Source: an optimization exercise on an open RTL-to-GDS flow (aim: small area, a short achievable clock period and few clock cycles per item). Production flows keep margins and buffers that such runs may drop. Where RTL was checked, it was by simulation tests only, not by an equivalence proof against the original. Not every run is shown, and edits may drop behaviour that the tests do not exercise. For run 1, only the layout was checked, not whether the RTL still works. No activity file was given, so power comes from the tool's default toggle rates.

**design/flow/config.mk**
```make
export PLATFORM = sky130hd
export DESIGN_NAME = IOTDF
export DESIGN_NICKNAME = IOTDF
export VERILOG_FILES = /design/flow/design.v
export SDC_FILE = /design/flow/constraint.sdc
export NUM_CORES = 4
export LEC_CHECK = 0
export CAP_MARGIN = 20
export CORE_MARGIN = 2
export CORE_UTILIZATION = 35
export SETUP_SLACK_MARGIN = 3.6
export SLEW_MARGIN = 20
```
**design/flow/constraint.sdc**
```tcl
create_clock -name core_clock -period 6.0 [get_ports {clk}]
set_input_delay 1.2000 -clock core_clock [delete_from_list [all_inputs] [get_ports {clk}]]
set_output_delay 1.2000 -clock core_clock [all_outputs]
set_load 0.01 [all_outputs]
```
**design/flow/design.v**
```verilog
`timescale 1ns/10ps
module IOTDF( clk, rst, in_en, iot_in, fn_sel, busy, valid, iot_out);
input          clk;
input          rst;
input          in_en;
input  [7:0]   iot_in;
input  [2:0]   fn_sel;
output         busy;
output         valid;
output [127:0] iot_out;
reg [127:0] A, B, C;
reg [7:0] Ax;
reg [3:0] cnt;
reg dcy, ld, valid_r, pg, gt1, gt2;
reg [2:0] grp;
reg f12, fdec, f3, f45, fmin;
assign busy = 1'b0;
assign valid = valid_r;
assign iot_out = C;
always @(posedge clk) begin
	f12  <= (fn_sel == 3'd1) || (fn_sel == 3'd2);
	fdec <= (fn_sel == 3'd2);
	f3   <= (fn_sel == 3'd3);
	f45  <= (fn_sel == 3'd4) || (fn_sel == 3'd5);
	fmin <= (fn_sel == 3'd5);
end
always @(posedge clk) A <= {iot_in, A[127:8]};
always @(posedge clk) Ax <= A[7:0];
reg mBA, mBC, mBB, mCA, mCB, mCC;
wire [7:0] Bin = ({8{mBA}} & Ax) | ({8{mBC}} & C[7:0]) | ({8{mBB}} & B[7:0]);
wire [7:0] Cin = ({8{mCA}} & Ax) | ({8{mCB}} & B[7:0]) | ({8{mCC}} & C[7:0]);
wire [7:0] a8 = A[127:120];
wire c1 = (cnt == 4'd1);
wire g1 = (a8 > Cin) | ((a8 == Cin) & gt1 & ~c1);
wire g2 = (a8 > Bin) | ((a8 == Bin) & gt2 & ~c1);
wire x1 = g1 ^ fmin;    
wire x2 = g2 ^ fmin;    
wire first = (grp == 3'd0);
wire second = (grp == 3'd1);
wire nCA = first ? 1'b0 : second ? x2 : x1;
wire nCB = first ? 1'b1 : second ? ~x2 : 1'b0;
wire nBA = first ? 1'b1 : second ? ~x2 : (~x1 & x2);
wire nBC = first ? 1'b0 : second ? 1'b0 : x1;
wire wdone = in_en & (cnt == 4'd15);
always @(posedge clk) begin
	if (dcy) begin
		mCA <= nCA; mCB <= nCB; mCC <= ~(nCA | nCB);
		mBA <= nBA; mBC <= nBC; mBB <= ~(nBA | nBC);
	end
end
always @(posedge clk or posedge rst) begin
	if (rst) begin
		cnt <= 4'd0; dcy <= 1'b0; ld <= 1'b0; valid_r <= 1'b0; pg <= 1'b0;
		grp <= 3'd0; gt1 <= 1'b0; gt2 <= 1'b0;
	end else begin
		cnt <= cnt + {3'd0, in_en};
		dcy <= wdone;
		if (dcy) ld <= 1'b1;
		if (dcy) grp <= grp + 3'd1;
		if (dcy & (grp == 3'd7)) pg <= 1'b1;
		gt1 <= g1;
		gt2 <= g2;
		valid_r <= (f12 & dcy & ld) | (f3 & dcy) | (f45 & dcy & pg & (first | second));
	end
end
wire [3:0] cntn = cnt + {3'd0, in_en};
wire s1n = (cntn == 4'd1) | (cntn == 4'd8) | (cntn == 4'd15);
reg bLe, bLd, bLp, bRnd, sh, sh1, e1, e2, d1, d2, cD, cDe, cDd;
always @(posedge clk) begin
	bLp  <= f12 & wdone;
	bLe  <= f12 & ~fdec & wdone;
	bLd  <= f12 & fdec & wdone;
	bRnd <= f12 & ~wdone;
	sh   <= f45 | (f12 & ~wdone);
	sh1  <= f45 | (f12 & ~wdone & ~fdec & s1n);
	e1   <= f12 & ~wdone & ~fdec & s1n;
	e2   <= f12 & ~wdone & ~fdec & ~s1n;
	d1   <= f12 & ~wdone & fdec & s1n;
	d2   <= f12 & ~wdone & fdec & ~s1n;
	cD   <= f12 & wdone;
	cDe  <= f12 & ~fdec & wdone;
	cDd  <= f12 & fdec & wdone;
end
wire [31:0] Lr, Rr, F, newR;
wire [55:0] CD;
wire [47:0] K;
assign Lr[0] = B[0];
assign Rr[0] = B[8];
assign Lr[1] = B[16];
assign Rr[1] = B[24];
assign Lr[2] = B[32];
assign Rr[2] = B[40];
assign Lr[3] = B[48];
assign Rr[3] = B[56];
assign Lr[4] = B[64];
assign Rr[4] = B[72];
assign Lr[5] = B[80];
assign Rr[5] = B[88];
assign Lr[6] = B[96];
assign Rr[6] = B[104];
assign Lr[7] = B[112];
assign Rr[7] = B[120];
assign Lr[8] = B[1];
assign Rr[8] = B[9];
assign Lr[9] = B[17];
assign Rr[9] = B[25];
assign Lr[10] = B[33];
assign Rr[10] = B[41];
assign Lr[11] = B[49];
assign Rr[11] = B[57];
assign Lr[12] = B[65];
assign Rr[12] = B[73];
assign Lr[13] = B[81];
assign Rr[13] = B[89];
assign Lr[14] = B[97];
assign Rr[14] = B[105];
assign Lr[15] = B[113];
assign Rr[15] = B[121];
assign Lr[16] = B[2];
assign Rr[16] = B[10];
assign Lr[17] = B[18];
assign Rr[17] = B[26];
assign Lr[18] = B[34];
assign Rr[18] = B[42];
assign Lr[19] = B[50];
assign Rr[19] = B[58];
assign Lr[20] = B[66];
assign Rr[20] = B[74];
assign Lr[21] = B[82];
assign Rr[21] = B[90];
assign Lr[22] = B[98];
assign Rr[22] = B[106];
assign Lr[23] = B[114];
assign Rr[23] = B[122];
assign Lr[24] = B[3];
assign Rr[24] = B[11];
assign Lr[25] = B[19];
assign Rr[25] = B[27];
assign Lr[26] = B[35];
assign Rr[26] = B[43];
assign Lr[27] = B[51];
assign Rr[27] = B[59];
assign Lr[28] = B[67];
assign Rr[28] = B[75];
assign Lr[29] = B[83];
assign Rr[29] = B[91];
assign Lr[30] = B[99];
assign Rr[30] = B[107];
assign Lr[31] = B[115];
assign Rr[31] = B[123];
assign CD[0] = B[95];
assign CD[1] = B[87];
assign CD[2] = B[79];
assign CD[3] = B[71];
assign CD[4] = B[63];
assign CD[5] = B[55];
assign CD[6] = B[47];
assign CD[7] = B[39];
assign CD[8] = B[31];
assign CD[9] = B[23];
assign CD[10] = B[15];
assign CD[11] = B[7];
assign CD[12] = B[126];
assign CD[13] = B[118];
assign CD[14] = B[110];
assign CD[15] = B[102];
assign CD[16] = B[94];
assign CD[17] = B[86];
assign CD[18] = B[78];
assign CD[19] = B[70];
assign CD[20] = B[62];
assign CD[21] = B[54];
assign CD[22] = B[46];
assign CD[23] = B[38];
assign CD[24] = B[30];
assign CD[25] = B[22];
assign CD[26] = B[14];
assign CD[27] = B[6];
assign CD[28] = B[93];
assign CD[29] = B[85];
assign CD[30] = B[77];
assign CD[31] = B[69];
assign CD[32] = B[61];
assign CD[33] = B[53];
assign CD[34] = B[45];
assign CD[35] = B[37];
assign CD[36] = B[29];
assign CD[37] = B[21];
assign CD[38] = B[13];
assign CD[39] = B[5];
assign CD[40] = B[124];
assign CD[41] = B[116];
assign CD[42] = B[108];
assign CD[43] = B[100];
assign CD[44] = B[92];
assign CD[45] = B[84];
assign CD[46] = B[76];
assign CD[47] = B[68];
assign CD[48] = B[60];
assign CD[49] = B[52];
assign CD[50] = B[44];
assign CD[51] = B[36];
assign CD[52] = B[28];
assign CD[53] = B[20];
assign CD[54] = B[12];
assign CD[55] = B[4];
assign K[0] = CD[24];
assign K[1] = CD[27];
assign K[2] = CD[20];
assign K[3] = CD[6];
assign K[4] = CD[14];
assign K[5] = CD[10];
assign K[6] = CD[3];
assign K[7] = CD[22];
assign K[8] = CD[0];
assign K[9] = CD[17];
assign K[10] = CD[7];
assign K[11] = CD[12];
assign K[12] = CD[8];
assign K[13] = CD[23];
assign K[14] = CD[11];
assign K[15] = CD[5];
assign K[16] = CD[16];
assign K[17] = CD[26];
assign K[18] = CD[1];
assign K[19] = CD[9];
assign K[20] = CD[19];
assign K[21] = CD[25];
assign K[22] = CD[4];
assign K[23] = CD[15];
assign K[24] = CD[54];
assign K[25] = CD[43];
assign K[26] = CD[36];
assign K[27] = CD[29];
assign K[28] = CD[49];
assign K[29] = CD[40];
assign K[30] = CD[48];
assign K[31] = CD[30];
assign K[32] = CD[52];
assign K[33] = CD[44];
assign K[34] = CD[37];
assign K[35] = CD[33];
assign K[36] = CD[46];
assign K[37] = CD[35];
assign K[38] = CD[50];
assign K[39] = CD[41];
assign K[40] = CD[28];
assign K[41] = CD[53];
assign K[42] = CD[51];
assign K[43] = CD[55];
assign K[44] = CD[32];
assign K[45] = CD[45];
assign K[46] = CD[39];
assign K[47] = CD[42];
F_Function F_Function_u(.key_in(K), .R_in(Rr), .F_out(F));
assign newR = Lr ^ F;
reg [1:0] crc_in;
always @(*) begin
	case (cnt)
	4'd1: crc_in = {a8[0] ^ a8[2] ^ a8[3] ^ a8[5] ^ a8[6], a8[0] ^ a8[1] ^ a8[3] ^ a8[4] ^ a8[6] ^ a8[7]};
	4'd2: crc_in = {a8[0] ^ a8[1] ^ a8[3] ^ a8[4] ^ a8[6] ^ a8[7], a8[1] ^ a8[2] ^ a8[4] ^ a8[5] ^ a8[7]};
	4'd3: crc_in = {a8[1] ^ a8[2] ^ a8[4] ^ a8[5] ^ a8[7], a8[0] ^ a8[2] ^ a8[3] ^ a8[5] ^ a8[6]};
	4'd4: crc_in = {a8[0] ^ a8[2] ^ a8[3] ^ a8[5] ^ a8[6], a8[0] ^ a8[1] ^ a8[3] ^ a8[4] ^ a8[6] ^ a8[7]};
	4'd5: crc_in = {a8[0] ^ a8[1] ^ a8[3] ^ a8[4] ^ a8[6] ^ a8[7], a8[1] ^ a8[2] ^ a8[4] ^ a8[5] ^ a8[7]};
	4'd6: crc_in = {a8[1] ^ a8[2] ^ a8[4] ^ a8[5] ^ a8[7], a8[0] ^ a8[2] ^ a8[3] ^ a8[5] ^ a8[6]};
	4'd7: crc_in = {a8[0] ^ a8[2] ^ a8[3] ^ a8[5] ^ a8[6], a8[0] ^ a8[1] ^ a8[3] ^ a8[4] ^ a8[6] ^ a8[7]};
	4'd8: crc_in = {a8[0] ^ a8[1] ^ a8[3] ^ a8[4] ^ a8[6] ^ a8[7], a8[1] ^ a8[2] ^ a8[4] ^ a8[5] ^ a8[7]};
	4'd9: crc_in = {a8[1] ^ a8[2] ^ a8[4] ^ a8[5] ^ a8[7], a8[0] ^ a8[2] ^ a8[3] ^ a8[5] ^ a8[6]};
	4'd10: crc_in = {a8[0] ^ a8[2] ^ a8[3] ^ a8[5] ^ a8[6], a8[0] ^ a8[1] ^ a8[3] ^ a8[4] ^ a8[6] ^ a8[7]};
	4'd11: crc_in = {a8[0] ^ a8[1] ^ a8[3] ^ a8[4] ^ a8[6] ^ a8[7], a8[1] ^ a8[2] ^ a8[4] ^ a8[5] ^ a8[7]};
	4'd12: crc_in = {a8[1] ^ a8[2] ^ a8[4] ^ a8[5] ^ a8[7], a8[0] ^ a8[2] ^ a8[3] ^ a8[5] ^ a8[6]};
	4'd13: crc_in = {a8[0] ^ a8[2] ^ a8[3] ^ a8[5] ^ a8[6], a8[0] ^ a8[1] ^ a8[3] ^ a8[4] ^ a8[6] ^ a8[7]};
	4'd14: crc_in = {a8[0] ^ a8[1] ^ a8[3] ^ a8[4] ^ a8[6] ^ a8[7], a8[1] ^ a8[2] ^ a8[4] ^ a8[5] ^ a8[7]};
	4'd15: crc_in = {a8[1] ^ a8[2] ^ a8[4] ^ a8[5] ^ a8[7], a8[0] ^ a8[2] ^ a8[3] ^ a8[5] ^ a8[6]};
	4'd0: crc_in = {a8[0] ^ a8[2] ^ a8[3] ^ a8[5] ^ a8[6], a8[0] ^ a8[1] ^ a8[3] ^ a8[4] ^ a8[6] ^ a8[7]};
	endcase
end
wire [1:0] crc_old = (cnt == 4'd1) ? 2'b00 : C[2:1];
wire [1:0] crc_new = crc_old ^ crc_in;
wire [127:0] Bn, Cn;
assign Bn[0] = (sh & B[8]) | (bLp & A[56]);
assign Bn[1] = (sh & B[9]) | (bLp & A[58]);
assign Bn[2] = (sh & B[10]) | (bLp & A[60]);
assign Bn[3] = (sh & B[11]) | (bLp & A[62]);
assign Bn[4] = (bLe & A[79]) | (bLd & A[71]) | (sh1 & B[12]) | (e2 & B[20]) | (d1 & B[93]) | (d2 & B[85]);
assign Bn[5] = (bLe & A[77]) | (bLd & A[69]) | (sh1 & B[13]) | (e2 & B[21]) | (d1 & B[124]) | (d2 & B[116]);
assign Bn[6] = (bLe & A[73]) | (bLd & A[65]) | (sh1 & B[14]) | (e2 & B[22]) | (d1 & B[95]) | (d2 & B[87]);
assign Bn[7] = (bLe & A[75]) | (bLd & A[67]) | (sh1 & B[15]) | (e2 & B[23]) | (d1 & B[126]) | (d2 & B[118]);
assign Bn[8] = (bLp & A[57]) | (bRnd & newR[0]) | (f45 & B[16]);
assign Bn[9] = (bLp & A[59]) | (bRnd & newR[8]) | (f45 & B[17]);
assign Bn[10] = (bLp & A[61]) | (bRnd & newR[16]) | (f45 & B[18]);
assign Bn[11] = (bLp & A[63]) | (bRnd & newR[24]) | (f45 & B[19]);
assign Bn[12] = (bLe & A[87]) | (bLd & A[79]) | (sh1 & B[20]) | (e2 & B[28]) | (d1 & B[4]) | (d2 & B[93]);
assign Bn[13] = (bLe & A[85]) | (bLd & A[77]) | (sh1 & B[21]) | (e2 & B[29]) | (d1 & B[5]) | (d2 & B[124]);
assign Bn[14] = (bLe & A[81]) | (bLd & A[73]) | (sh1 & B[22]) | (e2 & B[30]) | (d1 & B[6]) | (d2 & B[95]);
assign Bn[15] = (bLe & A[83]) | (bLd & A[75]) | (sh1 & B[23]) | (e2 & B[31]) | (d1 & B[7]) | (d2 & B[126]);
assign Bn[16] = (sh & B[24]) | (bLp & A[48]);
assign Bn[17] = (sh & B[25]) | (bLp & A[50]);
assign Bn[18] = (sh & B[26]) | (bLp & A[52]);
assign Bn[19] = (sh & B[27]) | (bLp & A[54]);
assign Bn[20] = (bLe & A[95]) | (bLd & A[87]) | (sh1 & B[28]) | (e2 & B[36]) | (d1 & B[12]) | (d2 & B[4]);
assign Bn[21] = (bLe & A[93]) | (bLd & A[85]) | (sh1 & B[29]) | (e2 & B[37]) | (d1 & B[13]) | (d2 & B[5]);
assign Bn[22] = (bLe & A[89]) | (bLd & A[81]) | (sh1 & B[30]) | (e2 & B[38]) | (d1 & B[14]) | (d2 & B[6]);
assign Bn[23] = (bLe & A[91]) | (bLd & A[83]) | (sh1 & B[31]) | (e2 & B[39]) | (d1 & B[15]) | (d2 & B[7]);
assign Bn[24] = (bLp & A[49]) | (bRnd & newR[1]) | (f45 & B[32]);
assign Bn[25] = (bLp & A[51]) | (bRnd & newR[9]) | (f45 & B[33]);
assign Bn[26] = (bLp & A[53]) | (bRnd & newR[17]) | (f45 & B[34]);
assign Bn[27] = (bLp & A[55]) | (bRnd & newR[25]) | (f45 & B[35]);
assign Bn[28] = (bLe & A[103]) | (bLd & A[95]) | (sh1 & B[36]) | (e2 & B[44]) | (d1 & B[20]) | (d2 & B[12]);
assign Bn[29] = (bLe & A[101]) | (bLd & A[93]) | (sh1 & B[37]) | (e2 & B[45]) | (d1 & B[21]) | (d2 & B[13]);
assign Bn[30] = (bLe & A[97]) | (bLd & A[89]) | (sh1 & B[38]) | (e2 & B[46]) | (d1 & B[22]) | (d2 & B[14]);
assign Bn[31] = (bLe & A[99]) | (bLd & A[91]) | (sh1 & B[39]) | (e2 & B[47]) | (d1 & B[23]) | (d2 & B[15]);
assign Bn[32] = (sh & B[40]) | (bLp & A[40]);
assign Bn[33] = (sh & B[41]) | (bLp & A[42]);
assign Bn[34] = (sh & B[42]) | (bLp & A[44]);
assign Bn[35] = (sh & B[43]) | (bLp & A[46]);
assign Bn[36] = (bLe & A[111]) | (bLd & A[103]) | (sh1 & B[44]) | (e2 & B[52]) | (d1 & B[28]) | (d2 & B[20]);
assign Bn[37] = (bLe & A[109]) | (bLd & A[101]) | (sh1 & B[45]) | (e2 & B[53]) | (d1 & B[29]) | (d2 & B[21]);
assign Bn[38] = (bLe & A[105]) | (bLd & A[97]) | (sh1 & B[46]) | (e2 & B[54]) | (d1 & B[30]) | (d2 & B[22]);
assign Bn[39] = (bLe & A[107]) | (bLd & A[99]) | (sh1 & B[47]) | (e2 & B[55]) | (d1 & B[31]) | (d2 & B[23]);
assign Bn[40] = (bLp & A[41]) | (bRnd & newR[2]) | (f45 & B[48]);
assign Bn[41] = (bLp & A[43]) | (bRnd & newR[10]) | (f45 & B[49]);
assign Bn[42] = (bLp & A[45]) | (bRnd & newR[18]) | (f45 & B[50]);
assign Bn[43] = (bLp & A[47]) | (bRnd & newR[26]) | (f45 & B[51]);
assign Bn[44] = (bLe & A[119]) | (bLd & A[111]) | (sh1 & B[52]) | (e2 & B[60]) | (d1 & B[36]) | (d2 & B[28]);
assign Bn[45] = (bLe & A[117]) | (bLd & A[109]) | (sh1 & B[53]) | (e2 & B[61]) | (d1 & B[37]) | (d2 & B[29]);
assign Bn[46] = (bLe & A[113]) | (bLd & A[105]) | (sh1 & B[54]) | (e2 & B[62]) | (d1 & B[38]) | (d2 & B[30]);
assign Bn[47] = (bLe & A[115]) | (bLd & A[107]) | (sh1 & B[55]) | (e2 & B[63]) | (d1 & B[39]) | (d2 & B[31]);
assign Bn[48] = (sh & B[56]) | (bLp & A[32]);
assign Bn[49] = (sh & B[57]) | (bLp & A[34]);
assign Bn[50] = (sh & B[58]) | (bLp & A[36]);
assign Bn[51] = (sh & B[59]) | (bLp & A[38]);
assign Bn[52] = (bLe & A[127]) | (bLd & A[119]) | (sh1 & B[60]) | (e2 & B[68]) | (d1 & B[44]) | (d2 & B[36]);
assign Bn[53] = (bLe & A[125]) | (bLd & A[117]) | (sh1 & B[61]) | (e2 & B[69]) | (d1 & B[45]) | (d2 & B[37]);
assign Bn[54] = (bLe & A[121]) | (bLd & A[113]) | (sh1 & B[62]) | (e2 & B[70]) | (d1 & B[46]) | (d2 & B[38]);
assign Bn[55] = (bLe & A[123]) | (bLd & A[115]) | (sh1 & B[63]) | (e2 & B[71]) | (d1 & B[47]) | (d2 & B[39]);
assign Bn[56] = (bLp & A[33]) | (bRnd & newR[3]) | (f45 & B[64]);
assign Bn[57] = (bLp & A[35]) | (bRnd & newR[11]) | (f45 & B[65]);
assign Bn[58] = (bLp & A[37]) | (bRnd & newR[19]) | (f45 & B[66]);
assign Bn[59] = (bLp & A[39]) | (bRnd & newR[27]) | (f45 & B[67]);
assign Bn[60] = (bLe & A[70]) | (bLd & A[127]) | (sh1 & B[68]) | (e2 & B[76]) | (d1 & B[52]) | (d2 & B[44]);
assign Bn[61] = (bLe & A[68]) | (bLd & A[125]) | (sh1 & B[69]) | (e2 & B[77]) | (d1 & B[53]) | (d2 & B[45]);
assign Bn[62] = (bLe & A[66]) | (bLd & A[121]) | (sh1 & B[70]) | (e2 & B[78]) | (d1 & B[54]) | (d2 & B[46]);
assign Bn[63] = (bLe & A[100]) | (bLd & A[123]) | (sh1 & B[71]) | (e2 & B[79]) | (d1 & B[55]) | (d2 & B[47]);
assign Bn[64] = (sh & B[72]) | (bLp & A[24]);
assign Bn[65] = (sh & B[73]) | (bLp & A[26]);
assign Bn[66] = (sh & B[74]) | (bLp & A[28]);
assign Bn[67] = (sh & B[75]) | (bLp & A[30]);
assign Bn[68] = (bLe & A[78]) | (bLd & A[70]) | (sh1 & B[76]) | (e2 & B[84]) | (d1 & B[60]) | (d2 & B[52]);
assign Bn[69] = (bLe & A[76]) | (bLd & A[68]) | (sh1 & B[77]) | (e2 & B[85]) | (d1 & B[61]) | (d2 & B[53]);
assign Bn[70] = (bLe & A[74]) | (bLd & A[66]) | (sh1 & B[78]) | (e2 & B[86]) | (d1 & B[62]) | (d2 & B[54]);
assign Bn[71] = (bLe & A[108]) | (bLd & A[100]) | (sh1 & B[79]) | (e2 & B[87]) | (d1 & B[63]) | (d2 & B[55]);
assign Bn[72] = (bLp & A[25]) | (bRnd & newR[4]) | (f45 & B[80]);
assign Bn[73] = (bLp & A[27]) | (bRnd & newR[12]) | (f45 & B[81]);
assign Bn[74] = (bLp & A[29]) | (bRnd & newR[20]) | (f45 & B[82]);
assign Bn[75] = (bLp & A[31]) | (bRnd & newR[28]) | (f45 & B[83]);
assign Bn[76] = (bLe & A[86]) | (bLd & A[78]) | (sh1 & B[84]) | (e2 & B[92]) | (d1 & B[68]) | (d2 & B[60]);
assign Bn[77] = (bLe & A[84]) | (bLd & A[76]) | (sh1 & B[85]) | (e2 & B[93]) | (d1 & B[69]) | (d2 & B[61]);
assign Bn[78] = (bLe & A[82]) | (bLd & A[74]) | (sh1 & B[86]) | (e2 & B[94]) | (d1 & B[70]) | (d2 & B[62]);
assign Bn[79] = (bLe & A[116]) | (bLd & A[108]) | (sh1 & B[87]) | (e2 & B[95]) | (d1 & B[71]) | (d2 & B[63]);
assign Bn[80] = (sh & B[88]) | (bLp & A[16]);
assign Bn[81] = (sh & B[89]) | (bLp & A[18]);
assign Bn[82] = (sh & B[90]) | (bLp & A[20]);
assign Bn[83] = (sh & B[91]) | (bLp & A[22]);
assign Bn[84] = (bLe & A[94]) | (bLd & A[86]) | (sh1 & B[92]) | (e2 & B[100]) | (d1 & B[76]) | (d2 & B[68]);
assign Bn[85] = (bLe & A[92]) | (bLd & A[84]) | (sh1 & B[93]) | (e2 & B[4]) | (d1 & B[77]) | (d2 & B[69]);
assign Bn[86] = (bLe & A[90]) | (bLd & A[82]) | (sh1 & B[94]) | (e2 & B[102]) | (d1 & B[78]) | (d2 & B[70]);
assign Bn[87] = (bLe & A[124]) | (bLd & A[116]) | (sh1 & B[95]) | (e2 & B[6]) | (d1 & B[79]) | (d2 & B[71]);
assign Bn[88] = (bLp & A[17]) | (bRnd & newR[5]) | (f45 & B[96]);
assign Bn[89] = (bLp & A[19]) | (bRnd & newR[13]) | (f45 & B[97]);
assign Bn[90] = (bLp & A[21]) | (bRnd & newR[21]) | (f45 & B[98]);
assign Bn[91] = (bLp & A[23]) | (bRnd & newR[29]) | (f45 & B[99]);
assign Bn[92] = (bLe & A[102]) | (bLd & A[94]) | (sh1 & B[100]) | (e2 & B[108]) | (d1 & B[84]) | (d2 & B[76]);
assign Bn[93] = (bLe & A[71]) | (bLd & A[92]) | (e1 & B[4]) | (e2 & B[12]) | (d1 & B[85]) | (d2 & B[77]) | (f45 & B[101]);
assign Bn[94] = (bLe & A[98]) | (bLd & A[90]) | (sh1 & B[102]) | (e2 & B[110]) | (d1 & B[86]) | (d2 & B[78]);
assign Bn[95] = (bLe & A[65]) | (bLd & A[124]) | (e1 & B[6]) | (e2 & B[14]) | (d1 & B[87]) | (d2 & B[79]) | (f45 & B[103]);
assign Bn[96] = (sh & B[104]) | (bLp & A[8]);
assign Bn[97] = (sh & B[105]) | (bLp & A[10]);
assign Bn[98] = (sh & B[106]) | (bLp & A[12]);
assign Bn[99] = (sh & B[107]) | (bLp & A[14]);
assign Bn[100] = (bLe & A[110]) | (bLd & A[102]) | (sh1 & B[108]) | (e2 & B[116]) | (d1 & B[92]) | (d2 & B[84]);
assign Bn[101] = (bLp & A[64]) | (bRnd & B[101]) | (f45 & B[109]);
assign Bn[102] = (bLe & A[106]) | (bLd & A[98]) | (sh1 & B[110]) | (e2 & B[118]) | (d1 & B[94]) | (d2 & B[86]);
assign Bn[103] = (bLp & A[96]) | (bRnd & B[103]) | (f45 & B[111]);
assign Bn[104] = (bLp & A[9]) | (bRnd & newR[6]) | (f45 & B[112]);
assign Bn[105] = (bLp & A[11]) | (bRnd & newR[14]) | (f45 & B[113]);
assign Bn[106] = (bLp & A[13]) | (bRnd & newR[22]) | (f45 & B[114]);
assign Bn[107] = (bLp & A[15]) | (bRnd & newR[30]) | (f45 & B[115]);
assign Bn[108] = (bLe & A[118]) | (bLd & A[110]) | (sh1 & B[116]) | (e2 & B[124]) | (d1 & B[100]) | (d2 & B[92]);
assign Bn[109] = (bLp & A[72]) | (bRnd & B[109]) | (f45 & B[117]);
assign Bn[110] = (bLe & A[114]) | (bLd & A[106]) | (sh1 & B[118]) | (e2 & B[126]) | (d1 & B[102]) | (d2 & B[94]);
assign Bn[111] = (bLp & A[104]) | (bRnd & B[111]) | (f45 & B[119]);
assign Bn[112] = (sh & B[120]) | (bLp & A[0]);
assign Bn[113] = (sh & B[121]) | (bLp & A[2]);
assign Bn[114] = (sh & B[122]) | (bLp & A[4]);
assign Bn[115] = (sh & B[123]) | (bLp & A[6]);
assign Bn[116] = (bLe & A[126]) | (bLd & A[118]) | (sh1 & B[124]) | (e2 & B[5]) | (d1 & B[108]) | (d2 & B[100]);
assign Bn[117] = (bLp & A[80]) | (bRnd & B[117]) | (f45 & B[125]);
assign Bn[118] = (bLe & A[122]) | (bLd & A[114]) | (sh1 & B[126]) | (e2 & B[7]) | (d1 & B[110]) | (d2 & B[102]);
assign Bn[119] = (bLp & A[112]) | (bRnd & B[119]) | (f45 & B[127]);
assign Bn[120] = (bLp & A[1]) | (bRnd & newR[7]) | (f45 & Bin[0]);
assign Bn[121] = (bLp & A[3]) | (bRnd & newR[15]) | (f45 & Bin[1]);
assign Bn[122] = (bLp & A[5]) | (bRnd & newR[23]) | (f45 & Bin[2]);
assign Bn[123] = (bLp & A[7]) | (bRnd & newR[31]) | (f45 & Bin[3]);
assign Bn[124] = (bLe & A[69]) | (bLd & A[126]) | (e1 & B[5]) | (e2 & B[13]) | (d1 & B[116]) | (d2 & B[108]) | (f45 & Bin[4]);
assign Bn[125] = (bLp & A[88]) | (bRnd & B[125]) | (f45 & Bin[5]);
assign Bn[126] = (bLe & A[67]) | (bLd & A[122]) | (e1 & B[7]) | (e2 & B[15]) | (d1 & B[118]) | (d2 & B[110]) | (f45 & Bin[6]);
assign Bn[127] = (bLp & A[120]) | (bRnd & B[127]) | (f45 & Bin[7]);
assign Cn[0] = (f45 & C[8]) | (cD & newR[7]);
assign Cn[1] = (f45 & C[9]) | (cD & B[120]) | (f3 & crc_new[0]);
assign Cn[2] = (f45 & C[10]) | (cD & newR[15]) | (f3 & crc_new[1]);
assign Cn[3] = (f45 & C[11]) | (cD & B[121]);
assign Cn[4] = (f45 & C[12]) | (cD & newR[23]);
assign Cn[5] = (f45 & C[13]) | (cD & B[122]);
assign Cn[6] = (f45 & C[14]) | (cD & newR[31]);
assign Cn[7] = (f45 & C[15]) | (cD & B[123]);
assign Cn[8] = (f45 & C[16]) | (cD & newR[6]);
assign Cn[9] = (f45 & C[17]) | (cD & B[104]);
assign Cn[10] = (f45 & C[18]) | (cD & newR[14]);
assign Cn[11] = (f45 & C[19]) | (cD & B[105]);
assign Cn[12] = (f45 & C[20]) | (cD & newR[22]);
assign Cn[13] = (f45 & C[21]) | (cD & B[106]);
assign Cn[14] = (f45 & C[22]) | (cD & newR[30]);
assign Cn[15] = (f45 & C[23]) | (cD & B[107]);
assign Cn[16] = (f45 & C[24]) | (cD & newR[5]);
assign Cn[17] = (f45 & C[25]) | (cD & B[88]);
assign Cn[18] = (f45 & C[26]) | (cD & newR[13]);
assign Cn[19] = (f45 & C[27]) | (cD & B[89]);
assign Cn[20] = (f45 & C[28]) | (cD & newR[21]);
assign Cn[21] = (f45 & C[29]) | (cD & B[90]);
assign Cn[22] = (f45 & C[30]) | (cD & newR[29]);
assign Cn[23] = (f45 & C[31]) | (cD & B[91]);
assign Cn[24] = (f45 & C[32]) | (cD & newR[4]);
assign Cn[25] = (f45 & C[33]) | (cD & B[72]);
assign Cn[26] = (f45 & C[34]) | (cD & newR[12]);
assign Cn[27] = (f45 & C[35]) | (cD & B[73]);
assign Cn[28] = (f45 & C[36]) | (cD & newR[20]);
assign Cn[29] = (f45 & C[37]) | (cD & B[74]);
assign Cn[30] = (f45 & C[38]) | (cD & newR[28]);
assign Cn[31] = (f45 & C[39]) | (cD & B[75]);
assign Cn[32] = (f45 & C[40]) | (cD & newR[3]);
assign Cn[33] = (f45 & C[41]) | (cD & B[56]);
assign Cn[34] = (f45 & C[42]) | (cD & newR[11]);
assign Cn[35] = (f45 & C[43]) | (cD & B[57]);
assign Cn[36] = (f45 & C[44]) | (cD & newR[19]);
assign Cn[37] = (f45 & C[45]) | (cD & B[58]);
assign Cn[38] = (f45 & C[46]) | (cD & newR[27]);
assign Cn[39] = (f45 & C[47]) | (cD & B[59]);
assign Cn[40] = (f45 & C[48]) | (cD & newR[2]);
assign Cn[41] = (f45 & C[49]) | (cD & B[40]);
assign Cn[42] = (f45 & C[50]) | (cD & newR[10]);
assign Cn[43] = (f45 & C[51]) | (cD & B[41]);
assign Cn[44] = (f45 & C[52]) | (cD & newR[18]);
assign Cn[45] = (f45 & C[53]) | (cD & B[42]);
assign Cn[46] = (f45 & C[54]) | (cD & newR[26]);
assign Cn[47] = (f45 & C[55]) | (cD & B[43]);
assign Cn[48] = (f45 & C[56]) | (cD & newR[1]);
assign Cn[49] = (f45 & C[57]) | (cD & B[24]);
assign Cn[50] = (f45 & C[58]) | (cD & newR[9]);
assign Cn[51] = (f45 & C[59]) | (cD & B[25]);
assign Cn[52] = (f45 & C[60]) | (cD & newR[17]);
assign Cn[53] = (f45 & C[61]) | (cD & B[26]);
assign Cn[54] = (f45 & C[62]) | (cD & newR[25]);
assign Cn[55] = (f45 & C[63]) | (cD & B[27]);
assign Cn[56] = (f45 & C[64]) | (cD & newR[0]);
assign Cn[57] = (f45 & C[65]) | (cD & B[8]);
assign Cn[58] = (f45 & C[66]) | (cD & newR[8]);
assign Cn[59] = (f45 & C[67]) | (cD & B[9]);
assign Cn[60] = (f45 & C[68]) | (cD & newR[16]);
assign Cn[61] = (f45 & C[69]) | (cD & B[10]);
assign Cn[62] = (f45 & C[70]) | (cD & newR[24]);
assign Cn[63] = (f45 & C[71]) | (cD & B[11]);
assign Cn[64] = (f45 & C[72]) | (cD & B[101]);
assign Cn[65] = (f45 & C[73]) | (cDe & B[6]) | (cDd & B[95]);
assign Cn[66] = (f45 & C[74]) | (cDe & B[70]) | (cDd & B[62]);
assign Cn[67] = (f45 & C[75]) | (cDe & B[7]) | (cDd & B[126]);
assign Cn[68] = (f45 & C[76]) | (cDe & B[69]) | (cDd & B[61]);
assign Cn[69] = (f45 & C[77]) | (cDe & B[5]) | (cDd & B[124]);
assign Cn[70] = (f45 & C[78]) | (cDe & B[68]) | (cDd & B[60]);
assign Cn[71] = (f45 & C[79]) | (cDe & B[4]) | (cDd & B[93]);
assign Cn[72] = (f45 & C[80]) | (cD & B[109]);
assign Cn[73] = (f45 & C[81]) | (cDe & B[14]) | (cDd & B[6]);
assign Cn[74] = (f45 & C[82]) | (cDe & B[78]) | (cDd & B[70]);
assign Cn[75] = (f45 & C[83]) | (cDe & B[15]) | (cDd & B[7]);
assign Cn[76] = (f45 & C[84]) | (cDe & B[77]) | (cDd & B[69]);
assign Cn[77] = (f45 & C[85]) | (cDe & B[13]) | (cDd & B[5]);
assign Cn[78] = (f45 & C[86]) | (cDe & B[76]) | (cDd & B[68]);
assign Cn[79] = (f45 & C[87]) | (cDe & B[12]) | (cDd & B[4]);
assign Cn[80] = (f45 & C[88]) | (cD & B[117]);
assign Cn[81] = (f45 & C[89]) | (cDe & B[22]) | (cDd & B[14]);
assign Cn[82] = (f45 & C[90]) | (cDe & B[86]) | (cDd & B[78]);
assign Cn[83] = (f45 & C[91]) | (cDe & B[23]) | (cDd & B[15]);
assign Cn[84] = (f45 & C[92]) | (cDe & B[85]) | (cDd & B[77]);
assign Cn[85] = (f45 & C[93]) | (cDe & B[21]) | (cDd & B[13]);
assign Cn[86] = (f45 & C[94]) | (cDe & B[84]) | (cDd & B[76]);
assign Cn[87] = (f45 & C[95]) | (cDe & B[20]) | (cDd & B[12]);
assign Cn[88] = (f45 & C[96]) | (cD & B[125]);
assign Cn[89] = (f45 & C[97]) | (cDe & B[30]) | (cDd & B[22]);
assign Cn[90] = (f45 & C[98]) | (cDe & B[94]) | (cDd & B[86]);
assign Cn[91] = (f45 & C[99]) | (cDe & B[31]) | (cDd & B[23]);
assign Cn[92] = (f45 & C[100]) | (cDe & B[93]) | (cDd & B[85]);
assign Cn[93] = (f45 & C[101]) | (cDe & B[29]) | (cDd & B[21]);
assign Cn[94] = (f45 & C[102]) | (cDe & B[92]) | (cDd & B[84]);
assign Cn[95] = (f45 & C[103]) | (cDe & B[28]) | (cDd & B[20]);
assign Cn[96] = (f45 & C[104]) | (cD & B[103]);
assign Cn[97] = (f45 & C[105]) | (cDe & B[38]) | (cDd & B[30]);
assign Cn[98] = (f45 & C[106]) | (cDe & B[102]) | (cDd & B[94]);
assign Cn[99] = (f45 & C[107]) | (cDe & B[39]) | (cDd & B[31]);
assign Cn[100] = (f45 & C[108]) | (cDe & B[71]) | (cDd & B[63]);
assign Cn[101] = (f45 & C[109]) | (cDe & B[37]) | (cDd & B[29]);
assign Cn[102] = (f45 & C[110]) | (cDe & B[100]) | (cDd & B[92]);
assign Cn[103] = (f45 & C[111]) | (cDe & B[36]) | (cDd & B[28]);
assign Cn[104] = (f45 & C[112]) | (cD & B[111]);
assign Cn[105] = (f45 & C[113]) | (cDe & B[46]) | (cDd & B[38]);
assign Cn[106] = (f45 & C[114]) | (cDe & B[110]) | (cDd & B[102]);
assign Cn[107] = (f45 & C[115]) | (cDe & B[47]) | (cDd & B[39]);
assign Cn[108] = (f45 & C[116]) | (cDe & B[79]) | (cDd & B[71]);
assign Cn[109] = (f45 & C[117]) | (cDe & B[45]) | (cDd & B[37]);
assign Cn[110] = (f45 & C[118]) | (cDe & B[108]) | (cDd & B[100]);
assign Cn[111] = (f45 & C[119]) | (cDe & B[44]) | (cDd & B[36]);
assign Cn[112] = (f45 & C[120]) | (cD & B[119]);
assign Cn[113] = (f45 & C[121]) | (cDe & B[54]) | (cDd & B[46]);
assign Cn[114] = (f45 & C[122]) | (cDe & B[118]) | (cDd & B[110]);
assign Cn[115] = (f45 & C[123]) | (cDe & B[55]) | (cDd & B[47]);
assign Cn[116] = (f45 & C[124]) | (cDe & B[87]) | (cDd & B[79]);
assign Cn[117] = (f45 & C[125]) | (cDe & B[53]) | (cDd & B[45]);
assign Cn[118] = (f45 & C[126]) | (cDe & B[116]) | (cDd & B[108]);
assign Cn[119] = (f45 & C[127]) | (cDe & B[52]) | (cDd & B[44]);
assign Cn[120] = (f45 & Cin[0]) | (cD & B[127]);
assign Cn[121] = (f45 & Cin[1]) | (cDe & B[62]) | (cDd & B[54]);
assign Cn[122] = (f45 & Cin[2]) | (cDe & B[126]) | (cDd & B[118]);
assign Cn[123] = (f45 & Cin[3]) | (cDe & B[63]) | (cDd & B[55]);
assign Cn[124] = (f45 & Cin[4]) | (cDe & B[95]) | (cDd & B[87]);
assign Cn[125] = (f45 & Cin[5]) | (cDe & B[61]) | (cDd & B[53]);
assign Cn[126] = (f45 & Cin[6]) | (cDe & B[124]) | (cDd & B[116]);
assign Cn[127] = (f45 & Cin[7]) | (cDe & B[60]) | (cDd & B[52]);
always @(posedge clk) begin
	B <= Bn;
	C <= Cn;
end
endmodule
module F_Function(
input   [47:0] key_in,
input   [31:0] R_in,
output  [31:0] F_out);
wire [47:0]expansion_out = {R_in[ 0],R_in[31],R_in[30],R_in[29]
						   ,R_in[28],R_in[27],R_in[28],R_in[27]
						   ,R_in[26],R_in[25],R_in[24],R_in[23]
						   ,R_in[24],R_in[23],R_in[22],R_in[21]
						   ,R_in[20],R_in[19],R_in[20],R_in[19]
						   ,R_in[18],R_in[17],R_in[16],R_in[15]
						   ,R_in[16],R_in[15],R_in[14],R_in[13]
						   ,R_in[12],R_in[11],R_in[12],R_in[11]
						   ,R_in[10],R_in[ 9],R_in[ 8],R_in[ 7]
						   ,R_in[ 8],R_in[ 7],R_in[ 6],R_in[ 5]
						   ,R_in[ 4],R_in[ 3],R_in[ 4],R_in[ 3]
						   ,R_in[ 2],R_in[ 1],R_in[ 0],R_in[31]};
wire [47:0]xor_out = key_in ^ expansion_out;
wire [5:0]S1_in = xor_out[47:42];
wire [5:0]S2_in = xor_out[41:36];
wire [5:0]S3_in = xor_out[35:30];
wire [5:0]S4_in = xor_out[29:24];
wire [5:0]S5_in = xor_out[23:18];
wire [5:0]S6_in = xor_out[17:12];
wire [5:0]S7_in = xor_out[11: 6];
wire [5:0]S8_in = xor_out[ 5: 0];
wire [5:0] s1 = S1_in;
wire [5:0] n1 = ~S1_in;
wire S1_b0 = (s1[0] & s1[1] & n1[2] & n1[3] & n1[4] & n1[5]) | (n1[0] & n1[1] & s1[2] & n1[3] & n1[4] & n1[5]) | (s1[0] & n1[1] & s1[2] & n1[3] & n1[4] & n1[5]) | (n1[0] & s1[1] & s1[2] & n1[3] & n1[4] & n1[5]) | (n1[0] & s1[1] & n1[2] & s1[3] & n1[4] & n1[5]) | (n1[0] & n1[1] & s1[2] & s1[3] & n1[4] & n1[5]) | (s1[0] & n1[1] & s1[2] & s1[3] & n1[4] & n1[5]) | (s1[0] & s1[1] & s1[2] & s1[3] & n1[4] & n1[5]) | (n1[0] & n1[1] & n1[2] & n1[3] & s1[4] & n1[5]) | (s1[0] & s1[1] & s1[2] & n1[3] & s1[4] & n1[5]) | (n1[0] & n1[1] & n1[2] & s1[3] & s1[4] & n1[5]) | (s1[0] & n1[1] & n1[2] & s1[3] & s1[4] & n1[5]) | (n1[0] & s1[1] & n1[2] & s1[3] & s1[4] & n1[5]) | (s1[0] & s1[1] & n1[2] & s1[3] & s1[4] & n1[5]) | (s1[0] & n1[1] & s1[2] & s1[3] & s1[4] & n1[5]) | (n1[0] & s1[1] & s1[2] & s1[3] & s1[4] & n1[5]) | (s1[0] & n1[1] & n1[2] & n1[3] & n1[4] & s1[5]) | (n1[0] & s1[1] & n1[2] & n1[3] & n1[4] & s1[5]) | (n1[0] & n1[1] & n1[2] & s1[3] & n1[4] & s1[5]) | (s1[0] & s1[1] & n1[2] & s1[3] & n1[4] & s1[5]) | (s1[0] & n1[1] & s1[2] & s1[3] & n1[4] & s1[5]) | (n1[0] & s1[1] & s1[2] & s1[3] & n1[4] & s1[5]) | (s1[0] & s1[1] & s1[2] & s1[3] & n1[4] & s1[5]) | (n1[0] & n1[1] & n1[2] & n1[3] & s1[4] & s1[5]) | (s1[0] & n1[1] & n1[2] & n1[3] & s1[4] & s1[5]) | (s1[0] & s1[1] & n1[2] & n1[3] & s1[4] & s1[5]) | (n1[0] & n1[1] & s1[2] & n1[3] & s1[4] & s1[5]) | (s1[0] & n1[1] & s1[2] & n1[3] & s1[4] & s1[5]) | (n1[0] & s1[1] & s1[2] & n1[3] & s1[4] & s1[5]) | (n1[0] & n1[1] & n1[2] & s1[3] & s1[4] & s1[5]) | (n1[0] & n1[1] & s1[2] & s1[3] & s1[4] & s1[5]) | (s1[0] & s1[1] & s1[2] & s1[3] & s1[4] & s1[5]);
wire S1_b1 = (n1[0] & n1[1] & n1[2] & n1[3] & n1[4] & n1[5]) | (s1[0] & s1[1] & n1[2] & n1[3] & n1[4] & n1[5]) | (s1[0] & n1[1] & s1[2] & n1[3] & n1[4] & n1[5]) | (n1[0] & n1[1] & n1[2] & s1[3] & n1[4] & n1[5]) | (s1[0] & n1[1] & n1[2] & s1[3] & n1[4] & n1[5]) | (n1[0] & s1[1] & n1[2] & s1[3] & n1[4] & n1[5]) | (s1[0] & s1[1] & n1[2] & s1[3] & n1[4] & n1[5]) | (n1[0] & n1[1] & s1[2] & s1[3] & n1[4] & n1[5]) | (n1[0] & n1[1] & n1[2] & n1[3] & s1[4] & n1[5]) | (s1[0] & n1[1] & n1[2] & n1[3] & s1[4] & n1[5]) | (n1[0] & s1[1] & n1[2] & n1[3] & s1[4] & n1[5]) | (s1[0] & s1[1] & n1[2] & n1[3] & s1[4] & n1[5]) | (n1[0] & n1[1] & s1[2] & n1[3] & s1[4] & n1[5]) | (s1[0] & s1[1] & s1[2] & n1[3] & s1[4] & n1[5]) | (s1[0] & n1[1] & s1[2] & s1[3] & s1[4] & n1[5]) | (n1[0] & s1[1] & s1[2] & s1[3] & s1[4] & n1[5]) | (s1[0] & n1[1] & n1[2] & n1[3] & n1[4] & s1[5]) | (n1[0] & n1[1] & s1[2] & n1[3] & n1[4] & s1[5]) | (s1[0] & s1[1] & s1[2] & n1[3] & n1[4] & s1[5]) | (n1[0] & s1[1] & n1[2] & s1[3] & n1[4] & s1[5]) | (n1[0] & n1[1] & s1[2] & s1[3] & n1[4] & s1[5]) | (n1[0] & s1[1] & s1[2] & s1[3] & n1[4] & s1[5]) | (s1[0] & s1[1] & s1[2] & s1[3] & n1[4] & s1[5]) | (n1[0] & n1[1] & n1[2] & n1[3] & s1[4] & s1[5]) | (s1[0] & s1[1] & n1[2] & n1[3] & s1[4] & s1[5]) | (s1[0] & n1[1] & s1[2] & n1[3] & s1[4] & s1[5]) | (n1[0] & s1[1] & s1[2] & n1[3] & s1[4] & s1[5]) | (s1[0] & s1[1] & s1[2] & n1[3] & s1[4] & s1[5]) | (n1[0] & n1[1] & n1[2] & s1[3] & s1[4] & s1[5]) | (s1[0] & n1[1] & n1[2] & s1[3] & s1[4] & s1[5]) | (n1[0] & s1[1] & n1[2] & s1[3] & s1[4] & s1[5]) | (s1[0] & n1[1] & s1[2] & s1[3] & s1[4] & s1[5]);
wire S1_b2 = (n1[0] & n1[1] & n1[2] & n1[3] & n1[4] & n1[5]) | (n1[0] & s1[1] & n1[2] & n1[3] & n1[4] & n1[5]) | (s1[0] & s1[1] & n1[2] & n1[3] & n1[4] & n1[5]) | (n1[0] & n1[1] & s1[2] & n1[3] & n1[4] & n1[5]) | (s1[0] & n1[1] & s1[2] & n1[3] & n1[4] & n1[5]) | (s1[0] & s1[1] & s1[2] & n1[3] & n1[4] & n1[5]) | (s1[0] & n1[1] & n1[2] & s1[3] & n1[4] & n1[5]) | (n1[0] & s1[1] & n1[2] & s1[3] & n1[4] & n1[5]) | (s1[0] & n1[1] & s1[2] & s1[3] & n1[4] & n1[5]) | (s1[0] & s1[1] & n1[2] & n1[3] & s1[4] & n1[5]) | (n1[0] & n1[1] & s1[2] & n1[3] & s1[4] & n1[5]) | (s1[0] & n1[1] & s1[2] & n1[3] & s1[4] & n1[5]) | (n1[0] & s1[1] & s1[2] & n1[3] & s1[4] & n1[5]) | (n1[0] & n1[1] & n1[2] & s1[3] & s1[4] & n1[5]) | (s1[0] & s1[1] & n1[2] & s1[3] & s1[4] & n1[5]) | (n1[0] & s1[1] & s1[2] & s1[3] & s1[4] & n1[5]) | (n1[0] & n1[1] & n1[2] & n1[3] & n1[4] & s1[5]) | (s1[0] & n1[1] & n1[2] & n1[3] & n1[4] & s1[5]) | (s1[0] & s1[1] & n1[2] & n1[3] & n1[4] & s1[5]) | (n1[0] & n1[1] & s1[2] & n1[3] & n1[4] & s1[5]) | (n1[0] & n1[1] & n1[2] & s1[3] & n1[4] & s1[5]) | (s1[0] & n1[1] & n1[2] & s1[3] & n1[4] & s1[5]) | (n1[0] & s1[1] & n1[2] & s1[3] & n1[4] & s1[5]) | (s1[0] & s1[1] & s1[2] & s1[3] & n1[4] & s1[5]) | (n1[0] & n1[1] & n1[2] & n1[3] & s1[4] & s1[5]) | (s1[0] & n1[1] & n1[2] & n1[3] & s1[4] & s1[5]) | (n1[0] & s1[1] & n1[2] & n1[3] & s1[4] & s1[5]) | (n1[0] & s1[1] & s1[2] & n1[3] & s1[4] & s1[5]) | (s1[0] & s1[1] & s1[2] & n1[3] & s1[4] & s1[5]) | (n1[0] & n1[1] & s1[2] & s1[3] & s1[4] & s1[5]) | (s1[0] & n1[1] & s1[2] & s1[3] & s1[4] & s1[5]) | (s1[0] & s1[1] & s1[2] & s1[3] & s1[4] & s1[5]);
wire S1_b3 = (n1[0] & n1[1] & n1[2] & n1[3] & n1[4] & n1[5]) | (s1[0] & s1[1] & n1[2] & n1[3] & n1[4] & n1[5]) | (n1[0] & n1[1] & s1[2] & n1[3] & n1[4] & n1[5]) | (s1[0] & n1[1] & n1[2] & s1[3] & n1[4] & n1[5]) | (n1[0] & s1[1] & n1[2] & s1[3] & n1[4] & n1[5]) | (n1[0] & n1[1] & s1[2] & s1[3] & n1[4] & n1[5]) | (s1[0] & n1[1] & s1[2] & s1[3] & n1[4] & n1[5]) | (n1[0] & s1[1] & s1[2] & s1[3] & n1[4] & n1[5]) | (s1[0] & n1[1] & n1[2] & n1[3] & s1[4] & n1[5]) | (n1[0] & s1[1] & n1[2] & n1[3] & s1[4] & n1[5]) | (s1[0] & n1[1] & s1[2] & n1[3] & s1[4] & n1[5]) | (n1[0] & s1[1] & s1[2] & n1[3] & s1[4] & n1[5]) | (s1[0] & s1[1] & s1[2] & n1[3] & s1[4] & n1[5]) | (s1[0] & n1[1] & n1[2] & s1[3] & s1[4] & n1[5]) | (n1[0] & s1[1] & n1[2] & s1[3] & s1[4] & n1[5]) | (s1[0] & s1[1] & s1[2] & s1[3] & s1[4] & n1[5]) | (s1[0] & n1[1] & n1[2] & n1[3] & n1[4] & s1[5]) | (s1[0] & s1[1] & n1[2] & n1[3] & n1[4] & s1[5]) | (n1[0] & n1[1] & s1[2] & n1[3] & n1[4] & s1[5]) | (s1[0] & n1[1] & s1[2] & n1[3] & n1[4] & s1[5]) | (n1[0] & s1[1] & s1[2] & n1[3] & n1[4] & s1[5]) | (n1[0] & n1[1] & n1[2] & s1[3] & n1[4] & s1[5]) | (s1[0] & s1[1] & n1[2] & s1[3] & n1[4] & s1[5]) | (n1[0] & s1[1] & s1[2] & s1[3] & n1[4] & s1[5]) | (n1[0] & n1[1] & n1[2] & n1[3] & s1[4] & s1[5]) | (n1[0] & s1[1] & n1[2] & n1[3] & s1[4] & s1[5]) | (s1[0] & s1[1] & n1[2] & n1[3] & s1[4] & s1[5]) | (n1[0] & n1[1] & s1[2] & n1[3] & s1[4] & s1[5]) | (s1[0] & s1[1] & s1[2] & n1[3] & s1[4] & s1[5]) | (s1[0] & n1[1] & n1[2] & s1[3] & s1[4] & s1[5]) | (n1[0] & s1[1] & n1[2] & s1[3] & s1[4] & s1[5]) | (s1[0] & s1[1] & s1[2] & s1[3] & s1[4] & s1[5]);
wire [3:0] S1_out = {S1_b3, S1_b2, S1_b1, S1_b0};
wire [5:0] s2 = S2_in;
wire [5:0] n2 = ~S2_in;
wire S2_b0 = (n2[0] & n2[1] & n2[2] & n2[3] & n2[4] & n2[5]) | (s2[0] & n2[1] & n2[2] & n2[3] & n2[4] & n2[5]) | (n2[0] & s2[1] & n2[2] & n2[3] & n2[4] & n2[5]) | (s2[0] & s2[1] & n2[2] & n2[3] & n2[4] & n2[5]) | (s2[0] & s2[1] & s2[2] & n2[3] & n2[4] & n2[5]) | (s2[0] & n2[1] & n2[2] & s2[3] & n2[4] & n2[5]) | (n2[0] & s2[1] & n2[2] & s2[3] & n2[4] & n2[5]) | (n2[0] & n2[1] & s2[2] & s2[3] & n2[4] & n2[5]) | (n2[0] & n2[1] & n2[2] & n2[3] & s2[4] & n2[5]) | (n2[0] & s2[1] & n2[2] & n2[3] & s2[4] & n2[5]) | (s2[0] & n2[1] & s2[2] & n2[3] & s2[4] & n2[5]) | (n2[0] & s2[1] & s2[2] & n2[3] & s2[4] & n2[5]) | (s2[0] & s2[1] & n2[2] & s2[3] & s2[4] & n2[5]) | (n2[0] & n2[1] & s2[2] & s2[3] & s2[4] & n2[5]) | (s2[0] & n2[1] & s2[2] & s2[3] & s2[4] & n2[5]) | (s2[0] & s2[1] & s2[2] & s2[3] & s2[4] & n2[5]) | (s2[0] & n2[1] & n2[2] & n2[3] & n2[4] & s2[5]) | (n2[0] & n2[1] & s2[2] & n2[3] & n2[4] & s2[5]) | (n2[0] & s2[1] & s2[2] & n2[3] & n2[4] & s2[5]) | (s2[0] & s2[1] & s2[2] & n2[3] & n2[4] & s2[5]) | (s2[0] & n2[1] & n2[2] & s2[3] & n2[4] & s2[5]) | (s2[0] & s2[1] & n2[2] & s2[3] & n2[4] & s2[5]) | (n2[0] & n2[1] & s2[2] & s2[3] & n2[4] & s2[5]) | (n2[0] & s2[1] & s2[2] & s2[3] & n2[4] & s2[5]) | (n2[0] & n2[1] & n2[2] & n2[3] & s2[4] & s2[5]) | (s2[0] & n2[1] & n2[2] & n2[3] & s2[4] & s2[5]) | (s2[0] & n2[1] & s2[2] & n2[3] & s2[4] & s2[5]) | (n2[0] & n2[1] & n2[2] & s2[3] & s2[4] & s2[5]) | (n2[0] & s2[1] & n2[2] & s2[3] & s2[4] & s2[5]) | (s2[0] & s2[1] & n2[2] & s2[3] & s2[4] & s2[5]) | (n2[0] & s2[1] & s2[2] & s2[3] & s2[4] & s2[5]) | (s2[0] & s2[1] & s2[2] & s2[3] & s2[4] & s2[5]);
wire S2_b1 = (n2[0] & n2[1] & n2[2] & n2[3] & n2[4] & n2[5]) | (s2[0] & n2[1] & n2[2] & n2[3] & n2[4] & n2[5]) | (n2[0] & s2[1] & s2[2] & n2[3] & n2[4] & n2[5]) | (s2[0] & s2[1] & s2[2] & n2[3] & n2[4] & n2[5]) | (n2[0] & n2[1] & n2[2] & s2[3] & n2[4] & n2[5]) | (s2[0] & n2[1] & n2[2] & s2[3] & n2[4] & n2[5]) | (n2[0] & s2[1] & n2[2] & s2[3] & n2[4] & n2[5]) | (s2[0] & s2[1] & n2[2] & s2[3] & n2[4] & n2[5]) | (n2[0] & n2[1] & s2[2] & s2[3] & n2[4] & n2[5]) | (s2[0] & s2[1] & s2[2] & s2[3] & n2[4] & n2[5]) | (n2[0] & s2[1] & n2[2] & n2[3] & s2[4] & n2[5]) | (n2[0] & n2[1] & s2[2] & n2[3] & s2[4] & n2[5]) | (s2[0] & s2[1] & s2[2] & n2[3] & s2[4] & n2[5]) | (s2[0] & n2[1] & n2[2] & s2[3] & s2[4] & n2[5]) | (s2[0] & n2[1] & s2[2] & s2[3] & s2[4] & n2[5]) | (n2[0] & s2[1] & s2[2] & s2[3] & s2[4] & n2[5]) | (n2[0] & s2[1] & n2[2] & n2[3] & n2[4] & s2[5]) | (n2[0] & n2[1] & s2[2] & n2[3] & n2[4] & s2[5]) | (s2[0] & n2[1] & s2[2] & n2[3] & n2[4] & s2[5]) | (n2[0] & s2[1] & s2[2] & n2[3] & n2[4] & s2[5]) | (n2[0] & n2[1] & n2[2] & s2[3] & n2[4] & s2[5]) | (s2[0] & n2[1] & n2[2] & s2[3] & n2[4] & s2[5]) | (s2[0] & s2[1] & n2[2] & s2[3] & n2[4] & s2[5]) | (s2[0] & s2[1] & s2[2] & s2[3] & n2[4] & s2[5]) | (s2[0] & n2[1] & n2[2] & n2[3] & s2[4] & s2[5]) | (s2[0] & s2[1] & n2[2] & n2[3] & s2[4] & s2[5]) | (s2[0] & n2[1] & s2[2] & n2[3] & s2[4] & s2[5]) | (n2[0] & s2[1] & s2[2] & n2[3] & s2[4] & s2[5]) | (n2[0] & s2[1] & n2[2] & s2[3] & s2[4] & s2[5]) | (n2[0] & n2[1] & s2[2] & s2[3] & s2[4] & s2[5]) | (s2[0] & n2[1] & s2[2] & s2[3] & s2[4] & s2[5]) | (n2[0] & s2[1] & s2[2] & s2[3] & s2[4] & s2[5]);
wire S2_b2 = (n2[0] & n2[1] & n2[2] & n2[3] & n2[4] & n2[5]) | (s2[0] & s2[1] & n2[2] & n2[3] & n2[4] & n2[5]) | (s2[0] & n2[1] & s2[2] & n2[3] & n2[4] & n2[5]) | (n2[0] & s2[1] & s2[2] & n2[3] & n2[4] & n2[5]) | (s2[0] & s2[1] & s2[2] & n2[3] & n2[4] & n2[5]) | (n2[0] & n2[1] & n2[2] & s2[3] & n2[4] & n2[5]) | (s2[0] & n2[1] & n2[2] & s2[3] & n2[4] & n2[5]) | (n2[0] & s2[1] & s2[2] & s2[3] & n2[4] & n2[5]) | (s2[0] & s2[1] & s2[2] & s2[3] & n2[4] & n2[5]) | (s2[0] & n2[1] & n2[2] & n2[3] & s2[4] & n2[5]) | (n2[0] & s2[1] & n2[2] & n2[3] & s2[4] & n2[5]) | (n2[0] & s2[1] & s2[2] & n2[3] & s2[4] & n2[5]) | (n2[0] & n2[1] & n2[2] & s2[3] & s2[4] & n2[5]) | (s2[0] & n2[1] & n2[2] & s2[3] & s2[4] & n2[5]) | (n2[0] & n2[1] & s2[2] & s2[3] & s2[4] & n2[5]) | (s2[0] & s2[1] & s2[2] & s2[3] & s2[4] & n2[5]) | (s2[0] & n2[1] & n2[2] & n2[3] & n2[4] & s2[5]) | (n2[0] & s2[1] & n2[2] & n2[3] & n2[4] & s2[5]) | (n2[0] & n2[1] & s2[2] & n2[3] & n2[4] & s2[5]) | (n2[0] & s2[1] & n2[2] & s2[3] & n2[4] & s2[5]) | (s2[0] & s2[1] & n2[2] & s2[3] & n2[4] & s2[5]) | (n2[0] & n2[1] & s2[2] & s2[3] & n2[4] & s2[5]) | (s2[0] & n2[1] & s2[2] & s2[3] & n2[4] & s2[5]) | (n2[0] & n2[1] & n2[2] & n2[3] & s2[4] & s2[5]) | (s2[0] & s2[1] & n2[2] & n2[3] & s2[4] & s2[5]) | (n2[0] & n2[1] & s2[2] & n2[3] & s2[4] & s2[5]) | (s2[0] & n2[1] & s2[2] & n2[3] & s2[4] & s2[5]) | (n2[0] & s2[1] & s2[2] & n2[3] & s2[4] & s2[5]) | (s2[0] & s2[1] & s2[2] & n2[3] & s2[4] & s2[5]) | (s2[0] & s2[1] & n2[2] & s2[3] & s2[4] & s2[5]) | (s2[0] & n2[1] & s2[2] & s2[3] & s2[4] & s2[5]) | (n2[0] & s2[1] & s2[2] & s2[3] & s2[4] & s2[5]);
wire S2_b3 = (n2[0] & n2[1] & n2[2] & n2[3] & n2[4] & n2[5]) | (s2[0] & s2[1] & n2[2] & n2[3] & n2[4] & n2[5]) | (n2[0] & n2[1] & s2[2] & n2[3] & n2[4] & n2[5]) | (n2[0] & s2[1] & s2[2] & n2[3] & n2[4] & n2[5]) | (s2[0] & n2[1] & n2[2] & s2[3] & n2[4] & n2[5]) | (n2[0] & s2[1] & n2[2] & s2[3] & n2[4] & n2[5]) | (s2[0] & n2[1] & s2[2] & s2[3] & n2[4] & n2[5]) | (s2[0] & s2[1] & s2[2] & s2[3] & n2[4] & n2[5]) | (n2[0] & n2[1] & n2[2] & n2[3] & s2[4] & n2[5]) | (s2[0] & n2[1] & n2[2] & n2[3] & s2[4] & n2[5]) | (n2[0] & s2[1] & s2[2] & n2[3] & s2[4] & n2[5]) | (s2[0] & s2[1] & s2[2] & n2[3] & s2[4] & n2[5]) | (n2[0] & n2[1] & n2[2] & s2[3] & s2[4] & n2[5]) | (s2[0] & s2[1] & n2[2] & s2[3] & s2[4] & n2[5]) | (s2[0] & n2[1] & s2[2] & s2[3] & s2[4] & n2[5]) | (n2[0] & s2[1] & s2[2] & s2[3] & s2[4] & n2[5]) | (s2[0] & n2[1] & n2[2] & n2[3] & n2[4] & s2[5]) | (n2[0] & s2[1] & n2[2] & n2[3] & n2[4] & s2[5]) | (s2[0] & s2[1] & n2[2] & n2[3] & n2[4] & s2[5]) | (s2[0] & n2[1] & s2[2] & n2[3] & n2[4] & s2[5]) | (n2[0] & s2[1] & s2[2] & n2[3] & n2[4] & s2[5]) | (n2[0] & n2[1] & n2[2] & s2[3] & n2[4] & s2[5]) | (s2[0] & s2[1] & n2[2] & s2[3] & n2[4] & s2[5]) | (n2[0] & n2[1] & s2[2] & s2[3] & n2[4] & s2[5]) | (s2[0] & n2[1] & n2[2] & n2[3] & s2[4] & s2[5]) | (n2[0] & s2[1] & n2[2] & n2[3] & s2[4] & s2[5]) | (n2[0] & n2[1] & s2[2] & n2[3] & s2[4] & s2[5]) | (s2[0] & s2[1] & s2[2] & n2[3] & s2[4] & s2[5]) | (n2[0] & n2[1] & n2[2] & s2[3] & s2[4] & s2[5]) | (s2[0] & n2[1] & s2[2] & s2[3] & s2[4] & s2[5]) | (n2[0] & s2[1] & s2[2] & s2[3] & s2[4] & s2[5]) | (s2[0] & s2[1] & s2[2] & s2[3] & s2[4] & s2[5]);
wire [3:0] S2_out = {S2_b3, S2_b2, S2_b1, S2_b0};
wire [5:0] s3 = S3_in;
wire [5:0] n3 = ~S3_in;
wire S3_b0 = (s3[0] & n3[1] & n3[2] & n3[3] & n3[4] & n3[5]) | (s3[0] & s3[1] & n3[2] & n3[3] & n3[4] & n3[5]) | (n3[0] & n3[1] & s3[2] & n3[3] & n3[4] & n3[5]) | (s3[0] & s3[1] & s3[2] & n3[3] & n3[4] & n3[5]) | (s3[0] & n3[1] & n3[2] & s3[3] & n3[4] & n3[5]) | (n3[0] & s3[1] & n3[2] & s3[3] & n3[4] & n3[5]) | (n3[0] & n3[1] & s3[2] & s3[3] & n3[4] & n3[5]) | (n3[0] & s3[1] & s3[2] & s3[3] & n3[4] & n3[5]) | (n3[0] & n3[1] & n3[2] & n3[3] & s3[4] & n3[5]) | (n3[0] & s3[1] & n3[2] & n3[3] & s3[4] & n3[5]) | (s3[0] & n3[1] & s3[2] & n3[3] & s3[4] & n3[5]) | (n3[0] & s3[1] & s3[2] & n3[3] & s3[4] & n3[5]) | (n3[0] & n3[1] & n3[2] & s3[3] & s3[4] & n3[5]) | (s3[0] & s3[1] & n3[2] & s3[3] & s3[4] & n3[5]) | (s3[0] & n3[1] & s3[2] & s3[3] & s3[4] & n3[5]) | (s3[0] & s3[1] & s3[2] & s3[3] & s3[4] & n3[5]) | (n3[0] & n3[1] & n3[2] & n3[3] & n3[4] & s3[5]) | (s3[0] & n3[1] & n3[2] & n3[3] & n3[4] & s3[5]) | (s3[0] & n3[1] & s3[2] & n3[3] & n3[4] & s3[5]) | (n3[0] & s3[1] & s3[2] & n3[3] & n3[4] & s3[5]) | (n3[0] & s3[1] & n3[2] & s3[3] & n3[4] & s3[5]) | (s3[0] & s3[1] & n3[2] & s3[3] & n3[4] & s3[5]) | (n3[0] & n3[1] & s3[2] & s3[3] & n3[4] & s3[5]) | (s3[0] & s3[1] & s3[2] & s3[3] & n3[4] & s3[5]) | (n3[0] & n3[1] & n3[2] & n3[3] & s3[4] & s3[5]) | (n3[0] & s3[1] & n3[2] & n3[3] & s3[4] & s3[5]) | (s3[0] & s3[1] & n3[2] & n3[3] & s3[4] & s3[5]) | (s3[0] & s3[1] & s3[2] & n3[3] & s3[4] & s3[5]) | (n3[0] & n3[1] & n3[2] & s3[3] & s3[4] & s3[5]) | (s3[0] & n3[1] & n3[2] & s3[3] & s3[4] & s3[5]) | (s3[0] & s3[1] & n3[2] & s3[3] & s3[4] & s3[5]) | (n3[0] & s3[1] & s3[2] & s3[3] & s3[4] & s3[5]);
wire S3_b1 = (n3[0] & n3[1] & n3[2] & n3[3] & n3[4] & n3[5]) | (s3[0] & s3[1] & n3[2] & n3[3] & n3[4] & n3[5]) | (n3[0] & s3[1] & s3[2] & n3[3] & n3[4] & n3[5]) | (n3[0] & n3[1] & n3[2] & s3[3] & n3[4] & n3[5]) | (s3[0] & n3[1] & n3[2] & s3[3] & n3[4] & n3[5]) | (n3[0] & s3[1] & n3[2] & s3[3] & n3[4] & n3[5]) | (n3[0] & n3[1] & s3[2] & s3[3] & n3[4] & n3[5]) | (s3[0] & n3[1] & s3[2] & s3[3] & n3[4] & n3[5]) | (s3[0] & s3[1] & s3[2] & s3[3] & n3[4] & n3[5]) | (s3[0] & n3[1] & n3[2] & n3[3] & s3[4] & n3[5]) | (n3[0] & s3[1] & s3[2] & n3[3] & s3[4] & n3[5]) | (s3[0] & s3[1] & s3[2] & n3[3] & s3[4] & n3[5]) | (n3[0] & n3[1] & n3[2] & s3[3] & s3[4] & n3[5]) | (s3[0] & s3[1] & n3[2] & s3[3] & s3[4] & n3[5]) | (n3[0] & n3[1] & s3[2] & s3[3] & s3[4] & n3[5]) | (s3[0] & n3[1] & s3[2] & s3[3] & s3[4] & n3[5]) | (n3[0] & s3[1] & n3[2] & n3[3] & n3[4] & s3[5]) | (s3[0] & s3[1] & n3[2] & n3[3] & n3[4] & s3[5]) | (s3[0] & n3[1] & n3[2] & s3[3] & n3[4] & s3[5]) | (n3[0] & s3[1] & n3[2] & s3[3] & n3[4] & s3[5]) | (n3[0] & n3[1] & s3[2] & s3[3] & n3[4] & s3[5]) | (s3[0] & s3[1] & s3[2] & s3[3] & n3[4] & s3[5]) | (n3[0] & n3[1] & n3[2] & n3[3] & s3[4] & s3[5]) | (s3[0] & s3[1] & n3[2] & n3[3] & s3[4] & s3[5]) | (n3[0] & n3[1] & s3[2] & n3[3] & s3[4] & s3[5]) | (s3[0] & n3[1] & s3[2] & n3[3] & s3[4] & s3[5]) | (s3[0] & s3[1] & s3[2] & n3[3] & s3[4] & s3[5]) | (s3[0] & n3[1] & n3[2] & s3[3] & s3[4] & s3[5]) | (n3[0] & s3[1] & n3[2] & s3[3] & s3[4] & s3[5]) | (n3[0] & n3[1] & s3[2] & s3[3] & s3[4] & s3[5]) | (s3[0] & n3[1] & s3[2] & s3[3] & s3[4] & s3[5]) | (n3[0] & s3[1] & s3[2] & s3[3] & s3[4] & s3[5]);
wire S3_b2 = (s3[0] & n3[1] & n3[2] & n3[3] & n3[4] & n3[5]) | (s3[0] & s3[1] & n3[2] & n3[3] & n3[4] & n3[5]) | (n3[0] & s3[1] & s3[2] & n3[3] & n3[4] & n3[5]) | (n3[0] & n3[1] & n3[2] & s3[3] & n3[4] & n3[5]) | (s3[0] & s3[1] & n3[2] & s3[3] & n3[4] & n3[5]) | (n3[0] & n3[1] & s3[2] & s3[3] & n3[4] & n3[5]) | (s3[0] & n3[1] & s3[2] & s3[3] & n3[4] & n3[5]) | (n3[0] & s3[1] & s3[2] & s3[3] & n3[4] & n3[5]) | (n3[0] & s3[1] & n3[2] & n3[3] & s3[4] & n3[5]) | (n3[0] & n3[1] & s3[2] & n3[3] & s3[4] & n3[5]) | (s3[0] & n3[1] & s3[2] & n3[3] & s3[4] & n3[5]) | (n3[0] & s3[1] & s3[2] & n3[3] & s3[4] & n3[5]) | (s3[0] & s3[1] & s3[2] & n3[3] & s3[4] & n3[5]) | (s3[0] & n3[1] & n3[2] & s3[3] & s3[4] & n3[5]) | (n3[0] & s3[1] & n3[2] & s3[3] & s3[4] & n3[5]) | (s3[0] & n3[1] & s3[2] & s3[3] & s3[4] & n3[5]) | (n3[0] & n3[1] & n3[2] & n3[3] & n3[4] & s3[5]) | (n3[0] & s3[1] & n3[2] & n3[3] & n3[4] & s3[5]) | (n3[0] & n3[1] & s3[2] & n3[3] & n3[4] & s3[5]) | (s3[0] & n3[1] & s3[2] & n3[3] & n3[4] & s3[5]) | (s3[0] & n3[1] & n3[2] & s3[3] & n3[4] & s3[5]) | (n3[0] & s3[1] & n3[2] & s3[3] & n3[4] & s3[5]) | (s3[0] & s3[1] & s3[2] & s3[3] & n3[4] & s3[5]) | (s3[0] & n3[1] & n3[2] & n3[3] & s3[4] & s3[5]) | (s3[0] & s3[1] & n3[2] & n3[3] & s3[4] & s3[5]) | (s3[0] & n3[1] & s3[2] & n3[3] & s3[4] & s3[5]) | (n3[0] & s3[1] & s3[2] & n3[3] & s3[4] & s3[5]) | (n3[0] & n3[1] & n3[2] & s3[3] & s3[4] & s3[5]) | (s3[0] & s3[1] & n3[2] & s3[3] & s3[4] & s3[5]) | (n3[0] & n3[1] & s3[2] & s3[3] & s3[4] & s3[5]) | (n3[0] & s3[1] & s3[2] & s3[3] & s3[4] & s3[5]) | (s3[0] & s3[1] & s3[2] & s3[3] & s3[4] & s3[5]);
wire S3_b3 = (n3[0] & n3[1] & n3[2] & n3[3] & n3[4] & n3[5]) | (s3[0] & n3[1] & n3[2] & n3[3] & n3[4] & n3[5]) | (n3[0] & n3[1] & s3[2] & n3[3] & n3[4] & n3[5]) | (n3[0] & s3[1] & s3[2] & n3[3] & n3[4] & n3[5]) | (s3[0] & s3[1] & s3[2] & n3[3] & n3[4] & n3[5]) | (n3[0] & n3[1] & s3[2] & s3[3] & n3[4] & n3[5]) | (s3[0] & s3[1] & s3[2] & s3[3] & n3[4] & n3[5]) | (n3[0] & s3[1] & n3[2] & n3[3] & s3[4] & n3[5]) | (s3[0] & s3[1] & n3[2] & n3[3] & s3[4] & n3[5]) | (n3[0] & n3[1] & s3[2] & n3[3] & s3[4] & n3[5]) | (s3[0] & s3[1] & s3[2] & n3[3] & s3[4] & n3[5]) | (n3[0] & n3[1] & n3[2] & s3[3] & s3[4] & n3[5]) | (s3[0] & n3[1] & n3[2] & s3[3] & s3[4] & n3[5]) | (s3[0] & s3[1] & n3[2] & s3[3] & s3[4] & n3[5]) | (s3[0] & n3[1] & s3[2] & s3[3] & s3[4] & n3[5]) | (n3[0] & s3[1] & s3[2] & s3[3] & s3[4] & n3[5]) | (n3[0] & n3[1] & n3[2] & n3[3] & n3[4] & s3[5]) | (s3[0] & s3[1] & n3[2] & n3[3] & n3[4] & s3[5]) | (s3[0] & n3[1] & s3[2] & n3[3] & n3[4] & s3[5]) | (n3[0] & s3[1] & s3[2] & n3[3] & n3[4] & s3[5]) | (n3[0] & n3[1] & n3[2] & s3[3] & n3[4] & s3[5]) | (n3[0] & s3[1] & n3[2] & s3[3] & n3[4] & s3[5]) | (s3[0] & s3[1] & n3[2] & s3[3] & n3[4] & s3[5]) | (s3[0] & n3[1] & s3[2] & s3[3] & n3[4] & s3[5]) | (n3[0] & n3[1] & n3[2] & n3[3] & s3[4] & s3[5]) | (s3[0] & s3[1] & n3[2] & n3[3] & s3[4] & s3[5]) | (s3[0] & n3[1] & s3[2] & n3[3] & s3[4] & s3[5]) | (n3[0] & s3[1] & s3[2] & n3[3] & s3[4] & s3[5]) | (s3[0] & n3[1] & n3[2] & s3[3] & s3[4] & s3[5]) | (n3[0] & s3[1] & n3[2] & s3[3] & s3[4] & s3[5]) | (n3[0] & n3[1] & s3[2] & s3[3] & s3[4] & s3[5]) | (s3[0] & s3[1] & s3[2] & s3[3] & s3[4] & s3[5]);
wire [3:0] S3_out = {S3_b3, S3_b2, S3_b1, S3_b0};
wire [5:0] s4 = S4_in;
wire [5:0] n4 = ~S4_in;
wire S4_b0 = (n4[0] & n4[1] & n4[2] & n4[3] & n4[4] & n4[5]) | (s4[0] & n4[1] & n4[2] & n4[3] & n4[4] & n4[5]) | (n4[0] & s4[1] & n4[2] & n4[3] & n4[4] & n4[5]) | (s4[0] & n4[1] & s4[2] & n4[3] & n4[4] & n4[5]) | (n4[0] & s4[1] & s4[2] & n4[3] & n4[4] & n4[5]) | (s4[0] & s4[1] & s4[2] & n4[3] & n4[4] & n4[5]) | (s4[0] & s4[1] & n4[2] & s4[3] & n4[4] & n4[5]) | (n4[0] & n4[1] & s4[2] & s4[3] & n4[4] & n4[5]) | (s4[0] & s4[1] & s4[2] & s4[3] & n4[4] & n4[5]) | (n4[0] & n4[1] & n4[2] & n4[3] & s4[4] & n4[5]) | (s4[0] & s4[1] & n4[2] & n4[3] & s4[4] & n4[5]) | (n4[0] & s4[1] & s4[2] & n4[3] & s4[4] & n4[5]) | (n4[0] & n4[1] & n4[2] & s4[3] & s4[4] & n4[5]) | (s4[0] & n4[1] & n4[2] & s4[3] & s4[4] & n4[5]) | (n4[0] & s4[1] & s4[2] & s4[3] & s4[4] & n4[5]) | (s4[0] & s4[1] & s4[2] & s4[3] & s4[4] & n4[5]) | (s4[0] & n4[1] & n4[2] & n4[3] & n4[4] & s4[5]) | (s4[0] & s4[1] & n4[2] & n4[3] & n4[4] & s4[5]) | (n4[0] & n4[1] & s4[2] & n4[3] & n4[4] & s4[5]) | (n4[0] & s4[1] & n4[2] & s4[3] & n4[4] & s4[5]) | (s4[0] & s4[1] & n4[2] & s4[3] & n4[4] & s4[5]) | (n4[0] & n4[1] & s4[2] & s4[3] & n4[4] & s4[5]) | (s4[0] & n4[1] & s4[2] & s4[3] & n4[4] & s4[5]) | (n4[0] & s4[1] & s4[2] & s4[3] & n4[4] & s4[5]) | (n4[0] & n4[1] & n4[2] & n4[3] & s4[4] & s4[5]) | (s4[0] & n4[1] & n4[2] & n4[3] & s4[4] & s4[5]) | (n4[0] & s4[1] & n4[2] & n4[3] & s4[4] & s4[5]) | (n4[0] & n4[1] & s4[2] & n4[3] & s4[4] & s4[5]) | (s4[0] & n4[1] & s4[2] & n4[3] & s4[4] & s4[5]) | (s4[0] & s4[1] & s4[2] & n4[3] & s4[4] & s4[5]) | (n4[0] & n4[1] & n4[2] & s4[3] & s4[4] & s4[5]) | (s4[0] & s4[1] & n4[2] & s4[3] & s4[4] & s4[5]);
wire S4_b1 = (n4[0] & n4[1] & n4[2] & n4[3] & n4[4] & n4[5]) | (n4[0] & n4[1] & s4[2] & n4[3] & n4[4] & n4[5]) | (s4[0] & n4[1] & s4[2] & n4[3] & n4[4] & n4[5]) | (n4[0] & s4[1] & s4[2] & n4[3] & n4[4] & n4[5]) | (s4[0] & n4[1] & n4[2] & s4[3] & n4[4] & n4[5]) | (n4[0] & s4[1] & n4[2] & s4[3] & n4[4] & n4[5]) | (s4[0] & s4[1] & n4[2] & s4[3] & n4[4] & n4[5]) | (n4[0] & s4[1] & s4[2] & s4[3] & n4[4] & n4[5]) | (s4[0] & s4[1] & s4[2] & s4[3] & n4[4] & n4[5]) | (n4[0] & s4[1] & n4[2] & n4[3] & s4[4] & n4[5]) | (s4[0] & s4[1] & n4[2] & n4[3] & s4[4] & n4[5]) | (s4[0] & n4[1] & s4[2] & n4[3] & s4[4] & n4[5]) | (n4[0] & n4[1] & n4[2] & s4[3] & s4[4] & n4[5]) | (s4[0] & s4[1] & n4[2] & s4[3] & s4[4] & n4[5]) | (s4[0] & n4[1] & s4[2] & s4[3] & s4[4] & n4[5]) | (n4[0] & s4[1] & s4[2] & s4[3] & s4[4] & n4[5]) | (n4[0] & n4[1] & n4[2] & n4[3] & n4[4] & s4[5]) | (s4[0] & n4[1] & n4[2] & n4[3] & n4[4] & s4[5]) | (n4[0] & s4[1] & n4[2] & n4[3] & n4[4] & s4[5]) | (s4[0] & s4[1] & n4[2] & n4[3] & n4[4] & s4[5]) | (s4[0] & s4[1] & s4[2] & n4[3] & n4[4] & s4[5]) | (s4[0] & n4[1] & n4[2] & s4[3] & n4[4] & s4[5]) | (n4[0] & s4[1] & n4[2] & s4[3] & n4[4] & s4[5]) | (n4[0] & n4[1] & s4[2] & s4[3] & n4[4] & s4[5]) | (n4[0] & n4[1] & n4[2] & n4[3] & s4[4] & s4[5]) | (n4[0] & n4[1] & s4[2] & n4[3] & s4[4] & s4[5]) | (n4[0] & s4[1] & s4[2] & n4[3] & s4[4] & s4[5]) | (s4[0] & s4[1] & s4[2] & n4[3] & s4[4] & s4[5]) | (n4[0] & s4[1] & n4[2] & s4[3] & s4[4] & s4[5]) | (s4[0] & s4[1] & n4[2] & s4[3] & s4[4] & s4[5]) | (s4[0] & n4[1] & s4[2] & s4[3] & s4[4] & s4[5]) | (s4[0] & s4[1] & s4[2] & s4[3] & s4[4] & s4[5]);
wire S4_b2 = (n4[0] & n4[1] & n4[2] & n4[3] & n4[4] & n4[5]) | (s4[0] & n4[1] & n4[2] & n4[3] & n4[4] & n4[5]) | (n4[0] & s4[1] & n4[2] & n4[3] & n4[4] & n4[5]) | (n4[0] & n4[1] & s4[2] & n4[3] & n4[4] & n4[5]) | (s4[0] & s4[1] & s4[2] & n4[3] & n4[4] & n4[5]) | (s4[0] & n4[1] & n4[2] & s4[3] & n4[4] & n4[5]) | (n4[0] & s4[1] & n4[2] & s4[3] & n4[4] & n4[5]) | (s4[0] & s4[1] & n4[2] & s4[3] & n4[4] & n4[5]) | (s4[0] & n4[1] & n4[2] & n4[3] & s4[4] & n4[5]) | (s4[0] & s4[1] & n4[2] & n4[3] & s4[4] & n4[5]) | (n4[0] & s4[1] & s4[2] & n4[3] & s4[4] & n4[5]) | (s4[0] & s4[1] & s4[2] & n4[3] & s4[4] & n4[5]) | (n4[0] & s4[1] & n4[2] & s4[3] & s4[4] & n4[5]) | (n4[0] & n4[1] & s4[2] & s4[3] & s4[4] & n4[5]) | (s4[0] & n4[1] & s4[2] & s4[3] & s4[4] & n4[5]) | (n4[0] & s4[1] & s4[2] & s4[3] & s4[4] & n4[5]) | (n4[0] & s4[1] & n4[2] & n4[3] & n4[4] & s4[5]) | (s4[0] & s4[1] & n4[2] & n4[3] & n4[4] & s4[5]) | (s4[0] & s4[1] & s4[2] & n4[3] & n4[4] & s4[5]) | (n4[0] & n4[1] & n4[2] & s4[3] & n4[4] & s4[5]) | (n4[0] & n4[1] & s4[2] & s4[3] & n4[4] & s4[5]) | (s4[0] & n4[1] & s4[2] & s4[3] & n4[4] & s4[5]) | (n4[0] & s4[1] & s4[2] & s4[3] & n4[4] & s4[5]) | (n4[0] & n4[1] & n4[2] & n4[3] & s4[4] & s4[5]) | (s4[0] & s4[1] & n4[2] & n4[3] & s4[4] & s4[5]) | (s4[0] & n4[1] & s4[2] & n4[3] & s4[4] & s4[5]) | (n4[0] & s4[1] & s4[2] & n4[3] & s4[4] & s4[5]) | (n4[0] & n4[1] & n4[2] & s4[3] & s4[4] & s4[5]) | (s4[0] & n4[1] & n4[2] & s4[3] & s4[4] & s4[5]) | (s4[0] & s4[1] & n4[2] & s4[3] & s4[4] & s4[5]) | (n4[0] & s4[1] & s4[2] & s4[3] & s4[4] & s4[5]) | (s4[0] & s4[1] & s4[2] & s4[3] & s4[4] & s4[5]);
wire S4_b3 = (s4[0] & n4[1] & n4[2] & n4[3] & n4[4] & n4[5]) | (n4[0] & s4[1] & n4[2] & n4[3] & n4[4] & n4[5]) | (s4[0] & s4[1] & n4[2] & n4[3] & n4[4] & n4[5]) | (n4[0] & n4[1] & s4[2] & n4[3] & n4[4] & n4[5]) | (s4[0] & n4[1] & s4[2] & n4[3] & n4[4] & n4[5]) | (s4[0] & s4[1] & n4[2] & s4[3] & n4[4] & n4[5]) | (n4[0] & n4[1] & s4[2] & s4[3] & n4[4] & n4[5]) | (n4[0] & s4[1] & s4[2] & s4[3] & n4[4] & n4[5]) | (n4[0] & n4[1] & s4[2] & n4[3] & s4[4] & n4[5]) | (s4[0] & s4[1] & s4[2] & n4[3] & s4[4] & n4[5]) | (n4[0] & n4[1] & n4[2] & s4[3] & s4[4] & n4[5]) | (n4[0] & s4[1] & n4[2] & s4[3] & s4[4] & n4[5]) | (s4[0] & s4[1] & n4[2] & s4[3] & s4[4] & n4[5]) | (s4[0] & n4[1] & s4[2] & s4[3] & s4[4] & n4[5]) | (n4[0] & s4[1] & s4[2] & s4[3] & s4[4] & n4[5]) | (s4[0] & s4[1] & s4[2] & s4[3] & s4[4] & n4[5]) | (n4[0] & n4[1] & n4[2] & n4[3] & n4[4] & s4[5]) | (s4[0] & s4[1] & n4[2] & n4[3] & n4[4] & s4[5]) | (n4[0] & n4[1] & s4[2] & n4[3] & n4[4] & s4[5]) | (n4[0] & n4[1] & n4[2] & s4[3] & n4[4] & s4[5]) | (s4[0] & n4[1] & n4[2] & s4[3] & n4[4] & s4[5]) | (n4[0] & s4[1] & n4[2] & s4[3] & n4[4] & s4[5]) | (s4[0] & n4[1] & s4[2] & s4[3] & n4[4] & s4[5]) | (n4[0] & s4[1] & s4[2] & s4[3] & n4[4] & s4[5]) | (s4[0] & s4[1] & s4[2] & s4[3] & n4[4] & s4[5]) | (n4[0] & n4[1] & n4[2] & n4[3] & s4[4] & s4[5]) | (s4[0] & n4[1] & n4[2] & n4[3] & s4[4] & s4[5]) | (n4[0] & s4[1] & s4[2] & n4[3] & s4[4] & s4[5]) | (s4[0] & s4[1] & s4[2] & n4[3] & s4[4] & s4[5]) | (s4[0] & n4[1] & n4[2] & s4[3] & s4[4] & s4[5]) | (n4[0] & n4[1] & s4[2] & s4[3] & s4[4] & s4[5]) | (s4[0] & s4[1] & s4[2] & s4[3] & s4[4] & s4[5]);
wire [3:0] S4_out = {S4_b3, S4_b2, S4_b1, S4_b0};
wire [5:0] s5 = S5_in;
wire [5:0] n5 = ~S5_in;
wire S5_b0 = (s5[0] & s5[1] & n5[2] & n5[3] & n5[4] & n5[5]) | (n5[0] & s5[1] & s5[2] & n5[3] & n5[4] & n5[5]) | (n5[0] & n5[1] & n5[2] & s5[3] & n5[4] & n5[5]) | (s5[0] & s5[1] & n5[2] & s5[3] & n5[4] & n5[5]) | (n5[0] & n5[1] & s5[2] & s5[3] & n5[4] & n5[5]) | (s5[0] & n5[1] & s5[2] & s5[3] & n5[4] & n5[5]) | (s5[0] & s5[1] & s5[2] & s5[3] & n5[4] & n5[5]) | (s5[0] & n5[1] & n5[2] & n5[3] & s5[4] & n5[5]) | (n5[0] & s5[1] & n5[2] & n5[3] & s5[4] & n5[5]) | (n5[0] & n5[1] & s5[2] & n5[3] & s5[4] & n5[5]) | (s5[0] & n5[1] & s5[2] & n5[3] & s5[4] & n5[5]) | (n5[0] & s5[1] & s5[2] & n5[3] & s5[4] & n5[5]) | (n5[0] & n5[1] & n5[2] & s5[3] & s5[4] & n5[5]) | (s5[0] & n5[1] & n5[2] & s5[3] & s5[4] & n5[5]) | (s5[0] & s5[1] & n5[2] & s5[3] & s5[4] & n5[5]) | (n5[0] & s5[1] & s5[2] & s5[3] & s5[4] & n5[5]) | (s5[0] & n5[1] & n5[2] & n5[3] & n5[4] & s5[5]) | (n5[0] & n5[1] & s5[2] & n5[3] & n5[4] & s5[5]) | (n5[0] & s5[1] & s5[2] & n5[3] & n5[4] & s5[5]) | (s5[0] & s5[1] & s5[2] & n5[3] & n5[4] & s5[5]) | (s5[0] & n5[1] & n5[2] & s5[3] & n5[4] & s5[5]) | (n5[0] & s5[1] & n5[2] & s5[3] & n5[4] & s5[5]) | (n5[0] & n5[1] & s5[2] & s5[3] & n5[4] & s5[5]) | (s5[0] & s5[1] & s5[2] & s5[3] & n5[4] & s5[5]) | (n5[0] & n5[1] & n5[2] & n5[3] & s5[4] & s5[5]) | (n5[0] & s5[1] & n5[2] & n5[3] & s5[4] & s5[5]) | (s5[0] & s5[1] & n5[2] & n5[3] & s5[4] & s5[5]) | (n5[0] & s5[1] & s5[2] & n5[3] & s5[4] & s5[5]) | (s5[0] & s5[1] & s5[2] & n5[3] & s5[4] & s5[5]) | (n5[0] & s5[1] & n5[2] & s5[3] & s5[4] & s5[5]) | (s5[0] & n5[1] & s5[2] & s5[3] & s5[4] & s5[5]) | (s5[0] & s5[1] & s5[2] & s5[3] & s5[4] & s5[5]);
wire S5_b1 = (n5[0] & n5[1] & n5[2] & n5[3] & n5[4] & n5[5]) | (s5[0] & n5[1] & n5[2] & n5[3] & n5[4] & n5[5]) | (s5[0] & s5[1] & n5[2] & n5[3] & n5[4] & n5[5]) | (s5[0] & n5[1] & s5[2] & n5[3] & n5[4] & n5[5]) | (n5[0] & n5[1] & n5[2] & s5[3] & n5[4] & n5[5]) | (n5[0] & s5[1] & n5[2] & s5[3] & n5[4] & n5[5]) | (s5[0] & s5[1] & n5[2] & s5[3] & n5[4] & n5[5]) | (n5[0] & n5[1] & s5[2] & s5[3] & n5[4] & n5[5]) | (n5[0] & s5[1] & s5[2] & s5[3] & n5[4] & n5[5]) | (n5[0] & n5[1] & s5[2] & n5[3] & s5[4] & n5[5]) | (s5[0] & n5[1] & s5[2] & n5[3] & s5[4] & n5[5]) | (n5[0] & s5[1] & s5[2] & n5[3] & s5[4] & n5[5]) | (s5[0] & s5[1] & s5[2] & n5[3] & s5[4] & n5[5]) | (s5[0] & n5[1] & n5[2] & s5[3] & s5[4] & n5[5]) | (n5[0] & n5[1] & s5[2] & s5[3] & s5[4] & n5[5]) | (s5[0] & s5[1] & s5[2] & s5[3] & s5[4] & n5[5]) | (s5[0] & n5[1] & n5[2] & n5[3] & n5[4] & s5[5]) | (n5[0] & s5[1] & n5[2] & n5[3] & n5[4] & s5[5]) | (n5[0] & s5[1] & s5[2] & n5[3] & n5[4] & s5[5]) | (s5[0] & s5[1] & s5[2] & n5[3] & n5[4] & s5[5]) | (n5[0] & n5[1] & n5[2] & s5[3] & n5[4] & s5[5]) | (s5[0] & s5[1] & n5[2] & s5[3] & n5[4] & s5[5]) | (n5[0] & n5[1] & s5[2] & s5[3] & n5[4] & s5[5]) | (s5[0] & n5[1] & s5[2] & s5[3] & n5[4] & s5[5]) | (n5[0] & n5[1] & n5[2] & n5[3] & s5[4] & s5[5]) | (s5[0] & n5[1] & n5[2] & n5[3] & s5[4] & s5[5]) | (s5[0] & s5[1] & n5[2] & n5[3] & s5[4] & s5[5]) | (n5[0] & n5[1] & n5[2] & s5[3] & s5[4] & s5[5]) | (s5[0] & n5[1] & n5[2] & s5[3] & s5[4] & s5[5]) | (n5[0] & s5[1] & n5[2] & s5[3] & s5[4] & s5[5]) | (n5[0] & s5[1] & s5[2] & s5[3] & s5[4] & s5[5]) | (s5[0] & s5[1] & s5[2] & s5[3] & s5[4] & s5[5]);
wire S5_b2 = (s5[0] & n5[1] & n5[2] & n5[3] & n5[4] & n5[5]) | (n5[0] & s5[1] & n5[2] & n5[3] & n5[4] & n5[5]) | (n5[0] & n5[1] & s5[2] & n5[3] & n5[4] & n5[5]) | (s5[0] & s5[1] & s5[2] & n5[3] & n5[4] & n5[5]) | (n5[0] & n5[1] & n5[2] & s5[3] & n5[4] & n5[5]) | (s5[0] & n5[1] & n5[2] & s5[3] & n5[4] & n5[5]) | (s5[0] & s5[1] & n5[2] & s5[3] & n5[4] & n5[5]) | (s5[0] & n5[1] & s5[2] & s5[3] & n5[4] & n5[5]) | (n5[0] & s5[1] & s5[2] & s5[3] & n5[4] & n5[5]) | (s5[0] & n5[1] & n5[2] & n5[3] & s5[4] & n5[5]) | (n5[0] & s5[1] & n5[2] & n5[3] & s5[4] & n5[5]) | (s5[0] & n5[1] & s5[2] & n5[3] & s5[4] & n5[5]) | (n5[0] & s5[1] & s5[2] & n5[3] & s5[4] & n5[5]) | (n5[0] & n5[1] & n5[2] & s5[3] & s5[4] & n5[5]) | (n5[0] & n5[1] & s5[2] & s5[3] & s5[4] & n5[5]) | (s5[0] & s5[1] & s5[2] & s5[3] & s5[4] & n5[5]) | (n5[0] & n5[1] & n5[2] & n5[3] & n5[4] & s5[5]) | (s5[0] & n5[1] & s5[2] & n5[3] & n5[4] & s5[5]) | (s5[0] & s5[1] & s5[2] & n5[3] & n5[4] & s5[5]) | (n5[0] & s5[1] & n5[2] & s5[3] & n5[4] & s5[5]) | (s5[0] & s5[1] & n5[2] & s5[3] & n5[4] & s5[5]) | (n5[0] & n5[1] & s5[2] & s5[3] & n5[4] & s5[5]) | (s5[0] & s5[1] & s5[2] & s5[3] & n5[4] & s5[5]) | (n5[0] & n5[1] & n5[2] & n5[3] & s5[4] & s5[5]) | (s5[0] & n5[1] & n5[2] & n5[3] & s5[4] & s5[5]) | (s5[0] & s5[1] & n5[2] & n5[3] & s5[4] & s5[5]) | (n5[0] & n5[1] & s5[2] & n5[3] & s5[4] & s5[5]) | (n5[0] & s5[1] & s5[2] & n5[3] & s5[4] & s5[5]) | (n5[0] & n5[1] & n5[2] & s5[3] & s5[4] & s5[5]) | (s5[0] & s5[1] & n5[2] & s5[3] & s5[4] & s5[5]) | (s5[0] & n5[1] & s5[2] & s5[3] & s5[4] & s5[5]) | (n5[0] & s5[1] & s5[2] & s5[3] & s5[4] & s5[5]);
wire S5_b3 = (s5[0] & n5[1] & n5[2] & n5[3] & n5[4] & n5[5]) | (n5[0] & s5[1] & n5[2] & n5[3] & n5[4] & n5[5]) | (s5[0] & s5[1] & n5[2] & n5[3] & n5[4] & n5[5]) | (s5[0] & s5[1] & s5[2] & n5[3] & n5[4] & n5[5]) | (n5[0] & s5[1] & n5[2] & s5[3] & n5[4] & n5[5]) | (n5[0] & n5[1] & s5[2] & s5[3] & n5[4] & n5[5]) | (s5[0] & n5[1] & s5[2] & s5[3] & n5[4] & n5[5]) | (n5[0] & n5[1] & n5[2] & n5[3] & s5[4] & n5[5]) | (s5[0] & n5[1] & s5[2] & n5[3] & s5[4] & n5[5]) | (n5[0] & s5[1] & s5[2] & n5[3] & s5[4] & n5[5]) | (s5[0] & s5[1] & s5[2] & n5[3] & s5[4] & n5[5]) | (n5[0] & n5[1] & n5[2] & s5[3] & s5[4] & n5[5]) | (s5[0] & s5[1] & n5[2] & s5[3] & s5[4] & n5[5]) | (n5[0] & n5[1] & s5[2] & s5[3] & s5[4] & n5[5]) | (s5[0] & n5[1] & s5[2] & s5[3] & s5[4] & n5[5]) | (n5[0] & s5[1] & s5[2] & s5[3] & s5[4] & n5[5]) | (s5[0] & n5[1] & n5[2] & n5[3] & n5[4] & s5[5]) | (s5[0] & s5[1] & n5[2] & n5[3] & n5[4] & s5[5]) | (s5[0] & n5[1] & s5[2] & n5[3] & n5[4] & s5[5]) | (n5[0] & s5[1] & s5[2] & n5[3] & n5[4] & s5[5]) | (n5[0] & n5[1] & n5[2] & s5[3] & n5[4] & s5[5]) | (n5[0] & s5[1] & n5[2] & s5[3] & n5[4] & s5[5]) | (s5[0] & s5[1] & n5[2] & s5[3] & n5[4] & s5[5]) | (n5[0] & s5[1] & s5[2] & s5[3] & n5[4] & s5[5]) | (s5[0] & s5[1] & s5[2] & s5[3] & n5[4] & s5[5]) | (n5[0] & n5[1] & n5[2] & n5[3] & s5[4] & s5[5]) | (n5[0] & s5[1] & n5[2] & n5[3] & s5[4] & s5[5]) | (s5[0] & s5[1] & n5[2] & n5[3] & s5[4] & s5[5]) | (n5[0] & n5[1] & s5[2] & n5[3] & s5[4] & s5[5]) | (s5[0] & s5[1] & s5[2] & n5[3] & s5[4] & s5[5]) | (s5[0] & n5[1] & n5[2] & s5[3] & s5[4] & s5[5]) | (n5[0] & s5[1] & s5[2] & s5[3] & s5[4] & s5[5]);
wire [3:0] S5_out = {S5_b3, S5_b2, S5_b1, S5_b0};
wire [5:0] s6 = S6_in;
wire [5:0] n6 = ~S6_in;
wire S6_b0 = (n6[0] & s6[1] & n6[2] & n6[3] & n6[4] & n6[5]) | (s6[0] & s6[1] & n6[2] & n6[3] & n6[4] & n6[5]) | (n6[0] & s6[1] & s6[2] & n6[3] & n6[4] & n6[5]) | (n6[0] & n6[1] & n6[2] & s6[3] & n6[4] & n6[5]) | (s6[0] & n6[1] & n6[2] & s6[3] & n6[4] & n6[5]) | (s6[0] & n6[1] & s6[2] & s6[3] & n6[4] & n6[5]) | (s6[0] & s6[1] & s6[2] & s6[3] & n6[4] & n6[5]) | (n6[0] & s6[1] & n6[2] & n6[3] & s6[4] & n6[5]) | (s6[0] & s6[1] & n6[2] & n6[3] & s6[4] & n6[5]) | (n6[0] & n6[1] & s6[2] & n6[3] & s6[4] & n6[5]) | (s6[0] & n6[1] & s6[2] & n6[3] & s6[4] & n6[5]) | (n6[0] & s6[1] & n6[2] & s6[3] & s6[4] & n6[5]) | (s6[0] & s6[1] & n6[2] & s6[3] & s6[4] & n6[5]) | (n6[0] & n6[1] & s6[2] & s6[3] & s6[4] & n6[5]) | (s6[0] & n6[1] & s6[2] & s6[3] & s6[4] & n6[5]) | (n6[0] & s6[1] & s6[2] & s6[3] & s6[4] & n6[5]) | (n6[0] & n6[1] & n6[2] & n6[3] & n6[4] & s6[5]) | (s6[0] & s6[1] & n6[2] & n6[3] & n6[4] & s6[5]) | (n6[0] & n6[1] & s6[2] & n6[3] & n6[4] & s6[5]) | (n6[0] & s6[1] & s6[2] & n6[3] & n6[4] & s6[5]) | (s6[0] & n6[1] & n6[2] & s6[3] & n6[4] & s6[5]) | (s6[0] & s6[1] & n6[2] & s6[3] & n6[4] & s6[5]) | (s6[0] & n6[1] & s6[2] & s6[3] & n6[4] & s6[5]) | (n6[0] & s6[1] & s6[2] & s6[3] & n6[4] & s6[5]) | (n6[0] & n6[1] & n6[2] & n6[3] & s6[4] & s6[5]) | (s6[0] & n6[1] & n6[2] & n6[3] & s6[4] & s6[5]) | (s6[0] & n6[1] & s6[2] & n6[3] & s6[4] & s6[5]) | (s6[0] & s6[1] & s6[2] & n6[3] & s6[4] & s6[5]) | (n6[0] & n6[1] & n6[2] & s6[3] & s6[4] & s6[5]) | (n6[0] & s6[1] & n6[2] & s6[3] & s6[4] & s6[5]) | (n6[0] & n6[1] & s6[2] & s6[3] & s6[4] & s6[5]) | (s6[0] & s6[1] & s6[2] & s6[3] & s6[4] & s6[5]);
wire S6_b1 = (s6[0] & n6[1] & n6[2] & n6[3] & n6[4] & n6[5]) | (s6[0] & s6[1] & n6[2] & n6[3] & n6[4] & n6[5]) | (n6[0] & n6[1] & s6[2] & n6[3] & n6[4] & n6[5]) | (n6[0] & s6[1] & s6[2] & n6[3] & n6[4] & n6[5]) | (s6[0] & s6[1] & s6[2] & n6[3] & n6[4] & n6[5]) | (s6[0] & n6[1] & n6[2] & s6[3] & n6[4] & n6[5]) | (n6[0] & s6[1] & n6[2] & s6[3] & n6[4] & n6[5]) | (n6[0] & n6[1] & s6[2] & s6[3] & n6[4] & n6[5]) | (s6[0] & n6[1] & n6[2] & n6[3] & s6[4] & n6[5]) | (n6[0] & n6[1] & s6[2] & n6[3] & s6[4] & n6[5]) | (s6[0] & s6[1] & s6[2] & n6[3] & s6[4] & n6[5]) | (n6[0] & n6[1] & n6[2] & s6[3] & s6[4] & n6[5]) | (n6[0] & s6[1] & n6[2] & s6[3] & s6[4] & n6[5]) | (s6[0] & s6[1] & n6[2] & s6[3] & s6[4] & n6[5]) | (s6[0] & n6[1] & s6[2] & s6[3] & s6[4] & n6[5]) | (n6[0] & s6[1] & s6[2] & s6[3] & s6[4] & n6[5]) | (n6[0] & s6[1] & n6[2] & n6[3] & n6[4] & s6[5]) | (s6[0] & s6[1] & n6[2] & n6[3] & n6[4] & s6[5]) | (n6[0] & n6[1] & s6[2] & n6[3] & n6[4] & s6[5]) | (s6[0] & n6[1] & s6[2] & n6[3] & n6[4] & s6[5]) | (n6[0] & n6[1] & n6[2] & s6[3] & n6[4] & s6[5]) | (s6[0] & n6[1] & s6[2] & s6[3] & n6[4] & s6[5]) | (n6[0] & s6[1] & s6[2] & s6[3] & n6[4] & s6[5]) | (s6[0] & s6[1] & s6[2] & s6[3] & n6[4] & s6[5]) | (n6[0] & n6[1] & n6[2] & n6[3] & s6[4] & s6[5]) | (s6[0] & n6[1] & n6[2] & n6[3] & s6[4] & s6[5]) | (s6[0] & s6[1] & n6[2] & n6[3] & s6[4] & s6[5]) | (n6[0] & s6[1] & s6[2] & n6[3] & s6[4] & s6[5]) | (s6[0] & s6[1] & s6[2] & n6[3] & s6[4] & s6[5]) | (s6[0] & n6[1] & n6[2] & s6[3] & s6[4] & s6[5]) | (n6[0] & n6[1] & s6[2] & s6[3] & s6[4] & s6[5]) | (n6[0] & s6[1] & s6[2] & s6[3] & s6[4] & s6[5]);
wire S6_b2 = (n6[0] & n6[1] & n6[2] & n6[3] & n6[4] & n6[5]) | (s6[0] & s6[1] & n6[2] & n6[3] & n6[4] & n6[5]) | (s6[0] & n6[1] & s6[2] & n6[3] & n6[4] & n6[5]) | (n6[0] & s6[1] & s6[2] & n6[3] & n6[4] & n6[5]) | (s6[0] & n6[1] & n6[2] & s6[3] & n6[4] & n6[5]) | (s6[0] & s6[1] & n6[2] & s6[3] & n6[4] & n6[5]) | (n6[0] & n6[1] & s6[2] & s6[3] & n6[4] & n6[5]) | (s6[0] & s6[1] & s6[2] & s6[3] & n6[4] & n6[5]) | (s6[0] & n6[1] & n6[2] & n6[3] & s6[4] & n6[5]) | (n6[0] & s6[1] & n6[2] & n6[3] & s6[4] & n6[5]) | (s6[0] & n6[1] & s6[2] & n6[3] & s6[4] & n6[5]) | (n6[0] & s6[1] & s6[2] & n6[3] & s6[4] & n6[5]) | (s6[0] & s6[1] & s6[2] & n6[3] & s6[4] & n6[5]) | (n6[0] & n6[1] & n6[2] & s6[3] & s6[4] & n6[5]) | (n6[0] & s6[1] & n6[2] & s6[3] & s6[4] & n6[5]) | (n6[0] & n6[1] & s6[2] & s6[3] & s6[4] & n6[5]) | (s6[0] & n6[1] & n6[2] & n6[3] & n6[4] & s6[5]) | (n6[0] & s6[1] & n6[2] & n6[3] & n6[4] & s6[5]) | (n6[0] & n6[1] & s6[2] & n6[3] & n6[4] & s6[5]) | (n6[0] & s6[1] & s6[2] & n6[3] & n6[4] & s6[5]) | (s6[0] & s6[1] & s6[2] & n6[3] & n6[4] & s6[5]) | (s6[0] & s6[1] & n6[2] & s6[3] & n6[4] & s6[5]) | (n6[0] & n6[1] & s6[2] & s6[3] & n6[4] & s6[5]) | (s6[0] & n6[1] & s6[2] & s6[3] & n6[4] & s6[5]) | (n6[0] & n6[1] & n6[2] & n6[3] & s6[4] & s6[5]) | (s6[0] & s6[1] & n6[2] & n6[3] & s6[4] & s6[5]) | (n6[0] & n6[1] & s6[2] & n6[3] & s6[4] & s6[5]) | (s6[0] & s6[1] & s6[2] & n6[3] & s6[4] & s6[5]) | (s6[0] & n6[1] & n6[2] & s6[3] & s6[4] & s6[5]) | (n6[0] & s6[1] & n6[2] & s6[3] & s6[4] & s6[5]) | (n6[0] & s6[1] & s6[2] & s6[3] & s6[4] & s6[5]) | (s6[0] & s6[1] & s6[2] & s6[3] & s6[4] & s6[5]);
wire S6_b3 = (n6[0] & n6[1] & n6[2] & n6[3] & n6[4] & n6[5]) | (s6[0] & n6[1] & n6[2] & n6[3] & n6[4] & n6[5]) | (s6[0] & s6[1] & n6[2] & n6[3] & n6[4] & n6[5]) | (n6[0] & n6[1] & s6[2] & n6[3] & n6[4] & n6[5]) | (n6[0] & s6[1] & s6[2] & n6[3] & n6[4] & n6[5]) | (n6[0] & n6[1] & n6[2] & s6[3] & n6[4] & n6[5]) | (s6[0] & s6[1] & n6[2] & s6[3] & n6[4] & n6[5]) | (s6[0] & n6[1] & s6[2] & s6[3] & n6[4] & n6[5]) | (n6[0] & s6[1] & s6[2] & s6[3] & n6[4] & n6[5]) | (n6[0] & s6[1] & n6[2] & n6[3] & s6[4] & n6[5]) | (s6[0] & n6[1] & s6[2] & n6[3] & s6[4] & n6[5]) | (s6[0] & s6[1] & s6[2] & n6[3] & s6[4] & n6[5]) | (n6[0] & n6[1] & n6[2] & s6[3] & s6[4] & n6[5]) | (s6[0] & s6[1] & n6[2] & s6[3] & s6[4] & n6[5]) | (n6[0] & s6[1] & s6[2] & s6[3] & s6[4] & n6[5]) | (s6[0] & s6[1] & s6[2] & s6[3] & s6[4] & n6[5]) | (n6[0] & n6[1] & n6[2] & n6[3] & n6[4] & s6[5]) | (n6[0] & s6[1] & n6[2] & n6[3] & n6[4] & s6[5]) | (n6[0] & n6[1] & s6[2] & n6[3] & n6[4] & s6[5]) | (s6[0] & s6[1] & s6[2] & n6[3] & n6[4] & s6[5]) | (s6[0] & n6[1] & n6[2] & s6[3] & n6[4] & s6[5]) | (n6[0] & s6[1] & n6[2] & s6[3] & n6[4] & s6[5]) | (n6[0] & n6[1] & s6[2] & s6[3] & n6[4] & s6[5]) | (s6[0] & n6[1] & s6[2] & s6[3] & n6[4] & s6[5]) | (s6[0] & s6[1] & s6[2] & s6[3] & n6[4] & s6[5]) | (s6[0] & n6[1] & n6[2] & n6[3] & s6[4] & s6[5]) | (s6[0] & s6[1] & n6[2] & n6[3] & s6[4] & s6[5]) | (n6[0] & s6[1] & s6[2] & n6[3] & s6[4] & s6[5]) | (n6[0] & s6[1] & n6[2] & s6[3] & s6[4] & s6[5]) | (n6[0] & n6[1] & s6[2] & s6[3] & s6[4] & s6[5]) | (s6[0] & n6[1] & s6[2] & s6[3] & s6[4] & s6[5]) | (s6[0] & s6[1] & s6[2] & s6[3] & s6[4] & s6[5]);
wire [3:0] S6_out = {S6_b3, S6_b2, S6_b1, S6_b0};
wire [5:0] s7 = S7_in;
wire [5:0] n7 = ~S7_in;
wire S7_b0 = (s7[0] & n7[1] & n7[2] & n7[3] & n7[4] & n7[5]) | (n7[0] & s7[1] & n7[2] & n7[3] & n7[4] & n7[5]) | (s7[0] & n7[1] & s7[2] & n7[3] & n7[4] & n7[5]) | (s7[0] & s7[1] & s7[2] & n7[3] & n7[4] & n7[5]) | (n7[0] & n7[1] & n7[2] & s7[3] & n7[4] & n7[5]) | (s7[0] & s7[1] & n7[2] & s7[3] & n7[4] & n7[5]) | (s7[0] & n7[1] & s7[2] & s7[3] & n7[4] & n7[5]) | (n7[0] & s7[1] & s7[2] & s7[3] & n7[4] & n7[5]) | (n7[0] & n7[1] & n7[2] & n7[3] & s7[4] & n7[5]) | (s7[0] & s7[1] & n7[2] & n7[3] & s7[4] & n7[5]) | (n7[0] & n7[1] & s7[2] & n7[3] & s7[4] & n7[5]) | (s7[0] & n7[1] & s7[2] & n7[3] & s7[4] & n7[5]) | (n7[0] & s7[1] & s7[2] & n7[3] & s7[4] & n7[5]) | (n7[0] & n7[1] & n7[2] & s7[3] & s7[4] & n7[5]) | (s7[0] & s7[1] & n7[2] & s7[3] & s7[4] & n7[5]) | (n7[0] & s7[1] & s7[2] & s7[3] & s7[4] & n7[5]) | (n7[0] & n7[1] & n7[2] & n7[3] & n7[4] & s7[5]) | (s7[0] & s7[1] & n7[2] & n7[3] & n7[4] & s7[5]) | (n7[0] & n7[1] & s7[2] & n7[3] & n7[4] & s7[5]) | (s7[0] & n7[1] & s7[2] & n7[3] & n7[4] & s7[5]) | (n7[0] & s7[1] & s7[2] & n7[3] & n7[4] & s7[5]) | (s7[0] & n7[1] & n7[2] & s7[3] & n7[4] & s7[5]) | (n7[0] & s7[1] & n7[2] & s7[3] & n7[4] & s7[5]) | (n7[0] & n7[1] & s7[2] & s7[3] & n7[4] & s7[5]) | (s7[0] & s7[1] & s7[2] & s7[3] & n7[4] & s7[5]) | (s7[0] & n7[1] & n7[2] & n7[3] & s7[4] & s7[5]) | (n7[0] & s7[1] & n7[2] & n7[3] & s7[4] & s7[5]) | (s7[0] & s7[1] & n7[2] & n7[3] & s7[4] & s7[5]) | (s7[0] & s7[1] & s7[2] & n7[3] & s7[4] & s7[5]) | (n7[0] & s7[1] & n7[2] & s7[3] & s7[4] & s7[5]) | (n7[0] & n7[1] & s7[2] & s7[3] & s7[4] & s7[5]) | (s7[0] & n7[1] & s7[2] & s7[3] & s7[4] & s7[5]);
wire S7_b1 = (n7[0] & s7[1] & n7[2] & n7[3] & n7[4] & n7[5]) | (n7[0] & n7[1] & s7[2] & n7[3] & n7[4] & n7[5]) | (s7[0] & n7[1] & s7[2] & n7[3] & n7[4] & n7[5]) | (n7[0] & s7[1] & s7[2] & n7[3] & n7[4] & n7[5]) | (s7[0] & s7[1] & s7[2] & n7[3] & n7[4] & n7[5]) | (n7[0] & n7[1] & n7[2] & s7[3] & n7[4] & n7[5]) | (s7[0] & s7[1] & s7[2] & s7[3] & n7[4] & n7[5]) | (n7[0] & n7[1] & n7[2] & n7[3] & s7[4] & n7[5]) | (s7[0] & n7[1] & n7[2] & n7[3] & s7[4] & n7[5]) | (s7[0] & s7[1] & n7[2] & n7[3] & s7[4] & n7[5]) | (n7[0] & s7[1] & s7[2] & n7[3] & s7[4] & n7[5]) | (s7[0] & n7[1] & n7[2] & s7[3] & s7[4] & n7[5]) | (n7[0] & s7[1] & n7[2] & s7[3] & s7[4] & n7[5]) | (s7[0] & s7[1] & n7[2] & s7[3] & s7[4] & n7[5]) | (n7[0] & n7[1] & s7[2] & s7[3] & s7[4] & n7[5]) | (s7[0] & s7[1] & s7[2] & s7[3] & s7[4] & n7[5]) | (s7[0] & n7[1] & n7[2] & n7[3] & n7[4] & s7[5]) | (s7[0] & s7[1] & n7[2] & n7[3] & n7[4] & s7[5]) | (n7[0] & n7[1] & s7[2] & n7[3] & n7[4] & s7[5]) | (n7[0] & s7[1] & n7[2] & s7[3] & n7[4] & s7[5]) | (n7[0] & n7[1] & s7[2] & s7[3] & n7[4] & s7[5]) | (s7[0] & n7[1] & s7[2] & s7[3] & n7[4] & s7[5]) | (n7[0] & s7[1] & s7[2] & s7[3] & n7[4] & s7[5]) | (s7[0] & s7[1] & s7[2] & s7[3] & n7[4] & s7[5]) | (n7[0] & n7[1] & n7[2] & n7[3] & s7[4] & s7[5]) | (n7[0] & s7[1] & n7[2] & n7[3] & s7[4] & s7[5]) | (n7[0] & n7[1] & s7[2] & n7[3] & s7[4] & s7[5]) | (s7[0] & s7[1] & s7[2] & n7[3] & s7[4] & s7[5]) | (s7[0] & n7[1] & n7[2] & s7[3] & s7[4] & s7[5]) | (s7[0] & s7[1] & n7[2] & s7[3] & s7[4] & s7[5]) | (s7[0] & n7[1] & s7[2] & s7[3] & s7[4] & s7[5]) | (n7[0] & s7[1] & s7[2] & s7[3] & s7[4] & s7[5]);
wire S7_b2 = (n7[0] & n7[1] & n7[2] & n7[3] & n7[4] & n7[5]) | (s7[0] & n7[1] & n7[2] & n7[3] & n7[4] & n7[5]) | (n7[0] & s7[1] & s7[2] & n7[3] & n7[4] & n7[5]) | (s7[0] & s7[1] & s7[2] & n7[3] & n7[4] & n7[5]) | (n7[0] & n7[1] & n7[2] & s7[3] & n7[4] & n7[5]) | (s7[0] & n7[1] & n7[2] & s7[3] & n7[4] & n7[5]) | (n7[0] & s7[1] & s7[2] & s7[3] & n7[4] & n7[5]) | (s7[0] & n7[1] & n7[2] & n7[3] & s7[4] & n7[5]) | (n7[0] & s7[1] & n7[2] & n7[3] & s7[4] & n7[5]) | (s7[0] & n7[1] & s7[2] & n7[3] & s7[4] & n7[5]) | (n7[0] & s7[1] & s7[2] & n7[3] & s7[4] & n7[5]) | (s7[0] & s7[1] & s7[2] & n7[3] & s7[4] & n7[5]) | (n7[0] & n7[1] & n7[2] & s7[3] & s7[4] & n7[5]) | (s7[0] & s7[1] & n7[2] & s7[3] & s7[4] & n7[5]) | (n7[0] & n7[1] & s7[2] & s7[3] & s7[4] & n7[5]) | (s7[0] & s7[1] & s7[2] & s7[3] & s7[4] & n7[5]) | (s7[0] & n7[1] & n7[2] & n7[3] & n7[4] & s7[5]) | (n7[0] & s7[1] & n7[2] & n7[3] & n7[4] & s7[5]) | (s7[0] & n7[1] & s7[2] & n7[3] & n7[4] & s7[5]) | (n7[0] & s7[1] & s7[2] & n7[3] & n7[4] & s7[5]) | (n7[0] & n7[1] & n7[2] & s7[3] & n7[4] & s7[5]) | (s7[0] & s7[1] & n7[2] & s7[3] & n7[4] & s7[5]) | (n7[0] & n7[1] & s7[2] & s7[3] & n7[4] & s7[5]) | (n7[0] & s7[1] & s7[2] & s7[3] & n7[4] & s7[5]) | (s7[0] & s7[1] & s7[2] & s7[3] & n7[4] & s7[5]) | (n7[0] & s7[1] & n7[2] & n7[3] & s7[4] & s7[5]) | (s7[0] & s7[1] & n7[2] & n7[3] & s7[4] & s7[5]) | (n7[0] & n7[1] & s7[2] & n7[3] & s7[4] & s7[5]) | (s7[0] & s7[1] & s7[2] & n7[3] & s7[4] & s7[5]) | (s7[0] & n7[1] & n7[2] & s7[3] & s7[4] & s7[5]) | (n7[0] & s7[1] & n7[2] & s7[3] & s7[4] & s7[5]) | (s7[0] & s7[1] & s7[2] & s7[3] & s7[4] & s7[5]);
wire S7_b3 = (s7[0] & n7[1] & n7[2] & n7[3] & n7[4] & n7[5]) | (n7[0] & s7[1] & n7[2] & n7[3] & n7[4] & n7[5]) | (s7[0] & n7[1] & s7[2] & n7[3] & n7[4] & n7[5]) | (n7[0] & s7[1] & s7[2] & n7[3] & n7[4] & n7[5]) | (n7[0] & n7[1] & n7[2] & s7[3] & n7[4] & n7[5]) | (s7[0] & s7[1] & n7[2] & s7[3] & n7[4] & n7[5]) | (n7[0] & n7[1] & s7[2] & s7[3] & n7[4] & n7[5]) | (n7[0] & s7[1] & s7[2] & s7[3] & n7[4] & n7[5]) | (s7[0] & s7[1] & s7[2] & s7[3] & n7[4] & n7[5]) | (s7[0] & n7[1] & n7[2] & n7[3] & s7[4] & n7[5]) | (n7[0] & s7[1] & n7[2] & n7[3] & s7[4] & n7[5]) | (n7[0] & n7[1] & s7[2] & n7[3] & s7[4] & n7[5]) | (s7[0] & s7[1] & s7[2] & n7[3] & s7[4] & n7[5]) | (n7[0] & s7[1] & n7[2] & s7[3] & s7[4] & n7[5]) | (s7[0] & s7[1] & n7[2] & s7[3] & s7[4] & n7[5]) | (s7[0] & n7[1] & s7[2] & s7[3] & s7[4] & n7[5]) | (s7[0] & s7[1] & n7[2] & n7[3] & n7[4] & s7[5]) | (n7[0] & n7[1] & s7[2] & n7[3] & n7[4] & s7[5]) | (s7[0] & n7[1] & s7[2] & n7[3] & n7[4] & s7[5]) | (n7[0] & s7[1] & s7[2] & n7[3] & n7[4] & s7[5]) | (s7[0] & s7[1] & s7[2] & n7[3] & n7[4] & s7[5]) | (n7[0] & n7[1] & n7[2] & s7[3] & n7[4] & s7[5]) | (s7[0] & n7[1] & s7[2] & s7[3] & n7[4] & s7[5]) | (n7[0] & s7[1] & s7[2] & s7[3] & n7[4] & s7[5]) | (n7[0] & n7[1] & n7[2] & n7[3] & s7[4] & s7[5]) | (s7[0] & n7[1] & n7[2] & n7[3] & s7[4] & s7[5]) | (n7[0] & s7[1] & n7[2] & n7[3] & s7[4] & s7[5]) | (n7[0] & s7[1] & s7[2] & n7[3] & s7[4] & s7[5]) | (s7[0] & s7[1] & s7[2] & n7[3] & s7[4] & s7[5]) | (s7[0] & n7[1] & n7[2] & s7[3] & s7[4] & s7[5]) | (n7[0] & n7[1] & s7[2] & s7[3] & s7[4] & s7[5]) | (s7[0] & s7[1] & s7[2] & s7[3] & s7[4] & s7[5]);
wire [3:0] S7_out = {S7_b3, S7_b2, S7_b1, S7_b0};
wire [5:0] s8 = S8_in;
wire [5:0] n8 = ~S8_in;
wire S8_b0 = (n8[0] & n8[1] & n8[2] & n8[3] & n8[4] & n8[5]) | (s8[0] & n8[1] & n8[2] & n8[3] & n8[4] & n8[5]) | (s8[0] & s8[1] & n8[2] & n8[3] & n8[4] & n8[5]) | (s8[0] & n8[1] & s8[2] & n8[3] & n8[4] & n8[5]) | (n8[0] & s8[1] & n8[2] & s8[3] & n8[4] & n8[5]) | (s8[0] & s8[1] & n8[2] & s8[3] & n8[4] & n8[5]) | (n8[0] & n8[1] & s8[2] & s8[3] & n8[4] & n8[5]) | (s8[0] & n8[1] & s8[2] & s8[3] & n8[4] & n8[5]) | (n8[0] & s8[1] & s8[2] & s8[3] & n8[4] & n8[5]) | (n8[0] & s8[1] & n8[2] & n8[3] & s8[4] & n8[5]) | (s8[0] & s8[1] & n8[2] & n8[3] & s8[4] & n8[5]) | (n8[0] & n8[1] & s8[2] & n8[3] & s8[4] & n8[5]) | (s8[0] & s8[1] & s8[2] & n8[3] & s8[4] & n8[5]) | (n8[0] & n8[1] & n8[2] & s8[3] & s8[4] & n8[5]) | (s8[0] & n8[1] & s8[2] & s8[3] & s8[4] & n8[5]) | (n8[0] & s8[1] & s8[2] & s8[3] & s8[4] & n8[5]) | (n8[0] & n8[1] & n8[2] & n8[3] & n8[4] & s8[5]) | (n8[0] & s8[1] & n8[2] & n8[3] & n8[4] & s8[5]) | (s8[0] & s8[1] & n8[2] & n8[3] & n8[4] & s8[5]) | (n8[0] & s8[1] & s8[2] & n8[3] & n8[4] & s8[5]) | (s8[0] & s8[1] & s8[2] & n8[3] & n8[4] & s8[5]) | (n8[0] & n8[1] & n8[2] & s8[3] & n8[4] & s8[5]) | (s8[0] & s8[1] & s8[2] & s8[3] & n8[4] & s8[5]) | (s8[0] & n8[1] & n8[2] & n8[3] & s8[4] & s8[5]) | (s8[0] & n8[1] & s8[2] & n8[3] & s8[4] & s8[5]) | (n8[0] & s8[1] & s8[2] & n8[3] & s8[4] & s8[5]) | (n8[0] & n8[1] & n8[2] & s8[3] & s8[4] & s8[5]) | (s8[0] & n8[1] & n8[2] & s8[3] & s8[4] & s8[5]) | (n8[0] & s8[1] & n8[2] & s8[3] & s8[4] & s8[5]) | (s8[0] & s8[1] & n8[2] & s8[3] & s8[4] & s8[5]) | (n8[0] & n8[1] & s8[2] & s8[3] & s8[4] & s8[5]) | (s8[0] & s8[1] & s8[2] & s8[3] & s8[4] & s8[5]);
wire S8_b1 = (n8[0] & s8[1] & n8[2] & n8[3] & n8[4] & n8[5]) | (s8[0] & s8[1] & n8[2] & n8[3] & n8[4] & n8[5]) | (n8[0] & n8[1] & n8[2] & s8[3] & n8[4] & n8[5]) | (s8[0] & n8[1] & n8[2] & s8[3] & n8[4] & n8[5]) | (n8[0] & s8[1] & n8[2] & s8[3] & n8[4] & n8[5]) | (s8[0] & s8[1] & n8[2] & s8[3] & n8[4] & n8[5]) | (n8[0] & n8[1] & s8[2] & s8[3] & n8[4] & n8[5]) | (s8[0] & n8[1] & s8[2] & s8[3] & n8[4] & n8[5]) | (n8[0] & n8[1] & n8[2] & n8[3] & s8[4] & n8[5]) | (n8[0] & n8[1] & s8[2] & n8[3] & s8[4] & n8[5]) | (s8[0] & n8[1] & s8[2] & n8[3] & s8[4] & n8[5]) | (n8[0] & s8[1] & s8[2] & n8[3] & s8[4] & n8[5]) | (s8[0] & s8[1] & s8[2] & n8[3] & s8[4] & n8[5]) | (s8[0] & s8[1] & n8[2] & s8[3] & s8[4] & n8[5]) | (n8[0] & s8[1] & s8[2] & s8[3] & s8[4] & n8[5]) | (s8[0] & s8[1] & s8[2] & s8[3] & s8[4] & n8[5]) | (n8[0] & n8[1] & n8[2] & n8[3] & n8[4] & s8[5]) | (s8[0] & n8[1] & n8[2] & n8[3] & n8[4] & s8[5]) | (n8[0] & s8[1] & n8[2] & n8[3] & n8[4] & s8[5]) | (s8[0] & n8[1] & s8[2] & n8[3] & n8[4] & s8[5]) | (s8[0] & s8[1] & s8[2] & n8[3] & n8[4] & s8[5]) | (s8[0] & s8[1] & n8[2] & s8[3] & n8[4] & s8[5]) | (n8[0] & n8[1] & s8[2] & s8[3] & n8[4] & s8[5]) | (n8[0] & s8[1] & s8[2] & s8[3] & n8[4] & s8[5]) | (s8[0] & n8[1] & n8[2] & n8[3] & s8[4] & s8[5]) | (n8[0] & s8[1] & n8[2] & n8[3] & s8[4] & s8[5]) | (n8[0] & n8[1] & s8[2] & n8[3] & s8[4] & s8[5]) | (n8[0] & n8[1] & n8[2] & s8[3] & s8[4] & s8[5]) | (s8[0] & n8[1] & n8[2] & s8[3] & s8[4] & s8[5]) | (n8[0] & s8[1] & n8[2] & s8[3] & s8[4] & s8[5]) | (s8[0] & n8[1] & s8[2] & s8[3] & s8[4] & s8[5]) | (s8[0] & s8[1] & s8[2] & s8[3] & s8[4] & s8[5]);
wire S8_b2 = (n8[0] & n8[1] & n8[2] & n8[3] & n8[4] & n8[5]) | (s8[0] & s8[1] & n8[2] & n8[3] & n8[4] & n8[5]) | (s8[0] & n8[1] & s8[2] & n8[3] & n8[4] & n8[5]) | (n8[0] & s8[1] & s8[2] & n8[3] & n8[4] & n8[5]) | (n8[0] & n8[1] & n8[2] & s8[3] & n8[4] & n8[5]) | (n8[0] & s8[1] & n8[2] & s8[3] & n8[4] & n8[5]) | (s8[0] & n8[1] & s8[2] & s8[3] & n8[4] & n8[5]) | (s8[0] & s8[1] & s8[2] & s8[3] & n8[4] & n8[5]) | (s8[0] & n8[1] & n8[2] & n8[3] & s8[4] & n8[5]) | (s8[0] & s8[1] & n8[2] & n8[3] & s8[4] & n8[5]) | (s8[0] & n8[1] & s8[2] & n8[3] & s8[4] & n8[5]) | (n8[0] & s8[1] & s8[2] & n8[3] & s8[4] & n8[5]) | (n8[0] & n8[1] & n8[2] & s8[3] & s8[4] & n8[5]) | (s8[0] & s8[1] & n8[2] & s8[3] & s8[4] & n8[5]) | (n8[0] & n8[1] & s8[2] & s8[3] & s8[4] & n8[5]) | (n8[0] & s8[1] & s8[2] & s8[3] & s8[4] & n8[5]) | (n8[0] & n8[1] & n8[2] & n8[3] & n8[4] & s8[5]) | (n8[0] & n8[1] & s8[2] & n8[3] & n8[4] & s8[5]) | (s8[0] & n8[1] & s8[2] & n8[3] & n8[4] & s8[5]) | (s8[0] & s8[1] & s8[2] & n8[3] & n8[4] & s8[5]) | (s8[0] & n8[1] & n8[2] & s8[3] & n8[4] & s8[5]) | (n8[0] & s8[1] & n8[2] & s8[3] & n8[4] & s8[5]) | (n8[0] & n8[1] & s8[2] & s8[3] & n8[4] & s8[5]) | (s8[0] & s8[1] & s8[2] & s8[3] & n8[4] & s8[5]) | (s8[0] & n8[1] & n8[2] & n8[3] & s8[4] & s8[5]) | (n8[0] & s8[1] & n8[2] & n8[3] & s8[4] & s8[5]) | (s8[0] & s8[1] & n8[2] & n8[3] & s8[4] & s8[5]) | (n8[0] & s8[1] & s8[2] & n8[3] & s8[4] & s8[5]) | (n8[0] & n8[1] & n8[2] & s8[3] & s8[4] & s8[5]) | (s8[0] & s8[1] & n8[2] & s8[3] & s8[4] & s8[5]) | (n8[0] & n8[1] & s8[2] & s8[3] & s8[4] & s8[5]) | (s8[0] & n8[1] & s8[2] & s8[3] & s8[4] & s8[5]);
wire S8_b3 = (n8[0] & n8[1] & n8[2] & n8[3] & n8[4] & n8[5]) | (s8[0] & s8[1] & n8[2] & n8[3] & n8[4] & n8[5]) | (n8[0] & n8[1] & s8[2] & n8[3] & n8[4] & n8[5]) | (s8[0] & n8[1] & s8[2] & n8[3] & n8[4] & n8[5]) | (s8[0] & s8[1] & s8[2] & n8[3] & n8[4] & n8[5]) | (s8[0] & n8[1] & n8[2] & s8[3] & n8[4] & n8[5]) | (n8[0] & s8[1] & n8[2] & s8[3] & n8[4] & n8[5]) | (n8[0] & n8[1] & s8[2] & s8[3] & n8[4] & n8[5]) | (n8[0] & n8[1] & n8[2] & n8[3] & s8[4] & n8[5]) | (s8[0] & n8[1] & n8[2] & n8[3] & s8[4] & n8[5]) | (n8[0] & s8[1] & n8[2] & n8[3] & s8[4] & n8[5]) | (n8[0] & s8[1] & s8[2] & n8[3] & s8[4] & n8[5]) | (s8[0] & s8[1] & s8[2] & n8[3] & s8[4] & n8[5]) | (s8[0] & s8[1] & n8[2] & s8[3] & s8[4] & n8[5]) | (n8[0] & n8[1] & s8[2] & s8[3] & s8[4] & n8[5]) | (s8[0] & n8[1] & s8[2] & s8[3] & s8[4] & n8[5]) | (n8[0] & s8[1] & n8[2] & n8[3] & n8[4] & s8[5]) | (s8[0] & n8[1] & s8[2] & n8[3] & n8[4] & s8[5]) | (n8[0] & n8[1] & n8[2] & s8[3] & n8[4] & s8[5]) | (n8[0] & s8[1] & n8[2] & s8[3] & n8[4] & s8[5]) | (s8[0] & s8[1] & n8[2] & s8[3] & n8[4] & s8[5]) | (n8[0] & n8[1] & s8[2] & s8[3] & n8[4] & s8[5]) | (s8[0] & n8[1] & s8[2] & s8[3] & n8[4] & s8[5]) | (s8[0] & s8[1] & s8[2] & s8[3] & n8[4] & s8[5]) | (s8[0] & n8[1] & n8[2] & n8[3] & s8[4] & s8[5]) | (s8[0] & s8[1] & n8[2] & n8[3] & s8[4] & s8[5]) | (n8[0] & n8[1] & s8[2] & n8[3] & s8[4] & s8[5]) | (s8[0] & n8[1] & s8[2] & n8[3] & s8[4] & s8[5]) | (n8[0] & s8[1] & s8[2] & n8[3] & s8[4] & s8[5]) | (n8[0] & n8[1] & n8[2] & s8[3] & s8[4] & s8[5]) | (n8[0] & s8[1] & s8[2] & s8[3] & s8[4] & s8[5]) | (s8[0] & s8[1] & s8[2] & s8[3] & s8[4] & s8[5]);
wire [3:0] S8_out = {S8_b3, S8_b2, S8_b1, S8_b0};
wire [31:0]P_in = {S1_out,S2_out,S3_out,S4_out,S5_out,S6_out,S7_out,S8_out};
assign F_out = {P_in[16],P_in[25],P_in[12],P_in[11]
			   ,P_in[ 3],P_in[20],P_in[ 4],P_in[15]
			   ,P_in[31],P_in[17],P_in[ 9],P_in[ 6]
			   ,P_in[27],P_in[14],P_in[ 1],P_in[22]
			   ,P_in[30],P_in[24],P_in[ 8],P_in[18]
			   ,P_in[ 0],P_in[ 5],P_in[29],P_in[23]
			   ,P_in[13],P_in[19],P_in[ 2],P_in[26]
			   ,P_in[10],P_in[21],P_in[28],P_in[ 7]};
endmodule
module Sub_Key(
input   [55:0] sub_key_in,
input   [2:0] func_in,
output  reg[55:0] sub_key_out);
localparam FUNC_LEFT_1 = 0, FUNC_LEFT_2 = 1, FUNC_RIGHT_1 = 2, FUNC_RIGHT_2 = 3, FUNC_KEEP = 4;
wire [27:0]sub_key_in_msb = sub_key_in[55:28];
wire [27:0]sub_key_in_lsb = sub_key_in[27:0];
wire [27:0]sub_key_in_msb_left_1 = {sub_key_in_msb[26:0], sub_key_in_msb[27]};
wire [27:0]sub_key_in_lsb_left_1 = {sub_key_in_lsb[26:0], sub_key_in_lsb[27]};
wire [27:0]sub_key_in_msb_left_2 = {sub_key_in_msb[25:0], sub_key_in_msb[27:26]};
wire [27:0]sub_key_in_lsb_left_2 = {sub_key_in_lsb[25:0], sub_key_in_lsb[27:26]};
wire [27:0]sub_key_in_msb_right_1 = {sub_key_in_msb[0], sub_key_in_msb[27:1]};
wire [27:0]sub_key_in_lsb_right_1 = {sub_key_in_lsb[0], sub_key_in_lsb[27:1]};
wire [27:0]sub_key_in_msb_right_2 = {sub_key_in_msb[1:0], sub_key_in_msb[27:2]};
wire [27:0]sub_key_in_lsb_right_2 = {sub_key_in_lsb[1:0], sub_key_in_lsb[27:2]};
always@(*)begin
	case(func_in)
		FUNC_LEFT_1: sub_key_out = {sub_key_in_msb_left_1, sub_key_in_lsb_left_1};
		FUNC_LEFT_2: sub_key_out = {sub_key_in_msb_left_2, sub_key_in_lsb_left_2};
		FUNC_RIGHT_1: sub_key_out = {sub_key_in_msb_right_1, sub_key_in_lsb_right_1};
		FUNC_RIGHT_2: sub_key_out = {sub_key_in_msb_right_2, sub_key_in_lsb_right_2};
		FUNC_KEEP: sub_key_out = sub_key_in;
		default: sub_key_out = sub_key_in;
	endcase
end
endmodule
module CRC_Gen(
input   [10:0] crc_dividend_in,
output   [2:0] crc_remainder_out);
assign crc_remainder_out[2] =  crc_dividend_in[9] ^ crc_dividend_in[8] ^ crc_dividend_in[6] ^ crc_dividend_in[5] ^ crc_dividend_in[3] ^ crc_dividend_in[2];
assign crc_remainder_out[1] =  crc_dividend_in[10] ^ crc_dividend_in[9] ^ crc_dividend_in[7] ^ crc_dividend_in[6] ^ crc_dividend_in[4] ^ crc_dividend_in[3] ^ crc_dividend_in[1];
assign crc_remainder_out[0] =  crc_dividend_in[0];
endmodule
```
**design/flow/run.sh**
```bash
#!/bin/bash
# synth_recipe.tcl (not shown) runs the flow's synth.tcl, then flattens the netlist and writes it again
# the make line also repeats each setting of config.mk as NAME=value (left out here)
make -C /OpenROAD-flow-scripts/flow DESIGN_CONFIG=/design/flow/config.mk WORK_HOME=/design/flow/orfs CLKGATE_MAP_FILE= SYNTH_SCRIPT=/design/flow/synth_recipe.tcl finish
```
Fig. 1: run 1, met3 routing
Drawn at 2 px/µm.
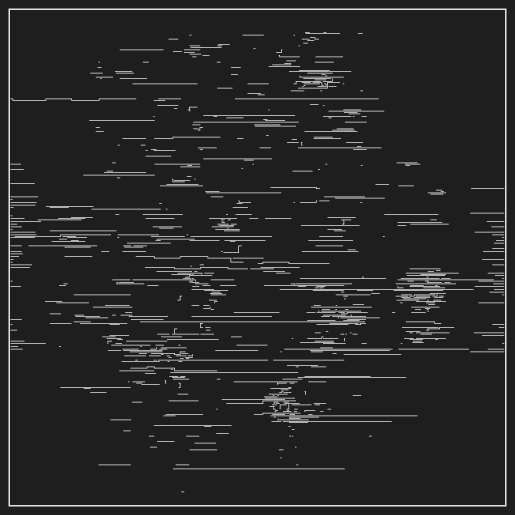
429 nets have wire on it. The layer holds 8.2% of the routed length. The longest straight run is 112 µm. The layer carries 6470 µm of wire. The wires run mostly horizontal.
grt met3 use: 0.0397
routed via count: 20000
total routed wirelength: 79200 µm

Fig. 2: run 1, wires at chosen ports, followed through buffers
Drawn at 2 px/µm.
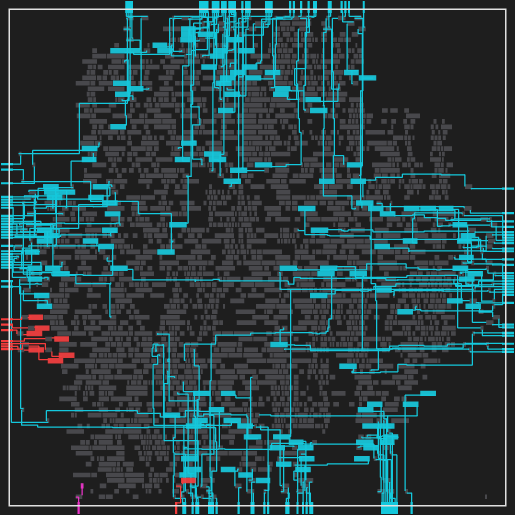
Red marks iot_in, direction input, end cells 8, buffers 8, wire 128 µm. Magenta marks rst, direction input, end cells 1, buffers 1, wire 9.50 µm. Cyan marks iot_out, direction output, end cells 128, buffers 129, wire 8840 µm.
IO Count: 144
Port Buf Inserts: 142

Fig. 3: run 1, PDN straps and rails
Drawn at 2 px/µm. Pins as bars on the die edge. Tap cells in grey.
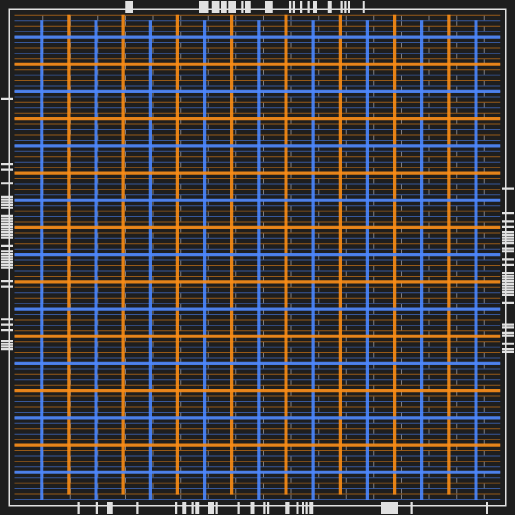
Blue marks VSS. Orange marks VDD.
773 tap cells. 17 straps on met5. The core has 89 rows. 90 met1 rails follow the rows.
die width: 247 µm
Die H: 247 µm
core box area: 0.0588 mm²

==> impl_metrics.csv, run 1 <==
group,metric,value,unit
hold_path,hold_path_end,"A[31]",
logic_synthesis,synthXorXnorAreaFrac,0.0823,
grt,overflow,0,
routing,initialDrtViolationCount,2661,
finish,synthToLayoutAreaGrowth,31.2,%
place,dp.cells,2932,
finish,multi_input_area,0.0122,mm²
sta,fin_skew,0.0412,ns
logic_synthesis,avgSynthCellArea,9.28,µm²
sta,fin_crit_sh,0.490,
critical_path,path_cells,"a222oi_1 > buf_4 > ha_4 > a21o_1 > a21o_1 > a21oi_2 > o211ai_1 > and2_4 > or4b_4 > o2111ai_2",
place,dpl_cell_area,0.0223,mm²
finish,clkbuf_count,67,
sta,whs,0.334,ns
grt,grt_pass1_vias,18200,
grt,grt_pass1_wl,116000,µm
floorplanning,fp-row-count,89,
routing,viasPerCell,6.15,
logic_synthesis,async_flop_share,0.0305,
floorplanning,tapCellCount,773,
critical_path,critical_path.top_delay_family,"compound AO/OA/AOI/OAI gates",
finish,reg_top3,"A (128), B (128), C (128)",
pwr,seq_cell_power,3.96,mW
finish,drive_above_1_share,0.322,
grt,grt_usage,0.246,
pwr,power_density,480,mW/mm²
pwr,p_leak,10.6,nW
logic_synthesis,synthAdderAreaFrac,0.0152,
place,dp_slack,2.58,ns
clock_network,numCtsBuffers,46,
hold_path,hold_path_depth,0,
sta,fmax,340,MHz
logic_synthesis,yosysMostFrequentCell,"dfxtp_1",
routing,routedWlPerCell,24.3,µm
sta,slew_viol_final,0,
place,place.gp.congestion,0.888,
critical_path,crit_start,"mCA",
clock_network,clock-root-buffer,"clkbuf_16",
finish,postLayoutCellArea,0.0272,mm²
routing,drc_errors,0,
clock_network,clk_pin_slew,0.07,ns
grt,grt_max_degree,96,
outcome,outcome,"timing/DRC/antenna clean",
logic_synthesis,synth_top_family_by_area,"compound AO/OA/AOI/OAI gates",
hold_path,hold_class,"flop to flop",
pwr,power,13.1,mW
logic_synthesis,ys_ff_latch,426,
critical_path,ff2ff_setup_slack,3.06,ns
pwr,sw_frac_of_total,0.422,
logic_synthesis,synthTopCellsByArea,"dfxtp_1 (39%), a22oi_1 (7.4%), a22o_1 (3.8%)",
critical_path,endpoint,"mBB",
critical_path,reg2reg_from,"mCA",
sta,setup_slack,3.06,ns
routing,wl_met1,33400,µm
routing,wl_met2,36200,µm
logic_synthesis,synth.distinct_cells,89,
grt,gr-usage-met2,0.388,
finish,antennaDiodeCount,1,
sta,hold_viol_final,0,
grt,grt-busiest-layer,"met2",
critical_path,cp_common_cell,"a21o_1",
flow_run,drv_cap,0,
finish,ff_latch_area,0.00909,mm²
logic_synthesis,ys_warn_count,1,
logic_synthesis,synth_enable_flop_cells,6,
logic_synthesis,synth_top_area_frac,0.393,
sta,fin_crit,2.94,ns
sta,max-slew-margin-rel,0.408,
finish,final-nonclk-buf-share,0.120,
logic_synthesis,muxShareOfSynthArea,0.0129,
pwr,intPower,7.54,mW
finish,fillCellCount,5486,
routing,wl_met3,6470,µm
critical_path,critPathMaxFanout,4,
## Run 2: what changed since run 1
--- a/design/flow/design.v
+++ b/design/flow/design.v
@@ -33,4 +33,11 @@
 wire c1 = (cnt == 4'd1);
-wire g1 = (a8 > Cin) | ((a8 == Cin) & gt1 & ~c1);
-wire g2 = (a8 > Bin) | ((a8 == Bin) & gt2 & ~c1);
+wire gtA = (a8 > Ax), eqA = (a8 == Ax);
+wire gtB = (a8 > B[7:0]), eqB = (a8 == B[7:0]);
+wire gtC = (a8 > C[7:0]), eqC = (a8 == C[7:0]);
+wire gtCin = (mCA & gtA) | (mCB & gtB) | (mCC & gtC);
+wire eqCin = (mCA & eqA) | (mCB & eqB) | (mCC & eqC);
+wire gtBin = (mBA & gtA) | (mBC & gtC) | (mBB & gtB);
+wire eqBin = (mBA & eqA) | (mBC & eqC) | (mBB & eqB);
+wire g1 = gtCin | (eqCin & gt1 & ~c1);
+wire g2 = gtBin | (eqBin & gt2 & ~c1);
 wire x1 = g1 ^ fmin;    
@@ -44,4 +51,7 @@
 wire wdone = in_en & (cnt == 4'd15);
-always @(posedge clk) begin
-	if (dcy) begin
+always @(posedge clk or posedge rst) begin
+	if (rst) begin
+		mCA <= 1'b0; mCB <= 1'b0; mCC <= 1'b1;
+		mBA <= 1'b0; mBC <= 1'b0; mBB <= 1'b1;
+	end else if (dcy) begin
 		mCA <= nCA; mCB <= nCB; mCC <= ~(nCA | nCB);
--- a/design/flow/config.mk
+++ b/design/flow/config.mk
@@ -10,3 +10,6 @@
 export CORE_UTILIZATION = 35
-export SETUP_SLACK_MARGIN = 3.6
+export CTS_CLUSTER_DIAMETER = 100
+export CTS_CLUSTER_SIZE = 20
+export SETUP_SLACK_MARGIN = 4.5
 export SLEW_MARGIN = 20
+export TNS_END_PERCENT = 0
==> run 2 against run 1 <==
Compared with the run above: core utilization shrank 2.1 points; sequential cell count stayed put; design area is 2.6% lower; sequential share of layout area is 1.1 points higher; clock power fell by 35%; clock-buffer cell count is 37 lower; clock skew down 0.022 ns; via count increased by 1.1%; worst hold slack gained 0.021 ns; critical path depth stayed put; area after synthesis increased by 1.9%; wire length up 2.9%.
==> impl_metrics.csv, run 2 <==
group,metric,value,unit
outcome,outcome,"timing/DRC/antenna clean",
critical_path,endpoint,"mBB",
critical_path,crit_start,"C[4]",
finish,finalNonFillerCells,3222,
finish,reg_top3,"A (128), B (128), C (128)",
logic_synthesis,synthXorXnorAreaFrac,0.0830,
logic_synthesis,muxShareOfSynthArea,0.00924,
critical_path,path_cells,"inv_2 > ha_1 > and4_4 > nand2_2 > and2_0 > a222oi_1 > buf_4 > nand4_1 > o211a_1 > o32ai_2",
place,dp.cells,3003,
critical_path,reg2reg_from,"C[4]",
pwr,sw_frac_of_total,0.439,
logic_synthesis,ys_ff_latch,426,
clock_network,numCtsBuffers,26,
clock_network,clk_pin_slew,0.09,ns
routing,wl_met1,33700,µm
routing,wl_met3,7530,µm
finish,ff_latch_area,0.00914,mm²
sta,fin_crit_sh,0.411,
finish,clkbuf_count,30,
critical_path,critPathMaxFanout,5,
grt,grt_pass1_wl,122000,µm
pwr,power,11.3,mW
sta,whs,0.354,ns
place,io_buffer_count,142,
sta,fin_skew,0.0188,ns
logic_synthesis,ys_warn_count,1,
finish,final-nonclk-buf-share,0.104,
critical_path,ff2ff_setup_slack,3.53,ns
logic_synthesis,synth_top_area_frac,0.386,
logic_synthesis,synthAdderAreaFrac,0.0182,
clock_network,clock-root-buffer,"clkbuf_16",
sta,slew_viol_final,0,
floorplanning,tapCellCount,782,
place,dpl_cell_area,0.0227,mm²
hold_path,hold_path_end,"A[32]",
grt,antenna_found_initial,2,
finish,drive_above_1_share,0.310,
routing,initialDrtViolationCount,2909,
grt,overflow,0,
sta,hold_viol_final,0,
finish,fillCellCount,5638,
sta,setup_slack,3.53,ns
sta,fin_crit,2.47,ns
critical_path,critical_path.top_delay_family,"compound AO/OA/AOI/OAI gates",
logic_synthesis,avgSynthCellArea,9.17,µm²
logic_synthesis,synth_enable_flop_cells,0,
routing,viasPerCell,6.28,
place,dp_slack,2.69,ns
routing,vias,20200,
pwr,power_density,427,mW/mm²
logic_synthesis,async_flop_share,0.0446,
logic_synthesis,yosysMostFrequentCell,"dfxtp_1",
clock_network,post_cts_resized,948,
routing,wl_met2,36200,µm
logic_synthesis,synthTopCellsByArea,"dfxtp_1 (39%), a22oi_1 (7.0%), a22o_1 (4.1%)",
grt,grt_pass1_vias,18900,
floorplanning,boundaryPins,144,
sta,fmax,405,MHz
grt,gr-usage-met2,0.387,
logic_synthesis,synth_top_family_by_area,"compound AO/OA/AOI/OAI gates",
hold_path,hold_path_depth,0,
flow_run,drv_cap,0,
sta,max-slew-margin-rel,0.286,
Testbench counts for the RTL of run 2, summed over its fixed seeds: cycles 41,936, items 1,792.
Fig. 4: run 2, wires at chosen ports, followed through buffers
Drawn at 2 px/µm.
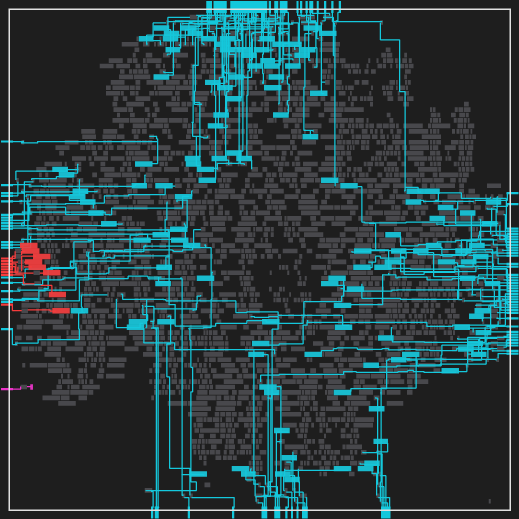
Red marks iot_in, direction input, end cells 8, buffers 8, wire 123 µm. Cyan marks iot_out, direction output, end cells 128, buffers 133, wire 8670 µm. Magenta marks rst, direction input, end cells 1, buffers 1, wire 8.00 µm.

Fig. 5: run 2, PDN straps and rails
Drawn at 2 px/µm. Pins as bars on the die edge. Tap cells in grey.
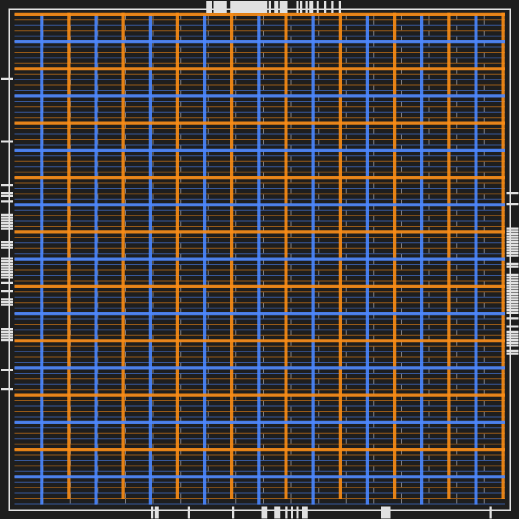
Peak supply drop: 0.000209 V
core box area: 0.0600 mm²
Die H: 250 µm
die width: 250 µm

Fig. 6: run 2, routing congestion
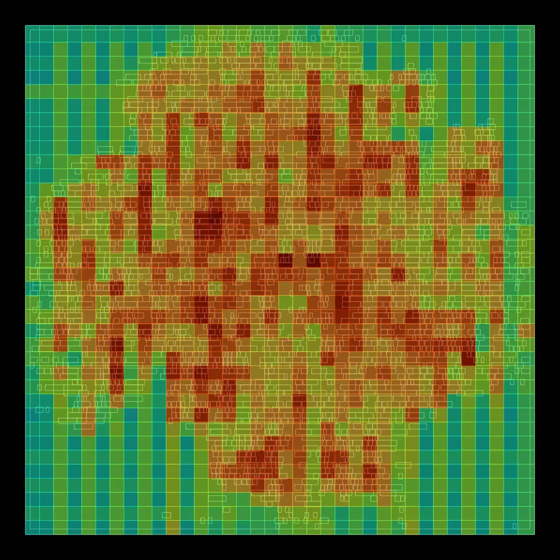
routed length per instance: 25.3 µm
Tot GR Track Use: 0.250
grt met3 use: 0.0459
GR peak layer: met2
Final Core Density: 0.442

## Run 3: what changed since run 2
--- a/design/flow/config.mk
+++ b/design/flow/config.mk
@@ -12,3 +12,3 @@
 export CTS_CLUSTER_SIZE = 20
-export SETUP_SLACK_MARGIN = 4.5
+export SETUP_SLACK_MARGIN = 3.8
 export SLEW_MARGIN = 20
==> run 3 against run 2 <==
Compared with the run above: core utilization unchanged; clock power barely moved; global-route usage stayed put; worst hold slack stayed put; final cell count is the same; design area stayed put; critical path depth stayed put; die area is the same; via count stayed put; maximum frequency did not move; first-iteration DRC count did not move; critical endpoint unchanged; largest power group unchanged.
==> impl_metrics.csv, run 3 <==
group,metric,value,unit
routing,wl_met3,7530,µm
logic_synthesis,synthAdderAreaFrac,0.0182,
pwr,p_clk,1.81,mW
clock_network,cts_sinks,426,
pwr,power_frac_comb,0.498,
pwr,peakVddDrop,0.000209,V
grt,antenna_found_initial,2,
flow_run,drv_cap,0,
logic_synthesis,synth_enable_flop_cells,0,
sta,max-slew-margin-rel,0.286,
finish,fillCellCount,5638,
sta,fin_skew,0.0188,ns
critical_path,endpoint,"mBB",
clock_network,clock-root-buffer,"clkbuf_16",
floorplanning,fp.coreArea,0.0600,mm²
logic_synthesis,async_flop_share,0.0446,
floorplanning,boundaryPins,144,
sta,fmax,405,MHz
pwr,power,11.3,mW
logic_synthesis,avgSynthCellArea,9.17,µm²
place,io_buffer_count,142,
critical_path,critical_path.top_delay_family,"compound AO/OA/AOI/OAI gates",
place,dp_slack,2.69,ns
routing,wl_met2,36200,µm
pwr,sw_frac_of_total,0.439,
floorplanning,die_w,250,µm
clock_network,numCtsBuffers,26,
floorplanning,die_y,250,µm
logic_synthesis,synth.distinct_cells,96,
grt,grt_pass1_vias,18900,
grt,grt_pass1_wl,122000,µm
hold_path,hold_path_depth,0,
grt,grt_usage,0.250,
sta,slew_viol_final,0,
clock_network,post_cts_resized,948,
logic_synthesis,synth-main-ff-cell,"dfxtp_1",
outcome,outcome,"timing/DRC/antenna clean",
routing,initialDrtViolationCount,2909,
sta,whs,0.354,ns
logic_synthesis,yosysMostFrequentCell,"dfxtp_1",
logic_synthesis,synthXorXnorAreaFrac,0.0830,
logic_synthesis,muxShareOfSynthArea,0.00924,
pwr,power_density,427,mW/mm²
logic_synthesis,ys_warn_count,1,
routing,wl_met1,33700,µm
critical_path,ff2ff_setup_slack,3.53,ns
pwr,power.switching,4.97,mW
sta,fin_crit_sh,0.411,
logic_synthesis,synth_top_family_by_area,"compound AO/OA/AOI/OAI gates",
finish,fin_util,0.442,
sta,tightest_slew,1.07,ns
finish,reg_top3,"A (128), B (128), C (128)",
finish,finalNonFillerCells,3222,
routing,viasPerCell,6.28,
floorplanning,tapCellCount,782,
routing,routedWlPerCell,25.3,µm
sta,setup_slack,3.53,ns
critical_path,path_cells,"inv_2 > ha_1 > and4_4 > nand2_2 > and2_0 > a222oi_1 > buf_4 > nand4_1 > o211a_1 > o32ai_2",
floorplanning,fp-row-count,90,
grt,grt-busiest-layer,"met2",
place,dpl_cell_area,0.0227,mm²
floorplanning,start_util,0.352,
finish,final-nonclk-buf-share,0.104,
critical_path,reg2reg_from,"C[4]",
hold_path,hold_path_end,"A[32]",
logic_synthesis,synthTopCellsByArea,"dfxtp_1 (39%), a22oi_1 (7.0%), a22o_1 (4.1%)",
finish,clkbuf_count,30,
finish,drive_above_1_share,0.310,
place,dp.cells,3003,
grt,groute.layer.met3.usage,0.0459,
grt,overflow,0,
clock_network,clk_pin_slew,0.09,ns
sta,hold_viol_final,0,
hold_path,hold_class,"flop to flop",
logic_synthesis,synth_top_area_frac,0.386,
grt,gr-usage-met2,0.387,
Fig. 7: run 3, met3 routing
Drawn at 2 px/µm.
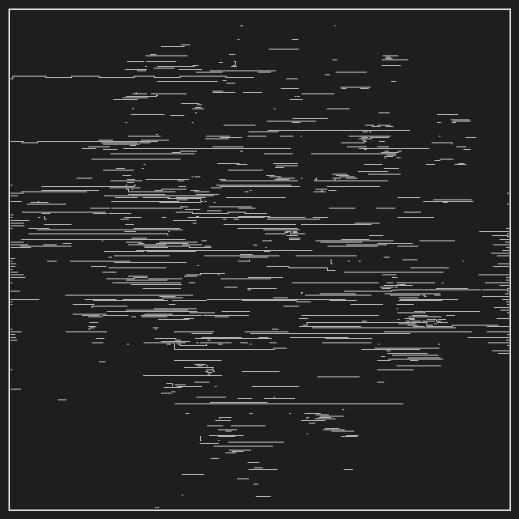
The longest straight run is 114 µm. The layer holds 9.2% of the routed length.
routed via count: 20200
total routed wirelength: 81500 µm

Fig. 8: run 3, sequential cells coloured by netlist name
Drawn at 1.5 px/µm. Other sequential cells in the stronger grey, the rest of the logic in the fainter grey.
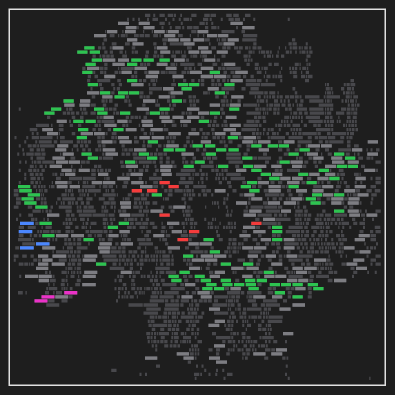
Magenta marks grp, flops 3. Red marks Ax, flops 8, where centre. Green marks A, flops 128. Blue marks cnt, flops 4, where middle left.
Another 283 sequential cells are not coloured.
register share of the cell area: 0.345
seq pwr: 3.87 mW
Reg area: 0.00914 mm²

## Run 4: what changed since run 3
--- a/design/flow/config.mk
+++ b/design/flow/config.mk
@@ -9,5 +9,6 @@
 export CORE_MARGIN = 2
-export CORE_UTILIZATION = 35
+export CORE_UTILIZATION = 50
 export CTS_CLUSTER_DIAMETER = 100
 export CTS_CLUSTER_SIZE = 20
+export PLACE_DENSITY = 0.7
 export SETUP_SLACK_MARGIN = 3.8
==> run 4 against run 3 <==
Compared with the run above: clock power barely moved; synthesized cell count did not move; maximum frequency is 0.74% lower; core utilization up 18 points; die area fell by 30%; final cell count shrank 8.4%; worst hold slack got worse by 0.0040 ns; sequential share of layout area grew 0.52 points; global-route usage grew 8.1 points; area after synthesis unchanged; largest power group unchanged.
==> impl_metrics.csv, run 4 <==
group,metric,value,unit
finish,finalNonFillerCells,2950,
pwr,p_leak,10.0,nW
place,dp.cells,2757,
sta,finalSetupTns,0,ns
finish,multi_input_area,0.0125,mm²
critical_path,cp-end-kind,"flop",
logic_synthesis,muxShareOfSynthArea,0.00924,
clock_network,clk_pin_slew,0.09,ns
logic_synthesis,synthAdderAreaFrac,0.0182,
floorplanning,die_y,210,µm
critical_path,reg2regPathDepth,8,
floorplanning,start_util,0.505,
logic_synthesis,ys_warn_count,1,
finish,dominant_cells,"multi-input combinational cells",
clock_network,clock-root-buffer,"clkbuf_16",
sta,fin_crit_sh,0.414,
critical_path,cp_num_buf_inv,1,
critical_path,arrival,2.93,ns
floorplanning,tapCellCount,539,
critical_path,critPathRequiredTime,6.44,ns
sta,fin_skew,0.0302,ns
critical_path,critical_path.top_delay_family,"XOR/XNOR gates",
pwr,peakVddDrop,0.000250,V
grt,grt_pass1_vias,18300,
logic_synthesis,synthTopCellsByCount,"dfxtp_1 (407), a22oi_1 (197), clkbuf_1 (127), nand3_1 (125), nand2_1 (105)",
floorplanning,fp-row-count,75,
outcome,outcome,"timing/DRC/antenna clean",
grt,overflow,0,
sta,rsz0062_at_grt,"true",
logic_synthesis,synthTopCellsByArea,"dfxtp_1 (39%), a22oi_1 (7.0%), a22o_1 (4.1%)",
floorplanning,fp.coreArea,0.0419,mm²
finish,postLayoutCellArea,0.0259,mm²
clock_network,post_cts_buffers,114,
routing,highest_layer,"met4",
logic_synthesis,syn_nets,2349,
finish,clk_share,0.0282,
finish,drive_above_1_share,0.285,
critical_path,cp.depth,8,
critical_path,critPathLaunchType,"flop",
pwr,p_comb,5.35,mW
logic_synthesis,synthXorXnorAreaFrac,0.0830,
finish,layout_common_cells,"dfxtp_1 (213), a22oi_1 (196), buf_4 (173)",
finish,final-nonclk-buf-share,0.102,
place,dp_slack,2.68,ns
pwr,power_frac_comb,0.485,
pwr,power_density,425,mW/mm²
place,io_buffer_count,142,
hold_path,hold_class,"flop to flop",
pwr,power_leader,"combinational cells",
hold_path,hold_path_end,"A[64]",
floorplanning,die_area,0.0439,mm²
routing,wl_met3,6560,µm
finish,nets,2449,
logic_synthesis,synth-compound-area-share,0.302,
grt,antenna_found_initial,1,
grt,grt_pass1_wl,114000,µm
place,dpl_cell_area,0.0224,mm²
finish,n_all_buffers,328,
grt,use_met1,0.461,
routing,routedWlPerCell,25.7,µm
clock_network,clk-insertion-delay-late,0.60,ns
routing,viasPerCell,6.80,
pwr,power,11.0,mW
pwr,intPower,6.22,mW
routing,wl_met1,31200,µm
sta,setup_slack,3.51,ns
floorplanning,boundaryPins,144,
finish,synthToLayoutAreaGrowth,22.7,%
critical_path,path_cells,"xor2_4 > buf_12 > nor2_2 > mux2_2 > o221ai_1 > a21oi_1 > xnor2_1 > o21ai_0",
routing,detail_route.first_pass.iterations,11,
logic_synthesis,synth-main-ff-cell,"dfxtp_1",
routing,drtAntennaViolNets,0,
logic_synthesis,ys_ff_latch,426,
hold_path,hold_path.startpoint,"A[72]",
pwr,sw_frac_of_total,0.436,
critical_path,critPathSlowestCell,"dfxtp_4",
routing,drc_errors,0,
logic_synthesis,syn-instance-count,2305,
finish,fillCellCount,3515,
clock_network,numCtsBuffers,26,
critical_path,max_stage_delay,0.54,ns
critical_path,endpoint,"C[22]",
sta,max-slew-margin-rel,0.394,
sta,fin_crit,2.49,ns
logic_synthesis,synthesis.area,0.0211,mm²
finish,multi_input_area_share,0.481,
pwr,seqPwrFrac,0.352,
flow_run,drv_cap,0,
logic_synthesis,ys_seq_area_frac,0.408,
pwr,p_clk,1.80,mW
critical_path,crit_start,"B[57]",
clock_network,post_cts_resized,842,
sta,setup_viol,0,
clock_network,cts_sinks,426,
routing,vias,20100,
grt,grt-busiest-layer,"met2",
routing,totalWireLength,75800,µm
sta,hold_viol_final,0,
routing,initialDrtViolationCount,3234,
finish,seq_cells,426,
sta,whs,0.350,ns
logic_synthesis,async_flop_share,0.0446,
finish,antennaDiodeCount,0,
logic_synthesis,avgSynthCellArea,9.17,µm²
pwr,clkPwrFrac,0.163,
logic_synthesis,synth-simple-area-share,0.107,
logic_synthesis,synth_top_family_by_area,"compound AO/OA/AOI/OAI gates",
critical_path,reg2reg_from,"B[57]",
logic_synthesis,synth_enable_flop_cells,0,
clock_network,cts_tree,"done",
logic_synthesis,synth_top_area_frac,0.386,
hold_path,hold_path_depth,0,
finish,clkbuf_count,30,
grt,grt_max_degree,82,
clock_network,clk_path_buf_depth,3,
pwr,power.switching,4.81,mW
critical_path,r2r-end,"C[22]",
critical_path,ff2ff_setup_slack,3.51,ns
finish,reg_top3,"A (128), B (128), C (128)",
place,dpl.hpwl,50700,µm
logic_synthesis,yosysMostFrequentCell,"dfxtp_1",
finish,multi_input_gates,1533,
finish,final_common_cell,"dfxtp_1",
clock_network,htreeDepth,1,
routing,wl_met2,34000,µm
place,place.gp.congestion,0.927,
floorplanning,die_w,210,µm
sta,slew_viol_final,0,
finish,nNonClkInverters,90,
logic_synthesis,synth.distinct_cells,96,
sta,tightest_slew,0.909,ns
sta,fmax,402,MHz
Fig. 9: run 4, wires at chosen ports, followed through buffers
Drawn at 3 px/µm.
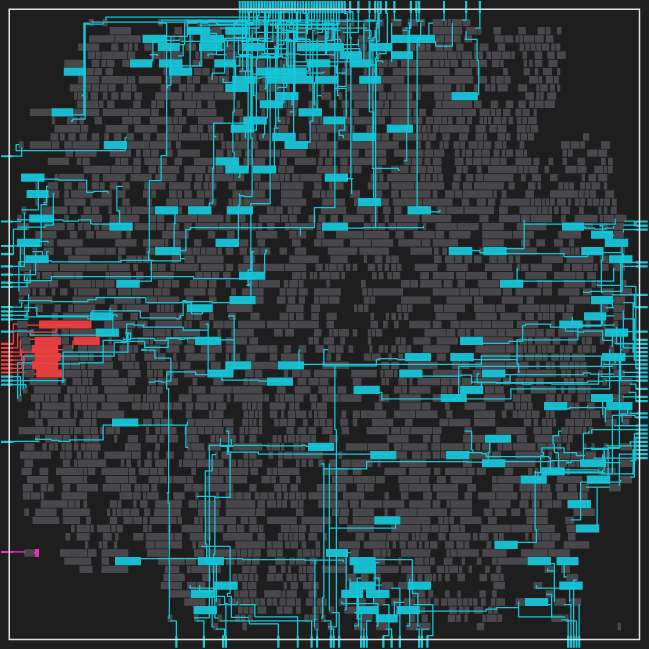

Fig. 10: run 4, routing congestion
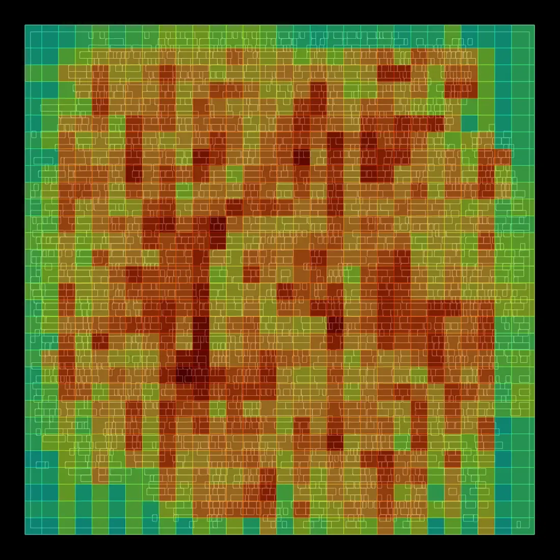
Final Core Density: 0.619
Tot GR Track Use: 0.331
grt met3 use: 0.0473
met2 usage: 0.511

Fig. 11: run 4, sequential cells coloured by netlist name
Drawn at 2 px/µm. Other sequential cells in the stronger grey, the rest of the logic in the fainter grey.
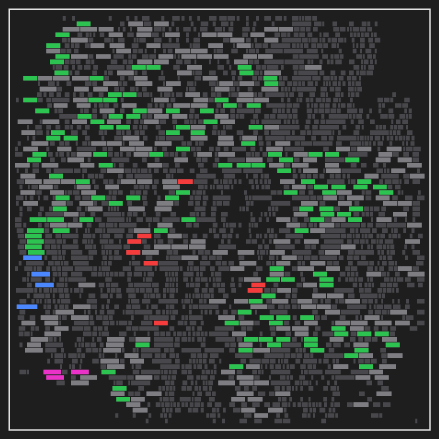
seq pwr: 3.88 mW
Reg area: 0.00907 mm²
register share of the cell area: 0.350

## Run 5: what changed since run 4
--- a/design/flow/design.v
+++ b/design/flow/design.v
@@ -13,3 +13,3 @@
 reg [3:0] cnt;
-reg dcy, ld, valid_r, pg, gt1, gt2;
+reg dcy, dcy_d, ld, valid_r, pg, gt1, gt2;
 reg [2:0] grp;
@@ -62,3 +62,3 @@
 	if (rst) begin
-		cnt <= 4'd0; dcy <= 1'b0; ld <= 1'b0; valid_r <= 1'b0; pg <= 1'b0;
+		cnt <= 4'd0; dcy <= 1'b0; dcy_d <= 1'b0; ld <= 1'b0; valid_r <= 1'b0; pg <= 1'b0;
 		grp <= 3'd0; gt1 <= 1'b0; gt2 <= 1'b0;
@@ -67,2 +67,3 @@
 		dcy <= wdone;
+		dcy_d <= dcy;
 		if (dcy) ld <= 1'b1;
@@ -72,3 +73,3 @@
 		gt2 <= g2;
-		valid_r <= (f12 & dcy & ld) | (f3 & dcy) | (f45 & dcy & pg & (first | second));
+		valid_r <= (f12 & dcy & ld) | (f3 & dcy_d) | (f45 & dcy & pg & (first | second));
 	end
@@ -287,4 +288,6 @@
 end
-wire [1:0] crc_old = (cnt == 4'd1) ? 2'b00 : C[2:1];
-wire [1:0] crc_new = crc_old ^ crc_in;
+reg [1:0] crc_c;
+always @(posedge clk) crc_c <= crc_in;
+wire [1:0] crc_old = (cnt == 4'd2) ? 2'b00 : C[2:1];
+wire [1:0] crc_new = crc_old ^ crc_c;
 wire [127:0] Bn, Cn;
--- a/design/flow/config.mk
+++ b/design/flow/config.mk
@@ -7,3 +7,3 @@
 export LEC_CHECK = 0
-export CAP_MARGIN = 20
+export CAP_MARGIN = 0
 export CORE_MARGIN = 2
@@ -14,3 +14,3 @@
 export SETUP_SLACK_MARGIN = 3.8
-export SLEW_MARGIN = 20
+export SLEW_MARGIN = 0
 export TNS_END_PERCENT = 0
==> run 5 against run 4 <==
Compared with the run above: clock power decreased by 2%; global-route usage fell by 1.1 points; combinational power increased by 22%; design area decreased by 2.4%; via count is 4.3% lower; register-to-register slack gained 0.06 ns; die area shrank 4.0%; sequential cell count rose by 3.
==> impl_metrics.csv, run 5 <==
group,metric,value,unit
outcome,outcome,"timing/DRC/antenna clean",
routing,detail_route.first_pass.iterations,12,
critical_path,critical_path.top_delay_family,"compound AO/OA/AOI/OAI gates",
logic_synthesis,avgSynthCellArea,9.18,µm²
clock_network,hold_buffers,0,
floorplanning,die_y,205,µm
sta,finalSetupTns,0,ns
critical_path,cp.depth,9,
routing,drtAntennaViolNets,0,
finish,multi_input_area,0.0118,mm²
pwr,p_clk,1.76,mW
logic_synthesis,synthAdderAreaFrac,0.0206,
logic_synthesis,synthesis.area,0.0203,mm²
floorplanning,fp.coreArea,0.0399,mm²
logic_synthesis,yosysMostFrequentCell,"dfxtp_1",
clock_network,post_cts_resized,921,
finish,reg_top3,"A (128), B (128), C (128)",
logic_synthesis,synth_enable_flop_cells,0,
floorplanning,die_w,205,µm
logic_synthesis,muxShareOfSynthArea,0.00346,
logic_synthesis,synth-compound-area-share,0.299,
critical_path,cp_num_buf_inv,1,
routing,initialDrtViolationCount,3060,
finish,fin_util,0.634,
clock_network,clk_pin_slew,0.09,ns
logic_synthesis,synth-simple-area-share,0.0931,
finish,layout_common_cells,"dfxtp_1 (203), a22oi_1 (194), buf_4 (181)",
critical_path,endpoint,"C[26]",
finish,clk_share,0.0275,
sta,hold_viol_final,0,
place,dp.cells,2656,
finish,clkbuf_count,31,
finish,finalNonFillerCells,2875,
routing,wl_met1,29100,µm
finish,fillCellCount,3177,
critical_path,criticalPathCategory,"flop to flop",
finish,synthToLayoutAreaGrowth,24.9,%
sta,fmax,412,MHz
logic_synthesis,synthTopCellsByArea,"dfxtp_1 (40%), a22oi_1 (7.2%), a22o_1 (4.5%)",
sta,max-slew-margin-rel,0.185,
finish,multi_input_gates,1448,
routing,drc_errors,0,
clock_network,clk_path_buf_depth,3,
floorplanning,fp-row-count,73,
finish,postLayoutCellArea,0.0253,mm²
grt,antenna_found_initial,2,
place,dpl_cell_area,0.0215,mm²
clock_network,cts_tree,"done",
critical_path,max_stage_delay,0.60,ns
pwr,peakVddDrop,0.000265,V
clock_network,clock-root-buffer,"clkbuf_16",
critical_path,critPathSlowestCell,"o211ai_1",
place,dp_slack,2.80,ns
grt,grt_pass1_wl,105000,µm
finish,nets,2387,
critical_path,arrival,2.86,ns
sta,setup_slack,3.57,ns
critical_path,reg2reg_from,"B[29]",
critical_path,path_cells,"xnor2_1 > buf_4 > nor2_4 > a211oi_2 > nor3_1 > a311oi_1 > o211ai_1 > xor2_1 > o21ai_1",
critical_path,critPathRequiredTime,6.44,ns
logic_synthesis,synth_top_family_by_area,"compound AO/OA/AOI/OAI gates",
pwr,p_comb,6.51,mW
pwr,power_density,484,mW/mm²
clock_network,post_cts_buffers,108,
hold_path,hold_path.startpoint,"A[13]",
pwr,seq_cell_power,3.99,mW
logic_synthesis,synthXorXnorAreaFrac,0.0836,
finish,multi_input_area_share,0.466,
finish,dominant_cells,"multi-input combinational cells",
pwr,intPower,6.86,mW
floorplanning,boundaryPins,144,
sta,slew_viol_final,0,
grt,grt_max_degree,101,
pwr,clkPwrFrac,0.143,
sta,fin_crit,2.43,ns
flow_run,drv_cap,0,
clock_network,cts_sinks,429,
logic_synthesis,ys_warn_count,1,
grt,grt-busiest-layer,"met2",
hold_path,hold_path_depth,0,
place,io_buffer_count,142,
finish,seq_cells,429,
critical_path,ff2ff_setup_slack,3.57,ns
finish,antennaDiodeCount,1,
routing,wl_met2,31900,µm
hold_path,hold_path_end,"A[5]",
finish,n_all_buffers,347,
floorplanning,die_area,0.0422,mm²
finish,drive_above_1_share,0.311,
logic_synthesis,async_flop_share,0.0466,
sta,rsz0062_at_grt,"true",
logic_synthesis,synth.distinct_cells,79,
routing,highest_layer,"met4",
floorplanning,start_util,0.508,
clock_network,clk-insertion-delay-late,0.61,ns
pwr,p_leak,10.0,nW
sta,setup_viol,0,
place,dpl.hpwl,45400,µm
logic_synthesis,syn-instance-count,2209,
pwr,sw_frac_of_total,0.440,
logic_synthesis,synth-main-ff-cell,"dfxtp_1",
critical_path,reg2regPathDepth,9,
hold_path,hold_class,"flop to flop",
finish,final_common_cell,"dfxtp_1",
grt,overflow,0,
clock_network,htreeDepth,1,
logic_synthesis,synth_top_area_frac,0.404,
finish,final-nonclk-buf-share,0.105,
critical_path,critPathLaunchType,"flop",
critical_path,cp-end-kind,"flop",
critical_path,crit_start,"B[29]",
sta,fin_skew,0.0429,ns
finish,nNonClkInverters,92,
sta,fin_crit_sh,0.404,
logic_synthesis,synthTopCellsByCount,"dfxtp_1 (409), a22oi_1 (195), clkbuf_1 (117), nand2_1 (111), nand3_1 (108)",
clock_network,numCtsBuffers,25,
pwr,power_leader,"combinational cells",
pwr,power,12.3,mW
logic_synthesis,syn_nets,2253,
logic_synthesis,synth_top_area_cell,"dfxtp_1",
floorplanning,tapCellCount,525,
pwr,seqPwrFrac,0.326,
routing,viasPerCell,6.68,
routing,wl_met3,6870,µm
pwr,power_frac_comb,0.531,
logic_synthesis,ys_seq_area_frac,0.429,
critical_path,r2r-end,"C[26]",
sta,whs,0.319,ns
critical_path,critPathMaxFanout,10,
logic_synthesis,ys_ff_latch,429,
pwr,power.switching,5.40,mW
sta,tightest_slew,1.22,ns
grt,grt_pass1_vias,17200,
place,place.gp.congestion,1.00,
Testbench counts for the RTL of run 5, summed over its fixed seeds: cycles 41,936, items 1,792.
Fig. 12: run 5, met3 routing
Drawn at 2 px/µm.
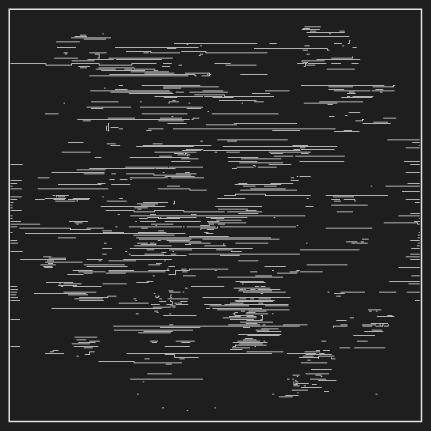
routed via count: 19200
total routed wirelength: 70900 µm
grt met3 use: 0.0485

Fig. 13: run 5, sequential cells coloured by netlist name
Drawn at 2 px/µm. Other sequential cells in the stronger grey, the rest of the logic in the fainter grey.
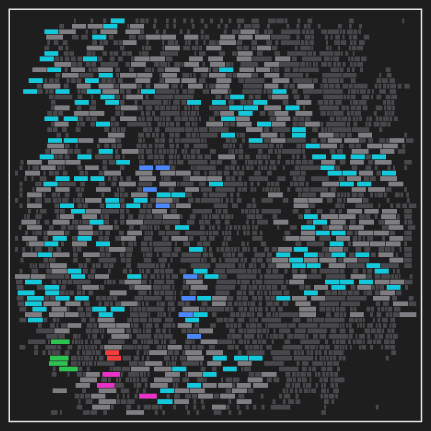
Magenta marks grp, flops 3. Green marks cnt, flops 4, where lower left. Blue marks Ax, flops 8. Red marks crc_c, flops 2. Cyan marks A, flops 128.
register share of the cell area: 0.362
Reg area: 0.00917 mm²

Fig. 14: run 5, routing congestion
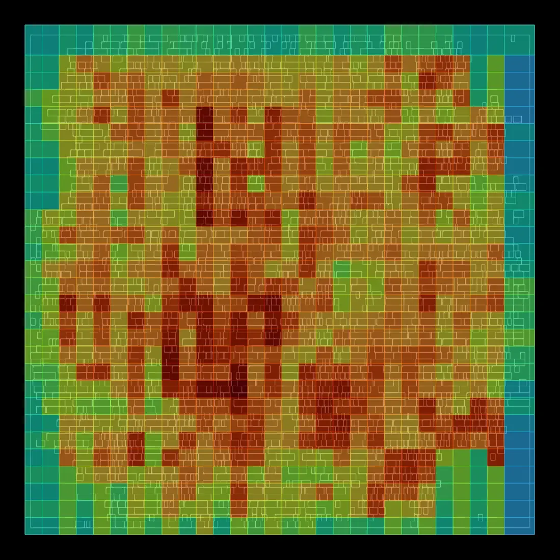
GR Layer Usage met1: 0.459
routed length per instance: 24.7 µm
met2 usage: 0.489
Tot GR Track Use: 0.320

## Run 6: what changed since run 5
--- a/design/flow/config.mk
+++ b/design/flow/config.mk
@@ -7,3 +7,3 @@
 export LEC_CHECK = 0
-export CAP_MARGIN = 0
+export CAP_MARGIN = 20
 export CORE_MARGIN = 2
@@ -14,3 +14,3 @@
 export SETUP_SLACK_MARGIN = 3.8
-export SLEW_MARGIN = 0
+export SLEW_MARGIN = 20
 export TNS_END_PERCENT = 0
==> run 6 against run 5 <==
Compared with the run above: wire length about the same; clock skew down 0.00086 ns; critical path depth fell by 7; combinational power hardly changed; worst hold slack better by 0.0038 ns; sequential cell count did not move; core utilization hardly changed; design area barely moved; synthesized cell count stayed put; first-iteration DRC count down 5.4%; critical endpoint is now iot_out[5]; highest routed layer unchanged; largest power group unchanged; clock-buffer cell count stayed put; die area stayed put.
==> impl_metrics.csv, run 6 <==
group,metric,value,unit
pwr,seqPwrFrac,0.326,
logic_synthesis,ys_seq_area_frac,0.429,
clock_network,post_cts_buffers,108,
critical_path,endpoint,"iot_out[5]",
floorplanning,boundaryPins,144,
hold_path,hold_path_depth,0,
logic_synthesis,ys_ff_latch,429,
grt,gr-usage-met2,0.489,
hold_path,hold_path.startpoint,"A[13]",
grt,grt-busiest-layer,"met2",
logic_synthesis,muxShareOfSynthArea,0.00346,
pwr,sw_frac_of_total,0.440,
logic_synthesis,synth_top_area_frac,0.404,
place,dpl_cell_area,0.0215,mm²
place,dp.cells,2656,
hold_path,hold_class,"flop to flop",
clock_network,htreeDepth,1,
clock_network,numCtsBuffers,25,
clock_network,post_cts_resized,921,
grt,grt_max_degree,101,
critical_path,ff2ff_setup_slack,3.60,ns
sta,finalSetupTns,0,ns
logic_synthesis,avgSynthCellArea,9.18,µm²
outcome,outcome,"timing/DRC/antenna clean",
grt,overflow,0,
pwr,power,12.3,mW
routing,detail_route.first_pass.iterations,10,
finish,dominant_cells,"multi-input combinational cells",
clock_network,cts_sinks,429,
clock_network,clk-insertion-delay-late,0.61,ns
pwr,intPower,6.86,mW
sta,fin_crit,2.40,ns
logic_synthesis,synth-main-ff-cell,"dfxtp_1",
critical_path,reg2regPathDepth,9,
place,dp_slack,2.80,ns
sta,rsz0062_at_grt,"true",
finish,final-nonclk-buf-share,0.105,
critical_path,cp-end-kind,"output pin",
logic_synthesis,synth-compound-area-share,0.299,
flow_run,drv_cap,0,
clock_network,hold_buffers,0,
pwr,power_frac_comb,0.531,
logic_synthesis,ys_warn_count,1,
finish,layout_common_cells,"dfxtp_1 (203), a22oi_1 (194), buf_4 (181)",
logic_synthesis,synthXorXnorAreaFrac,0.0836,
routing,drc_errors,0,
grt,grt_usage,0.320,
logic_synthesis,synth_top_area_cell,"dfxtp_1",
grt,use_met1,0.459,
critical_path,critPathSlowestCell,"dfxtp_4",
pwr,power.switching,5.39,mW
finish,final_common_cell,"dfxtp_1",
logic_synthesis,synthTopCellsByArea,"dfxtp_1 (40%), a22oi_1 (7.2%), a22o_1 (4.5%)",
finish,seq_cells,429,
pwr,clkPwrFrac,0.144,
critical_path,path_cells,"buf_12 > buf_6",
clock_network,clk_path_buf_depth,3,
sta,hold_viol_final,0,
finish,n_all_buffers,347,
place,place.gp.congestion,1.00,
logic_synthesis,synth-simple-area-share,0.0931,
routing,highest_layer,"met4",
critical_path,r2r-end,"C[26]",
place,dpl.hpwl,45400,µm
routing,wl_met2,32200,µm
finish,multi_input_gates,1448,
grt,grt_pass1_vias,17200,
floorplanning,start_util,0.508,
logic_synthesis,synthTopCellsByCount,"dfxtp_1 (409), a22oi_1 (195), clkbuf_1 (117), nand2_1 (111), nand3_1 (108)",
pwr,p_clk,1.76,mW
critical_path,arrival,1.20,ns
critical_path,max_stage_delay,0.36,ns
routing,vias,19200,
finish,multi_input_area_share,0.465,
finish,nNonClkInverters,92,
sta,fmax,417,MHz
sta,max-slew-margin-rel,0.221,
place,io_buffer_count,142,
sta,fin_skew,0.0420,ns
pwr,peakVddDrop,0.000265,V
hold_path,hold_path_end,"A[5]",
critical_path,critPathMaxFanout,2,
critical_path,critPathRequiredTime,4.80,ns
grt,grt_pass1_wl,105000,µm
routing,wl_met3,6770,µm
logic_synthesis,syn-instance-count,2209,
grt,groute.layer.met3.usage,0.0485,
clock_network,clock-root-buffer,"clkbuf_16",
finish,reg_top3,"A (128), B (128), C (128)",
critical_path,cp_num_buf_inv,2,
sta,slew_viol_final,0,
finish,fillCellCount,3176,
finish,drive_above_1_share,0.311,
floorplanning,tapCellCount,525,
finish,finalNonFillerCells,2874,
floorplanning,fp-row-count,73,
clock_network,cts_tree,"done",
sta,setup_viol,0,
logic_synthesis,synth_top_family_by_area,"compound AO/OA/AOI/OAI gates",
finish,postLayoutCellArea,0.0253,mm²
critical_path,reg2reg_from,"B[29]",
critical_path,cp.depth,2,
critical_path,crit_start,"C[5]",
routing,totalWireLength,70900,µm
finish,multi_input_area,0.0118,mm²
pwr,p_leak,10.0,nW
clock_network,clk_pin_slew,0.09,ns
finish,antennaDiodeCount,0,
pwr,power_leader,"combinational cells",
critical_path,critical_path.top_delay_family,"flip-flops",
routing,viasPerCell,6.67,
finish,synthToLayoutAreaGrowth,24.9,%
critical_path,critPathLaunchType,"flop",
routing,drtAntennaViolNets,0,
logic_synthesis,synth_enable_flop_cells,0,
finish,nets,2387,
logic_synthesis,synth.distinct_cells,79,
floorplanning,die_area,0.0422,mm²
finish,clkbuf_count,31,
logic_synthesis,synthesis.area,0.0203,mm²
logic_synthesis,syn_nets,2253,
logic_synthesis,yosysMostFrequentCell,"dfxtp_1",
routing,initialDrtViolationCount,2894,
sta,tightest_slew,1.17,ns
pwr,p_comb,6.50,mW
critical_path,criticalPathCategory,"flop to output pin",
routing,wl_met1,29000,µm
sta,setup_slack,3.60,ns
logic_synthesis,synthAdderAreaFrac,0.0206,
logic_synthesis,async_flop_share,0.0466,
grt,antenna_found_initial,2,
pwr,power_density,484,mW/mm²
sta,fin_crit_sh,0.400,
sta,whs,0.323,ns
Fig. 15: run 6, routing congestion
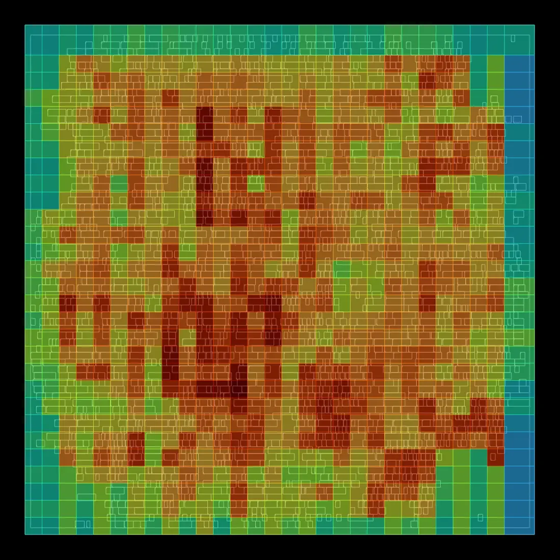
routed length per instance: 24.7 µm
Final Core Density: 0.634

Fig. 16: run 6, sequential cells coloured by netlist name
Drawn at 2 px/µm. Other sequential cells in the stronger grey, the rest of the logic in the fainter grey.
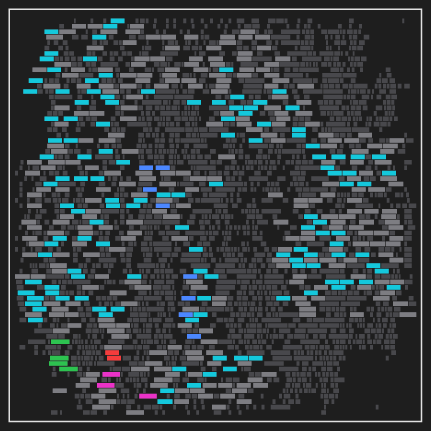
Green marks cnt, flops 4, where lower left. Blue marks Ax, flops 8. Cyan marks A, flops 128. Magenta marks grp, flops 3. Red marks crc_c, flops 2.
Another 284 sequential cells are not coloured.
Reg area: 0.00917 mm²
seq pwr: 3.99 mW
register share of the cell area: 0.362

Fig. 17: run 6, PDN straps and rails
Drawn at 2 px/µm. Pins as bars on the die edge. Tap cells in grey.
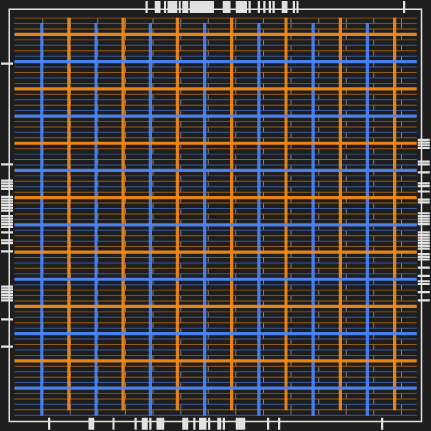
die width: 205 µm
core box area: 0.0399 mm²
Die H: 205 µm

## Run 7: what changed since run 6
--- a/design/flow/config.mk
+++ b/design/flow/config.mk
@@ -9,6 +9,6 @@
 export CORE_MARGIN = 2
-export CORE_UTILIZATION = 50
+export CORE_UTILIZATION = 60
 export CTS_CLUSTER_DIAMETER = 100
 export CTS_CLUSTER_SIZE = 20
-export PLACE_DENSITY = 0.7
+export PLACE_DENSITY = 0.8
 export SETUP_SLACK_MARGIN = 3.8
==> run 7 against run 6 <==
Compared with the run above: sequential share of layout area is 0.41 points higher; core utilization rose by 11 points; via count is 2.2% higher; worst hold slack improved by 0.031 ns; clock-buffer cell count down 3; synthesized cell count stayed put; critical path type is now flop to flop; combinational power grew 2%; final cell count fell by 3.1%; sequential cell count unchanged; first-iteration DRC count is 24% higher; non-clock buffer count shrank 10.
==> impl_metrics.csv, run 7 <==
group,metric,value,unit
sta,whs,0.354,ns
grt,use_met1,0.514,
logic_synthesis,synth.distinct_cells,79,
sta,fin_crit_sh,0.406,
critical_path,path_cells,"buf_12 > xor2_4 > mux2i_1 > o22ai_1 > a221oi_1 > o32ai_1 > a21oi_2 > xor2_2 > o21ai_1",
floorplanning,fp-row-count,67,
logic_synthesis,ys_seq_area_frac,0.429,
floorplanning,die_y,188,µm
place,dpl_cell_area,0.0214,mm²
hold_path,hold_path_depth,0,
routing,wl_met2,31700,µm
finish,seq_cells,429,
floorplanning,start_util,0.607,
routing,routedWlPerCell,25.2,µm
routing,highest_layer,"met4",
pwr,power_frac_comb,0.537,
grt,grt_max_degree,111,
outcome,outcome,"timing/DRC/antenna clean",
finish,postLayoutCellArea,0.0250,mm²
pwr,p_clk,1.71,mW
place,io_buffer_count,142,
critical_path,crit_start,"B[37]",
floorplanning,tapCellCount,448,
logic_synthesis,synthTopCellsByCount,"dfxtp_1 (409), a22oi_1 (195), clkbuf_1 (117), nand2_1 (111), nand3_1 (108)",
sta,rsz0062_at_grt,"true",
pwr,intPower,6.84,mW
place,dp.cells,2576,
logic_synthesis,synth_top_area_cell,"dfxtp_1",
logic_synthesis,muxShareOfSynthArea,0.00346,
clock_network,htreeDepth,1,
finish,layout_common_cells,"dfxtp_1 (207), a22oi_1 (194), buf_4 (176)",
grt,overflow,0,
critical_path,cp-end-kind,"flop",
logic_synthesis,synthXorXnorAreaFrac,0.0836,
finish,dominant_cells,"multi-input combinational cells",
logic_synthesis,yosysMostFrequentCell,"dfxtp_1",
finish,multi_input_area_share,0.473,
grt,grt_pass1_wl,104000,µm
routing,drc_errors,0,
pwr,power,12.3,mW
critical_path,reg2regPathDepth,9,
clock_network,cts_tree,"done",
finish,nNonClkInverters,92,
critical_path,critPathMaxFanout,8,
routing,wl_met3,7230,µm
sta,fin_skew,0.0224,ns
sta,fmax,411,MHz
floorplanning,die_area,0.0353,mm²
routing,viasPerCell,7.03,
routing,initialDrtViolationCount,3585,
sta,setup_slack,3.56,ns
clock_network,post_cts_buffers,121,
logic_synthesis,synthTopCellsByArea,"dfxtp_1 (40%), a22oi_1 (7.2%), a22o_1 (4.5%)",
sta,fin_crit,2.44,ns
logic_synthesis,avgSynthCellArea,9.18,µm²
finish,antennaDiodeCount,0,
logic_synthesis,ys_warn_count,1,
hold_path,hold_path.startpoint,"A[27]",
sta,hold_viol_final,0,
critical_path,critPathRequiredTime,6.43,ns
clock_network,clk-insertion-delay-late,0.58,ns
finish,n_all_buffers,337,
critical_path,r2r-end,"C[14]",
critical_path,endpoint,"C[14]",
floorplanning,die_w,188,µm
finish,synthToLayoutAreaGrowth,23.3,%
pwr,sw_frac_of_total,0.443,
grt,antenna_found_initial,0,
finish,reg_top3,"A (128), B (128), C (128)",
critical_path,arrival,2.86,ns
clock_network,clk_path_buf_depth,3,
logic_synthesis,syn_nets,2253,
pwr,p_leak,9.98,nW
logic_synthesis,ys_ff_latch,429,
sta,setup_viol,0,
critical_path,ff2ff_setup_slack,3.56,ns
critical_path,criticalPathCategory,"flop to flop",
logic_synthesis,async_flop_share,0.0466,
sta,slew_viol_final,0,
grt,grt-busiest-layer,"met2",
clock_network,cts_sinks,429,
hold_path,hold_path_end,"A[19]",
clock_network,clk_pin_slew,0.08,ns
flow_run,drv_cap,0,
place,place.gp.congestion,0.972,
critical_path,max_stage_delay,0.39,ns
logic_synthesis,synthAdderAreaFrac,0.0206,
clock_network,clock-root-buffer,"clkbuf_16",
pwr,power_leader,"combinational cells",
pwr,peakVddDrop,0.000296,V
pwr,p_comb,6.60,mW
logic_synthesis,synth-simple-area-share,0.0931,
finish,final_common_cell,"dfxtp_1",
clock_network,hold_buffers,0,
logic_synthesis,synthesis.area,0.0203,mm²
sta,tightest_slew,0.887,ns
pwr,seqPwrFrac,0.324,
routing,drtAntennaViolNets,0,
place,dpl.hpwl,43800,µm
routing,detail_route.first_pass.iterations,15,
pwr,power.switching,5.45,mW
hold_path,hold_class,"flop to flop",
critical_path,critPathLaunchType,"flop",
sta,max-slew-margin-rel,0.408,
logic_synthesis,synth_top_area_frac,0.404,
logic_synthesis,synth-main-ff-cell,"dfxtp_1",
floorplanning,boundaryPins,144,
finish,fillCellCount,2351,
finish,clkbuf_count,28,
pwr,clkPwrFrac,0.139,
logic_synthesis,synth_enable_flop_cells,0,
finish,drive_above_1_share,0.306,
pwr,power_density,492,mW/mm²
critical_path,cp_num_buf_inv,1,
place,dp_slack,2.76,ns
critical_path,critPathSlowestCell,"dfxtp_4",
logic_synthesis,synth-compound-area-share,0.299,
sta,finalSetupTns,0,ns
clock_network,numCtsBuffers,25,
finish,finalNonFillerCells,2785,
grt,grt_usage,0.372,
critical_path,critical_path.top_delay_family,"compound AO/OA/AOI/OAI gates",
finish,nets,2378,
grt,grt_pass1_vias,17700,
clock_network,post_cts_resized,940,
critical_path,cp.depth,9,
finish,multi_input_area,0.0118,mm²
critical_path,reg2reg_from,"B[37]",
logic_synthesis,syn-instance-count,2209,
finish,final-nonclk-buf-share,0.0974,
Fig. 18: run 7, routing congestion
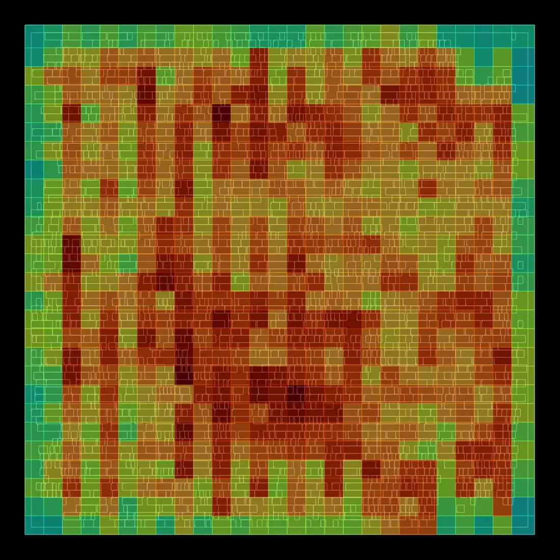
met2 usage: 0.577
Final Core Density: 0.749
grt met3 use: 0.0524

Fig. 19: run 7, sequential cells coloured by netlist name
Drawn at 2 px/µm. Other sequential cells in the stronger grey, the rest of the logic in the fainter grey.
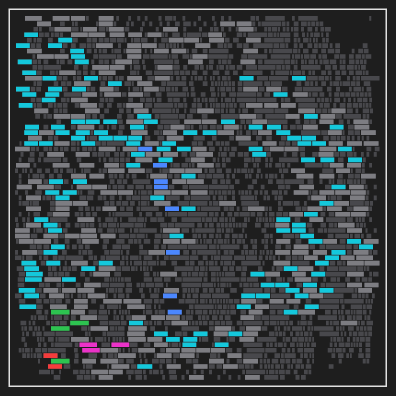
Blue marks Ax, flops 8, where centre. Cyan marks A, flops 128. Green marks cnt, flops 4, where lower left. Red marks crc_c, flops 2. Magenta marks grp, flops 3.
Reg area: 0.00916 mm²
register share of the cell area: 0.367
seq pwr: 3.98 mW

Fig. 20: run 7, met3 routing
Drawn at 2 px/µm.
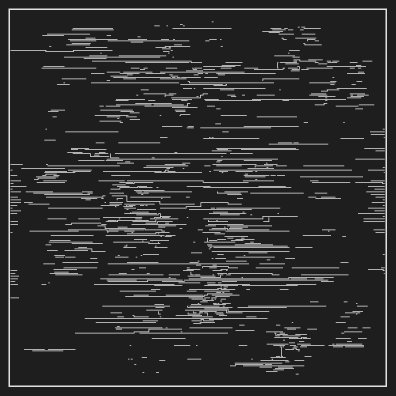
The layer carries 7230 µm of wire. 473 nets have wire on it. The longest straight run is 91.1 µm. The layer holds 10% of the routed length.
total routed wirelength: 70100 µm
routed via count: 19600

## Run 8: what changed since run 7
--- a/design/flow/config.mk
+++ b/design/flow/config.mk
@@ -9,6 +9,6 @@
 export CORE_MARGIN = 2
-export CORE_UTILIZATION = 60
-export CTS_CLUSTER_DIAMETER = 100
-export CTS_CLUSTER_SIZE = 20
-export PLACE_DENSITY = 0.8
+export CORE_UTILIZATION = 50
+export CTS_CLUSTER_DIAMETER = 120
+export CTS_CLUSTER_SIZE = 25
+export PLACE_DENSITY = 0.7
 export SETUP_SLACK_MARGIN = 3.8
==> run 8 against run 7 <==
Compared with the run above: via count down 1.2%; core utilization down 12 points; clock skew up 0.013 ns; maximum frequency up 0.49%; non-clock buffer count up 14; highest routed layer unchanged.
==> impl_metrics.csv, run 8 <==
group,metric,value,unit
pwr,p_comb,6.50,mW
floorplanning,die_y,205,µm
clock_network,htreeDepth,1,
pwr,power_frac_comb,0.538,
floorplanning,die_area,0.0422,mm²
finish,multi_input_area,0.0118,mm²
critical_path,critPathRequiredTime,6.42,ns
floorplanning,die_w,205,µm
finish,ff_latch_area,0.00919,mm²
finish,antennaDiodeCount,0,
critical_path,reg2reg_from,"B[124]",
critical_path,critPathLaunchType,"flop",
place,place.gp.congestion,1.00,
finish,reg_top3,"A (128), B (128), C (128)",
grt,grt-busiest-layer,"met2",
sta,hold_viol_final,0,
flow_run,drv_cap,0,
logic_synthesis,muxShareOfSynthArea,0.00346,
logic_synthesis,synthesis.area,0.0203,mm²
pwr,sw_frac_of_total,0.444,
critical_path,endpoint,"C[26]",
place,dp.cells,2656,
routing,viasPerCell,6.73,
critical_path,ff2ff_setup_slack,3.58,ns
logic_synthesis,synth_enable_flop_cells,0,
pwr,peakVddDrop,0.000240,V
grt,grt_pass1_wl,104000,µm
logic_synthesis,yosysMostFrequentCell,"dfxtp_1",
logic_synthesis,avgSynthCellArea,9.18,µm²
finish,fillCellCount,3174,
finish,nNonClkInverters,92,
logic_synthesis,synth-main-ff-cell,"dfxtp_1",
finish,multi_input_area_share,0.467,
outcome,outcome,"timing/DRC/antenna clean",
place,dpl_cell_area,0.0215,mm²
floorplanning,fp.coreArea,0.0399,mm²
finish,layout_common_cells,"dfxtp_1 (196), a22oi_1 (193), buf_4 (181)",
finish,finalNonFillerCells,2873,
clock_network,post_cts_buffers,122,
logic_synthesis,synth_top_family_by_area,"compound AO/OA/AOI/OAI gates",
sta,whs,0.351,ns
routing,highest_layer,"met4",
routing,wl_met1,29000,µm
grt,grt_pass1_vias,17300,
place,dpl.hpwl,45400,µm
finish,drive_above_1_share,0.312,
pwr,seqPwrFrac,0.331,
hold_path,hold_path_end,"A[39]",
logic_synthesis,synthXorXnorAreaFrac,0.0836,
finish,dominant_cells,"multi-input combinational cells",
routing,wl_met3,6820,µm
pwr,p_leak,9.97,nW
critical_path,arrival,2.84,ns
finish,synthToLayoutAreaGrowth,24.2,%
finish,clk_share,0.0226,
finish,n_all_buffers,351,
critical_path,critPathSlowestCell,"o211ai_1",
finish,fin_util,0.631,
grt,grt_max_degree,101,
clock_network,hold_buffers,0,
logic_synthesis,synth-compound-area-share,0.299,
clock_network,clk-insertion-delay-late,0.58,ns
routing,detail_route.first_pass.iterations,9,
place,dp_slack,2.80,ns
sta,slew_viol_final,0,
clock_network,clk_pin_slew,0.10,ns
critical_path,criticalPathCategory,"flop to flop",
sta,tightest_slew,1.17,ns
grt,overflow,0,
critical_path,path_cells,"xor2_4 > o22ai_1 > a211oi_1 > a311oi_1 > o211ai_1 > xor2_1 > o21ai_1",
critical_path,critPathMaxFanout,8,
logic_synthesis,ys_warn_count,1,
hold_path,hold_path_depth,0,
clock_network,cts_sinks,429,
logic_synthesis,synth-simple-area-share,0.0931,
finish,postLayoutCellArea,0.0252,mm²
floorplanning,fp-row-count,73,
grt,grt_usage,0.318,
logic_synthesis,synthAdderAreaFrac,0.0206,
sta,setup_slack,3.58,ns
floorplanning,tapCellCount,525,
logic_synthesis,ys_seq_area_frac,0.429,
sta,fmax,413,MHz
critical_path,r2r-end,"C[26]",
finish,seq_cells,429,
logic_synthesis,syn-instance-count,2209,
pwr,power_density,480,mW/mm²
critical_path,cp_num_buf_inv,0,
critical_path,cp.depth,7,
critical_path,max_stage_delay,0.59,ns
critical_path,crit_start,"B[124]",
floorplanning,start_util,0.508,
sta,fin_crit,2.42,ns
hold_path,hold_class,"flop to flop",
pwr,power,12.1,mW
finish,final_common_cell,"dfxtp_1",
logic_synthesis,synth_top_area_cell,"dfxtp_1",
sta,fin_crit_sh,0.404,
logic_synthesis,synth_top_area_frac,0.404,
pwr,power.switching,5.37,mW
logic_synthesis,syn_nets,2253,
grt,antenna_found_initial,1,
finish,clkbuf_count,23,
clock_network,cts_tree,"done",
pwr,intPower,6.71,mW
critical_path,critical_path.top_delay_family,"compound AO/OA/AOI/OAI gates",
sta,rsz0062_at_grt,"true",
logic_synthesis,ys_ff_latch,429,
pwr,clkPwrFrac,0.131,
clock_network,post_cts_resized,939,
pwr,p_clk,1.58,mW
routing,wl_met2,32100,µm
finish,seq_share,0.365,
critical_path,reg2regPathDepth,7,
logic_synthesis,synthTopCellsByArea,"dfxtp_1 (40%), a22oi_1 (7.2%), a22o_1 (4.5%)",
floorplanning,boundaryPins,144,
sta,max-slew-margin-rel,0.218,
finish,multi_input_gates,1449,
sta,fin_skew,0.0351,ns
place,io_buffer_count,142,
pwr,seq_cell_power,3.99,mW
clock_network,clock-root-buffer,"clkbuf_16",
clock_network,clk_path_buf_depth,3,
routing,drc_errors,0,
pwr,power_leader,"combinational cells",
finish,final-nonclk-buf-share,0.105,
clock_network,numCtsBuffers,21,
sta,setup_viol,0,
logic_synthesis,synth.distinct_cells,79,
critical_path,cp-end-kind,"flop",
logic_synthesis,synthTopCellsByCount,"dfxtp_1 (409), a22oi_1 (195), clkbuf_1 (117), nand2_1 (111), nand3_1 (108)",
routing,initialDrtViolationCount,2728,
routing,drtAntennaViolNets,0,
finish,nets,2388,
hold_path,hold_path.startpoint,"A[47]",
logic_synthesis,async_flop_share,0.0466,
sta,finalSetupTns,0,ns
grt,use_met1,0.453,
Fig. 21: run 8, routing congestion
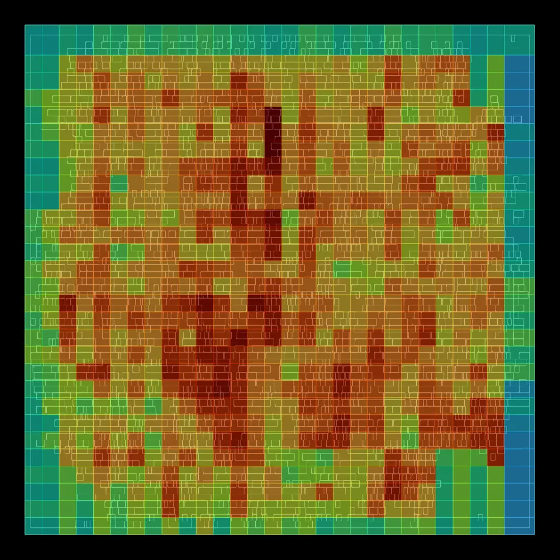
met2 usage: 0.493
grt met3 use: 0.0453
routed length per instance: 24.6 µm

Fig. 22: run 8, met3 routing
Drawn at 2 px/µm.
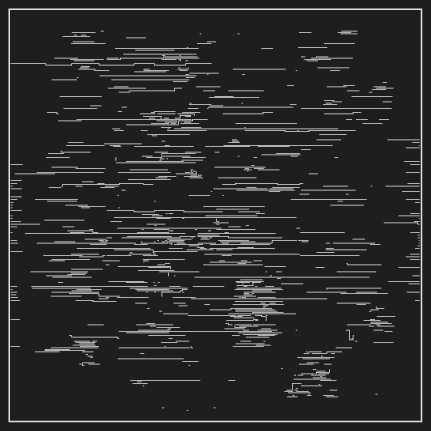
425 nets have wire on it. The wires run mostly horizontal. The layer holds 9.6% of the routed length. The longest straight run is 90.9 µm.
routed via count: 19300
total routed wirelength: 70800 µm

Fig. 23: run 8, wires at chosen ports, followed through buffers
Drawn at 3 px/µm.
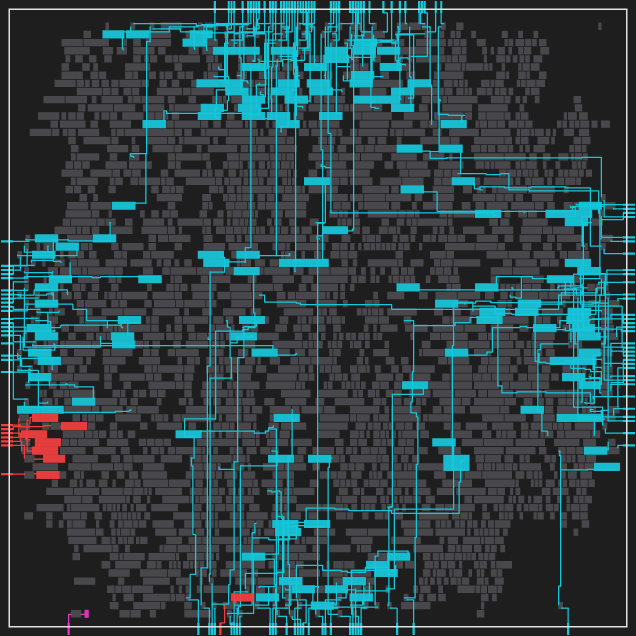


==> screenshots <==
Wires at chosen ports, followed through buffers.
Drawn at 3 px/µm.
shot_01.png
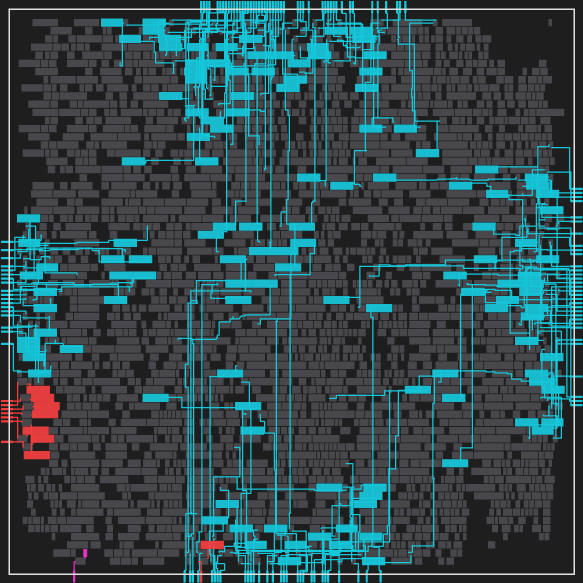
shot_02.png
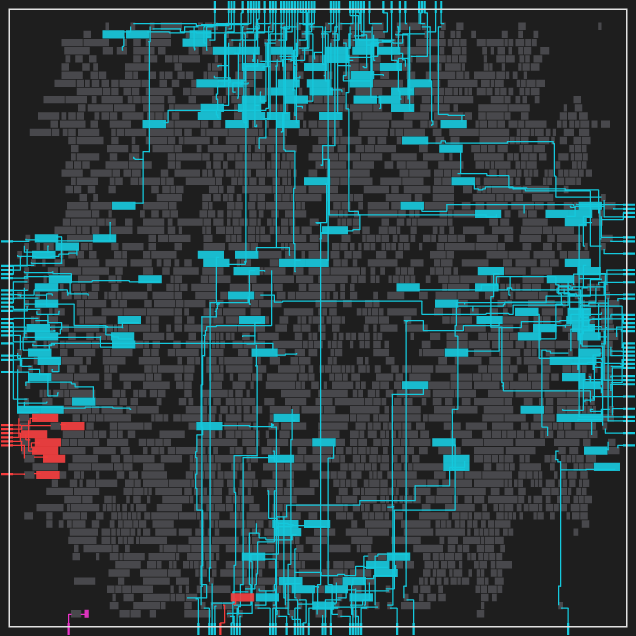
For run 7, see shot_01.png.
For run 6, see shot_02.png.

Key to shot_02.png:
Cyan marks iot_out, direction output, end cells 128, buffers 130, wire 6850 µm. Red marks iot_in, direction input, end cells 8, buffers 8, wire 95.9 µm. Magenta marks rst, direction input, end cells 1, buffers 1, wire 6.00 µm.

==> separate check: timing with driven ports <==
No port has a modelled driver above. Below, the same layouts with a new extraction and two added sets of constraints.
Step 1 (the two cells are an assumption about what drives the block):
set clk [get_ports {clk}]
set_driving_cell -lib_cell sky130_fd_sc_hd__clkbuf_16 $clk
set_driving_cell -lib_cell sky130_fd_sc_hd__buf_2 [delete_from_list [all_inputs] $clk]
Step 2 adds t to the input delays and takes it off the output delays; t is the mean of the earliest and latest rising clock arrival at the registers after step 1. Input paths then give back, and output paths get back, about the clock's delay inside the block.
a / b / c = no drivers / after step 1 / after step 2; a / b = the first two.
| run | t (ns) | setup WS [ns] | worst setup path at the end |
|---|---|---|---|
| run 1 | 0.651 | 3.062 / 3.062 / 3.062 | register to register |
| run 2 | 0.636 | 3.532 / 3.488 / 3.046 | input to register |
| run 3 | 0.636 | 3.532 / 3.488 / 3.046 | input to register |
| run 4 | 0.636 | 3.513 / 3.513 / 3.035 | input to register |
| run 5 | 0.637 | 3.573 / 3.549 / 3.122 | input to register |
| run 6 | 0.637 | 3.599 / 3.546 / 3.125 | input to register |
| run 7 | 0.625 | 3.564 / 3.564 / 3.102 | input to register |
| run 8 | 0.613 | 3.576 / 3.576 / 3.107 | input to register |
After both steps setup and hold are still met in every run listed.
